This is an optimization exercise on Yosys and OpenROAD, whose aim is a short achievable clock period and few clock cycles, not a production implementation.
Where RTL was checked, it was by simulation tests only, not by an equivalence proof against the original.
Some runs may be left out. An edit can pass the tests and still lose a function that they never use.
Function not checked in run 4: the RTL went through the layout flow alone.
No activity file was given, so power comes from the tool's default toggle rates.

`config.mk`:
```
export PLATFORM = sky130hd
export DESIGN_NAME = RV32I
export DESIGN_NICKNAME = RV32I
export VERILOG_FILES = /design/flow/design.v
export SDC_FILE = /design/flow/constraint.sdc
export NUM_CORES = 4
export LEC_CHECK = 0
export CAP_MARGIN = 20
export CELL_PAD_IN_SITES_DETAIL_PLACEMENT = 1
export CELL_PAD_IN_SITES_GLOBAL_PLACEMENT = 2
export CORE_MARGIN = 2
export CORE_UTILIZATION = 40
export SLEW_MARGIN = 20
```
`constraint.sdc`:
```
create_clock -name core_clock -period 27.0 [get_ports {clk}]
set_input_delay 5.4000 -clock core_clock [delete_from_list [all_inputs] [get_ports {clk}]]
set_output_delay 5.4000 -clock core_clock [all_outputs]
set_load 0.01 [all_outputs]
```
`design.v`:
```
module mul_stage1(input [31:0] a, input [31:0] b, output [176:0] p);
    wire pp0_0 = a[0] & b[0];
    wire pp0_1 = a[1] & b[0];
    wire pp0_2 = a[2] & b[0];
    wire pp0_3 = a[3] & b[0];
    wire pp0_4 = a[4] & b[0];
    wire pp0_5 = a[5] & b[0];
    wire pp0_6 = a[6] & b[0];
    wire pp0_7 = a[7] & b[0];
    wire pp0_8 = a[8] & b[0];
    wire pp0_9 = a[9] & b[0];
    wire pp0_10 = a[10] & b[0];
    wire pp0_11 = a[11] & b[0];
    wire pp0_12 = a[12] & b[0];
    wire pp0_13 = a[13] & b[0];
    wire pp0_14 = a[14] & b[0];
    wire pp0_15 = a[15] & b[0];
    wire pp0_16 = a[16] & b[0];
    wire pp0_17 = a[17] & b[0];
    wire pp0_18 = a[18] & b[0];
    wire pp0_19 = a[19] & b[0];
    wire pp0_20 = a[20] & b[0];
    wire pp0_21 = a[21] & b[0];
    wire pp0_22 = a[22] & b[0];
    wire pp0_23 = a[23] & b[0];
    wire pp0_24 = a[24] & b[0];
    wire pp0_25 = a[25] & b[0];
    wire pp0_26 = a[26] & b[0];
    wire pp0_27 = a[27] & b[0];
    wire pp0_28 = a[28] & b[0];
    wire pp0_29 = a[29] & b[0];
    wire pp0_30 = a[30] & b[0];
    wire pp0_31 = a[31] & b[0];
    wire pp1_0 = a[0] & b[1];
    wire pp1_1 = a[1] & b[1];
    wire pp1_2 = a[2] & b[1];
    wire pp1_3 = a[3] & b[1];
    wire pp1_4 = a[4] & b[1];
    wire pp1_5 = a[5] & b[1];
    wire pp1_6 = a[6] & b[1];
    wire pp1_7 = a[7] & b[1];
    wire pp1_8 = a[8] & b[1];
    wire pp1_9 = a[9] & b[1];
    wire pp1_10 = a[10] & b[1];
    wire pp1_11 = a[11] & b[1];
    wire pp1_12 = a[12] & b[1];
    wire pp1_13 = a[13] & b[1];
    wire pp1_14 = a[14] & b[1];
    wire pp1_15 = a[15] & b[1];
    wire pp1_16 = a[16] & b[1];
    wire pp1_17 = a[17] & b[1];
    wire pp1_18 = a[18] & b[1];
    wire pp1_19 = a[19] & b[1];
    wire pp1_20 = a[20] & b[1];
    wire pp1_21 = a[21] & b[1];
    wire pp1_22 = a[22] & b[1];
    wire pp1_23 = a[23] & b[1];
    wire pp1_24 = a[24] & b[1];
    wire pp1_25 = a[25] & b[1];
    wire pp1_26 = a[26] & b[1];
    wire pp1_27 = a[27] & b[1];
    wire pp1_28 = a[28] & b[1];
    wire pp1_29 = a[29] & b[1];
    wire pp1_30 = a[30] & b[1];
    wire pp2_0 = a[0] & b[2];
    wire pp2_1 = a[1] & b[2];
    wire pp2_2 = a[2] & b[2];
    wire pp2_3 = a[3] & b[2];
    wire pp2_4 = a[4] & b[2];
    wire pp2_5 = a[5] & b[2];
    wire pp2_6 = a[6] & b[2];
    wire pp2_7 = a[7] & b[2];
    wire pp2_8 = a[8] & b[2];
    wire pp2_9 = a[9] & b[2];
    wire pp2_10 = a[10] & b[2];
    wire pp2_11 = a[11] & b[2];
    wire pp2_12 = a[12] & b[2];
    wire pp2_13 = a[13] & b[2];
    wire pp2_14 = a[14] & b[2];
    wire pp2_15 = a[15] & b[2];
    wire pp2_16 = a[16] & b[2];
    wire pp2_17 = a[17] & b[2];
    wire pp2_18 = a[18] & b[2];
    wire pp2_19 = a[19] & b[2];
    wire pp2_20 = a[20] & b[2];
    wire pp2_21 = a[21] & b[2];
    wire pp2_22 = a[22] & b[2];
    wire pp2_23 = a[23] & b[2];
    wire pp2_24 = a[24] & b[2];
    wire pp2_25 = a[25] & b[2];
    wire pp2_26 = a[26] & b[2];
    wire pp2_27 = a[27] & b[2];
    wire pp2_28 = a[28] & b[2];
    wire pp2_29 = a[29] & b[2];
    wire pp3_0 = a[0] & b[3];
    wire pp3_1 = a[1] & b[3];
    wire pp3_2 = a[2] & b[3];
    wire pp3_3 = a[3] & b[3];
    wire pp3_4 = a[4] & b[3];
    wire pp3_5 = a[5] & b[3];
    wire pp3_6 = a[6] & b[3];
    wire pp3_7 = a[7] & b[3];
    wire pp3_8 = a[8] & b[3];
    wire pp3_9 = a[9] & b[3];
    wire pp3_10 = a[10] & b[3];
    wire pp3_11 = a[11] & b[3];
    wire pp3_12 = a[12] & b[3];
    wire pp3_13 = a[13] & b[3];
    wire pp3_14 = a[14] & b[3];
    wire pp3_15 = a[15] & b[3];
    wire pp3_16 = a[16] & b[3];
    wire pp3_17 = a[17] & b[3];
    wire pp3_18 = a[18] & b[3];
    wire pp3_19 = a[19] & b[3];
    wire pp3_20 = a[20] & b[3];
    wire pp3_21 = a[21] & b[3];
    wire pp3_22 = a[22] & b[3];
    wire pp3_23 = a[23] & b[3];
    wire pp3_24 = a[24] & b[3];
    wire pp3_25 = a[25] & b[3];
    wire pp3_26 = a[26] & b[3];
    wire pp3_27 = a[27] & b[3];
    wire pp3_28 = a[28] & b[3];
    wire pp4_0 = a[0] & b[4];
    wire pp4_1 = a[1] & b[4];
    wire pp4_2 = a[2] & b[4];
    wire pp4_3 = a[3] & b[4];
    wire pp4_4 = a[4] & b[4];
    wire pp4_5 = a[5] & b[4];
    wire pp4_6 = a[6] & b[4];
    wire pp4_7 = a[7] & b[4];
    wire pp4_8 = a[8] & b[4];
    wire pp4_9 = a[9] & b[4];
    wire pp4_10 = a[10] & b[4];
    wire pp4_11 = a[11] & b[4];
    wire pp4_12 = a[12] & b[4];
    wire pp4_13 = a[13] & b[4];
    wire pp4_14 = a[14] & b[4];
    wire pp4_15 = a[15] & b[4];
    wire pp4_16 = a[16] & b[4];
    wire pp4_17 = a[17] & b[4];
    wire pp4_18 = a[18] & b[4];
    wire pp4_19 = a[19] & b[4];
    wire pp4_20 = a[20] & b[4];
    wire pp4_21 = a[21] & b[4];
    wire pp4_22 = a[22] & b[4];
    wire pp4_23 = a[23] & b[4];
    wire pp4_24 = a[24] & b[4];
    wire pp4_25 = a[25] & b[4];
    wire pp4_26 = a[26] & b[4];
    wire pp4_27 = a[27] & b[4];
    wire pp5_0 = a[0] & b[5];
    wire pp5_1 = a[1] & b[5];
    wire pp5_2 = a[2] & b[5];
    wire pp5_3 = a[3] & b[5];
    wire pp5_4 = a[4] & b[5];
    wire pp5_5 = a[5] & b[5];
    wire pp5_6 = a[6] & b[5];
    wire pp5_7 = a[7] & b[5];
    wire pp5_8 = a[8] & b[5];
    wire pp5_9 = a[9] & b[5];
    wire pp5_10 = a[10] & b[5];
    wire pp5_11 = a[11] & b[5];
    wire pp5_12 = a[12] & b[5];
    wire pp5_13 = a[13] & b[5];
    wire pp5_14 = a[14] & b[5];
    wire pp5_15 = a[15] & b[5];
    wire pp5_16 = a[16] & b[5];
    wire pp5_17 = a[17] & b[5];
    wire pp5_18 = a[18] & b[5];
    wire pp5_19 = a[19] & b[5];
    wire pp5_20 = a[20] & b[5];
    wire pp5_21 = a[21] & b[5];
    wire pp5_22 = a[22] & b[5];
    wire pp5_23 = a[23] & b[5];
    wire pp5_24 = a[24] & b[5];
    wire pp5_25 = a[25] & b[5];
    wire pp5_26 = a[26] & b[5];
    wire pp6_0 = a[0] & b[6];
    wire pp6_1 = a[1] & b[6];
    wire pp6_2 = a[2] & b[6];
    wire pp6_3 = a[3] & b[6];
    wire pp6_4 = a[4] & b[6];
    wire pp6_5 = a[5] & b[6];
    wire pp6_6 = a[6] & b[6];
    wire pp6_7 = a[7] & b[6];
    wire pp6_8 = a[8] & b[6];
    wire pp6_9 = a[9] & b[6];
    wire pp6_10 = a[10] & b[6];
    wire pp6_11 = a[11] & b[6];
    wire pp6_12 = a[12] & b[6];
    wire pp6_13 = a[13] & b[6];
    wire pp6_14 = a[14] & b[6];
    wire pp6_15 = a[15] & b[6];
    wire pp6_16 = a[16] & b[6];
    wire pp6_17 = a[17] & b[6];
    wire pp6_18 = a[18] & b[6];
    wire pp6_19 = a[19] & b[6];
    wire pp6_20 = a[20] & b[6];
    wire pp6_21 = a[21] & b[6];
    wire pp6_22 = a[22] & b[6];
    wire pp6_23 = a[23] & b[6];
    wire pp6_24 = a[24] & b[6];
    wire pp6_25 = a[25] & b[6];
    wire pp7_0 = a[0] & b[7];
    wire pp7_1 = a[1] & b[7];
    wire pp7_2 = a[2] & b[7];
    wire pp7_3 = a[3] & b[7];
    wire pp7_4 = a[4] & b[7];
    wire pp7_5 = a[5] & b[7];
    wire pp7_6 = a[6] & b[7];
    wire pp7_7 = a[7] & b[7];
    wire pp7_8 = a[8] & b[7];
    wire pp7_9 = a[9] & b[7];
    wire pp7_10 = a[10] & b[7];
    wire pp7_11 = a[11] & b[7];
    wire pp7_12 = a[12] & b[7];
    wire pp7_13 = a[13] & b[7];
    wire pp7_14 = a[14] & b[7];
    wire pp7_15 = a[15] & b[7];
    wire pp7_16 = a[16] & b[7];
    wire pp7_17 = a[17] & b[7];
    wire pp7_18 = a[18] & b[7];
    wire pp7_19 = a[19] & b[7];
    wire pp7_20 = a[20] & b[7];
    wire pp7_21 = a[21] & b[7];
    wire pp7_22 = a[22] & b[7];
    wire pp7_23 = a[23] & b[7];
    wire pp7_24 = a[24] & b[7];
    wire pp8_0 = a[0] & b[8];
    wire pp8_1 = a[1] & b[8];
    wire pp8_2 = a[2] & b[8];
    wire pp8_3 = a[3] & b[8];
    wire pp8_4 = a[4] & b[8];
    wire pp8_5 = a[5] & b[8];
    wire pp8_6 = a[6] & b[8];
    wire pp8_7 = a[7] & b[8];
    wire pp8_8 = a[8] & b[8];
    wire pp8_9 = a[9] & b[8];
    wire pp8_10 = a[10] & b[8];
    wire pp8_11 = a[11] & b[8];
    wire pp8_12 = a[12] & b[8];
    wire pp8_13 = a[13] & b[8];
    wire pp8_14 = a[14] & b[8];
    wire pp8_15 = a[15] & b[8];
    wire pp8_16 = a[16] & b[8];
    wire pp8_17 = a[17] & b[8];
    wire pp8_18 = a[18] & b[8];
    wire pp8_19 = a[19] & b[8];
    wire pp8_20 = a[20] & b[8];
    wire pp8_21 = a[21] & b[8];
    wire pp8_22 = a[22] & b[8];
    wire pp8_23 = a[23] & b[8];
    wire pp9_0 = a[0] & b[9];
    wire pp9_1 = a[1] & b[9];
    wire pp9_2 = a[2] & b[9];
    wire pp9_3 = a[3] & b[9];
    wire pp9_4 = a[4] & b[9];
    wire pp9_5 = a[5] & b[9];
    wire pp9_6 = a[6] & b[9];
    wire pp9_7 = a[7] & b[9];
    wire pp9_8 = a[8] & b[9];
    wire pp9_9 = a[9] & b[9];
    wire pp9_10 = a[10] & b[9];
    wire pp9_11 = a[11] & b[9];
    wire pp9_12 = a[12] & b[9];
    wire pp9_13 = a[13] & b[9];
    wire pp9_14 = a[14] & b[9];
    wire pp9_15 = a[15] & b[9];
    wire pp9_16 = a[16] & b[9];
    wire pp9_17 = a[17] & b[9];
    wire pp9_18 = a[18] & b[9];
    wire pp9_19 = a[19] & b[9];
    wire pp9_20 = a[20] & b[9];
    wire pp9_21 = a[21] & b[9];
    wire pp9_22 = a[22] & b[9];
    wire pp10_0 = a[0] & b[10];
    wire pp10_1 = a[1] & b[10];
    wire pp10_2 = a[2] & b[10];
    wire pp10_3 = a[3] & b[10];
    wire pp10_4 = a[4] & b[10];
    wire pp10_5 = a[5] & b[10];
    wire pp10_6 = a[6] & b[10];
    wire pp10_7 = a[7] & b[10];
    wire pp10_8 = a[8] & b[10];
    wire pp10_9 = a[9] & b[10];
    wire pp10_10 = a[10] & b[10];
    wire pp10_11 = a[11] & b[10];
    wire pp10_12 = a[12] & b[10];
    wire pp10_13 = a[13] & b[10];
    wire pp10_14 = a[14] & b[10];
    wire pp10_15 = a[15] & b[10];
    wire pp10_16 = a[16] & b[10];
    wire pp10_17 = a[17] & b[10];
    wire pp10_18 = a[18] & b[10];
    wire pp10_19 = a[19] & b[10];
    wire pp10_20 = a[20] & b[10];
    wire pp10_21 = a[21] & b[10];
    wire pp11_0 = a[0] & b[11];
    wire pp11_1 = a[1] & b[11];
    wire pp11_2 = a[2] & b[11];
    wire pp11_3 = a[3] & b[11];
    wire pp11_4 = a[4] & b[11];
    wire pp11_5 = a[5] & b[11];
    wire pp11_6 = a[6] & b[11];
    wire pp11_7 = a[7] & b[11];
    wire pp11_8 = a[8] & b[11];
    wire pp11_9 = a[9] & b[11];
    wire pp11_10 = a[10] & b[11];
    wire pp11_11 = a[11] & b[11];
    wire pp11_12 = a[12] & b[11];
    wire pp11_13 = a[13] & b[11];
    wire pp11_14 = a[14] & b[11];
    wire pp11_15 = a[15] & b[11];
    wire pp11_16 = a[16] & b[11];
    wire pp11_17 = a[17] & b[11];
    wire pp11_18 = a[18] & b[11];
    wire pp11_19 = a[19] & b[11];
    wire pp11_20 = a[20] & b[11];
    wire pp12_0 = a[0] & b[12];
    wire pp12_1 = a[1] & b[12];
    wire pp12_2 = a[2] & b[12];
    wire pp12_3 = a[3] & b[12];
    wire pp12_4 = a[4] & b[12];
    wire pp12_5 = a[5] & b[12];
    wire pp12_6 = a[6] & b[12];
    wire pp12_7 = a[7] & b[12];
    wire pp12_8 = a[8] & b[12];
    wire pp12_9 = a[9] & b[12];
    wire pp12_10 = a[10] & b[12];
    wire pp12_11 = a[11] & b[12];
    wire pp12_12 = a[12] & b[12];
    wire pp12_13 = a[13] & b[12];
    wire pp12_14 = a[14] & b[12];
    wire pp12_15 = a[15] & b[12];
    wire pp12_16 = a[16] & b[12];
    wire pp12_17 = a[17] & b[12];
    wire pp12_18 = a[18] & b[12];
    wire pp12_19 = a[19] & b[12];
    wire pp13_0 = a[0] & b[13];
    wire pp13_1 = a[1] & b[13];
    wire pp13_2 = a[2] & b[13];
    wire pp13_3 = a[3] & b[13];
    wire pp13_4 = a[4] & b[13];
    wire pp13_5 = a[5] & b[13];
    wire pp13_6 = a[6] & b[13];
    wire pp13_7 = a[7] & b[13];
    wire pp13_8 = a[8] & b[13];
    wire pp13_9 = a[9] & b[13];
    wire pp13_10 = a[10] & b[13];
    wire pp13_11 = a[11] & b[13];
    wire pp13_12 = a[12] & b[13];
    wire pp13_13 = a[13] & b[13];
    wire pp13_14 = a[14] & b[13];
    wire pp13_15 = a[15] & b[13];
    wire pp13_16 = a[16] & b[13];
    wire pp13_17 = a[17] & b[13];
    wire pp13_18 = a[18] & b[13];
    wire pp14_0 = a[0] & b[14];
    wire pp14_1 = a[1] & b[14];
    wire pp14_2 = a[2] & b[14];
    wire pp14_3 = a[3] & b[14];
    wire pp14_4 = a[4] & b[14];
    wire pp14_5 = a[5] & b[14];
    wire pp14_6 = a[6] & b[14];
    wire pp14_7 = a[7] & b[14];
    wire pp14_8 = a[8] & b[14];
    wire pp14_9 = a[9] & b[14];
    wire pp14_10 = a[10] & b[14];
    wire pp14_11 = a[11] & b[14];
    wire pp14_12 = a[12] & b[14];
    wire pp14_13 = a[13] & b[14];
    wire pp14_14 = a[14] & b[14];
    wire pp14_15 = a[15] & b[14];
    wire pp14_16 = a[16] & b[14];
    wire pp14_17 = a[17] & b[14];
    wire pp15_0 = a[0] & b[15];
    wire pp15_1 = a[1] & b[15];
    wire pp15_2 = a[2] & b[15];
    wire pp15_3 = a[3] & b[15];
    wire pp15_4 = a[4] & b[15];
    wire pp15_5 = a[5] & b[15];
    wire pp15_6 = a[6] & b[15];
    wire pp15_7 = a[7] & b[15];
    wire pp15_8 = a[8] & b[15];
    wire pp15_9 = a[9] & b[15];
    wire pp15_10 = a[10] & b[15];
    wire pp15_11 = a[11] & b[15];
    wire pp15_12 = a[12] & b[15];
    wire pp15_13 = a[13] & b[15];
    wire pp15_14 = a[14] & b[15];
    wire pp15_15 = a[15] & b[15];
    wire pp15_16 = a[16] & b[15];
    wire pp16_0 = a[0] & b[16];
    wire pp16_1 = a[1] & b[16];
    wire pp16_2 = a[2] & b[16];
    wire pp16_3 = a[3] & b[16];
    wire pp16_4 = a[4] & b[16];
    wire pp16_5 = a[5] & b[16];
    wire pp16_6 = a[6] & b[16];
    wire pp16_7 = a[7] & b[16];
    wire pp16_8 = a[8] & b[16];
    wire pp16_9 = a[9] & b[16];
    wire pp16_10 = a[10] & b[16];
    wire pp16_11 = a[11] & b[16];
    wire pp16_12 = a[12] & b[16];
    wire pp16_13 = a[13] & b[16];
    wire pp16_14 = a[14] & b[16];
    wire pp16_15 = a[15] & b[16];
    wire pp17_0 = a[0] & b[17];
    wire pp17_1 = a[1] & b[17];
    wire pp17_2 = a[2] & b[17];
    wire pp17_3 = a[3] & b[17];
    wire pp17_4 = a[4] & b[17];
    wire pp17_5 = a[5] & b[17];
    wire pp17_6 = a[6] & b[17];
    wire pp17_7 = a[7] & b[17];
    wire pp17_8 = a[8] & b[17];
    wire pp17_9 = a[9] & b[17];
    wire pp17_10 = a[10] & b[17];
    wire pp17_11 = a[11] & b[17];
    wire pp17_12 = a[12] & b[17];
    wire pp17_13 = a[13] & b[17];
    wire pp17_14 = a[14] & b[17];
    wire pp18_0 = a[0] & b[18];
    wire pp18_1 = a[1] & b[18];
    wire pp18_2 = a[2] & b[18];
    wire pp18_3 = a[3] & b[18];
    wire pp18_4 = a[4] & b[18];
    wire pp18_5 = a[5] & b[18];
    wire pp18_6 = a[6] & b[18];
    wire pp18_7 = a[7] & b[18];
    wire pp18_8 = a[8] & b[18];
    wire pp18_9 = a[9] & b[18];
    wire pp18_10 = a[10] & b[18];
    wire pp18_11 = a[11] & b[18];
    wire pp18_12 = a[12] & b[18];
    wire pp18_13 = a[13] & b[18];
    wire pp19_0 = a[0] & b[19];
    wire pp19_1 = a[1] & b[19];
    wire pp19_2 = a[2] & b[19];
    wire pp19_3 = a[3] & b[19];
    wire pp19_4 = a[4] & b[19];
    wire pp19_5 = a[5] & b[19];
    wire pp19_6 = a[6] & b[19];
    wire pp19_7 = a[7] & b[19];
    wire pp19_8 = a[8] & b[19];
    wire pp19_9 = a[9] & b[19];
    wire pp19_10 = a[10] & b[19];
    wire pp19_11 = a[11] & b[19];
    wire pp19_12 = a[12] & b[19];
    wire pp20_0 = a[0] & b[20];
    wire pp20_1 = a[1] & b[20];
    wire pp20_2 = a[2] & b[20];
    wire pp20_3 = a[3] & b[20];
    wire pp20_4 = a[4] & b[20];
    wire pp20_5 = a[5] & b[20];
    wire pp20_6 = a[6] & b[20];
    wire pp20_7 = a[7] & b[20];
    wire pp20_8 = a[8] & b[20];
    wire pp20_9 = a[9] & b[20];
    wire pp20_10 = a[10] & b[20];
    wire pp20_11 = a[11] & b[20];
    wire pp21_0 = a[0] & b[21];
    wire pp21_1 = a[1] & b[21];
    wire pp21_2 = a[2] & b[21];
    wire pp21_3 = a[3] & b[21];
    wire pp21_4 = a[4] & b[21];
    wire pp21_5 = a[5] & b[21];
    wire pp21_6 = a[6] & b[21];
    wire pp21_7 = a[7] & b[21];
    wire pp21_8 = a[8] & b[21];
    wire pp21_9 = a[9] & b[21];
    wire pp21_10 = a[10] & b[21];
    wire pp22_0 = a[0] & b[22];
    wire pp22_1 = a[1] & b[22];
    wire pp22_2 = a[2] & b[22];
    wire pp22_3 = a[3] & b[22];
    wire pp22_4 = a[4] & b[22];
    wire pp22_5 = a[5] & b[22];
    wire pp22_6 = a[6] & b[22];
    wire pp22_7 = a[7] & b[22];
    wire pp22_8 = a[8] & b[22];
    wire pp22_9 = a[9] & b[22];
    wire pp23_0 = a[0] & b[23];
    wire pp23_1 = a[1] & b[23];
    wire pp23_2 = a[2] & b[23];
    wire pp23_3 = a[3] & b[23];
    wire pp23_4 = a[4] & b[23];
    wire pp23_5 = a[5] & b[23];
    wire pp23_6 = a[6] & b[23];
    wire pp23_7 = a[7] & b[23];
    wire pp23_8 = a[8] & b[23];
    wire pp24_0 = a[0] & b[24];
    wire pp24_1 = a[1] & b[24];
    wire pp24_2 = a[2] & b[24];
    wire pp24_3 = a[3] & b[24];
    wire pp24_4 = a[4] & b[24];
    wire pp24_5 = a[5] & b[24];
    wire pp24_6 = a[6] & b[24];
    wire pp24_7 = a[7] & b[24];
    wire pp25_0 = a[0] & b[25];
    wire pp25_1 = a[1] & b[25];
    wire pp25_2 = a[2] & b[25];
    wire pp25_3 = a[3] & b[25];
    wire pp25_4 = a[4] & b[25];
    wire pp25_5 = a[5] & b[25];
    wire pp25_6 = a[6] & b[25];
    wire pp26_0 = a[0] & b[26];
    wire pp26_1 = a[1] & b[26];
    wire pp26_2 = a[2] & b[26];
    wire pp26_3 = a[3] & b[26];
    wire pp26_4 = a[4] & b[26];
    wire pp26_5 = a[5] & b[26];
    wire pp27_0 = a[0] & b[27];
    wire pp27_1 = a[1] & b[27];
    wire pp27_2 = a[2] & b[27];
    wire pp27_3 = a[3] & b[27];
    wire pp27_4 = a[4] & b[27];
    wire pp28_0 = a[0] & b[28];
    wire pp28_1 = a[1] & b[28];
    wire pp28_2 = a[2] & b[28];
    wire pp28_3 = a[3] & b[28];
    wire pp29_0 = a[0] & b[29];
    wire pp29_1 = a[1] & b[29];
    wire pp29_2 = a[2] & b[29];
    wire pp30_0 = a[0] & b[30];
    wire pp30_1 = a[1] & b[30];
    wire pp31_0 = a[0] & b[31];
    wire t0 = pp0_28 ^ pp1_27;
    wire t1 = pp0_28 & pp1_27;
    wire t2 = pp0_29 ^ pp1_28 ^ pp2_27;
    wire t3 = (pp0_29 & pp1_28) | (pp0_29 & pp2_27) | (pp1_28 & pp2_27);
    wire t4 = pp3_26 ^ pp4_25;
    wire t5 = pp3_26 & pp4_25;
    wire t6 = pp0_30 ^ pp1_29 ^ pp2_28;
    wire t7 = (pp0_30 & pp1_29) | (pp0_30 & pp2_28) | (pp1_29 & pp2_28);
    wire t8 = pp3_27 ^ pp4_26 ^ pp5_25;
    wire t9 = (pp3_27 & pp4_26) | (pp3_27 & pp5_25) | (pp4_26 & pp5_25);
    wire t10 = pp6_24 ^ pp7_23;
    wire t11 = pp6_24 & pp7_23;
    wire t12 = pp0_31 ^ pp1_30 ^ pp2_29;
    wire t13 = (pp0_31 & pp1_30) | (pp0_31 & pp2_29) | (pp1_30 & pp2_29);
    wire t14 = pp3_28 ^ pp4_27 ^ pp5_26;
    wire t15 = (pp3_28 & pp4_27) | (pp3_28 & pp5_26) | (pp4_27 & pp5_26);
    wire t16 = pp6_25 ^ pp7_24 ^ pp8_23;
    wire t17 = (pp6_25 & pp7_24) | (pp6_25 & pp8_23) | (pp7_24 & pp8_23);
    wire t18 = pp9_22 ^ pp10_21;
    wire t19 = pp9_22 & pp10_21;
    wire t20 = pp0_19 ^ pp1_18;
    wire t21 = pp0_19 & pp1_18;
    wire t22 = pp0_20 ^ pp1_19 ^ pp2_18;
    wire t23 = (pp0_20 & pp1_19) | (pp0_20 & pp2_18) | (pp1_19 & pp2_18);
    wire t24 = pp3_17 ^ pp4_16;
    wire t25 = pp3_17 & pp4_16;
    wire t26 = pp0_21 ^ pp1_20 ^ pp2_19;
    wire t27 = (pp0_21 & pp1_20) | (pp0_21 & pp2_19) | (pp1_20 & pp2_19);
    wire t28 = pp3_18 ^ pp4_17 ^ pp5_16;
    wire t29 = (pp3_18 & pp4_17) | (pp3_18 & pp5_16) | (pp4_17 & pp5_16);
    wire t30 = pp6_15 ^ pp7_14;
    wire t31 = pp6_15 & pp7_14;
    wire t32 = pp0_22 ^ pp1_21 ^ pp2_20;
    wire t33 = (pp0_22 & pp1_21) | (pp0_22 & pp2_20) | (pp1_21 & pp2_20);
    wire t34 = pp3_19 ^ pp4_18 ^ pp5_17;
    wire t35 = (pp3_19 & pp4_18) | (pp3_19 & pp5_17) | (pp4_18 & pp5_17);
    wire t36 = pp6_16 ^ pp7_15 ^ pp8_14;
    wire t37 = (pp6_16 & pp7_15) | (pp6_16 & pp8_14) | (pp7_15 & pp8_14);
    wire t38 = pp9_13 ^ pp10_12;
    wire t39 = pp9_13 & pp10_12;
    wire t40 = pp0_23 ^ pp1_22 ^ pp2_21;
    wire t41 = (pp0_23 & pp1_22) | (pp0_23 & pp2_21) | (pp1_22 & pp2_21);
    wire t42 = pp3_20 ^ pp4_19 ^ pp5_18;
    wire t43 = (pp3_20 & pp4_19) | (pp3_20 & pp5_18) | (pp4_19 & pp5_18);
    wire t44 = pp6_17 ^ pp7_16 ^ pp8_15;
    wire t45 = (pp6_17 & pp7_16) | (pp6_17 & pp8_15) | (pp7_16 & pp8_15);
    wire t46 = pp9_14 ^ pp10_13 ^ pp11_12;
    wire t47 = (pp9_14 & pp10_13) | (pp9_14 & pp11_12) | (pp10_13 & pp11_12);
    wire t48 = pp12_11 ^ pp13_10;
    wire t49 = pp12_11 & pp13_10;
    wire t50 = pp0_24 ^ pp1_23 ^ pp2_22;
    wire t51 = (pp0_24 & pp1_23) | (pp0_24 & pp2_22) | (pp1_23 & pp2_22);
    wire t52 = pp3_21 ^ pp4_20 ^ pp5_19;
    wire t53 = (pp3_21 & pp4_20) | (pp3_21 & pp5_19) | (pp4_20 & pp5_19);
    wire t54 = pp6_18 ^ pp7_17 ^ pp8_16;
    wire t55 = (pp6_18 & pp7_17) | (pp6_18 & pp8_16) | (pp7_17 & pp8_16);
    wire t56 = pp9_15 ^ pp10_14 ^ pp11_13;
    wire t57 = (pp9_15 & pp10_14) | (pp9_15 & pp11_13) | (pp10_14 & pp11_13);
    wire t58 = pp12_12 ^ pp13_11 ^ pp14_10;
    wire t59 = (pp12_12 & pp13_11) | (pp12_12 & pp14_10) | (pp13_11 & pp14_10);
    wire t60 = pp15_9 ^ pp16_8;
    wire t61 = pp15_9 & pp16_8;
    wire t62 = pp0_25 ^ pp1_24 ^ pp2_23;
    wire t63 = (pp0_25 & pp1_24) | (pp0_25 & pp2_23) | (pp1_24 & pp2_23);
    wire t64 = pp3_22 ^ pp4_21 ^ pp5_20;
    wire t65 = (pp3_22 & pp4_21) | (pp3_22 & pp5_20) | (pp4_21 & pp5_20);
    wire t66 = pp6_19 ^ pp7_18 ^ pp8_17;
    wire t67 = (pp6_19 & pp7_18) | (pp6_19 & pp8_17) | (pp7_18 & pp8_17);
    wire t68 = pp9_16 ^ pp10_15 ^ pp11_14;
    wire t69 = (pp9_16 & pp10_15) | (pp9_16 & pp11_14) | (pp10_15 & pp11_14);
    wire t70 = pp12_13 ^ pp13_12 ^ pp14_11;
    wire t71 = (pp12_13 & pp13_12) | (pp12_13 & pp14_11) | (pp13_12 & pp14_11);
    wire t72 = pp15_10 ^ pp16_9 ^ pp17_8;
    wire t73 = (pp15_10 & pp16_9) | (pp15_10 & pp17_8) | (pp16_9 & pp17_8);
    wire t74 = pp18_7 ^ pp19_6;
    wire t75 = pp18_7 & pp19_6;
    wire t76 = pp0_26 ^ pp1_25 ^ pp2_24;
    wire t77 = (pp0_26 & pp1_25) | (pp0_26 & pp2_24) | (pp1_25 & pp2_24);
    wire t78 = pp3_23 ^ pp4_22 ^ pp5_21;
    wire t79 = (pp3_23 & pp4_22) | (pp3_23 & pp5_21) | (pp4_22 & pp5_21);
    wire t80 = pp6_20 ^ pp7_19 ^ pp8_18;
    wire t81 = (pp6_20 & pp7_19) | (pp6_20 & pp8_18) | (pp7_19 & pp8_18);
    wire t82 = pp9_17 ^ pp10_16 ^ pp11_15;
    wire t83 = (pp9_17 & pp10_16) | (pp9_17 & pp11_15) | (pp10_16 & pp11_15);
    wire t84 = pp12_14 ^ pp13_13 ^ pp14_12;
    wire t85 = (pp12_14 & pp13_13) | (pp12_14 & pp14_12) | (pp13_13 & pp14_12);
    wire t86 = pp15_11 ^ pp16_10 ^ pp17_9;
    wire t87 = (pp15_11 & pp16_10) | (pp15_11 & pp17_9) | (pp16_10 & pp17_9);
    wire t88 = pp18_8 ^ pp19_7 ^ pp20_6;
    wire t89 = (pp18_8 & pp19_7) | (pp18_8 & pp20_6) | (pp19_7 & pp20_6);
    wire t90 = pp21_5 ^ pp22_4;
    wire t91 = pp21_5 & pp22_4;
    wire t92 = pp0_27 ^ pp1_26 ^ pp2_25;
    wire t93 = (pp0_27 & pp1_26) | (pp0_27 & pp2_25) | (pp1_26 & pp2_25);
    wire t94 = pp3_24 ^ pp4_23 ^ pp5_22;
    wire t95 = (pp3_24 & pp4_23) | (pp3_24 & pp5_22) | (pp4_23 & pp5_22);
    wire t96 = pp6_21 ^ pp7_20 ^ pp8_19;
    wire t97 = (pp6_21 & pp7_20) | (pp6_21 & pp8_19) | (pp7_20 & pp8_19);
    wire t98 = pp9_18 ^ pp10_17 ^ pp11_16;
    wire t99 = (pp9_18 & pp10_17) | (pp9_18 & pp11_16) | (pp10_17 & pp11_16);
    wire t100 = pp12_15 ^ pp13_14 ^ pp14_13;
    wire t101 = (pp12_15 & pp13_14) | (pp12_15 & pp14_13) | (pp13_14 & pp14_13);
    wire t102 = pp15_12 ^ pp16_11 ^ pp17_10;
    wire t103 = (pp15_12 & pp16_11) | (pp15_12 & pp17_10) | (pp16_11 & pp17_10);
    wire t104 = pp18_9 ^ pp19_8 ^ pp20_7;
    wire t105 = (pp18_9 & pp19_8) | (pp18_9 & pp20_7) | (pp19_8 & pp20_7);
    wire t106 = pp21_6 ^ pp22_5 ^ pp23_4;
    wire t107 = (pp21_6 & pp22_5) | (pp21_6 & pp23_4) | (pp22_5 & pp23_4);
    wire t108 = pp24_3 ^ pp25_2;
    wire t109 = pp24_3 & pp25_2;
    wire t110 = pp2_26 ^ pp3_25 ^ pp4_24;
    wire t111 = (pp2_26 & pp3_25) | (pp2_26 & pp4_24) | (pp3_25 & pp4_24);
    wire t112 = pp5_23 ^ pp6_22 ^ pp7_21;
    wire t113 = (pp5_23 & pp6_22) | (pp5_23 & pp7_21) | (pp6_22 & pp7_21);
    wire t114 = pp8_20 ^ pp9_19 ^ pp10_18;
    wire t115 = (pp8_20 & pp9_19) | (pp8_20 & pp10_18) | (pp9_19 & pp10_18);
    wire t116 = pp11_17 ^ pp12_16 ^ pp13_15;
    wire t117 = (pp11_17 & pp12_16) | (pp11_17 & pp13_15) | (pp12_16 & pp13_15);
    wire t118 = pp14_14 ^ pp15_13 ^ pp16_12;
    wire t119 = (pp14_14 & pp15_13) | (pp14_14 & pp16_12) | (pp15_13 & pp16_12);
    wire t120 = pp17_11 ^ pp18_10 ^ pp19_9;
    wire t121 = (pp17_11 & pp18_10) | (pp17_11 & pp19_9) | (pp18_10 & pp19_9);
    wire t122 = pp20_8 ^ pp21_7 ^ pp22_6;
    wire t123 = (pp20_8 & pp21_7) | (pp20_8 & pp22_6) | (pp21_7 & pp22_6);
    wire t124 = pp23_5 ^ pp24_4 ^ pp25_3;
    wire t125 = (pp23_5 & pp24_4) | (pp23_5 & pp25_3) | (pp24_4 & pp25_3);
    wire t126 = pp26_2 ^ pp27_1 ^ pp28_0;
    wire t127 = (pp26_2 & pp27_1) | (pp26_2 & pp28_0) | (pp27_1 & pp28_0);
    wire t128 = pp5_24 ^ pp6_23 ^ pp7_22;
    wire t129 = (pp5_24 & pp6_23) | (pp5_24 & pp7_22) | (pp6_23 & pp7_22);
    wire t130 = pp8_21 ^ pp9_20 ^ pp10_19;
    wire t131 = (pp8_21 & pp9_20) | (pp8_21 & pp10_19) | (pp9_20 & pp10_19);
    wire t132 = pp11_18 ^ pp12_17 ^ pp13_16;
    wire t133 = (pp11_18 & pp12_17) | (pp11_18 & pp13_16) | (pp12_17 & pp13_16);
    wire t134 = pp14_15 ^ pp15_14 ^ pp16_13;
    wire t135 = (pp14_15 & pp15_14) | (pp14_15 & pp16_13) | (pp15_14 & pp16_13);
    wire t136 = pp17_12 ^ pp18_11 ^ pp19_10;
    wire t137 = (pp17_12 & pp18_11) | (pp17_12 & pp19_10) | (pp18_11 & pp19_10);
    wire t138 = pp20_9 ^ pp21_8 ^ pp22_7;
    wire t139 = (pp20_9 & pp21_8) | (pp20_9 & pp22_7) | (pp21_8 & pp22_7);
    wire t140 = pp23_6 ^ pp24_5 ^ pp25_4;
    wire t141 = (pp23_6 & pp24_5) | (pp23_6 & pp25_4) | (pp24_5 & pp25_4);
    wire t142 = pp26_3 ^ pp27_2 ^ pp28_1;
    wire t143 = (pp26_3 & pp27_2) | (pp26_3 & pp28_1) | (pp27_2 & pp28_1);
    wire t144 = pp29_0 ^ t2 ^ t4;
    wire t145 = (pp29_0 & t2) | (pp29_0 & t4) | (t2 & t4);
    wire t146 = pp8_22 ^ pp9_21 ^ pp10_20;
    wire t147 = (pp8_22 & pp9_21) | (pp8_22 & pp10_20) | (pp9_21 & pp10_20);
    wire t148 = pp11_19 ^ pp12_18 ^ pp13_17;
    wire t149 = (pp11_19 & pp12_18) | (pp11_19 & pp13_17) | (pp12_18 & pp13_17);
    wire t150 = pp14_16 ^ pp15_15 ^ pp16_14;
    wire t151 = (pp14_16 & pp15_15) | (pp14_16 & pp16_14) | (pp15_15 & pp16_14);
    wire t152 = pp17_13 ^ pp18_12 ^ pp19_11;
    wire t153 = (pp17_13 & pp18_12) | (pp17_13 & pp19_11) | (pp18_12 & pp19_11);
    wire t154 = pp20_10 ^ pp21_9 ^ pp22_8;
    wire t155 = (pp20_10 & pp21_9) | (pp20_10 & pp22_8) | (pp21_9 & pp22_8);
    wire t156 = pp23_7 ^ pp24_6 ^ pp25_5;
    wire t157 = (pp23_7 & pp24_6) | (pp23_7 & pp25_5) | (pp24_6 & pp25_5);
    wire t158 = pp26_4 ^ pp27_3 ^ pp28_2;
    wire t159 = (pp26_4 & pp27_3) | (pp26_4 & pp28_2) | (pp27_3 & pp28_2);
    wire t160 = pp29_1 ^ pp30_0 ^ t6;
    wire t161 = (pp29_1 & pp30_0) | (pp29_1 & t6) | (pp30_0 & t6);
    wire t162 = t8 ^ t10 ^ t3;
    wire t163 = (t8 & t10) | (t8 & t3) | (t10 & t3);
    wire t164 = pp11_20 ^ pp12_19 ^ pp13_18;
    wire t165 = (pp11_20 & pp12_19) | (pp11_20 & pp13_18) | (pp12_19 & pp13_18);
    wire t166 = pp14_17 ^ pp15_16 ^ pp16_15;
    wire t167 = (pp14_17 & pp15_16) | (pp14_17 & pp16_15) | (pp15_16 & pp16_15);
    wire t168 = pp17_14 ^ pp18_13 ^ pp19_12;
    wire t169 = (pp17_14 & pp18_13) | (pp17_14 & pp19_12) | (pp18_13 & pp19_12);
    wire t170 = pp20_11 ^ pp21_10 ^ pp22_9;
    wire t171 = (pp20_11 & pp21_10) | (pp20_11 & pp22_9) | (pp21_10 & pp22_9);
    wire t172 = pp23_8 ^ pp24_7 ^ pp25_6;
    wire t173 = (pp23_8 & pp24_7) | (pp23_8 & pp25_6) | (pp24_7 & pp25_6);
    wire t174 = pp26_5 ^ pp27_4 ^ pp28_3;
    wire t175 = (pp26_5 & pp27_4) | (pp26_5 & pp28_3) | (pp27_4 & pp28_3);
    wire t176 = pp29_2 ^ pp30_1 ^ pp31_0;
    wire t177 = (pp29_2 & pp30_1) | (pp29_2 & pp31_0) | (pp30_1 & pp31_0);
    wire t178 = t12 ^ t14 ^ t16;
    wire t179 = (t12 & t14) | (t12 & t16) | (t14 & t16);
    wire t180 = t18 ^ t7 ^ t9;
    wire t181 = (t18 & t7) | (t18 & t9) | (t7 & t9);
    wire t182 = pp0_13 ^ pp1_12;
    wire t183 = pp0_13 & pp1_12;
    wire t184 = pp0_14 ^ pp1_13 ^ pp2_12;
    wire t185 = (pp0_14 & pp1_13) | (pp0_14 & pp2_12) | (pp1_13 & pp2_12);
    wire t186 = pp3_11 ^ pp4_10;
    wire t187 = pp3_11 & pp4_10;
    wire t188 = pp0_15 ^ pp1_14 ^ pp2_13;
    wire t189 = (pp0_15 & pp1_14) | (pp0_15 & pp2_13) | (pp1_14 & pp2_13);
    wire t190 = pp3_12 ^ pp4_11 ^ pp5_10;
    wire t191 = (pp3_12 & pp4_11) | (pp3_12 & pp5_10) | (pp4_11 & pp5_10);
    wire t192 = pp6_9 ^ pp7_8;
    wire t193 = pp6_9 & pp7_8;
    wire t194 = pp0_16 ^ pp1_15 ^ pp2_14;
    wire t195 = (pp0_16 & pp1_15) | (pp0_16 & pp2_14) | (pp1_15 & pp2_14);
    wire t196 = pp3_13 ^ pp4_12 ^ pp5_11;
    wire t197 = (pp3_13 & pp4_12) | (pp3_13 & pp5_11) | (pp4_12 & pp5_11);
    wire t198 = pp6_10 ^ pp7_9 ^ pp8_8;
    wire t199 = (pp6_10 & pp7_9) | (pp6_10 & pp8_8) | (pp7_9 & pp8_8);
    wire t200 = pp9_7 ^ pp10_6;
    wire t201 = pp9_7 & pp10_6;
    wire t202 = pp0_17 ^ pp1_16 ^ pp2_15;
    wire t203 = (pp0_17 & pp1_16) | (pp0_17 & pp2_15) | (pp1_16 & pp2_15);
    wire t204 = pp3_14 ^ pp4_13 ^ pp5_12;
    wire t205 = (pp3_14 & pp4_13) | (pp3_14 & pp5_12) | (pp4_13 & pp5_12);
    wire t206 = pp6_11 ^ pp7_10 ^ pp8_9;
    wire t207 = (pp6_11 & pp7_10) | (pp6_11 & pp8_9) | (pp7_10 & pp8_9);
    wire t208 = pp9_8 ^ pp10_7 ^ pp11_6;
    wire t209 = (pp9_8 & pp10_7) | (pp9_8 & pp11_6) | (pp10_7 & pp11_6);
    wire t210 = pp12_5 ^ pp13_4;
    wire t211 = pp12_5 & pp13_4;
    wire t212 = pp0_18 ^ pp1_17 ^ pp2_16;
    wire t213 = (pp0_18 & pp1_17) | (pp0_18 & pp2_16) | (pp1_17 & pp2_16);
    wire t214 = pp3_15 ^ pp4_14 ^ pp5_13;
    wire t215 = (pp3_15 & pp4_14) | (pp3_15 & pp5_13) | (pp4_14 & pp5_13);
    wire t216 = pp6_12 ^ pp7_11 ^ pp8_10;
    wire t217 = (pp6_12 & pp7_11) | (pp6_12 & pp8_10) | (pp7_11 & pp8_10);
    wire t218 = pp9_9 ^ pp10_8 ^ pp11_7;
    wire t219 = (pp9_9 & pp10_8) | (pp9_9 & pp11_7) | (pp10_8 & pp11_7);
    wire t220 = pp12_6 ^ pp13_5 ^ pp14_4;
    wire t221 = (pp12_6 & pp13_5) | (pp12_6 & pp14_4) | (pp13_5 & pp14_4);
    wire t222 = pp15_3 ^ pp16_2;
    wire t223 = pp15_3 & pp16_2;
    wire t224 = pp2_17 ^ pp3_16 ^ pp4_15;
    wire t225 = (pp2_17 & pp3_16) | (pp2_17 & pp4_15) | (pp3_16 & pp4_15);
    wire t226 = pp5_14 ^ pp6_13 ^ pp7_12;
    wire t227 = (pp5_14 & pp6_13) | (pp5_14 & pp7_12) | (pp6_13 & pp7_12);
    wire t228 = pp8_11 ^ pp9_10 ^ pp10_9;
    wire t229 = (pp8_11 & pp9_10) | (pp8_11 & pp10_9) | (pp9_10 & pp10_9);
    wire t230 = pp11_8 ^ pp12_7 ^ pp13_6;
    wire t231 = (pp11_8 & pp12_7) | (pp11_8 & pp13_6) | (pp12_7 & pp13_6);
    wire t232 = pp14_5 ^ pp15_4 ^ pp16_3;
    wire t233 = (pp14_5 & pp15_4) | (pp14_5 & pp16_3) | (pp15_4 & pp16_3);
    wire t234 = pp17_2 ^ pp18_1 ^ pp19_0;
    wire t235 = (pp17_2 & pp18_1) | (pp17_2 & pp19_0) | (pp18_1 & pp19_0);
    wire t236 = pp5_15 ^ pp6_14 ^ pp7_13;
    wire t237 = (pp5_15 & pp6_14) | (pp5_15 & pp7_13) | (pp6_14 & pp7_13);
    wire t238 = pp8_12 ^ pp9_11 ^ pp10_10;
    wire t239 = (pp8_12 & pp9_11) | (pp8_12 & pp10_10) | (pp9_11 & pp10_10);
    wire t240 = pp11_9 ^ pp12_8 ^ pp13_7;
    wire t241 = (pp11_9 & pp12_8) | (pp11_9 & pp13_7) | (pp12_8 & pp13_7);
    wire t242 = pp14_6 ^ pp15_5 ^ pp16_4;
    wire t243 = (pp14_6 & pp15_5) | (pp14_6 & pp16_4) | (pp15_5 & pp16_4);
    wire t244 = pp17_3 ^ pp18_2 ^ pp19_1;
    wire t245 = (pp17_3 & pp18_2) | (pp17_3 & pp19_1) | (pp18_2 & pp19_1);
    wire t246 = pp20_0 ^ t22 ^ t24;
    wire t247 = (pp20_0 & t22) | (pp20_0 & t24) | (t22 & t24);
    wire t248 = pp8_13 ^ pp9_12 ^ pp10_11;
    wire t249 = (pp8_13 & pp9_12) | (pp8_13 & pp10_11) | (pp9_12 & pp10_11);
    wire t250 = pp11_10 ^ pp12_9 ^ pp13_8;
    wire t251 = (pp11_10 & pp12_9) | (pp11_10 & pp13_8) | (pp12_9 & pp13_8);
    wire t252 = pp14_7 ^ pp15_6 ^ pp16_5;
    wire t253 = (pp14_7 & pp15_6) | (pp14_7 & pp16_5) | (pp15_6 & pp16_5);
    wire t254 = pp17_4 ^ pp18_3 ^ pp19_2;
    wire t255 = (pp17_4 & pp18_3) | (pp17_4 & pp19_2) | (pp18_3 & pp19_2);
    wire t256 = pp20_1 ^ pp21_0 ^ t26;
    wire t257 = (pp20_1 & pp21_0) | (pp20_1 & t26) | (pp21_0 & t26);
    wire t258 = t28 ^ t30 ^ t23;
    wire t259 = (t28 & t30) | (t28 & t23) | (t30 & t23);
    wire t260 = pp11_11 ^ pp12_10 ^ pp13_9;
    wire t261 = (pp11_11 & pp12_10) | (pp11_11 & pp13_9) | (pp12_10 & pp13_9);
    wire t262 = pp14_8 ^ pp15_7 ^ pp16_6;
    wire t263 = (pp14_8 & pp15_7) | (pp14_8 & pp16_6) | (pp15_7 & pp16_6);
    wire t264 = pp17_5 ^ pp18_4 ^ pp19_3;
    wire t265 = (pp17_5 & pp18_4) | (pp17_5 & pp19_3) | (pp18_4 & pp19_3);
    wire t266 = pp20_2 ^ pp21_1 ^ pp22_0;
    wire t267 = (pp20_2 & pp21_1) | (pp20_2 & pp22_0) | (pp21_1 & pp22_0);
    wire t268 = t32 ^ t34 ^ t36;
    wire t269 = (t32 & t34) | (t32 & t36) | (t34 & t36);
    wire t270 = t38 ^ t27 ^ t29;
    wire t271 = (t38 & t27) | (t38 & t29) | (t27 & t29);
    wire t272 = pp14_9 ^ pp15_8 ^ pp16_7;
    wire t273 = (pp14_9 & pp15_8) | (pp14_9 & pp16_7) | (pp15_8 & pp16_7);
    wire t274 = pp17_6 ^ pp18_5 ^ pp19_4;
    wire t275 = (pp17_6 & pp18_5) | (pp17_6 & pp19_4) | (pp18_5 & pp19_4);
    wire t276 = pp20_3 ^ pp21_2 ^ pp22_1;
    wire t277 = (pp20_3 & pp21_2) | (pp20_3 & pp22_1) | (pp21_2 & pp22_1);
    wire t278 = pp23_0 ^ t40 ^ t42;
    wire t279 = (pp23_0 & t40) | (pp23_0 & t42) | (t40 & t42);
    wire t280 = t44 ^ t46 ^ t48;
    wire t281 = (t44 & t46) | (t44 & t48) | (t46 & t48);
    wire t282 = t33 ^ t35 ^ t37;
    wire t283 = (t33 & t35) | (t33 & t37) | (t35 & t37);
    wire t284 = pp17_7 ^ pp18_6 ^ pp19_5;
    wire t285 = (pp17_7 & pp18_6) | (pp17_7 & pp19_5) | (pp18_6 & pp19_5);
    wire t286 = pp20_4 ^ pp21_3 ^ pp22_2;
    wire t287 = (pp20_4 & pp21_3) | (pp20_4 & pp22_2) | (pp21_3 & pp22_2);
    wire t288 = pp23_1 ^ pp24_0 ^ t50;
    wire t289 = (pp23_1 & pp24_0) | (pp23_1 & t50) | (pp24_0 & t50);
    wire t290 = t52 ^ t54 ^ t56;
    wire t291 = (t52 & t54) | (t52 & t56) | (t54 & t56);
    wire t292 = t58 ^ t60 ^ t41;
    wire t293 = (t58 & t60) | (t58 & t41) | (t60 & t41);
    wire t294 = t43 ^ t45 ^ t47;
    wire t295 = (t43 & t45) | (t43 & t47) | (t45 & t47);
    wire t296 = pp20_5 ^ pp21_4 ^ pp22_3;
    wire t297 = (pp20_5 & pp21_4) | (pp20_5 & pp22_3) | (pp21_4 & pp22_3);
    wire t298 = pp23_2 ^ pp24_1 ^ pp25_0;
    wire t299 = (pp23_2 & pp24_1) | (pp23_2 & pp25_0) | (pp24_1 & pp25_0);
    wire t300 = t62 ^ t64 ^ t66;
    wire t301 = (t62 & t64) | (t62 & t66) | (t64 & t66);
    wire t302 = t68 ^ t70 ^ t72;
    wire t303 = (t68 & t70) | (t68 & t72) | (t70 & t72);
    wire t304 = t74 ^ t51 ^ t53;
    wire t305 = (t74 & t51) | (t74 & t53) | (t51 & t53);
    wire t306 = t55 ^ t57 ^ t59;
    wire t307 = (t55 & t57) | (t55 & t59) | (t57 & t59);
    wire t308 = pp23_3 ^ pp24_2 ^ pp25_1;
    wire t309 = (pp23_3 & pp24_2) | (pp23_3 & pp25_1) | (pp24_2 & pp25_1);
    wire t310 = pp26_0 ^ t76 ^ t78;
    wire t311 = (pp26_0 & t76) | (pp26_0 & t78) | (t76 & t78);
    wire t312 = t80 ^ t82 ^ t84;
    wire t313 = (t80 & t82) | (t80 & t84) | (t82 & t84);
    wire t314 = t86 ^ t88 ^ t90;
    wire t315 = (t86 & t88) | (t86 & t90) | (t88 & t90);
    wire t316 = t63 ^ t65 ^ t67;
    wire t317 = (t63 & t65) | (t63 & t67) | (t65 & t67);
    wire t318 = t69 ^ t71 ^ t73;
    wire t319 = (t69 & t71) | (t69 & t73) | (t71 & t73);
    wire t320 = pp26_1 ^ pp27_0 ^ t92;
    wire t321 = (pp26_1 & pp27_0) | (pp26_1 & t92) | (pp27_0 & t92);
    wire t322 = t94 ^ t96 ^ t98;
    wire t323 = (t94 & t96) | (t94 & t98) | (t96 & t98);
    wire t324 = t100 ^ t102 ^ t104;
    wire t325 = (t100 & t102) | (t100 & t104) | (t102 & t104);
    wire t326 = t106 ^ t108 ^ t77;
    wire t327 = (t106 & t108) | (t106 & t77) | (t108 & t77);
    wire t328 = t79 ^ t81 ^ t83;
    wire t329 = (t79 & t81) | (t79 & t83) | (t81 & t83);
    wire t330 = t85 ^ t87 ^ t89;
    wire t331 = (t85 & t87) | (t85 & t89) | (t87 & t89);
    wire t332 = t0 ^ t110 ^ t112;
    wire t333 = (t0 & t110) | (t0 & t112) | (t110 & t112);
    wire t334 = t114 ^ t116 ^ t118;
    wire t335 = (t114 & t116) | (t114 & t118) | (t116 & t118);
    wire t336 = t120 ^ t122 ^ t124;
    wire t337 = (t120 & t122) | (t120 & t124) | (t122 & t124);
    wire t338 = t126 ^ t93 ^ t95;
    wire t339 = (t126 & t93) | (t126 & t95) | (t93 & t95);
    wire t340 = t97 ^ t99 ^ t101;
    wire t341 = (t97 & t99) | (t97 & t101) | (t99 & t101);
    wire t342 = t103 ^ t105 ^ t107;
    wire t343 = (t103 & t105) | (t103 & t107) | (t105 & t107);
    wire t344 = t1 ^ t128 ^ t130;
    wire t345 = (t1 & t128) | (t1 & t130) | (t128 & t130);
    wire t346 = t132 ^ t134 ^ t136;
    wire t347 = (t132 & t134) | (t132 & t136) | (t134 & t136);
    wire t348 = t138 ^ t140 ^ t142;
    wire t349 = (t138 & t140) | (t138 & t142) | (t140 & t142);
    wire t350 = t144 ^ t111 ^ t113;
    wire t351 = (t144 & t111) | (t144 & t113) | (t111 & t113);
    wire t352 = t115 ^ t117 ^ t119;
    wire t353 = (t115 & t117) | (t115 & t119) | (t117 & t119);
    wire t354 = t121 ^ t123 ^ t125;
    wire t355 = (t121 & t123) | (t121 & t125) | (t123 & t125);
    wire t356 = t5 ^ t146 ^ t148;
    wire t357 = (t5 & t146) | (t5 & t148) | (t146 & t148);
    wire t358 = t150 ^ t152 ^ t154;
    wire t359 = (t150 & t152) | (t150 & t154) | (t152 & t154);
    wire t360 = t156 ^ t158 ^ t160;
    wire t361 = (t156 & t158) | (t156 & t160) | (t158 & t160);
    wire t362 = t162 ^ t129 ^ t131;
    wire t363 = (t162 & t129) | (t162 & t131) | (t129 & t131);
    wire t364 = t133 ^ t135 ^ t137;
    wire t365 = (t133 & t135) | (t133 & t137) | (t135 & t137);
    wire t366 = t139 ^ t141 ^ t143;
    wire t367 = (t139 & t141) | (t139 & t143) | (t141 & t143);
    wire t368 = t11 ^ t164 ^ t166;
    wire t369 = (t11 & t164) | (t11 & t166) | (t164 & t166);
    wire t370 = t168 ^ t170 ^ t172;
    wire t371 = (t168 & t170) | (t168 & t172) | (t170 & t172);
    wire t372 = t174 ^ t176 ^ t178;
    wire t373 = (t174 & t176) | (t174 & t178) | (t176 & t178);
    wire t374 = t180 ^ t147 ^ t149;
    wire t375 = (t180 & t147) | (t180 & t149) | (t147 & t149);
    wire t376 = t151 ^ t153 ^ t155;
    wire t377 = (t151 & t153) | (t151 & t155) | (t153 & t155);
    wire t378 = t157 ^ t159 ^ t161;
    wire t379 = (t157 & t159) | (t157 & t161) | (t159 & t161);
    wire t380 = pp0_9 ^ pp1_8;
    wire t381 = pp0_9 & pp1_8;
    wire t382 = pp0_10 ^ pp1_9 ^ pp2_8;
    wire t383 = (pp0_10 & pp1_9) | (pp0_10 & pp2_8) | (pp1_9 & pp2_8);
    wire t384 = pp3_7 ^ pp4_6;
    wire t385 = pp3_7 & pp4_6;
    wire t386 = pp0_11 ^ pp1_10 ^ pp2_9;
    wire t387 = (pp0_11 & pp1_10) | (pp0_11 & pp2_9) | (pp1_10 & pp2_9);
    wire t388 = pp3_8 ^ pp4_7 ^ pp5_6;
    wire t389 = (pp3_8 & pp4_7) | (pp3_8 & pp5_6) | (pp4_7 & pp5_6);
    wire t390 = pp6_5 ^ pp7_4;
    wire t391 = pp6_5 & pp7_4;
    wire t392 = pp0_12 ^ pp1_11 ^ pp2_10;
    wire t393 = (pp0_12 & pp1_11) | (pp0_12 & pp2_10) | (pp1_11 & pp2_10);
    wire t394 = pp3_9 ^ pp4_8 ^ pp5_7;
    wire t395 = (pp3_9 & pp4_8) | (pp3_9 & pp5_7) | (pp4_8 & pp5_7);
    wire t396 = pp6_6 ^ pp7_5 ^ pp8_4;
    wire t397 = (pp6_6 & pp7_5) | (pp6_6 & pp8_4) | (pp7_5 & pp8_4);
    wire t398 = pp9_3 ^ pp10_2;
    wire t399 = pp9_3 & pp10_2;
    wire t400 = pp2_11 ^ pp3_10 ^ pp4_9;
    wire t401 = (pp2_11 & pp3_10) | (pp2_11 & pp4_9) | (pp3_10 & pp4_9);
    wire t402 = pp5_8 ^ pp6_7 ^ pp7_6;
    wire t403 = (pp5_8 & pp6_7) | (pp5_8 & pp7_6) | (pp6_7 & pp7_6);
    wire t404 = pp8_5 ^ pp9_4 ^ pp10_3;
    wire t405 = (pp8_5 & pp9_4) | (pp8_5 & pp10_3) | (pp9_4 & pp10_3);
    wire t406 = pp11_2 ^ pp12_1 ^ pp13_0;
    wire t407 = (pp11_2 & pp12_1) | (pp11_2 & pp13_0) | (pp12_1 & pp13_0);
    wire t408 = pp5_9 ^ pp6_8 ^ pp7_7;
    wire t409 = (pp5_9 & pp6_8) | (pp5_9 & pp7_7) | (pp6_8 & pp7_7);
    wire t410 = pp8_6 ^ pp9_5 ^ pp10_4;
    wire t411 = (pp8_6 & pp9_5) | (pp8_6 & pp10_4) | (pp9_5 & pp10_4);
    wire t412 = pp11_3 ^ pp12_2 ^ pp13_1;
    wire t413 = (pp11_3 & pp12_2) | (pp11_3 & pp13_1) | (pp12_2 & pp13_1);
    wire t414 = pp14_0 ^ t184 ^ t186;
    wire t415 = (pp14_0 & t184) | (pp14_0 & t186) | (t184 & t186);
    wire t416 = pp8_7 ^ pp9_6 ^ pp10_5;
    wire t417 = (pp8_7 & pp9_6) | (pp8_7 & pp10_5) | (pp9_6 & pp10_5);
    wire t418 = pp11_4 ^ pp12_3 ^ pp13_2;
    wire t419 = (pp11_4 & pp12_3) | (pp11_4 & pp13_2) | (pp12_3 & pp13_2);
    wire t420 = pp14_1 ^ pp15_0 ^ t188;
    wire t421 = (pp14_1 & pp15_0) | (pp14_1 & t188) | (pp15_0 & t188);
    wire t422 = t190 ^ t192 ^ t185;
    wire t423 = (t190 & t192) | (t190 & t185) | (t192 & t185);
    wire t424 = pp11_5 ^ pp12_4 ^ pp13_3;
    wire t425 = (pp11_5 & pp12_4) | (pp11_5 & pp13_3) | (pp12_4 & pp13_3);
    wire t426 = pp14_2 ^ pp15_1 ^ pp16_0;
    wire t427 = (pp14_2 & pp15_1) | (pp14_2 & pp16_0) | (pp15_1 & pp16_0);
    wire t428 = t194 ^ t196 ^ t198;
    wire t429 = (t194 & t196) | (t194 & t198) | (t196 & t198);
    wire t430 = t200 ^ t189 ^ t191;
    wire t431 = (t200 & t189) | (t200 & t191) | (t189 & t191);
    wire t432 = pp14_3 ^ pp15_2 ^ pp16_1;
    wire t433 = (pp14_3 & pp15_2) | (pp14_3 & pp16_1) | (pp15_2 & pp16_1);
    wire t434 = pp17_0 ^ t202 ^ t204;
    wire t435 = (pp17_0 & t202) | (pp17_0 & t204) | (t202 & t204);
    wire t436 = t206 ^ t208 ^ t210;
    wire t437 = (t206 & t208) | (t206 & t210) | (t208 & t210);
    wire t438 = t195 ^ t197 ^ t199;
    wire t439 = (t195 & t197) | (t195 & t199) | (t197 & t199);
    wire t440 = pp17_1 ^ pp18_0 ^ t212;
    wire t441 = (pp17_1 & pp18_0) | (pp17_1 & t212) | (pp18_0 & t212);
    wire t442 = t214 ^ t216 ^ t218;
    wire t443 = (t214 & t216) | (t214 & t218) | (t216 & t218);
    wire t444 = t220 ^ t222 ^ t203;
    wire t445 = (t220 & t222) | (t220 & t203) | (t222 & t203);
    wire t446 = t205 ^ t207 ^ t209;
    wire t447 = (t205 & t207) | (t205 & t209) | (t207 & t209);
    wire t448 = t20 ^ t224 ^ t226;
    wire t449 = (t20 & t224) | (t20 & t226) | (t224 & t226);
    wire t450 = t228 ^ t230 ^ t232;
    wire t451 = (t228 & t230) | (t228 & t232) | (t230 & t232);
    wire t452 = t234 ^ t213 ^ t215;
    wire t453 = (t234 & t213) | (t234 & t215) | (t213 & t215);
    wire t454 = t217 ^ t219 ^ t221;
    wire t455 = (t217 & t219) | (t217 & t221) | (t219 & t221);
    wire t456 = t21 ^ t236 ^ t238;
    wire t457 = (t21 & t236) | (t21 & t238) | (t236 & t238);
    wire t458 = t240 ^ t242 ^ t244;
    wire t459 = (t240 & t242) | (t240 & t244) | (t242 & t244);
    wire t460 = t246 ^ t225 ^ t227;
    wire t461 = (t246 & t225) | (t246 & t227) | (t225 & t227);
    wire t462 = t229 ^ t231 ^ t233;
    wire t463 = (t229 & t231) | (t229 & t233) | (t231 & t233);
    wire t464 = t25 ^ t248 ^ t250;
    wire t465 = (t25 & t248) | (t25 & t250) | (t248 & t250);
    wire t466 = t252 ^ t254 ^ t256;
    wire t467 = (t252 & t254) | (t252 & t256) | (t254 & t256);
    wire t468 = t258 ^ t237 ^ t239;
    wire t469 = (t258 & t237) | (t258 & t239) | (t237 & t239);
    wire t470 = t241 ^ t243 ^ t245;
    wire t471 = (t241 & t243) | (t241 & t245) | (t243 & t245);
    wire t472 = t31 ^ t260 ^ t262;
    wire t473 = (t31 & t260) | (t31 & t262) | (t260 & t262);
    wire t474 = t264 ^ t266 ^ t268;
    wire t475 = (t264 & t266) | (t264 & t268) | (t266 & t268);
    wire t476 = t270 ^ t249 ^ t251;
    wire t477 = (t270 & t249) | (t270 & t251) | (t249 & t251);
    wire t478 = t253 ^ t255 ^ t257;
    wire t479 = (t253 & t255) | (t253 & t257) | (t255 & t257);
    wire t480 = t39 ^ t272 ^ t274;
    wire t481 = (t39 & t272) | (t39 & t274) | (t272 & t274);
    wire t482 = t276 ^ t278 ^ t280;
    wire t483 = (t276 & t278) | (t276 & t280) | (t278 & t280);
    wire t484 = t282 ^ t261 ^ t263;
    wire t485 = (t282 & t261) | (t282 & t263) | (t261 & t263);
    wire t486 = t265 ^ t267 ^ t269;
    wire t487 = (t265 & t267) | (t265 & t269) | (t267 & t269);
    wire t488 = t49 ^ t284 ^ t286;
    wire t489 = (t49 & t284) | (t49 & t286) | (t284 & t286);
    wire t490 = t288 ^ t290 ^ t292;
    wire t491 = (t288 & t290) | (t288 & t292) | (t290 & t292);
    wire t492 = t294 ^ t273 ^ t275;
    wire t493 = (t294 & t273) | (t294 & t275) | (t273 & t275);
    wire t494 = t277 ^ t279 ^ t281;
    wire t495 = (t277 & t279) | (t277 & t281) | (t279 & t281);
    wire t496 = t61 ^ t296 ^ t298;
    wire t497 = (t61 & t296) | (t61 & t298) | (t296 & t298);
    wire t498 = t300 ^ t302 ^ t304;
    wire t499 = (t300 & t302) | (t300 & t304) | (t302 & t304);
    wire t500 = t306 ^ t285 ^ t287;
    wire t501 = (t306 & t285) | (t306 & t287) | (t285 & t287);
    wire t502 = t289 ^ t291 ^ t293;
    wire t503 = (t289 & t291) | (t289 & t293) | (t291 & t293);
    wire t504 = t75 ^ t308 ^ t310;
    wire t505 = (t75 & t308) | (t75 & t310) | (t308 & t310);
    wire t506 = t312 ^ t314 ^ t316;
    wire t507 = (t312 & t314) | (t312 & t316) | (t314 & t316);
    wire t508 = t318 ^ t297 ^ t299;
    wire t509 = (t318 & t297) | (t318 & t299) | (t297 & t299);
    wire t510 = t301 ^ t303 ^ t305;
    wire t511 = (t301 & t303) | (t301 & t305) | (t303 & t305);
    wire t512 = t91 ^ t320 ^ t322;
    wire t513 = (t91 & t320) | (t91 & t322) | (t320 & t322);
    wire t514 = t324 ^ t326 ^ t328;
    wire t515 = (t324 & t326) | (t324 & t328) | (t326 & t328);
    wire t516 = t330 ^ t309 ^ t311;
    wire t517 = (t330 & t309) | (t330 & t311) | (t309 & t311);
    wire t518 = t313 ^ t315 ^ t317;
    wire t519 = (t313 & t315) | (t313 & t317) | (t315 & t317);
    wire t520 = t109 ^ t332 ^ t334;
    wire t521 = (t109 & t332) | (t109 & t334) | (t332 & t334);
    wire t522 = t336 ^ t338 ^ t340;
    wire t523 = (t336 & t338) | (t336 & t340) | (t338 & t340);
    wire t524 = t342 ^ t321 ^ t323;
    wire t525 = (t342 & t321) | (t342 & t323) | (t321 & t323);
    wire t526 = t325 ^ t327 ^ t329;
    wire t527 = (t325 & t327) | (t325 & t329) | (t327 & t329);
    wire t528 = t127 ^ t344 ^ t346;
    wire t529 = (t127 & t344) | (t127 & t346) | (t344 & t346);
    wire t530 = t348 ^ t350 ^ t352;
    wire t531 = (t348 & t350) | (t348 & t352) | (t350 & t352);
    wire t532 = t354 ^ t333 ^ t335;
    wire t533 = (t354 & t333) | (t354 & t335) | (t333 & t335);
    wire t534 = t337 ^ t339 ^ t341;
    wire t535 = (t337 & t339) | (t337 & t341) | (t339 & t341);
    wire t536 = t145 ^ t356 ^ t358;
    wire t537 = (t145 & t356) | (t145 & t358) | (t356 & t358);
    wire t538 = t360 ^ t362 ^ t364;
    wire t539 = (t360 & t362) | (t360 & t364) | (t362 & t364);
    wire t540 = t366 ^ t345 ^ t347;
    wire t541 = (t366 & t345) | (t366 & t347) | (t345 & t347);
    wire t542 = t349 ^ t351 ^ t353;
    wire t543 = (t349 & t351) | (t349 & t353) | (t351 & t353);
    wire t544 = t163 ^ t368 ^ t370;
    wire t545 = (t163 & t368) | (t163 & t370) | (t368 & t370);
    wire t546 = t372 ^ t374 ^ t376;
    wire t547 = (t372 & t374) | (t372 & t376) | (t374 & t376);
    wire t548 = t378 ^ t357 ^ t359;
    wire t549 = (t378 & t357) | (t378 & t359) | (t357 & t359);
    wire t550 = t361 ^ t363 ^ t365;
    wire t551 = (t361 & t363) | (t361 & t365) | (t363 & t365);
    wire t552 = pp0_6 ^ pp1_5;
    wire t553 = pp0_6 & pp1_5;
    wire t554 = pp0_7 ^ pp1_6 ^ pp2_5;
    wire t555 = (pp0_7 & pp1_6) | (pp0_7 & pp2_5) | (pp1_6 & pp2_5);
    wire t556 = pp3_4 ^ pp4_3;
    wire t557 = pp3_4 & pp4_3;
    wire t558 = pp0_8 ^ pp1_7 ^ pp2_6;
    wire t559 = (pp0_8 & pp1_7) | (pp0_8 & pp2_6) | (pp1_7 & pp2_6);
    wire t560 = pp3_5 ^ pp4_4 ^ pp5_3;
    wire t561 = (pp3_5 & pp4_4) | (pp3_5 & pp5_3) | (pp4_4 & pp5_3);
    wire t562 = pp6_2 ^ pp7_1;
    wire t563 = pp6_2 & pp7_1;
    wire t564 = pp2_7 ^ pp3_6 ^ pp4_5;
    wire t565 = (pp2_7 & pp3_6) | (pp2_7 & pp4_5) | (pp3_6 & pp4_5);
    wire t566 = pp5_4 ^ pp6_3 ^ pp7_2;
    wire t567 = (pp5_4 & pp6_3) | (pp5_4 & pp7_2) | (pp6_3 & pp7_2);
    wire t568 = pp8_1 ^ pp9_0 ^ t380;
    wire t569 = (pp8_1 & pp9_0) | (pp8_1 & t380) | (pp9_0 & t380);
    wire t570 = pp5_5 ^ pp6_4 ^ pp7_3;
    wire t571 = (pp5_5 & pp6_4) | (pp5_5 & pp7_3) | (pp6_4 & pp7_3);
    wire t572 = pp8_2 ^ pp9_1 ^ pp10_0;
    wire t573 = (pp8_2 & pp9_1) | (pp8_2 & pp10_0) | (pp9_1 & pp10_0);
    wire t574 = t382 ^ t384 ^ t381;
    wire t575 = (t382 & t384) | (t382 & t381) | (t384 & t381);
    wire t576 = pp8_3 ^ pp9_2 ^ pp10_1;
    wire t577 = (pp8_3 & pp9_2) | (pp8_3 & pp10_1) | (pp9_2 & pp10_1);
    wire t578 = pp11_0 ^ t386 ^ t388;
    wire t579 = (pp11_0 & t386) | (pp11_0 & t388) | (t386 & t388);
    wire t580 = t390 ^ t383 ^ t385;
    wire t581 = (t390 & t383) | (t390 & t385) | (t383 & t385);
    wire t582 = pp11_1 ^ pp12_0 ^ t392;
    wire t583 = (pp11_1 & pp12_0) | (pp11_1 & t392) | (pp12_0 & t392);
    wire t584 = t394 ^ t396 ^ t398;
    wire t585 = (t394 & t396) | (t394 & t398) | (t396 & t398);
    wire t586 = t387 ^ t389 ^ t391;
    wire t587 = (t387 & t389) | (t387 & t391) | (t389 & t391);
    wire t588 = t182 ^ t400 ^ t402;
    wire t589 = (t182 & t400) | (t182 & t402) | (t400 & t402);
    wire t590 = t404 ^ t406 ^ t393;
    wire t591 = (t404 & t406) | (t404 & t393) | (t406 & t393);
    wire t592 = t395 ^ t397 ^ t399;
    wire t593 = (t395 & t397) | (t395 & t399) | (t397 & t399);
    wire t594 = t183 ^ t408 ^ t410;
    wire t595 = (t183 & t408) | (t183 & t410) | (t408 & t410);
    wire t596 = t412 ^ t414 ^ t401;
    wire t597 = (t412 & t414) | (t412 & t401) | (t414 & t401);
    wire t598 = t403 ^ t405 ^ t407;
    wire t599 = (t403 & t405) | (t403 & t407) | (t405 & t407);
    wire t600 = t187 ^ t416 ^ t418;
    wire t601 = (t187 & t416) | (t187 & t418) | (t416 & t418);
    wire t602 = t420 ^ t422 ^ t409;
    wire t603 = (t420 & t422) | (t420 & t409) | (t422 & t409);
    wire t604 = t411 ^ t413 ^ t415;
    wire t605 = (t411 & t413) | (t411 & t415) | (t413 & t415);
    wire t606 = t193 ^ t424 ^ t426;
    wire t607 = (t193 & t424) | (t193 & t426) | (t424 & t426);
    wire t608 = t428 ^ t430 ^ t417;
    wire t609 = (t428 & t430) | (t428 & t417) | (t430 & t417);
    wire t610 = t419 ^ t421 ^ t423;
    wire t611 = (t419 & t421) | (t419 & t423) | (t421 & t423);
    wire t612 = t201 ^ t432 ^ t434;
    wire t613 = (t201 & t432) | (t201 & t434) | (t432 & t434);
    wire t614 = t436 ^ t438 ^ t425;
    wire t615 = (t436 & t438) | (t436 & t425) | (t438 & t425);
    wire t616 = t427 ^ t429 ^ t431;
    wire t617 = (t427 & t429) | (t427 & t431) | (t429 & t431);
    wire t618 = t211 ^ t440 ^ t442;
    wire t619 = (t211 & t440) | (t211 & t442) | (t440 & t442);
    wire t620 = t444 ^ t446 ^ t433;
    wire t621 = (t444 & t446) | (t444 & t433) | (t446 & t433);
    wire t622 = t435 ^ t437 ^ t439;
    wire t623 = (t435 & t437) | (t435 & t439) | (t437 & t439);
    wire t624 = t223 ^ t448 ^ t450;
    wire t625 = (t223 & t448) | (t223 & t450) | (t448 & t450);
    wire t626 = t452 ^ t454 ^ t441;
    wire t627 = (t452 & t454) | (t452 & t441) | (t454 & t441);
    wire t628 = t443 ^ t445 ^ t447;
    wire t629 = (t443 & t445) | (t443 & t447) | (t445 & t447);
    wire t630 = t235 ^ t456 ^ t458;
    wire t631 = (t235 & t456) | (t235 & t458) | (t456 & t458);
    wire t632 = t460 ^ t462 ^ t449;
    wire t633 = (t460 & t462) | (t460 & t449) | (t462 & t449);
    wire t634 = t451 ^ t453 ^ t455;
    wire t635 = (t451 & t453) | (t451 & t455) | (t453 & t455);
    wire t636 = t247 ^ t464 ^ t466;
    wire t637 = (t247 & t464) | (t247 & t466) | (t464 & t466);
    wire t638 = t468 ^ t470 ^ t457;
    wire t639 = (t468 & t470) | (t468 & t457) | (t470 & t457);
    wire t640 = t459 ^ t461 ^ t463;
    wire t641 = (t459 & t461) | (t459 & t463) | (t461 & t463);
    wire t642 = t259 ^ t472 ^ t474;
    wire t643 = (t259 & t472) | (t259 & t474) | (t472 & t474);
    wire t644 = t476 ^ t478 ^ t465;
    wire t645 = (t476 & t478) | (t476 & t465) | (t478 & t465);
    wire t646 = t467 ^ t469 ^ t471;
    wire t647 = (t467 & t469) | (t467 & t471) | (t469 & t471);
    wire t648 = t271 ^ t480 ^ t482;
    wire t649 = (t271 & t480) | (t271 & t482) | (t480 & t482);
    wire t650 = t484 ^ t486 ^ t473;
    wire t651 = (t484 & t486) | (t484 & t473) | (t486 & t473);
    wire t652 = t475 ^ t477 ^ t479;
    wire t653 = (t475 & t477) | (t475 & t479) | (t477 & t479);
    wire t654 = t283 ^ t488 ^ t490;
    wire t655 = (t283 & t488) | (t283 & t490) | (t488 & t490);
    wire t656 = t492 ^ t494 ^ t481;
    wire t657 = (t492 & t494) | (t492 & t481) | (t494 & t481);
    wire t658 = t483 ^ t485 ^ t487;
    wire t659 = (t483 & t485) | (t483 & t487) | (t485 & t487);
    wire t660 = t295 ^ t496 ^ t498;
    wire t661 = (t295 & t496) | (t295 & t498) | (t496 & t498);
    wire t662 = t500 ^ t502 ^ t489;
    wire t663 = (t500 & t502) | (t500 & t489) | (t502 & t489);
    wire t664 = t491 ^ t493 ^ t495;
    wire t665 = (t491 & t493) | (t491 & t495) | (t493 & t495);
    wire t666 = t307 ^ t504 ^ t506;
    wire t667 = (t307 & t504) | (t307 & t506) | (t504 & t506);
    wire t668 = t508 ^ t510 ^ t497;
    wire t669 = (t508 & t510) | (t508 & t497) | (t510 & t497);
    wire t670 = t499 ^ t501 ^ t503;
    wire t671 = (t499 & t501) | (t499 & t503) | (t501 & t503);
    wire t672 = t319 ^ t512 ^ t514;
    wire t673 = (t319 & t512) | (t319 & t514) | (t512 & t514);
    wire t674 = t516 ^ t518 ^ t505;
    wire t675 = (t516 & t518) | (t516 & t505) | (t518 & t505);
    wire t676 = t507 ^ t509 ^ t511;
    wire t677 = (t507 & t509) | (t507 & t511) | (t509 & t511);
    wire t678 = t331 ^ t520 ^ t522;
    wire t679 = (t331 & t520) | (t331 & t522) | (t520 & t522);
    wire t680 = t524 ^ t526 ^ t513;
    wire t681 = (t524 & t526) | (t524 & t513) | (t526 & t513);
    wire t682 = t515 ^ t517 ^ t519;
    wire t683 = (t515 & t517) | (t515 & t519) | (t517 & t519);
    wire t684 = t343 ^ t528 ^ t530;
    wire t685 = (t343 & t528) | (t343 & t530) | (t528 & t530);
    wire t686 = t532 ^ t534 ^ t521;
    wire t687 = (t532 & t534) | (t532 & t521) | (t534 & t521);
    wire t688 = t523 ^ t525 ^ t527;
    wire t689 = (t523 & t525) | (t523 & t527) | (t525 & t527);
    wire t690 = t355 ^ t536 ^ t538;
    wire t691 = (t355 & t536) | (t355 & t538) | (t536 & t538);
    wire t692 = t540 ^ t542 ^ t529;
    wire t693 = (t540 & t542) | (t540 & t529) | (t542 & t529);
    wire t694 = t531 ^ t533 ^ t535;
    wire t695 = (t531 & t533) | (t531 & t535) | (t533 & t535);
    wire t696 = t367 ^ t544 ^ t546;
    wire t697 = (t367 & t544) | (t367 & t546) | (t544 & t546);
    wire t698 = t548 ^ t550 ^ t537;
    wire t699 = (t548 & t550) | (t548 & t537) | (t550 & t537);
    wire t700 = t539 ^ t541 ^ t543;
    wire t701 = (t539 & t541) | (t539 & t543) | (t541 & t543);
    assign p[0] = pp0_0;
    assign p[1] = pp0_1;
    assign p[2] = pp1_0;
    assign p[3] = pp0_2;
    assign p[4] = pp1_1;
    assign p[5] = pp2_0;
    assign p[6] = pp0_3;
    assign p[7] = pp1_2;
    assign p[8] = pp2_1;
    assign p[9] = pp3_0;
    assign p[10] = pp0_4;
    assign p[11] = pp1_3;
    assign p[12] = pp2_2;
    assign p[13] = pp3_1;
    assign p[14] = pp4_0;
    assign p[15] = pp0_5;
    assign p[16] = pp1_4;
    assign p[17] = pp2_3;
    assign p[18] = pp3_2;
    assign p[19] = pp4_1;
    assign p[20] = pp5_0;
    assign p[21] = pp2_4;
    assign p[22] = pp3_3;
    assign p[23] = pp4_2;
    assign p[24] = pp5_1;
    assign p[25] = pp6_0;
    assign p[26] = t552;
    assign p[27] = pp5_2;
    assign p[28] = pp6_1;
    assign p[29] = pp7_0;
    assign p[30] = t554;
    assign p[31] = t556;
    assign p[32] = t553;
    assign p[33] = pp8_0;
    assign p[34] = t558;
    assign p[35] = t560;
    assign p[36] = t562;
    assign p[37] = t555;
    assign p[38] = t557;
    assign p[39] = t564;
    assign p[40] = t566;
    assign p[41] = t568;
    assign p[42] = t559;
    assign p[43] = t561;
    assign p[44] = t563;
    assign p[45] = t570;
    assign p[46] = t572;
    assign p[47] = t574;
    assign p[48] = t565;
    assign p[49] = t567;
    assign p[50] = t569;
    assign p[51] = t576;
    assign p[52] = t578;
    assign p[53] = t580;
    assign p[54] = t571;
    assign p[55] = t573;
    assign p[56] = t575;
    assign p[57] = t582;
    assign p[58] = t584;
    assign p[59] = t586;
    assign p[60] = t577;
    assign p[61] = t579;
    assign p[62] = t581;
    assign p[63] = t588;
    assign p[64] = t590;
    assign p[65] = t592;
    assign p[66] = t583;
    assign p[67] = t585;
    assign p[68] = t587;
    assign p[69] = t594;
    assign p[70] = t596;
    assign p[71] = t598;
    assign p[72] = t589;
    assign p[73] = t591;
    assign p[74] = t593;
    assign p[75] = t600;
    assign p[76] = t602;
    assign p[77] = t604;
    assign p[78] = t595;
    assign p[79] = t597;
    assign p[80] = t599;
    assign p[81] = t606;
    assign p[82] = t608;
    assign p[83] = t610;
    assign p[84] = t601;
    assign p[85] = t603;
    assign p[86] = t605;
    assign p[87] = t612;
    assign p[88] = t614;
    assign p[89] = t616;
    assign p[90] = t607;
    assign p[91] = t609;
    assign p[92] = t611;
    assign p[93] = t618;
    assign p[94] = t620;
    assign p[95] = t622;
    assign p[96] = t613;
    assign p[97] = t615;
    assign p[98] = t617;
    assign p[99] = t624;
    assign p[100] = t626;
    assign p[101] = t628;
    assign p[102] = t619;
    assign p[103] = t621;
    assign p[104] = t623;
    assign p[105] = t630;
    assign p[106] = t632;
    assign p[107] = t634;
    assign p[108] = t625;
    assign p[109] = t627;
    assign p[110] = t629;
    assign p[111] = t636;
    assign p[112] = t638;
    assign p[113] = t640;
    assign p[114] = t631;
    assign p[115] = t633;
    assign p[116] = t635;
    assign p[117] = t642;
    assign p[118] = t644;
    assign p[119] = t646;
    assign p[120] = t637;
    assign p[121] = t639;
    assign p[122] = t641;
    assign p[123] = t648;
    assign p[124] = t650;
    assign p[125] = t652;
    assign p[126] = t643;
    assign p[127] = t645;
    assign p[128] = t647;
    assign p[129] = t654;
    assign p[130] = t656;
    assign p[131] = t658;
    assign p[132] = t649;
    assign p[133] = t651;
    assign p[134] = t653;
    assign p[135] = t660;
    assign p[136] = t662;
    assign p[137] = t664;
    assign p[138] = t655;
    assign p[139] = t657;
    assign p[140] = t659;
    assign p[141] = t666;
    assign p[142] = t668;
    assign p[143] = t670;
    assign p[144] = t661;
    assign p[145] = t663;
    assign p[146] = t665;
    assign p[147] = t672;
    assign p[148] = t674;
    assign p[149] = t676;
    assign p[150] = t667;
    assign p[151] = t669;
    assign p[152] = t671;
    assign p[153] = t678;
    assign p[154] = t680;
    assign p[155] = t682;
    assign p[156] = t673;
    assign p[157] = t675;
    assign p[158] = t677;
    assign p[159] = t684;
    assign p[160] = t686;
    assign p[161] = t688;
    assign p[162] = t679;
    assign p[163] = t681;
    assign p[164] = t683;
    assign p[165] = t690;
    assign p[166] = t692;
    assign p[167] = t694;
    assign p[168] = t685;
    assign p[169] = t687;
    assign p[170] = t689;
    assign p[171] = t696;
    assign p[172] = t698;
    assign p[173] = t700;
    assign p[174] = t691;
    assign p[175] = t693;
    assign p[176] = t695;
endmodule
module mul_stage2(input [176:0] p, output [31:0] y);
    wire t0 = p[10] ^ p[11];
    wire t1 = p[10] & p[11];
    wire t2 = p[15] ^ p[16] ^ p[17];
    wire t3 = (p[15] & p[16]) | (p[15] & p[17]) | (p[16] & p[17]);
    wire t4 = p[18] ^ p[19];
    wire t5 = p[18] & p[19];
    wire t6 = p[21] ^ p[22] ^ p[23];
    wire t7 = (p[21] & p[22]) | (p[21] & p[23]) | (p[22] & p[23]);
    wire t8 = p[24] ^ p[25] ^ p[26];
    wire t9 = (p[24] & p[25]) | (p[24] & p[26]) | (p[25] & p[26]);
    wire t10 = p[27] ^ p[28] ^ p[29];
    wire t11 = (p[27] & p[28]) | (p[27] & p[29]) | (p[28] & p[29]);
    wire t12 = p[30] ^ p[31] ^ p[32];
    wire t13 = (p[30] & p[31]) | (p[30] & p[32]) | (p[31] & p[32]);
    wire t14 = p[33] ^ p[34] ^ p[35];
    wire t15 = (p[33] & p[34]) | (p[33] & p[35]) | (p[34] & p[35]);
    wire t16 = p[36] ^ p[37] ^ p[38];
    wire t17 = (p[36] & p[37]) | (p[36] & p[38]) | (p[37] & p[38]);
    wire t18 = p[39] ^ p[40] ^ p[41];
    wire t19 = (p[39] & p[40]) | (p[39] & p[41]) | (p[40] & p[41]);
    wire t20 = p[42] ^ p[43] ^ p[44];
    wire t21 = (p[42] & p[43]) | (p[42] & p[44]) | (p[43] & p[44]);
    wire t22 = p[45] ^ p[46] ^ p[47];
    wire t23 = (p[45] & p[46]) | (p[45] & p[47]) | (p[46] & p[47]);
    wire t24 = p[48] ^ p[49] ^ p[50];
    wire t25 = (p[48] & p[49]) | (p[48] & p[50]) | (p[49] & p[50]);
    wire t26 = p[51] ^ p[52] ^ p[53];
    wire t27 = (p[51] & p[52]) | (p[51] & p[53]) | (p[52] & p[53]);
    wire t28 = p[54] ^ p[55] ^ p[56];
    wire t29 = (p[54] & p[55]) | (p[54] & p[56]) | (p[55] & p[56]);
    wire t30 = p[57] ^ p[58] ^ p[59];
    wire t31 = (p[57] & p[58]) | (p[57] & p[59]) | (p[58] & p[59]);
    wire t32 = p[60] ^ p[61] ^ p[62];
    wire t33 = (p[60] & p[61]) | (p[60] & p[62]) | (p[61] & p[62]);
    wire t34 = p[63] ^ p[64] ^ p[65];
    wire t35 = (p[63] & p[64]) | (p[63] & p[65]) | (p[64] & p[65]);
    wire t36 = p[66] ^ p[67] ^ p[68];
    wire t37 = (p[66] & p[67]) | (p[66] & p[68]) | (p[67] & p[68]);
    wire t38 = p[69] ^ p[70] ^ p[71];
    wire t39 = (p[69] & p[70]) | (p[69] & p[71]) | (p[70] & p[71]);
    wire t40 = p[72] ^ p[73] ^ p[74];
    wire t41 = (p[72] & p[73]) | (p[72] & p[74]) | (p[73] & p[74]);
    wire t42 = p[75] ^ p[76] ^ p[77];
    wire t43 = (p[75] & p[76]) | (p[75] & p[77]) | (p[76] & p[77]);
    wire t44 = p[78] ^ p[79] ^ p[80];
    wire t45 = (p[78] & p[79]) | (p[78] & p[80]) | (p[79] & p[80]);
    wire t46 = p[81] ^ p[82] ^ p[83];
    wire t47 = (p[81] & p[82]) | (p[81] & p[83]) | (p[82] & p[83]);
    wire t48 = p[84] ^ p[85] ^ p[86];
    wire t49 = (p[84] & p[85]) | (p[84] & p[86]) | (p[85] & p[86]);
    wire t50 = p[87] ^ p[88] ^ p[89];
    wire t51 = (p[87] & p[88]) | (p[87] & p[89]) | (p[88] & p[89]);
    wire t52 = p[90] ^ p[91] ^ p[92];
    wire t53 = (p[90] & p[91]) | (p[90] & p[92]) | (p[91] & p[92]);
    wire t54 = p[93] ^ p[94] ^ p[95];
    wire t55 = (p[93] & p[94]) | (p[93] & p[95]) | (p[94] & p[95]);
    wire t56 = p[96] ^ p[97] ^ p[98];
    wire t57 = (p[96] & p[97]) | (p[96] & p[98]) | (p[97] & p[98]);
    wire t58 = p[99] ^ p[100] ^ p[101];
    wire t59 = (p[99] & p[100]) | (p[99] & p[101]) | (p[100] & p[101]);
    wire t60 = p[102] ^ p[103] ^ p[104];
    wire t61 = (p[102] & p[103]) | (p[102] & p[104]) | (p[103] & p[104]);
    wire t62 = p[105] ^ p[106] ^ p[107];
    wire t63 = (p[105] & p[106]) | (p[105] & p[107]) | (p[106] & p[107]);
    wire t64 = p[108] ^ p[109] ^ p[110];
    wire t65 = (p[108] & p[109]) | (p[108] & p[110]) | (p[109] & p[110]);
    wire t66 = p[111] ^ p[112] ^ p[113];
    wire t67 = (p[111] & p[112]) | (p[111] & p[113]) | (p[112] & p[113]);
    wire t68 = p[114] ^ p[115] ^ p[116];
    wire t69 = (p[114] & p[115]) | (p[114] & p[116]) | (p[115] & p[116]);
    wire t70 = p[117] ^ p[118] ^ p[119];
    wire t71 = (p[117] & p[118]) | (p[117] & p[119]) | (p[118] & p[119]);
    wire t72 = p[120] ^ p[121] ^ p[122];
    wire t73 = (p[120] & p[121]) | (p[120] & p[122]) | (p[121] & p[122]);
    wire t74 = p[123] ^ p[124] ^ p[125];
    wire t75 = (p[123] & p[124]) | (p[123] & p[125]) | (p[124] & p[125]);
    wire t76 = p[126] ^ p[127] ^ p[128];
    wire t77 = (p[126] & p[127]) | (p[126] & p[128]) | (p[127] & p[128]);
    wire t78 = p[129] ^ p[130] ^ p[131];
    wire t79 = (p[129] & p[130]) | (p[129] & p[131]) | (p[130] & p[131]);
    wire t80 = p[132] ^ p[133] ^ p[134];
    wire t81 = (p[132] & p[133]) | (p[132] & p[134]) | (p[133] & p[134]);
    wire t82 = p[135] ^ p[136] ^ p[137];
    wire t83 = (p[135] & p[136]) | (p[135] & p[137]) | (p[136] & p[137]);
    wire t84 = p[138] ^ p[139] ^ p[140];
    wire t85 = (p[138] & p[139]) | (p[138] & p[140]) | (p[139] & p[140]);
    wire t86 = p[141] ^ p[142] ^ p[143];
    wire t87 = (p[141] & p[142]) | (p[141] & p[143]) | (p[142] & p[143]);
    wire t88 = p[144] ^ p[145] ^ p[146];
    wire t89 = (p[144] & p[145]) | (p[144] & p[146]) | (p[145] & p[146]);
    wire t90 = p[147] ^ p[148] ^ p[149];
    wire t91 = (p[147] & p[148]) | (p[147] & p[149]) | (p[148] & p[149]);
    wire t92 = p[150] ^ p[151] ^ p[152];
    wire t93 = (p[150] & p[151]) | (p[150] & p[152]) | (p[151] & p[152]);
    wire t94 = p[153] ^ p[154] ^ p[155];
    wire t95 = (p[153] & p[154]) | (p[153] & p[155]) | (p[154] & p[155]);
    wire t96 = p[156] ^ p[157] ^ p[158];
    wire t97 = (p[156] & p[157]) | (p[156] & p[158]) | (p[157] & p[158]);
    wire t98 = p[159] ^ p[160] ^ p[161];
    wire t99 = (p[159] & p[160]) | (p[159] & p[161]) | (p[160] & p[161]);
    wire t100 = p[162] ^ p[163] ^ p[164];
    wire t101 = (p[162] & p[163]) | (p[162] & p[164]) | (p[163] & p[164]);
    wire t102 = p[165] ^ p[166] ^ p[167];
    wire t103 = (p[165] & p[166]) | (p[165] & p[167]) | (p[166] & p[167]);
    wire t104 = p[168] ^ p[169] ^ p[170];
    wire t105 = (p[168] & p[169]) | (p[168] & p[170]) | (p[169] & p[170]);
    wire t106 = p[171] ^ p[172] ^ p[173];
    wire t107 = (p[171] & p[172]) | (p[171] & p[173]) | (p[172] & p[173]);
    wire t108 = p[174] ^ p[175] ^ p[176];
    wire t109 = (p[174] & p[175]) | (p[174] & p[176]) | (p[175] & p[176]);
    wire t110 = p[6] ^ p[7];
    wire t111 = p[6] & p[7];
    wire t112 = p[12] ^ p[13] ^ p[14];
    wire t113 = (p[12] & p[13]) | (p[12] & p[14]) | (p[13] & p[14]);
    wire t114 = p[20] ^ t2 ^ t4;
    wire t115 = (p[20] & t2) | (p[20] & t4) | (t2 & t4);
    wire t116 = t6 ^ t8 ^ t3;
    wire t117 = (t6 & t8) | (t6 & t3) | (t8 & t3);
    wire t118 = t10 ^ t12 ^ t7;
    wire t119 = (t10 & t12) | (t10 & t7) | (t12 & t7);
    wire t120 = t14 ^ t16 ^ t11;
    wire t121 = (t14 & t16) | (t14 & t11) | (t16 & t11);
    wire t122 = t18 ^ t20 ^ t15;
    wire t123 = (t18 & t20) | (t18 & t15) | (t20 & t15);
    wire t124 = t22 ^ t24 ^ t19;
    wire t125 = (t22 & t24) | (t22 & t19) | (t24 & t19);
    wire t126 = t26 ^ t28 ^ t23;
    wire t127 = (t26 & t28) | (t26 & t23) | (t28 & t23);
    wire t128 = t30 ^ t32 ^ t27;
    wire t129 = (t30 & t32) | (t30 & t27) | (t32 & t27);
    wire t130 = t34 ^ t36 ^ t31;
    wire t131 = (t34 & t36) | (t34 & t31) | (t36 & t31);
    wire t132 = t38 ^ t40 ^ t35;
    wire t133 = (t38 & t40) | (t38 & t35) | (t40 & t35);
    wire t134 = t42 ^ t44 ^ t39;
    wire t135 = (t42 & t44) | (t42 & t39) | (t44 & t39);
    wire t136 = t46 ^ t48 ^ t43;
    wire t137 = (t46 & t48) | (t46 & t43) | (t48 & t43);
    wire t138 = t50 ^ t52 ^ t47;
    wire t139 = (t50 & t52) | (t50 & t47) | (t52 & t47);
    wire t140 = t54 ^ t56 ^ t51;
    wire t141 = (t54 & t56) | (t54 & t51) | (t56 & t51);
    wire t142 = t58 ^ t60 ^ t55;
    wire t143 = (t58 & t60) | (t58 & t55) | (t60 & t55);
    wire t144 = t62 ^ t64 ^ t59;
    wire t145 = (t62 & t64) | (t62 & t59) | (t64 & t59);
    wire t146 = t66 ^ t68 ^ t63;
    wire t147 = (t66 & t68) | (t66 & t63) | (t68 & t63);
    wire t148 = t70 ^ t72 ^ t67;
    wire t149 = (t70 & t72) | (t70 & t67) | (t72 & t67);
    wire t150 = t74 ^ t76 ^ t71;
    wire t151 = (t74 & t76) | (t74 & t71) | (t76 & t71);
    wire t152 = t78 ^ t80 ^ t75;
    wire t153 = (t78 & t80) | (t78 & t75) | (t80 & t75);
    wire t154 = t82 ^ t84 ^ t79;
    wire t155 = (t82 & t84) | (t82 & t79) | (t84 & t79);
    wire t156 = t86 ^ t88 ^ t83;
    wire t157 = (t86 & t88) | (t86 & t83) | (t88 & t83);
    wire t158 = t90 ^ t92 ^ t87;
    wire t159 = (t90 & t92) | (t90 & t87) | (t92 & t87);
    wire t160 = t94 ^ t96 ^ t91;
    wire t161 = (t94 & t96) | (t94 & t91) | (t96 & t91);
    wire t162 = t98 ^ t100 ^ t95;
    wire t163 = (t98 & t100) | (t98 & t95) | (t100 & t95);
    wire t164 = t102 ^ t104 ^ t99;
    wire t165 = (t102 & t104) | (t102 & t99) | (t104 & t99);
    wire t166 = t106 ^ t108 ^ t103;
    wire t167 = (t106 & t108) | (t106 & t103) | (t108 & t103);
    wire t168 = p[3] ^ p[4];
    wire t169 = p[3] & p[4];
    wire t170 = p[8] ^ p[9] ^ t110;
    wire t171 = (p[8] & p[9]) | (p[8] & t110) | (p[9] & t110);
    wire t172 = t0 ^ t112 ^ t111;
    wire t173 = (t0 & t112) | (t0 & t111) | (t112 & t111);
    wire t174 = t1 ^ t114 ^ t113;
    wire t175 = (t1 & t114) | (t1 & t113) | (t114 & t113);
    wire t176 = t5 ^ t116 ^ t115;
    wire t177 = (t5 & t116) | (t5 & t115) | (t116 & t115);
    wire t178 = t9 ^ t118 ^ t117;
    wire t179 = (t9 & t118) | (t9 & t117) | (t118 & t117);
    wire t180 = t13 ^ t120 ^ t119;
    wire t181 = (t13 & t120) | (t13 & t119) | (t120 & t119);
    wire t182 = t17 ^ t122 ^ t121;
    wire t183 = (t17 & t122) | (t17 & t121) | (t122 & t121);
    wire t184 = t21 ^ t124 ^ t123;
    wire t185 = (t21 & t124) | (t21 & t123) | (t124 & t123);
    wire t186 = t25 ^ t126 ^ t125;
    wire t187 = (t25 & t126) | (t25 & t125) | (t126 & t125);
    wire t188 = t29 ^ t128 ^ t127;
    wire t189 = (t29 & t128) | (t29 & t127) | (t128 & t127);
    wire t190 = t33 ^ t130 ^ t129;
    wire t191 = (t33 & t130) | (t33 & t129) | (t130 & t129);
    wire t192 = t37 ^ t132 ^ t131;
    wire t193 = (t37 & t132) | (t37 & t131) | (t132 & t131);
    wire t194 = t41 ^ t134 ^ t133;
    wire t195 = (t41 & t134) | (t41 & t133) | (t134 & t133);
    wire t196 = t45 ^ t136 ^ t135;
    wire t197 = (t45 & t136) | (t45 & t135) | (t136 & t135);
    wire t198 = t49 ^ t138 ^ t137;
    wire t199 = (t49 & t138) | (t49 & t137) | (t138 & t137);
    wire t200 = t53 ^ t140 ^ t139;
    wire t201 = (t53 & t140) | (t53 & t139) | (t140 & t139);
    wire t202 = t57 ^ t142 ^ t141;
    wire t203 = (t57 & t142) | (t57 & t141) | (t142 & t141);
    wire t204 = t61 ^ t144 ^ t143;
    wire t205 = (t61 & t144) | (t61 & t143) | (t144 & t143);
    wire t206 = t65 ^ t146 ^ t145;
    wire t207 = (t65 & t146) | (t65 & t145) | (t146 & t145);
    wire t208 = t69 ^ t148 ^ t147;
    wire t209 = (t69 & t148) | (t69 & t147) | (t148 & t147);
    wire t210 = t73 ^ t150 ^ t149;
    wire t211 = (t73 & t150) | (t73 & t149) | (t150 & t149);
    wire t212 = t77 ^ t152 ^ t151;
    wire t213 = (t77 & t152) | (t77 & t151) | (t152 & t151);
    wire t214 = t81 ^ t154 ^ t153;
    wire t215 = (t81 & t154) | (t81 & t153) | (t154 & t153);
    wire t216 = t85 ^ t156 ^ t155;
    wire t217 = (t85 & t156) | (t85 & t155) | (t156 & t155);
    wire t218 = t89 ^ t158 ^ t157;
    wire t219 = (t89 & t158) | (t89 & t157) | (t158 & t157);
    wire t220 = t93 ^ t160 ^ t159;
    wire t221 = (t93 & t160) | (t93 & t159) | (t160 & t159);
    wire t222 = t97 ^ t162 ^ t161;
    wire t223 = (t97 & t162) | (t97 & t161) | (t162 & t161);
    wire t224 = t101 ^ t164 ^ t163;
    wire t225 = (t101 & t164) | (t101 & t163) | (t164 & t163);
    wire t226 = t105 ^ t166 ^ t165;
    wire t227 = (t105 & t166) | (t105 & t165) | (t166 & t165);
    wire [31:0] r0 = {t226, t224, t222, t220, t218, t216, t214, t212, t210, t208, t206, t204, t202, t200, t198, t196, t194, t192, t190, t188, t186, t184, t182, t180, t178, t176, t174, t172, t170, p[5], p[1], p[0]};
    wire [31:0] r1 = {t225, t223, t221, t219, t217, t215, t213, t211, t209, t207, t205, t203, t201, t199, t197, t195, t193, t191, t189, t187, t185, t183, t181, t179, t177, t175, t173, t171, t169, t168, p[2], 1'b0};
    assign y = r0 + r1;
endmodule
module RV32I(output [31:0] Result,
             output        wb_en,
             output [4:0]  wb_rd,
             output [31:0] imem_addr,
             input  [31:0] imem_data,
             input clk,rst);
    localparam MULB = 177;    
    localparam BTBN = 16;     
    reg rst_q;
    always @(posedge clk) rst_q <= rst;
    reg  [31:0] pc_f, pc_on;
    assign imem_addr = ~pc_on;
    reg         btb_v   [0:BTBN-1];
    reg  [7:0]  btb_tag [0:BTBN-1];
    reg  [11:0] btb_tgt [0:BTBN-1];
    wire [3:0]  f_idx  = pc_f[5:2];
    wire        f_hit  = btb_v[f_idx] & (btb_tag[f_idx] == pc_f[13:6]);
    wire [31:0] f_next = f_hit ? {pc_f[31:14], btb_tgt[f_idx], 2'b00} : pc_f + 32'd4;
    wire [6:0]  f_op = imem_data[6:0];
    wire [4:0]  f_rs1 = imem_data[19:15];
    wire [4:0]  f_rs2 = imem_data[24:20];
    wire        f_load   = f_op == 7'b0000011;
    wire        f_opimm  = f_op == 7'b0010011;
    wire        f_auipc  = f_op == 7'b0010111;
    wire        f_store  = f_op == 7'b0100011;
    wire        f_rop    = f_op == 7'b0110011;
    wire        f_lui    = f_op == 7'b0110111;
    wire        f_branch = f_op == 7'b1100011;
    wire        f_jalr   = f_op == 7'b1100111;
    wire        f_jal    = f_op == 7'b1101111;
    wire        f_use1   = f_load | f_opimm | f_store | f_rop | f_branch | f_jalr;
    wire        f_use2   = f_store | f_rop | f_branch;
    wire [31:0] f_sel1   = 32'd1 << f_rs1;
    wire [31:0] f_sel2   = 32'd1 << f_rs2;
    reg  [31:0] ir;
    reg  [31:0] pc_x;
    reg         v_x;
    reg  [31:0] sel1, sel2;     
    reg         use1, use2;     
    reg         is_load, is_opimm, is_auipc, is_store, is_op, is_lui,
                is_branch, is_jalr, is_jal;
    wire [4:0] rd     = ir[11:7];
    wire [2:0] f3     = ir[14:12];
    wire [4:0] rs1    = ir[19:15];
    wire [4:0] rs2    = ir[24:20];
    wire       f7_30  = ir[30];
    wire       f7_25  = ir[25];
    wire       is_mul = is_op & f7_25;
    wire [31:0] imm_i = {{20{ir[31]}}, ir[31:20]};
    wire [31:0] imm_s = {{20{ir[31]}}, ir[31:25], ir[11:7]};
    wire [31:0] imm_b = {{20{ir[31]}}, ir[7], ir[30:25], ir[11:8], 1'b0};
    wire [31:0] imm_u = {ir[31:12], 12'b0};
    wire [31:0] imm_j = {{12{ir[31]}}, ir[19:12], ir[20], ir[30:21], 1'b0};
    reg  [31:0] rf [1:31];
    reg  [31:0] a_rf, b_rf;
    integer r;
    always @(*) begin
        a_rf = 32'd0;
        b_rf = 32'd0;
        for (r = 1; r < 32; r = r + 1) begin
            a_rf = a_rf | (rf[r] & {32{sel1[r]}});
            b_rf = b_rf | (rf[r] & {32{sel2[r]}});
        end
    end
    reg         w_en;       
    reg  [4:0]  w_rd;
    reg  [31:0] w_rdoh;     
    reg         w_mul;      
    reg         w_load;     
    reg  [31:0] w_val;
    reg  [MULB-1:0] w_mp;
    reg         m_we;       
    reg  [6:0]  m_addr;
    reg  [2:0]  m_f3;
    reg  [31:0] m_sdata;
    wire stall = v_x & ((use1 & |(w_rdoh & sel1)) | (use2 & |(w_rdoh & sel2)));
    wire go    = v_x & ~stall;
    wire [31:0] opb = is_op ? b_rf : imm_i;
    wire        sub = is_op & f7_30;
    wire [31:0] sum = a_rf + (sub ? ~opb : opb) + {31'd0, sub};
    wire        lt  = ($signed(a_rf) < $signed(opb));
    wire        ltu = (a_rf < opb);
    wire [4:0]  sh  = opb[4:0];
    wire [31:0] sra_r = $signed(a_rf) >>> sh;
    reg  [31:0] alu;
    always @(*) begin
        case (f3)
            3'd0: alu = sum;
            3'd1: alu = a_rf << sh;
            3'd2: alu = {31'd0, lt};
            3'd3: alu = {31'd0, ltu};
            3'd4: alu = a_rf ^ opb;
            3'd5: alu = f7_30 ? sra_r : (a_rf >> sh);
            3'd6: alu = a_rf | opb;
            default: alu = a_rf & opb;
        endcase
    end
    wire beq  = (a_rf == b_rf);
    wire blt  = ($signed(a_rf) < $signed(b_rf));
    wire bltu = (a_rf < b_rf);
    reg  bcond;
    always @(*) begin
        case (f3)
            3'd0: bcond = beq;
            3'd1: bcond = ~beq;
            3'd4: bcond = blt;
            3'd5: bcond = ~blt;
            3'd6: bcond = bltu;
            3'd7: bcond = ~bltu;
            default: bcond = 1'b0;
        endcase
    end
    wire [31:0] pc_imm  = pc_x + (is_jal ? imm_j : imm_b);
    wire [31:0] jalr_t  = a_rf + imm_i;
    wire [31:0] pc4_x   = pc_x + 32'd4;
    wire        taken   = is_jal | is_jalr | (is_branch & bcond);
    wire [31:0] target  = is_jalr ? {jalr_t[31:1], 1'b0} : pc_imm;
    wire [31:0] actual  = taken ? target : pc4_x;
    wire [31:0] jr_need = pc_f - imm_i;
    wire        ok_t    = (pc_imm == pc_f);
    wire        ok_4    = (pc4_x == pc_f);
    wire        ok_jr   = ~imm_i[0] & (a_rf[31:1] == jr_need[31:1]);
    wire        ok_next = is_jalr ? ok_jr : (taken ? ok_t : ok_4);
    wire        redirect = go & ~ok_next;
    wire        cti     = is_jal | is_jalr | is_branch;
    wire [6:0]  daddr = a_rf[6:0] + (is_store ? imm_s[6:0] : imm_i[6:0]);
    wire [31:0] pc_imm_u = pc_x + imm_u;
    reg [31:0] xres;
    always @(*) begin
        if (is_lui)                 xres = imm_u;
        else if (is_auipc)          xres = pc_imm_u;
        else if (is_jal | is_jalr)  xres = pc4_x;
        else                        xres = alu;
    end
    wire        x_wr  = go & (rd != 5'd0) &
                        (is_lui | is_auipc | is_jal | is_jalr | is_load | is_opimm | is_op);
    wire        x_late = is_mul | is_load;    
    wire        x_rfw = x_wr & ~x_late;
    wire [MULB-1:0] mp;
    mul_stage1 m1(.a(a_rf), .b(b_rf), .p(mp));
    wire [31:0] mres;
    mul_stage2 m2(.p(w_mp), .y(mres));
    reg  [31:0] dmem [0:31];
    wire [31:0] dword = dmem[m_addr[6:2]];
    wire [15:0] dhalf = m_addr[1] ? dword[31:16] : dword[15:0];
    wire [7:0]  dbyte = m_addr[0] ? dhalf[15:8] : dhalf[7:0];
    reg  [31:0] ldata;
    always @(*) begin
        case (m_f3[1:0])
            2'd0: ldata = {{24{dbyte[7] & ~m_f3[2]}}, dbyte};
            2'd1: ldata = {{16{dhalf[15] & ~m_f3[2]}}, dhalf};
            default: ldata = dword;
        endcase
    end
    wire [3:0] lanes = (m_f3[1:0] == 2'd0) ? (4'b0001 << m_addr[1:0]) :
                       (m_f3[1:0] == 2'd1) ? (m_addr[1] ? 4'b1100 : 4'b0011) : 4'b1111;
    wire [31:0] late_res = w_mul ? mres : ldata;
    wire        w_late   = w_mul | w_load;
    wire [31:0] w_res    = w_late ? late_res : w_val;
    reg         o_en;
    reg  [4:0]  o_rd;
    reg  [31:0] o_res;
    assign wb_en  = o_en;
    assign wb_rd  = o_rd;
    assign Result = o_res;
    always @(posedge clk) begin
        if (rst) begin
            pc_f   <= 32'd0;
            pc_on  <= 32'hffffffff;
            v_x    <= 1'b0;
            w_en   <= 1'b0;
            w_mul  <= 1'b0;
            w_load <= 1'b0;
            w_rdoh <= 32'd0;
            m_we   <= 1'b0;
            o_en   <= 1'b0;
        end else begin
            if (redirect) begin
                pc_f <= actual;
                v_x  <= 1'b0;
            end else if (!stall) begin
                pc_f <= f_next;
                v_x  <= 1'b1;
            end
            pc_on <= ~(redirect ? actual : stall ? pc_f : f_next);
            w_en   <= x_wr;
            w_mul  <= x_wr & is_mul;
            w_load <= x_wr & is_load;
            w_rdoh <= (x_wr & x_late) ? (32'd1 << rd) : 32'd0;
            m_we   <= go & is_store;
            o_en   <= w_en;
        end
    end
    always @(posedge clk) begin
        if (!stall) begin
            ir        <= imem_data;
            pc_x      <= pc_f;
            sel1      <= f_sel1;
            sel2      <= f_sel2;
            use1      <= f_use1;
            use2      <= f_use2;
            is_load   <= f_load;
            is_opimm  <= f_opimm;
            is_auipc  <= f_auipc;
            is_store  <= f_store;
            is_op     <= f_rop;
            is_lui    <= f_lui;
            is_branch <= f_branch;
            is_jalr   <= f_jalr;
            is_jal    <= f_jal;
        end
        w_rd    <= rd;
        w_val   <= xres;
        w_mp    <= mp;
        m_addr  <= daddr;
        m_f3    <= f3;
        m_sdata <= (f3[1:0] == 2'd0) ? {4{b_rf[7:0]}} :
                   (f3[1:0] == 2'd1) ? {2{b_rf[15:0]}} : b_rf;
        o_rd    <= w_rd;
        o_res   <= w_res;
    end
    reg         bu_en, bu_taken;
    reg  [3:0]  bu_idx;
    reg  [7:0]  bu_tag;
    reg  [11:0] bu_tgt;
    always @(posedge clk) begin
        if (rst)
            bu_en <= 1'b0;
        else
            bu_en <= go & cti;
        bu_taken <= taken;
        bu_idx   <= pc_x[5:2];
        bu_tag   <= pc_x[13:6];
        bu_tgt   <= target[13:2];
    end
    integer n;
    always @(posedge clk) begin
        for (n = 0; n < BTBN; n = n + 1) begin
            if (rst)
                btb_v[n] <= 1'b0;
            else if (bu_en && bu_idx == n)
                btb_v[n] <= bu_taken;
            if (bu_en && bu_taken && bu_idx == n) begin
                btb_tag[n] <= bu_tag;
                btb_tgt[n] <= bu_tgt;
            end
        end
    end
    integer i;
    always @(posedge clk) begin
        for (i = 1; i < 32; i = i + 1) begin
            if (rst_q)
                rf[i] <= 32'd0;
            else if (x_rfw && rd == i)
                rf[i] <= xres;
            else if (w_rdoh[i])
                rf[i] <= late_res;
        end
    end
    integer j, k;
    always @(posedge clk) begin
        for (j = 0; j < 32; j = j + 1)
            for (k = 0; k < 4; k = k + 1)
                if (rst_q)
                    dmem[j][8*k +: 8] <= 8'd0;
                else if (m_we && m_addr[6:2] == j && lanes[k])
                    dmem[j][8*k +: 8] <= m_sdata[8*k +: 8];
    end
endmodule
```
`flow/run.sh`:
```
#!/bin/bash
# Layout: the standard flow (standard synthesis unchanged), with repair_timing
# asked to keep a setup margin so that it sizes and buffers the critical paths
# (the design's 27 ns clock alone leaves them untouched). The SDC is not changed.
set -uo pipefail
bash standard.sh SETUP_SLACK_MARGIN=20.5 finish > flow_make.log 2>&1
status=$?
exit $status
```
`standard.sh`:
```
#!/bin/bash
# synth_recipe.tcl (not shown) runs the flow's synth.tcl, then flattens the netlist and writes it again
# the make line also repeats each setting of config.mk as NAME=value (left out here)
make -C /OpenROAD-flow-scripts/flow DESIGN_CONFIG=/design/flow/config.mk WORK_HOME=/design/flow/orfs CLKGATE_MAP_FILE= SYNTH_SCRIPT=/design/flow/synth_recipe.tcl "${@:-finish}"
```
run_1/route_heat.png
Drawn at 0.5 px/um. The die is cut into 32 by 32 equal tiles; dark purple is low, yellow is high, scaled to the fullest tile. Values are wire area over tile area, all layers added.
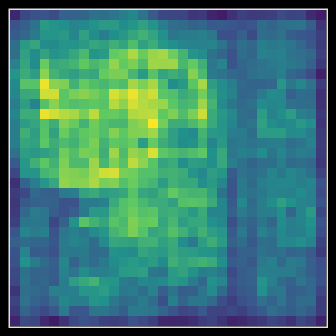
tiles over half the peak: 41%
mean over tiles: 0.46
fullest tile: 0.96
densest ninth of the die: centre
routed len/inst: 42.4 um
routed wire length: 1,020,000 um

run_1/ir_map.png
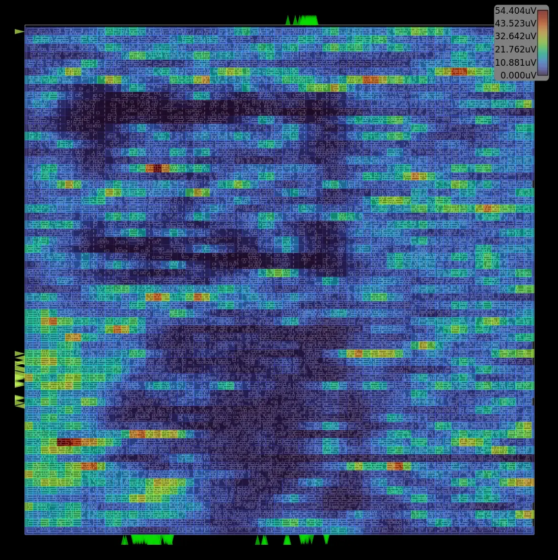
Tot Pwr: 10.6 mW
P_int: 7.60 mW
Switching Power: 2.96 mW

run_1/critical_path.png
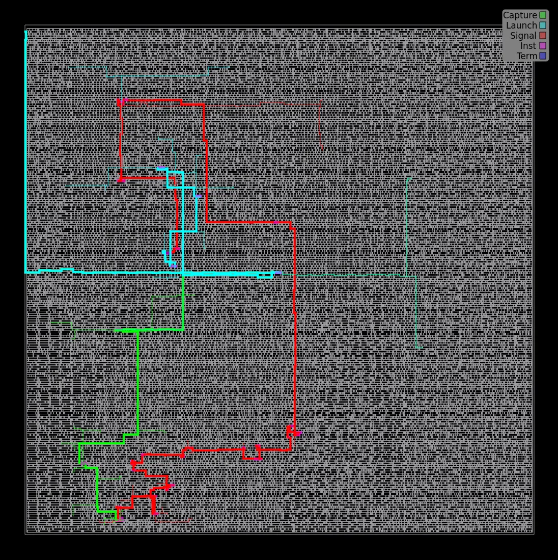
Setup WS post-layout: 19.76 ns
setup TNS: 0 ns
fin crit period: 7.24 ns
fin cells: 24,100
final core occ: 46.5%

-- run 1: repair_timing --
action,4_1_cts,5_1_grt
gates resized for setup,786,205
endpoints found under the hold margin,0,0
pin swaps,63,59
buffers inserted,123,60
hold buffers,0,0
cloned,26,10
setup endpoints to repair,1163,845
-- run 1: layout make-up --
class | count | area [um^2] | area share (%)
Clock inverter | 122 | 1550 | 0.847
Antenna cell | 123 | 308 | 0.168
Sequential cell | 2906 | 62900 | 34.4
Tap cell | 5220 | 6530 | 3.57
Timing Repair Buffer | 946 | 9510 | 5.20
Timing Repair inverter | 1 | 6.26 | 0.00342
Inverter | 723 | 2850 | 1.56
Clock buffer | 490 | 9920 | 5.42
Multi-Input combinational cell | 13600 | 89400 | 48.8
-- run 1: sequential cells by signal, summed over array words and instances (netlist names), 7 cells and up --
signal and flops:
btb_tag 128, btb_tgt 192, pc_x 32, sel2 32, m_sdata 32, bu_tgt 12
sel1 32, o_res 32, m_addr 7, pc_on 32, w_mp 177, w_val 32
dmem 1024, pc_f 32, bu_tag 8, w_rdoh 32, rf 992, ir 25
btb_v 16
-- run 1: layout by cell type (no fill, tap or decap), types with 148 or more instances in the layout --
| cell | count |
|---|---|
| o22ai_1 | 148 |
| xnor2_1 | 202 |
| inv_1 | 653 |
| edfxtp_1 | 452 |
| nand2_1 | 3246 |
| nand3_1 | 297 |
| nor2_1 | 1329 |
| buf_4 | 633 |
| ha_1 | 340 |
| dfxtp_1 | 2342 |
| a22oi_1 | 1044 |
| a221oi_1 | 490 |
| mux2i_1 | 343 |
| nand4_1 | 241 |
| o21ai_0 | 387 |
| nor2b_1 | 297 |
| a211oi_1 | 748 |
| a22o_1 | 246 |
| a21oi_1 | 1926 |
| fa_1 | 413 |
| clkbuf_16 | 360 |
-- run 1: cell families (layout without fill, tap and decap cells) --
group | count (synthesis) | in the layout
xor+xnor | 300 | 300
buf+inv | 2305 | 2282
simple gates | 6149 | 6159
fa+ha+maj | 766 | 766
other cells | 1 | 124
compound gates | 5874 | 5875
mux | 493 | 493
flops | 2906 | 2906
-- run 1: through the flow --
stage | cell area [um^2] | utilization, % | setup slack [ns] | hold WS, ns | std cells
final | 183000 | 46.5 | 19.76 | 0.329 | 24100
after floorplan | 158000 | - | 20.50 | 0.310 | 18800
after global routing | 183000 | 46.5 | 19.82 | 0.337 | 24000
after detailed placement | 166000 | 42.3 | 17.74 | 0.315 | 23200
after global placement | 166000 | 42.3 | 17.76 | 0.312 | 23200
after CTS | 181000 | 46.0 | 20.06 | 0.330 | 23900
-- run 1: worst max-delay path: stages (launching register included) --
cell,delay [ns]
edfxtp_1,0.43
buf_12,0.18
buf_16,0.16
a22o_1,0.22
a221oi_2,0.17
nand4_1,0.17
nor3_4,0.71
buf_12,0.24
clkinv_8,0.06
ha_4,0.25
nor4_4,0.32
nand4_1,0.31
o21ai_4,0.26
o311ai_4,0.14
a221o_2,0.50
buf_6,0.16
o21ai_4,0.19
o21ai_4,0.09
xnor2_1,0.15
or4b_1,0.52
or4_4,0.57
or4_4,0.61
buf_12,0.19
buf_12,0.13
nand2_8,0.12
mux2i_2,0.22
-- run 1: layer usage --
layer	wire length, um	part of all wire, %	vias up
met2	419000	41	12500
met4	100000	9.8	43
met3	122000	12	3917
met1	381000	37	85100
met5	701	0.069	-
li1	-	-	67300
-- run 1: where the power goes --
group / total, mW / switching, mW / internal (mW)
sequential: 4.52 / 0.0746 / 4.44
combinational: 1.16 / 0.829 / 0.334
clock: 4.88 / 2.06 / 2.82
-- run 1: worst max-delay path by stage --
stage                           startpoint              endpoint  depth (start not counted)
floorplan            sel1[8]$_SDFFCE_PP0N_   pc_f[11]$_SDFF_PP0_                         23
global placement     sel2[5]$_SDFFCE_PP0N_    pc_f[3]$_SDFF_PP0_                         23
detailed placement   sel2[5]$_SDFFCE_PP0N_    pc_f[3]$_SDFF_PP0_                         23
CTS                    pc_on[2]$_SDFF_PP1_          imem_addr[2]                          2
global route        sel2[16]$_SDFFCE_PN0N_  pc_on[14]$_SDFF_PP1_                         25
finish               sel2[5]$_SDFFCE_PP0N_  pc_on[14]$_SDFF_PP1_                         25
==> results.json, run 1 <==
{
  "outcome": "finished with violations",
  "so_faults": "max-capacitance violations, max-slew violations",
  "fin_crit_sh_pct": 26.8,
  "cts-htree-levels": 5,
  "vias_per_cell": 7.00,
  "synthTopCellsByCount": "nand2_1 (3,259), dfxtp_1 (2,454), a21oi_1 (1,955), nor2_1 (1,412), clkbuf_1 (1,395)",
  "core.rowCount": 230,
  "cts_buffer_depth": 4,
  "hold_viol_final": 0,
  "avgSynthCellArea_um2": 8.41,
  "synth_area_mm2": 0.158,
  "seq_area_frac_synth_pct": 39.6,
  "startpoint_type": "flop",
  "grt_max_degree": 186,
  "yosysTopAreaCellShare_pct": 31.1,
  "synth_top_flop_cell": "dfxtp_1",
  "ios": 104,
  "place_congestion": 1.05,
  "rsz0062_at_grt": "yes",
  "grt_util_met1_pct": 59.9,
  "r2r_cells": 25,
  "clockRootBuffer": "clkbuf_16",
  "cap_violations": 2,
  "drtIter0Drc": 24800,
  "max_freq_ghz": 0.138,
  "r2r-end": "pc_on[14]$_SDFF_PP1_",
  "yosysTopAreaCell": "dfxtp_1",
  "synth_xor_area_share_pct": 1.71,
  "overflow": 0,
  "synth_most_common_cell": "nand2_1",
  "holdPathEnd": "o_rd[1]$_DFF_P_",
  "nets": 19300,
  "hold_path_depth": 0,
  "grt.busiest_layer": "met2",
  "hp-start": "w_rd[1]$_DFF_P_",
  "synth.distinct_cells": 99,
  "grt_pass1_wl_um": 1370000,
  "rrSetupSlack_ns": 19.76,
  "numCtsBuffers": 340,
  "synthAdderAreaFrac_pct": 8.02,
  "relSlewSlack_pct": -50.9,
  "peakVddDrop_v": 0.0000604,
  "clk_latency_ns": 1.03,
  "core_mm2": 0.393,
  "synth_compound_area_share_pct": 25.1,
  "port_buffers": 103,
  "crit_required_ns": 27.91,
  "critPathCaptureType": "flop",
  "antenna_found_initial": 83,
  "setup_viol": 0,
  "tritoncts": "done",
  "gr-usage-met2_pct": 70.7,
  "synthArstFlopShare_pct": 0,
  "dieArea_mm2": 0.400,
  "maxSlewViolCount": 6,
  "synthSimpleGateAreaFrac_pct": 16.7,
  "cp_max_fo": 8,
  "min_path_type": "reg2reg",
  "synth_edf_count": 452,
  "cts_sinks": 2906,
  "synth_top_family_by_area": "compound AO/OA/AOI/OAI gates",
  "reg2reg_from": "sel2[5]$_SDFFCE_PP0N_",
  "use_met3_pct": 15.8,
  "syn_inst": 18800,
  "synth.ff_latch_count": 2906,
  "yosys_warnings": 6,
  "n_fill_cell": 45200,
  "die_y_um": 633,
  "skew_ns": 0.0734,
  "drc_errors": 0,
  "syn_nets": 19600,
  "vias": 169000,
  "cellPowerDensity_mw_per_mm2": 57.7,
  "dp_hpwl_um": 680000,
  "synth_mux_area_share_pct": 3.30,
  "grt_pass1_vias": 161000,
  "drt-pass1-iter-count": 10,
  "grtUsageTotal_pct": 48.9,
  "clkTransAtPathRegs_ns": 0.06,
  "die_x_um": 633,
  "path_class": "reg2reg",
  "drive_gt1_share_pct": 11.6,
  "initial_core_util_pct": 40.2,
  "ant_nets": 0,
  "arrival_ns": 8.16,
  "p_leak_nw": 65.8,
  "worstMarginPinSlew_ns": 2.26,
  "area_delta_synth_final_pct": 15.7,
  "synth.area.top_cells": "dfxtp_1 (31%), edfxtp_1 (8.6%), nand2_1 (7.7%)"
}
Testbench counts for the RTL of run 1, summed over its fixed seeds: cycles 63,625.
run_1/class_map.png
Drawn at 1 px/um.
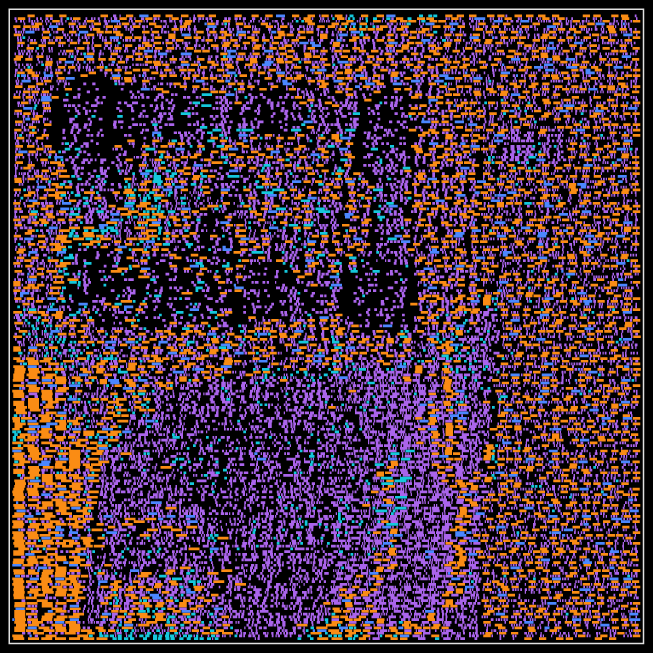

## Run 2: what changed since run 1
==> run.sh (new file) <==
#!/bin/bash
# synth_recipe.tcl (not shown) runs the flow's synth.tcl, then flattens the netlist and writes it again
# the make line also repeats each setting of config.mk as NAME=value (left out here)
make -C /OpenROAD-flow-scripts/flow DESIGN_CONFIG=/design/flow/config.mk WORK_HOME=/design/flow/orfs CLKGATE_MAP_FILE= SYNTH_SCRIPT=/design/flow/synth_recipe.tcl finish
--- a/config.mk
+++ b/config.mk
@@ -10,4 +10,4 @@
 export CELL_PAD_IN_SITES_GLOBAL_PLACEMENT = 2
 export CORE_MARGIN = 2
-export CORE_UTILIZATION = 40
+export CORE_UTILIZATION = 30
 export SLEW_MARGIN = 20
removed: flow/run.sh
removed: standard.sh
run_2/class_map.png
Drawn at 1 px/um.
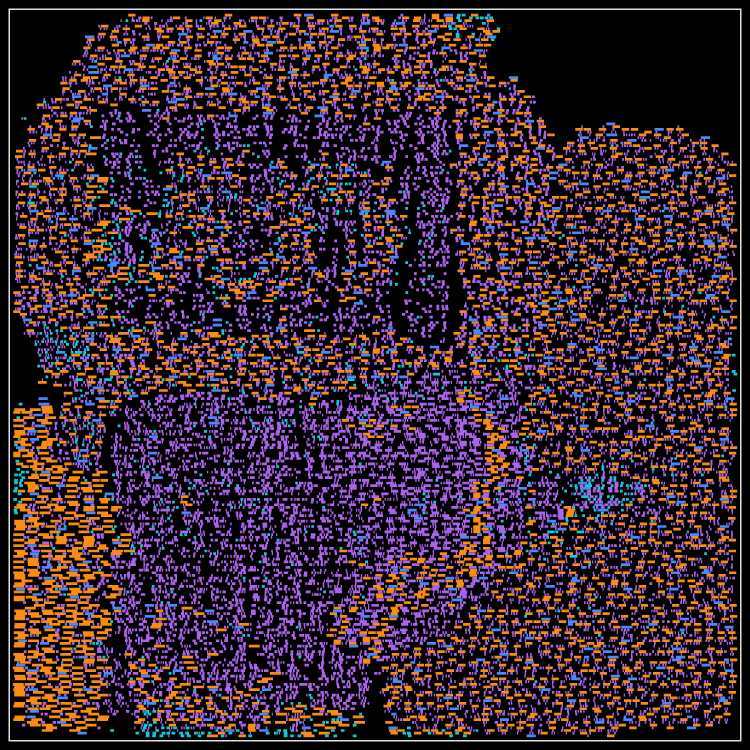
[blue] clock drivers and dummy loads | cells: 661 | share of their area: 7.1%
[purple] remaining logic cells | cells: 14,306 | share of their area: 53%
[cyan] remaining buffers and delay cells | cells: 804 | share of their area: 3.8%
[orange] sequential cells | cells: 2,906 | share of their area: 36%
Site Rows: 266
fin area: 0.181 mm^2
Core Region: 0.525 mm^2
final core occ: 34.6%
Seq/total area: 34.7%

run_2/ff_map.png
Drawn at 1 px/um.
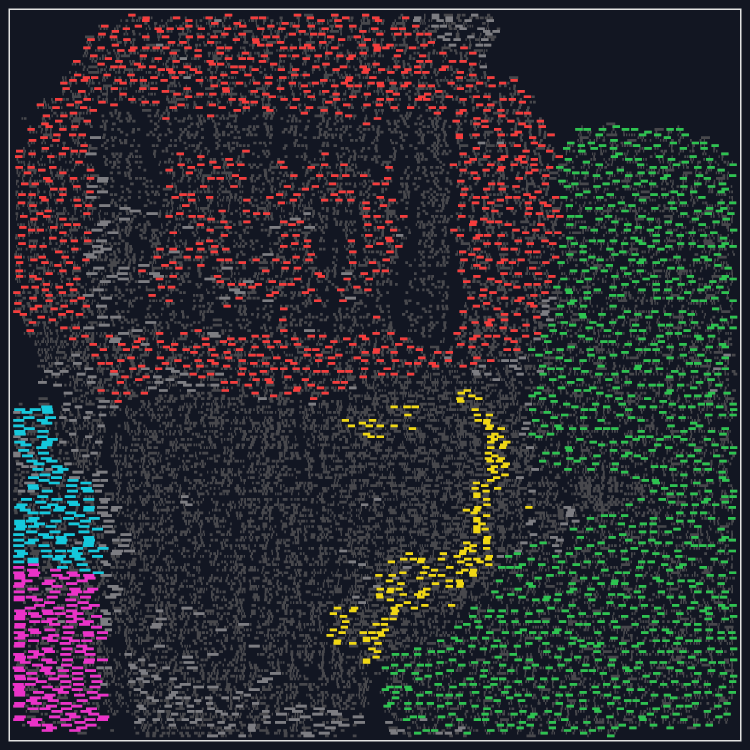
[magenta] btb_tgt | placed flops: 192 | where: south-west
[green] dmem | placed flops: 1,024
[cyan] btb_tag | placed flops: 128
[yellow] w_mp | placed flops: 177 | where: south
[red] rf | placed flops: 992
not coloured: 393
seq pwr: 4.53 mW
FF+latch area: 0.0629 mm^2

run_2/ir_map.png
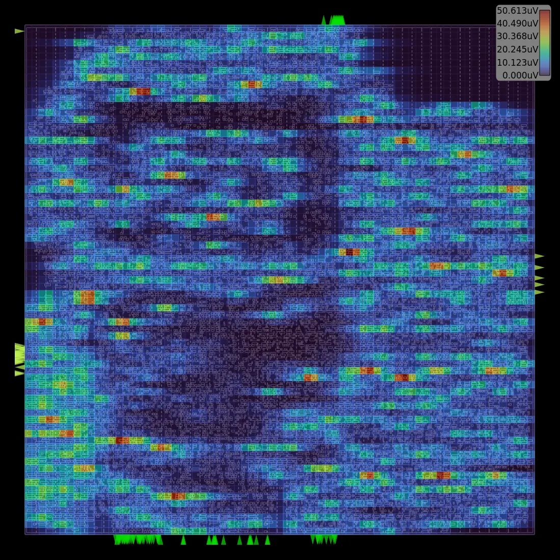
Pwr Density: 59.1 mW/mm^2
P_int: 7.64 mW
Switching Power: 3.09 mW
Tot Pwr: 10.7 mW

==> results.json, run 2 <==
{
  "port_buffers": 103,
  "p_leak_nw": 64.3,
  "regMostFlops": "dmem",
  "hold_viol_final": 0,
  "layout_common_cells": "nand2_1 (3,258), dfxtp_1 (2,391), a21oi_1 (1,927), nor2_1 (1,335), a22oi_1 (1,044)",
  "avgSynthCellArea_um2": 8.41,
  "numPlacedInstances": 25000,
  "slowest_stage": "nor3_2",
  "syn_inst": 18800,
  "post-cts-setup-buffer-count": 0,
  "outcome": "complete, no violations",
  "ant_nets": 0,
  "cp_max_fo": 44,
  "drc_errors": 0,
  "fin_crit_sh_pct": 35.7,
  "clkTransAtPathRegs_ns": 0.06,
  "place_congestion": 1.06,
  "grt.busiest_layer": "met2",
  "vias": 164000,
  "tritoncts": "done",
  "fin_cells": 25700,
  "overflow": 0,
  "grt_pass1_vias": 157000,
  "wl_um": 1080000,
  "die_x_um": 730,
  "ctsHoldBuffers": 0,
  "clockRootBuffer": "clkbuf_16",
  "synth_most_common_cell": "nand2_1",
  "setup_viol": 0,
  "min_path_type": "reg2reg",
  "setup_tns_ns": 0,
  "max_freq_ghz": 0.104,
  "synth.distinct_cells": 99,
  "synth_top_flop_cell": "dfxtp_1",
  "cp_common_cell": "buf_4",
  "drtIter0Drc": 22900,
  "ios": 104,
  "seq_area_frac_synth_pct": 39.6,
  "rsz0062_at_grt": "no",
  "crit_family": "simple AND/OR/NAND/NOR gates",
  "yosys_warnings": 6,
  "area_delta_synth_final_pct": 14.7,
  "path_class": "reg2reg",
  "maxSlewViolCount": 0,
  "synth_edf_count": 452,
  "layout.cells.most_common": "nand2_1",
  "syn_nets": 19600,
  "die_y_um": 730,
  "grt_max_degree": 203,
  "grt_util_met1_pct": 51.3,
  "grt_pass1_wl_um": 1430000,
  "nets": 19200,
  "grtUsageTotal_pct": 38.9,
  "relSlewSlack_pct": 15.1,
  "arrival_ns": 10.51,
  "numCtsBuffers": 364,
  "dp_hpwl_um": 745000,
  "initial_core_util_pct": 30.1,
  "antenna_found_initial": 99,
  "use_met3_pct": 9.48,
  "path_buf_inv": 5,
  "cts_sinks": 2906,
  "top_regs": "dmem x1024, rf x992, btb_tgt x192",
  "critPathCaptureType": "flop",
  "synthTopCellsByCount": "nand2_1 (3,259), dfxtp_1 (2,454), a21oi_1 (1,955), nor2_1 (1,412), clkbuf_1 (1,395)",
  "skew_ns": 0.142,
  "peakVddDrop_v": 0.0000603,
  "synth_area_mm2": 0.158,
  "slowest_delay_ns": 0.82,
  "cts-htree-levels": 5,
  "crit_required_ns": 27.87,
  "wl_per_cell_um": 41.9,
  "yosysTopAreaCellShare_pct": 31.1,
  "vias_per_cell": 6.39,
  "dieArea_mm2": 0.533,
  "cap_violations": 0
}
[run 2: cell counts after synthesis]
No cell type changed its count.
[run 2: final timing paths]
kind | end | start | cells after the start | slack, ns
setup reg to reg | pc_f[3]$_SDFF_PP0_ | sel2[1]$_SDFFCE_PP0N_ | 23 | 17.36
hold / removal | o_rd[4]$_DFF_P_ | w_rd[4]$_DFF_P_ | 0 | 0.32
hold reg to reg | o_rd[4]$_DFF_P_ | w_rd[4]$_DFF_P_ | 0 | 0.32
setup / recovery | pc_f[3]$_SDFF_PP0_ | sel2[1]$_SDFFCE_PP0N_ | 23 | 17.36
[run 2: cell type report]
| type | instances | area, um^2 |
|---|---|---|
| clock inverters | 133 | 1690 |
| clock buffers | 528 | 10500 |
| repair buffers | 804 | 6470 |
| flip-flops and latches | 2906 | 62900 |
| well taps | 6968 | 8720 |
| fillers | 60600 | 343000 |
| inverters | 723 | 2720 |
| diodes | 59 | 148 |
| multi-input cells | 13600 | 88300 |
[run 2: cells by family (layout without fill, tap and decap cells)]
family                     after synthesis  count (layout)  share of synthesized area (%)
and+or+nand+nor                       6149            6149                           16.7
AOI/OAI and AO/OA                     5874            5874                           25.1
DFF                                   2906            2906                           39.6
buffers and inverters                 2305            2188                           5.52
adders and majority gates              766             766                           8.02
muxes                                  493             493                           3.30
xor gates and xnor gates               300             300                           1.71
other                                    1              60                        0.00237
[run 2: through the flow]
| stage | hold slack, ns | instance area (um^2) | worst slack, ns | power, mW |
|---|---|---|---|---|
| after floorplan | 0.310 | 158000 | 20.08 | 5.13 |
| after global placement | 0.314 | 169000 | 17.90 | 5.65 |
| after detailed placement | 0.313 | 169000 | 17.78 | 5.64 |
| after CTS | 0.324 | 181000 | 17.74 | 10.8 |
| after global routing | 0.331 | 181000 | 17.33 | 11.0 |
| final | 0.320 | 181000 | 17.36 | 10.7 |
[run 2: power breakdown]
part,internal [mW],total [mW],switching [mW]
Combinational,0.273,1.05,0.777
Sequential,4.44,4.53,0.0872
Clock,2.92,5.14,2.22
[run 2: metal layers]
layer	vias to the layer above	wire [um]
met3	2670	104000
li1	66900	-
met2	10100	456000
met1	84700	445000
met4	20	72900
met5	-	132
run_2/route_heat.png
Drawn at 0.5 px/um. The die is cut into 37 by 37 equal tiles; dark purple is low, yellow is high, scaled to the fullest tile. Values are wire area over tile area, all layers added.
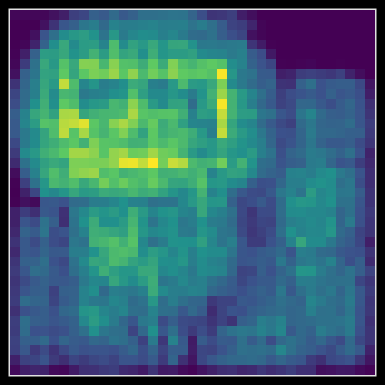

## Run 3: what changed since run 2
==> flow/run.sh (new file) <==
#!/bin/bash
# Layout: the standard flow (standard synthesis unchanged), with repair_timing
# asked to keep a setup margin so that it sizes and buffers the critical paths
# (the design's 27 ns clock alone leaves them untouched), without gate cloning (its
# clones were left with max-slew violations). The SDC is not changed.
set -uo pipefail
bash standard.sh SETUP_SLACK_MARGIN=20.5 SKIP_GATE_CLONING=1 finish > flow_make.log 2>&1
status=$?
exit $status
==> standard.sh (new file) <==
#!/bin/bash
# synth_recipe.tcl (not shown) runs the flow's synth.tcl, then flattens the netlist and writes it again
# the make line also repeats each setting of config.mk as NAME=value (left out here)
make -C /OpenROAD-flow-scripts/flow DESIGN_CONFIG=/design/flow/config.mk WORK_HOME=/design/flow/orfs CLKGATE_MAP_FILE= SYNTH_SCRIPT=/design/flow/synth_recipe.tcl "${@:-finish}"
removed: run.sh
run_3/route_heat.png
Drawn at 0.5 px/um. The die is cut into 37 by 37 equal tiles; dark purple is low, yellow is high, scaled to the fullest tile. Values are wire area over tile area, all layers added.
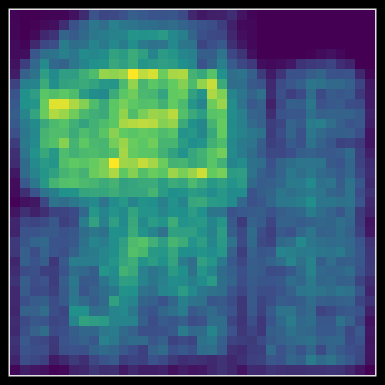
routed len/inst: 42.3 um
via count: 167,000

run_3/critical_path.png
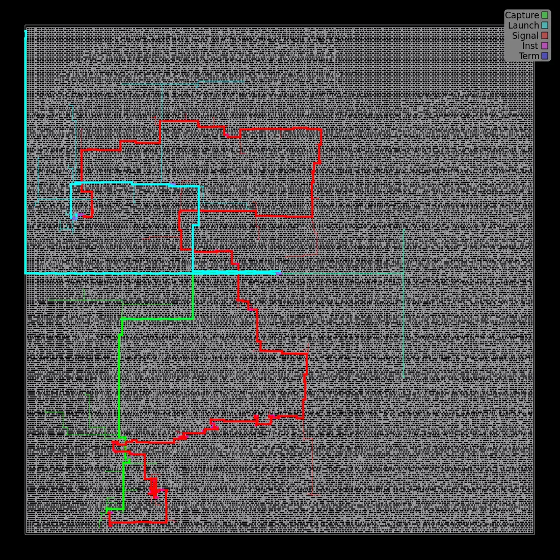
fin crit period: 7.28 ns
final core occ: 35.8%
fin cells: 26,000
Setup WS post-layout: 19.72 ns

==> results.json, run 3 <==
{
  "outcome": "complete, no violations",
  "top_regs": "dmem x1024, rf x992, btb_tgt x192",
  "regMostFlops": "dmem",
  "drive_gt1_share_pct": 12.7,
  "clockRootBuffer": "clkbuf_16",
  "largest_reg_flops": 1024,
  "worstMarginPinSlew_ns": 1.33,
  "skew_ns": 0.106,
  "synthSimpleGateAreaFrac_pct": 16.7,
  "synth.area.top_cells": "dfxtp_1 (31%), edfxtp_1 (8.6%), nand2_1 (7.7%)",
  "layout.cells.most_common": "nand2_1",
  "synth_compound_area_share_pct": 25.1,
  "grtUsageTotal_pct": 39.5,
  "relSlewSlack_pct": 11.6,
  "yosysTopAreaCellShare_pct": 31.1,
  "area_delta_synth_final_pct": 18.9,
  "place_congestion": 1.03,
  "clkTransAtPathRegs_ns": 0.06,
  "synth_mux_area_share_pct": 3.30,
  "p_leak_nw": 67.1,
  "setup_viol": 0,
  "cts-htree-levels": 5,
  "yosysTopAreaCell": "dfxtp_1",
  "synth_area_mm2": 0.158,
  "port_buffers": 103,
  "synth.ff_latch_count": 2906,
  "cts_sinks": 2906,
  "ctsHoldBuffers": 0,
  "grt_max_degree": 200,
  "peakVddDrop_v": 0.0000592,
  "avgSynthCellArea_um2": 8.41,
  "core_mm2": 0.525,
  "synth.distinct_cells": 99,
  "numCtsBuffers": 366,
  "path_class": "reg2reg",
  "arrival_ns": 8.19,
  "grt_pass1_wl_um": 1450000,
  "layout_common_cells": "nand2_1 (3,248), dfxtp_1 (2,329), a21oi_1 (1,918), nor2_1 (1,331), a22oi_1 (1,042)",
  "drtIter0Drc": 23800,
  "grt_pass1_vias": 158000,
  "die_y_um": 730,
  "synth_xor_area_share_pct": 1.71,
  "ios": 104,
  "dieArea_mm2": 0.533,
  "antenna_found_initial": 118,
  "clk_latency_ns": 1.09,
  "cts_buffer_depth": 4,
  "cap_violations": 0,
  "seq_area_frac_synth_pct": 39.6,
  "synthAdderAreaFrac_pct": 8.02,
  "cp_max_fo": 21,
  "initial_core_util_pct": 30.1,
  "slowest_delay_ns": 0.61,
  "synth_top_flop_cell": "dfxtp_1",
  "synthArstFlopShare_pct": 0,
  "die_x_um": 730,
  "startpoint_type": "flop",
  "slowest_stage": "or4_4",
  "wl_um": 1100000,
  "ant_nets": 0,
  "synth_top_family_by_area": "compound AO/OA/AOI/OAI gates",
  "dpl_cell_area_mm2": 0.169,
  "nets": 19500,
  "yosys_warnings": 6,
  "core.rowCount": 266,
  "syn_inst": 18800,
  "syn_nets": 19600,
  "drc_errors": 0,
  "crit_required_ns": 27.91,
  "synth_most_common_cell": "nand2_1",
  "rsz0062_at_grt": "yes",
  "overflow": 0,
  "cellPowerDensity_mw_per_mm2": 58.4,
  "vias_per_cell": 6.41,
  "fin_crit_sh_pct": 27.0,
  "synthTopCellsByCount": "nand2_1 (3,259), dfxtp_1 (2,454), a21oi_1 (1,955), nor2_1 (1,412), clkbuf_1 (1,395)",
  "total_power_mw": 11.0,
  "synth_edf_count": 452,
  "max_freq_ghz": 0.137,
  "drt-pass1-iter-count": 10,
  "dp_hpwl_um": 734000,
  "setup_tns_ns": 0,
  "min_path_type": "reg2reg",
  "maxSlewViolCount": 0,
  "critPathCaptureType": "flop",
  "tritoncts": "done",
  "hold_viol_final": 0
}
run_3/class_map.png
Drawn at 1 px/um.
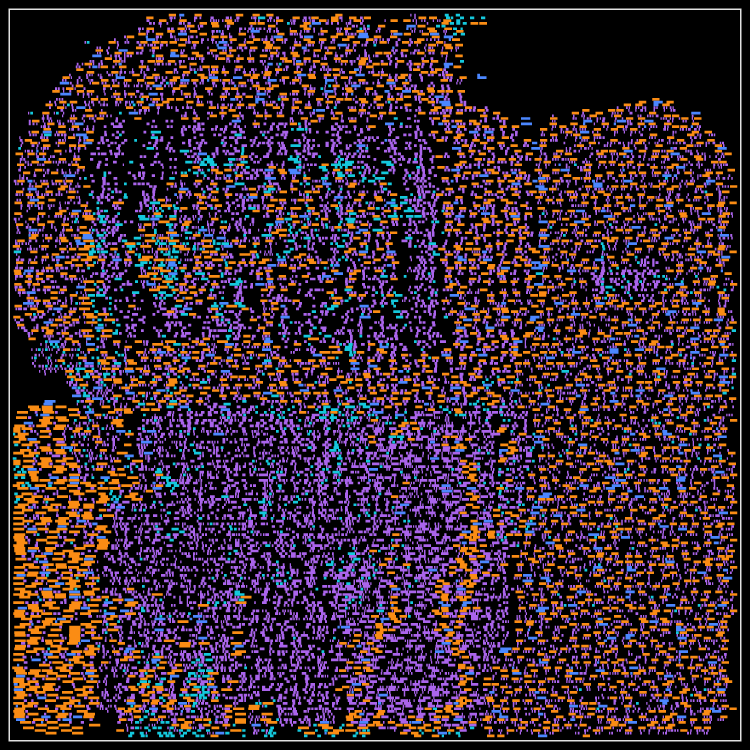
Seq/total area: 33.5%
fin area: 0.188 mm^2

run 3: timing repair:
action                                   CTS  global route
pin swaps                                 77            74
hold endpoints to repair                   0             0
endpoints found under the setup margin  1141           962
resized for setup                        842           238
setup buffers                            180           128
run 3: layout make-up:
type	instances	area, um^2
Tap cell	6968	8720
Fill cell	60200	337000
Antenna cell	87	218
Multi-Input combinational cell	13600	89400
Inverter	723	2860
Clock buffer	532	10800
Timing Repair Buffer	1090	11200
Sequential cell	2906	63000
Clock inverter	139	1880
run 3: logic make-up after synthesis:
kind of cell | Yosys count
buffers and inverters | 2305
other | 1
AO/OA/AOI/OAI | 5874
AND/OR/NAND/NOR | 6149
adder cells (fa/ha/maj) | 766
XOR/XNOR | 300
flip-flops | 2906
multiplexers | 493
run 3: per-stage QoR:
stage,util (%),hold WS (ns),worst slack (ns),instances
floorplan,-,0.310,20.50,18800
global placement,32.1,0.310,17.79,25000
detailed placement,32.2,0.313,17.86,25000
CTS,35.3,0.328,20.00,25800
global route,35.8,0.329,19.75,26000
finish,35.8,0.326,19.72,26000
run 3: metal layers:
layer  routed length [um]  GRT usage, %
met5                  607         0.553
met4                84800          24.2
met3               109000          10.3
met2               466000          59.2
met1               441000          50.5
run 3: critical path, delay by kind of cell, from the launching register on:
kind | cells | cell delay [ns]
buf+inv | 12 | 1.79
simple gates | 10 | 2.75
xor+xnor | 1 | 0.14
compound gates | 4 | 1.11
flops | 1 | 0.37
fa+ha+maj | 1 | 0.35
mux | 2 | 0.42
run 3: final timing paths:
check	start	to	slack, ns	cells after the start
max reg2reg	sel2[6]$_SDFFCE_PP0N_	pc_on[16]$_SDFF_PP1_	19.72	30
min	w_rd[0]$_DFF_P_	o_rd[0]$_DFF_P_	0.33	0
max	sel2[6]$_SDFFCE_PP0N_	pc_on[16]$_SDFF_PP1_	19.72	30
min reg2reg	w_rd[0]$_DFF_P_	o_rd[0]$_DFF_P_	0.33	0
run 3: report_power, final:
part	total, mW	leakage (nW)	switching, mW	internal [mW]
Combinational	1.17	36.6	0.814	0.357
Sequential	4.53	24.3	0.0845	4.44
Clock	5.27	6.17	2.22	3.05
Total	11.0	67.1	3.12	7.86
run_3/ir_map.png
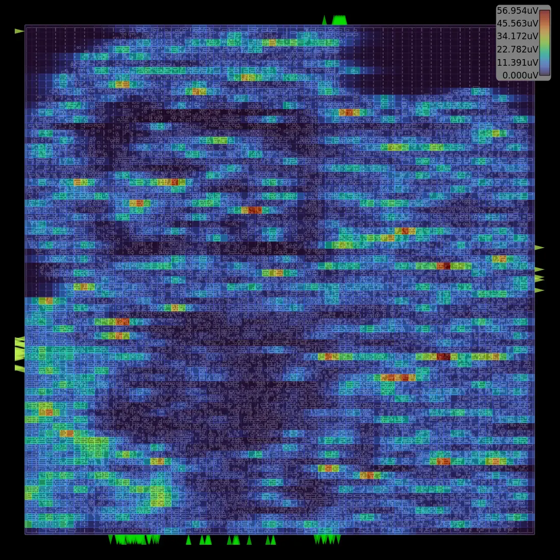

==> run 4: a larger rewrite; changed files in full <==
removed: flow/run.sh
removed: standard.sh
==> design.v <==
module adder(output  [31:0] y,input   [31:0] a, b);
     assign y = a + b;
endmodule
module mux2 #(parameter WIDTH = 8)
                      (output [WIDTH-1:0] y,
                       input [WIDTH-1:0] d0, d1,
                       input              s);
     assign y[WIDTH-1:0] = s ? d1 : d0;
endmodule
module mux3 #(parameter WIDTH = 8)
                     (output [WIDTH-1:0] y,
                         input  [WIDTH-1:0] d0, d1, d2,
                         input  [1:0]       s);
     assign y = s[1] ? d2 : (s[0] ? d1 : d0);
endmodule
module pc(output reg [31:0] PC, input clk, reset, input [31:0] PCNext);
    always @(posedge clk ) begin
        if (reset) begin
            PC<=0;
        end
        else begin
            PC <= PCNext;
        end
    end
endmodule
module instruction_fetch(
		output [6:0] opcode, 
		output [11:7] rd, 
		output [14:12] funct3,
		output [19:15] rs1,
		output [24:20] rs2,
		output [31:25] funct7,
		output [31:7] imm,
		input [31:0] Instr);
	assign opcode=Instr[6:0];
	assign rd=Instr[11:7];
	assign funct3=Instr[14:12];
	assign rs1=Instr[19:15];
	assign rs2=Instr[24:20];
	assign funct7=Instr[31:25];
	assign imm=Instr[31:7];
endmodule
module extend(output reg 	[31:0] immext,
               input  		[31:7] instr,
               input  		[2:0]  immsrc);
    always@(*) begin
        case(immsrc)
            3'b000:     immext = {{20{instr[31]}}, instr[31:20]}; 
            3'b001:     immext = {{20{instr[31]}}, instr[31:25], instr[11:7]}; 
            3'b010:     immext = {{20{instr[31]}}, instr[7], instr[30:25], instr[11:8], 1'b0}; 
            3'b011:     immext = {instr[31:12], 12'b0}; 
            3'b100:     immext = {{12{instr[31]}}, instr[19:12],  instr[20], instr[30:21], 1'b0}; 
            default:   immext = 32'b0;  
        endcase
    end
endmodule
module register_file(output reg [31:0] RD1,RD2, input clk, WE3, rst, input [4:0] A1,A2,A3, input [31:0] WD3);
    reg [31:0] reg_file [31:0];
    integer i;
    always @(posedge clk ) begin  
        if(!rst && WE3 && (A3!=0))begin  
            reg_file[A3]<=WD3;
        end
        else if(rst)begin  
            for(i=0;i<32;i=i+1)begin
                reg_file[i]<=32'd0;
            end
        end
        else begin   
            for(i=0;i<32;i=i+1)begin
                reg_file[i]<=reg_file[i];
            end
        end
    end
    always @(*) begin
        RD1<=reg_file[A1];
        RD2<=reg_file[A2];
    end
endmodule
module branch_cond(output reg br_taken, input [0:2] br_type, input [0:31] A, B);
	always @(*) begin	 
		case (br_type)
			3'b000: br_taken = (A==B)? 1:0;	 
			3'b001: br_taken = (A!=B)? 1:0;	 
			3'b010: br_taken = 0;	 
			3'b011: br_taken = 1;	 
			3'b100: br_taken = ($signed(A) < $signed(B))?  1:0;	 
			3'b101: br_taken = ($signed(A) >= $signed(B))? 1:0;	 
			3'b110: br_taken = (A<B)?  1:0;	 
			3'b111: br_taken = (A>=B)? 1:0;	 
			default: br_taken = 0;
		endcase
	end
endmodule
module alu(input [31:0] A,B,   
           input [3:0] ALU_Sel, 
           output [31:0] ALU_Out  
           );
    reg [31:0] ALU_Result;
    wire [32:0] tmp;
    assign ALU_Out = ALU_Result;  
    always @(*)begin
      case(ALU_Sel) 
      4'b0000:  
        ALU_Result <= A + B ;
      4'b0001:  
        ALU_Result <= A - B ;
      4'b0010:  
        ALU_Result <= A * B;
      4'b0100:  
        ALU_Result <= A<<B[4:0]; 
      4'b0101:  
        ALU_Result <= A>>B[4:0]; 
      4'b0110:  
        ALU_Result <= $signed(A)>>>B[4:0];
      4'b1000:  
        ALU_Result <= A & B;
      4'b1001:  
        ALU_Result <= A | B;
      4'b1010:  
        ALU_Result <= A ^ B;
      4'b1100:  
        ALU_Result <= B;
      4'b1101:  
        ALU_Result <= (A < B)?32'd1:32'd0 ;
      4'b1110:  
        ALU_Result <= ($signed(A) < $signed(B))?32'd1:32'd0 ;
      4'b1111:  
        ALU_Result <= (A==B)?32'd1:32'd0 ;
      default: ALU_Result <= A + B ;
      endcase
    end
endmodule
module data_memory(output reg [31:0] ReadData,input clk,rst, input [2:0] ReadControl, WriteControl, input [7:0] Address, input [31:0] WriteData);
    reg [31:0] data_mem_file [31:0]; 
    reg [31:0] store_intermediate, load_intermediate1,load_intermediate2;
    integer i;
    always @(posedge clk ) begin  
        if(!rst)begin
            case(WriteControl) 
                3'b000:begin
                    store_intermediate = {24'h000000,WriteData[7:0]}<<({3'd0,Address[1:0]}<<3) ;
                    data_mem_file[Address[6:2]] = ( (data_mem_file[Address[6:2]]) & ~(32'h000000ff<< ({3'd0,Address[1:0]}<<3) ) ) | store_intermediate;
                 end             
                3'b001:begin
                    store_intermediate = {16'h0000,WriteData[15:0]}<<({3'd0,(Address[1]),1'd0}<<3);
                    data_mem_file[Address[6:2]] = ( (data_mem_file[Address[6:2]]) & ~(32'h0000ffff<< ({3'd0,(Address[1]),1'd0}<<3) )) | store_intermediate; 
                 end
                3'b010: data_mem_file[Address[6:2]] <= WriteData; 
                default: begin
                    for(i=0;i<32;i=i+1)begin     
                        data_mem_file[i] <= data_mem_file[i];
                    end 
                end 
            endcase
        end
        else begin
            for(i=0;i<32;i=i+1)begin     
                data_mem_file[i]<=32'd0;
            end
            store_intermediate <= 0;
        end
    end
    always @(*) begin
        load_intermediate1 = 0;
        load_intermediate2 = 0;
        case (ReadControl) 
            3'b000:begin
                load_intermediate1=((3-{3'd0,Address[1:0]})<<3);
                load_intermediate2=data_mem_file[Address[6:2]]<<load_intermediate1;
                ReadData = $signed(load_intermediate2)>>>24; 
            end
            3'b001:begin
                load_intermediate1=(2-{3'd0,(Address[1]),1'd0})<<3; 
                load_intermediate2=data_mem_file[Address[6:2]]<<load_intermediate1;
                ReadData = $signed(load_intermediate2)>>>16; 
            end
            3'b010: ReadData =  data_mem_file[Address[6:2]]; 
            3'b100:begin
                load_intermediate1=((3-{3'd0,(Address[1:0])})<<3);
                load_intermediate2=data_mem_file[Address[6:2]]<<load_intermediate1;
                ReadData = load_intermediate2>>24; 
            end
            3'b101:begin
                load_intermediate1=((2-{3'd0,(Address[1]),1'd0})<<3);
                load_intermediate2=data_mem_file[Address[6:2]]<<load_intermediate1;
                ReadData = load_intermediate2>>16; 
            end
            default: begin
            ReadData = 0;
            end
        endcase
    end
endmodule
module controller(output reg [2:0] ImmSrc, output reg [3:0] alu_op, output reg [2:0] br_type,ReadControl,WriteControl,
                    output reg reg_wr, sel_A, sel_B,
                    output reg [1:0] wb_sel,
                    input[6:0] opcode,     
                    input [14:12] funct3,  
                    input [31:25] funct7,  
                    input rst);
        reg R,Ii,S,L,B,auipc,lui,jal,jalr;
    always@(*)begin    
        if (!rst) begin  
            case(opcode) 
                3: {R,Ii,S,L,B,auipc,lui,jal,jalr}<= 'b000100000;                          
                19:{R,Ii,S,L,B,auipc,lui,jal,jalr}<= 'b010000000;                          
                23:{R,Ii,S,L,B,auipc,lui,jal,jalr}<= 'b000001000;                          
                35:{R,Ii,S,L,B,auipc,lui,jal,jalr}<= 'b001000000;                          
                51:{R,Ii,S,L,B,auipc,lui,jal,jalr}<= 'b100000000;                          
                55:{R,Ii,S,L,B,auipc,lui,jal,jalr}<= 'b000000100;                          
                99:{R,Ii,S,L,B,auipc,lui,jal,jalr}<= 'b000010000;                          
                103:{R,Ii,S,L,B,auipc,lui,jal,jalr}<='b000000001;                          
                111:{R,Ii,S,L,B,auipc,lui,jal,jalr}<='b000000010;                          
                default:{R,Ii,S,L,B,auipc,lui,jal,jalr}<='b000000000;
            endcase    
        end   
        else begin
            {R,Ii,S,L,B,auipc,lui,jal,jalr}<=0;
        end
    end
    always @(*) begin
        if (R||Ii) begin     
            casex({R,funct7[30],funct7[25],funct3}) 
                6'b100000:alu_op<=0; 
                6'b110000:alu_op<=1; 
                6'b0xx000:alu_op<=0; 
                6'b100001:alu_op<=4; 
                6'b000001:alu_op<=4; 
                6'b100010:alu_op<=14; 
                6'b0xx010:alu_op<=14; 
                6'b100011:alu_op<=13; 
                6'b0xx011:alu_op<=13; 
                6'b100100:alu_op<=10; 
                6'b0xx100:alu_op<=10; 
                6'b100101:alu_op<=5; 
                6'b000101:alu_op<=5; 
                6'b110101:alu_op<=6; 
                6'b010101:alu_op<=6; 
                6'b100110:alu_op<=9; 
                6'b0xx110:alu_op<=9; 
                6'b100111:alu_op<=8; 
                6'b0xx111:alu_op<=8; 
                6'b101000:alu_op<=2; 
                default:alu_op<=0;
            endcase    
        end
        else if(lui)begin
            alu_op<=4'b1100; 
        end
        else begin
            alu_op<=0; 
        end            
    end
    always @(*) begin 
        case ({S})
            1: WriteControl<=funct3;
            default: WriteControl<=7; 
        endcase
    end
    always @(*) begin 
        case ({L})
            1: ReadControl<=funct3;
            default: ReadControl<=7; 
        endcase
    end
    always @(*) begin 
        casex({jal,jalr,B})
            3'b100: br_type <= 3 ;
            3'b010: br_type <= 3 ; 
            3'b001: br_type <= funct3 ; 
            default: br_type<= 2;  
        endcase
    end
    always@(*)begin
        case({R,Ii,S,L,B,auipc,lui,jal,jalr}) 
            10'b100000000:{ImmSrc,sel_A, sel_B,wb_sel,reg_wr}<=8'b00010011; 
            10'b010000000:{ImmSrc,sel_A, sel_B,wb_sel,reg_wr}<=8'b00011011; 
            10'b001000000:{ImmSrc,sel_A, sel_B,wb_sel,reg_wr}<=8'b00111000; 
            10'b000100000:{ImmSrc,sel_A, sel_B,wb_sel,reg_wr}<=8'b00011101; 
            10'b000010000:{ImmSrc,sel_A, sel_B,wb_sel,reg_wr}<=8'b01001000; 
            10'b000001000:{ImmSrc,sel_A, sel_B,wb_sel,reg_wr}<=8'b01101011; 
            10'b000000100:{ImmSrc,sel_A, sel_B,wb_sel,reg_wr}<=8'b01111011; 
            10'b000000010:{ImmSrc,sel_A, sel_B,wb_sel,reg_wr}<=8'b10001001; 
            10'b000000001:{ImmSrc,sel_A, sel_B,wb_sel,reg_wr}<=8'b00011001; 
            default: {ImmSrc,sel_A, sel_B,wb_sel,reg_wr}<=0;
        endcase
    end
endmodule
module datapath(output [6:0] opcode,
                output [14:12] funct3, 
                output [31:25] funct7, 
                output [31:0] Result,
                output [31:0] PC,
                output [11:7] rd,
                input [31:0] Instr,
                input rst,clk, reg_wr,sel_A,sel_B,
                input [1:0] wb_sel,
                input [2:0] ImmSrc,input [3:0] alu_op, input [2:0] br_type, ReadControl, WriteControl);
	wire [31:0] PCNext, PCPlus4_1, PCPlus4_2, ImmExt, SrcA, RD1, RD2, SrcB, rdata, ALUResult;
	wire [24:20] rs2;
	wire [19:15] rs1;
    wire [31:7] imm;
    wire br_taken;
	mux2 #(32) pcnext(PCNext,PCPlus4_1,ALUResult,br_taken);
	pc pc_inst(PC,clk,rst,PCNext);
	adder pc_plus4(PCPlus4_1,PC,32'd4);
	instruction_fetch ins_fetch(opcode,rd,funct3,rs1,rs2,funct7,imm,Instr);
	extend ext(ImmExt,Instr[31:7],ImmSrc);
	register_file reg_file(RD1,RD2,clk, reg_wr, rst, rs1,rs2,rd, Result);
	branch_cond Br_taken(br_taken,br_type,RD1,RD2);
	mux2 #(32) srcA(SrcA,PC,RD1,sel_A);
	mux2 #(32) srcB(SrcB,RD2,ImmExt,sel_B);
	alu aalu(SrcA,SrcB,alu_op, ALUResult);
	data_memory data_mem(rdata,clk,rst,ReadControl,WriteControl,ALUResult[7:0],RD2);
	adder pc_plus4_2(PCPlus4_2,PC,32'd4);
	mux3 #(32) result(Result,PCPlus4_2,ALUResult,rdata,wb_sel);
endmodule
module RV32I(output [31:0] Result,
             output        wb_en,
             output [4:0]  wb_rd,
             output [31:0] imem_addr,
             input  [31:0] imem_data,
             input clk,rst);
    wire [6:0] opcode;
    wire [14:12] funct3; 
    wire [31:25] funct7; 
    wire br_taken,ResultSrc,reg_wr,sel_A,sel_B; 
    wire [3:0] alu_op;
    wire [2:0] ImmSrc, br_type, ReadControl,WriteControl;
    wire [1:0] wb_sel;
    datapath dp(opcode, funct3, funct7, Result, imem_addr, wb_rd, imem_data, rst,clk,reg_wr,sel_A,sel_B, wb_sel, ImmSrc, alu_op,br_type,ReadControl,WriteControl);
    controller con(ImmSrc,alu_op,br_type,ReadControl,WriteControl, reg_wr, sel_A, sel_B, wb_sel, opcode, funct3, funct7,rst);
    assign wb_en = reg_wr;
endmodule
==> run.sh <==
#!/bin/bash
# synth_recipe.tcl (not shown) runs the flow's synth.tcl, then flattens the netlist and writes it again
# the make line also repeats each setting of config.mk as NAME=value (left out here)
make -C /OpenROAD-flow-scripts/flow DESIGN_CONFIG=/design/flow/config.mk WORK_HOME=/design/flow/orfs CLKGATE_MAP_FILE= SYNTH_SCRIPT=/design/flow/synth_recipe.tcl finish
==> config.mk <==
export PLATFORM = sky130hd
export DESIGN_NAME = RV32I
export DESIGN_NICKNAME = RV32I
export VERILOG_FILES = /design/flow/design.v
export SDC_FILE = /design/flow/constraint.sdc
export NUM_CORES = 4
export LEC_CHECK = 0
export CAP_MARGIN = 20
export CORE_MARGIN = 2
export CORE_UTILIZATION = 40
export SLEW_MARGIN = 20
run_4/ir_map.png
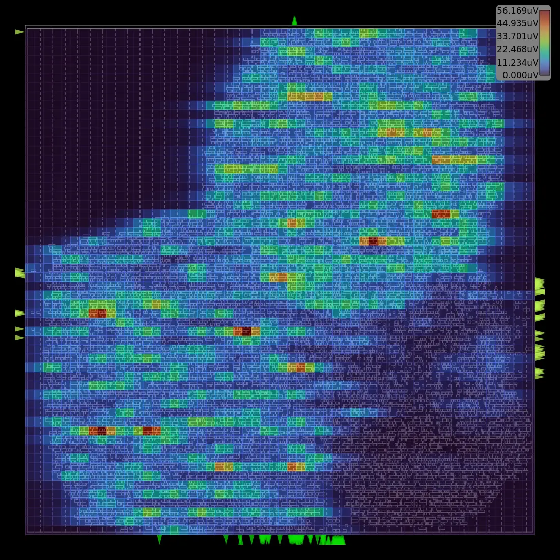
Switching Power: 2.34 mW
Tot Pwr: 7.60 mW
P_int: 5.26 mW
Pwr Density: 55.1 mW/mm^2

run_4/critical_path.png
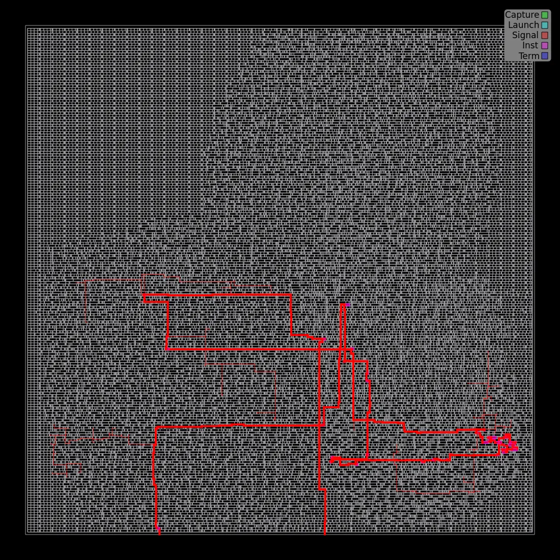
fin cells: 17,900
fin crit period: 25.08 ns

run_4/class_map.png
Drawn at 1 px/um.
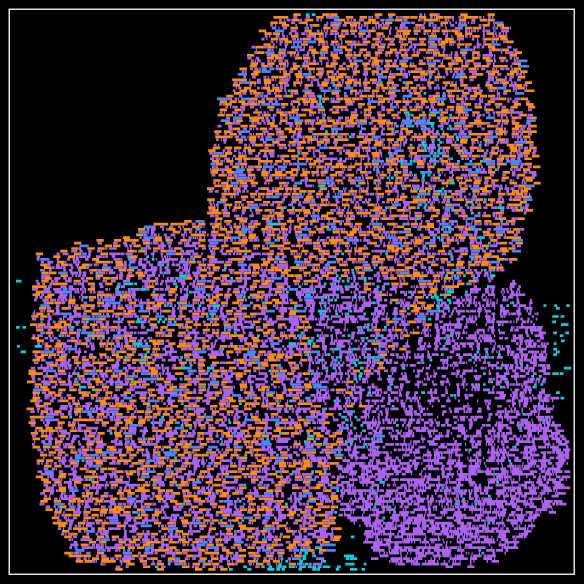
Core Region: 0.312 mm^2
Site Rows: 205

==> results.json, run 4 <==
{
  "n_fill_cell": 30300,
  "initial_core_util_pct": 40.2,
  "skew_ns": 0.112,
  "cts_resized": 0,
  "area_delta_synth_final_pct": 10.2,
  "layout_common_cells": "nor2_1 (2,676), dfxtp_1 (2,080), a211oi_1 (1,214), mux2i_1 (745), a311oi_1 (598)",
  "worstMarginPinSlew_ns": 1.26,
  "startpoint_type": "primary input",
  "synth_most_common_cell": "nor2_1",
  "rsz0062_at_grt": "no",
  "yosysTopAreaCellShare_pct": 33.2,
  "top_regs": "dp.data_mem.data_mem_file x1024, dp.reg_file.reg_file x1024, dp.pc_inst.PC x32",
  "clkTransAtPathRegs_ns": 0.06,
  "outcome": "complete, no violations",
  "grt_pass1_wl_um": 803000,
  "synth_edf_count": 0,
  "slowest_stage": "clkdlybuf4s50_1",
  "final_util_pct": 44.3,
  "wl_um": 562000,
  "synth.distinct_cells": 113,
  "synth_area_mm2": 0.125,
  "crit_family": "adder cells",
  "wl_per_cell_um": 31.4,
  "cap_violations": 0,
  "tritoncts": "done",
  "ios": 104,
  "cts_sinks": 2080,
  "fin_crit_sh_pct": 92.9,
  "yosys_warnings": 8,
  "relSlewSlack_pct": 15.0,
  "synth.ff_latch_count": 2080,
  "slowest_delay_ns": 1.17,
  "setup_viol": 0,
  "grt_pass1_vias": 109000,
  "peakVddDrop_v": 0.0000554,
  "die_x_um": 564,
  "maxSlewViolCount": 0,
  "hold_viol_final": 0,
  "synth_top_flop_cell": "dfxtp_1",
  "cp_common_cell": "fa_1",
  "numCtsBuffers": 229,
  "synth.area.top_cells": "dfxtp_1 (33%), nor2_1 (8.2%), a211oi_1 (7.3%)",
  "die_y_um": 564,
  "drt-pass1-iter-count": 6,
  "avgSynthCellArea_um2": 8.76,
  "grt_max_degree": 198,
  "dpl_cell_area_mm2": 0.130,
  "max_freq_ghz": 0.0399,
  "path_class": "in2out",
  "vias_per_cell": 6.59,
  "clk_latency_ns": 0.93,
  "dp_hpwl_um": 363000,
  "port_buffers": 103,
  "post-cts-setup-buffer-count": 0,
  "drc_errors": 0,
  "syn_inst": 14300,
  "ctsHoldBuffers": 0,
  "grtUsageTotal_pct": 34.1,
  "nets": 14300,
  "p_leak_nw": 49.1,
  "synthArstFlopShare_pct": 0,
  "arrival_ns": 19.68,
  "layout.cells.most_common": "nor2_1",
  "crit_required_ns": 21.60,
  "dieArea_mm2": 0.318,
  "path_buf_inv": 9,
  "cp_max_fo": 32,
  "drive_gt1_share_pct": 11.2,
  "seq_area_frac_synth_pct": 33.2,
  "ant_nets": 0,
  "clockRootBuffer": "clkbuf_16",
  "design_area_mm2": 0.138,
  "antenna_found_initial": 38,
  "cts-htree-levels": 4,
  "overflow": 0,
  "vias": 118000,
  "min_path_type": "reg2reg",
  "syn_nets": 15000,
  "critPathCaptureType": "primary output",
  "yosysTopAreaCell": "dfxtp_1",
  "place_congestion": 1.07,
  "drtIter0Drc": 17400,
  "cts_buffer_depth": 4,
  "synthTopCellsByCount": "nor2_1 (2,741), dfxtp_1 (2,080), a211oi_1 (1,218), clkbuf_1 (1,050), mux2i_1 (759)",
  "setup_tns_ns": 0
}
==> run 4: cell count changes in the layout (fill, tap and decap cells not counted), moves of 256 or more <==
cell      delta
buf_4      -256
a211oi_1   +468
mux4_2     +298
mux2i_1    +400
edfxtp_1   -452
a311oi_1   +529
nor2_1    +1345
nand2_1   -2716
a21oi_1   -1476
a221oi_1   -416
a22oi_1    -649
==> run 4: routing by layer <==
metal,up-vias,wire length [um],GRT usage (%)
li1,50700,-,-
met1,57600,217000,45.1
met2,7913,232000,49.3
met3,1773,72300,9.59
met4,20,40200,20.3
met5,-,201,0
==> run 4: kinds of logic (layout without fill, tap and decap cells) <==
| group | after synthesis | count (layout) | share of synthesized area, % |
|---|---|---|---|
| other cells | 0 | 19 | 0 |
| buf+inv | 2119 | 1573 | 7.03 |
| flops | 2080 | 2080 | 33.2 |
| compound gates | 3701 | 3701 | 22.2 |
| fa+ha+maj | 663 | 663 | 9.08 |
| mux | 1112 | 1112 | 12.0 |
| simple gates | 4485 | 4485 | 15.6 |
| xor+xnor | 129 | 129 | 0.902 |
==> run 4: final cells by class <==
type | count | area (um^2) | area share (%)
Antenna cell | 19 | 47.5 | 0.0344
Inverter | 586 | 2200 | 1.60
Sequential cell | 2080 | 41600 | 30.2
Timing Repair Buffer | 580 | 4890 | 3.54
Clock inverter | 67 | 841 | 0.609
Multi-Input combinational cell | 10100 | 76400 | 55.4
Clock buffer | 340 | 6790 | 4.92
Tap cell | 4140 | 5180 | 3.75
==> run 4: report_power, final <==
group / internal (mW) / total, mW / switching, mW
Sequential: 3.07 / 3.08 / 0.00413
Clock: 1.89 / 3.26 / 1.37
Combinational: 0.298 / 1.27 / 0.970
==> run 4: tightest hold or removal path: cells and delay by family, from the launching register on <==
kind	cells	cell delay (ns)
AOI/OAI and AO/OA	1	0.05
DFF	1	0.31
and+or+nand+nor	1	0.05
==> run 4: path summary, 6_finish.rpt <==
path,slack [ns],startpoint,endpoint,cells past startpoint
hold reg to reg,0.45,dp.data_mem.data_mem_file[1][7]$_SDFFE_PP0P_,dp.data_mem.data_mem_file[1][7]$_SDFFE_PP0P_,2
setup / recovery,1.92,imem_data[18],Result[31],39
hold / removal,0.45,dp.data_mem.data_mem_file[1][7]$_SDFFE_PP0P_,dp.data_mem.data_mem_file[1][7]$_SDFFE_PP0P_,2
setup reg to reg,12.49,dp.reg_file.reg_file[29][4]$_SDFFE_PP0P_,dp.reg_file.reg_file[10][8]$_SDFFE_PP0P_,38
==> run 4: metrics by stage <==
step / worst slack [ns] / instances / hold WS [ns]
3_3_place_gp: 2.54 / 17500 / 0.442
6_report: 1.92 / 17900 / 0.455
2_1_floorplan: 5.19 / 14300 / 0.432
3_5_place_dp: 2.46 / 17500 / 0.447
4_1_cts: 2.44 / 17900 / 0.455
5_1_grt: 1.86 / 17900 / 0.471

## Gallery

Register map, names as in the netlist.
Drawn at 1 px/um.
shot_01.png
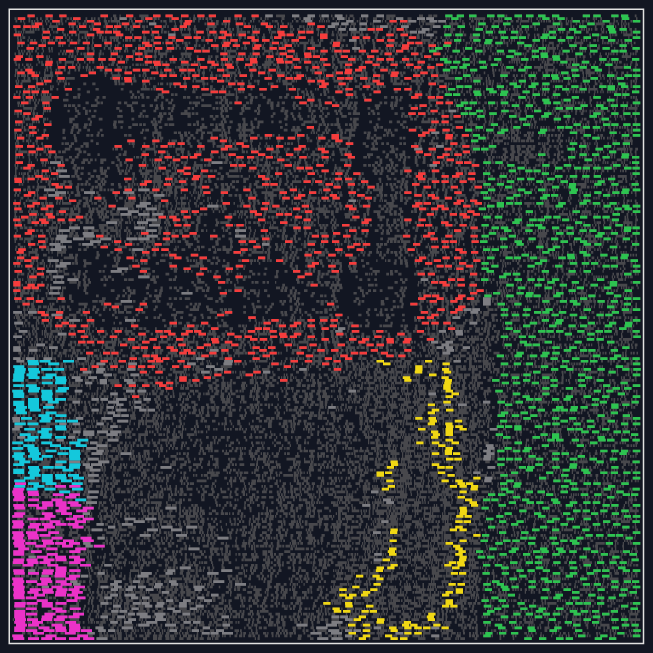
shot_02.png
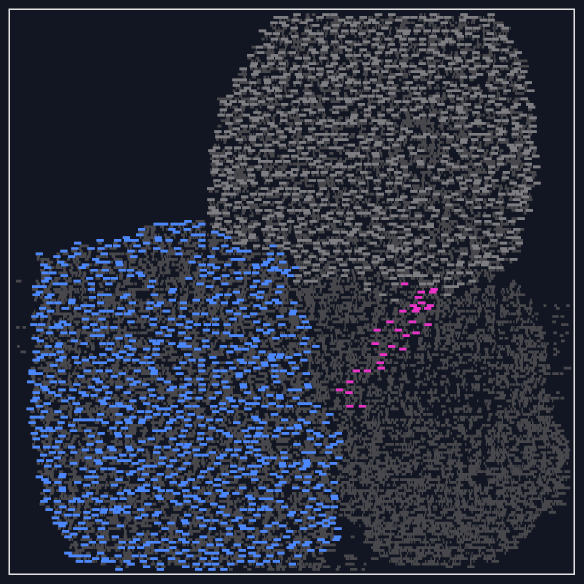
shot_03.png
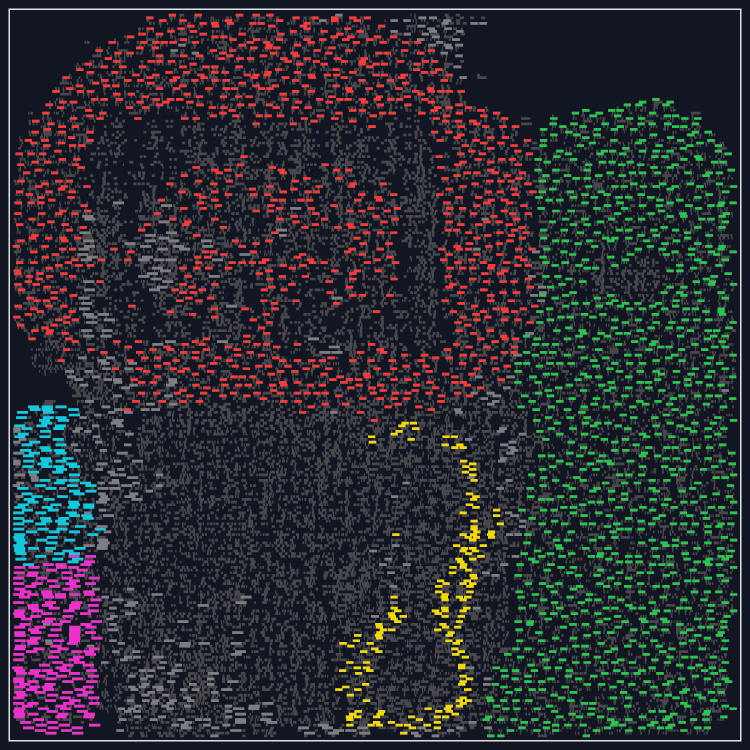
shot_03.png -> run 3
shot_01.png -> run 1
shot_02.png -> run 4

## re-timing with driven ports
No port has a modelled driver above. Below, the same layouts with a new extraction and two added sets of constraints.
Step 1: set_driving_cell puts a clkbuf_16 on clk and a buf_2 on each other input, an assumption about the parent block.
Step 2 adds t to the input delays and takes it off the output delays; t is the mean of the earliest and latest rising clock arrival at the registers after step 1. Input paths then give back, and output paths get back, about the clock's delay inside the block.
Three values: ideal ports, drivers, drivers and shift; two values: the first two.
| run | t, ns | setup slack, ns | latest minus earliest clock arrival (ns) | cell pins on the clock port's net |
|---|---|---|---|---|
| run 1 | 1.122 | 19.758 / 19.758 / 19.411 | 0.076 / 0.076 | 1 |
| run 2 | 1.157 | 17.361 / 17.361 / 17.361 | 0.142 / 0.141 | 1 |
| run 3 | 1.164 | 19.715 / 19.716 / 19.328 | 0.105 / 0.106 | 1 |
| run 4 | 0.980 | 1.925 / 1.725 / 1.725 | 0.112 / 0.112 | 1 |
The setup slack of run 3, which loses most, moves by +0.001 ns with the drivers and by -0.387 ns with both steps.
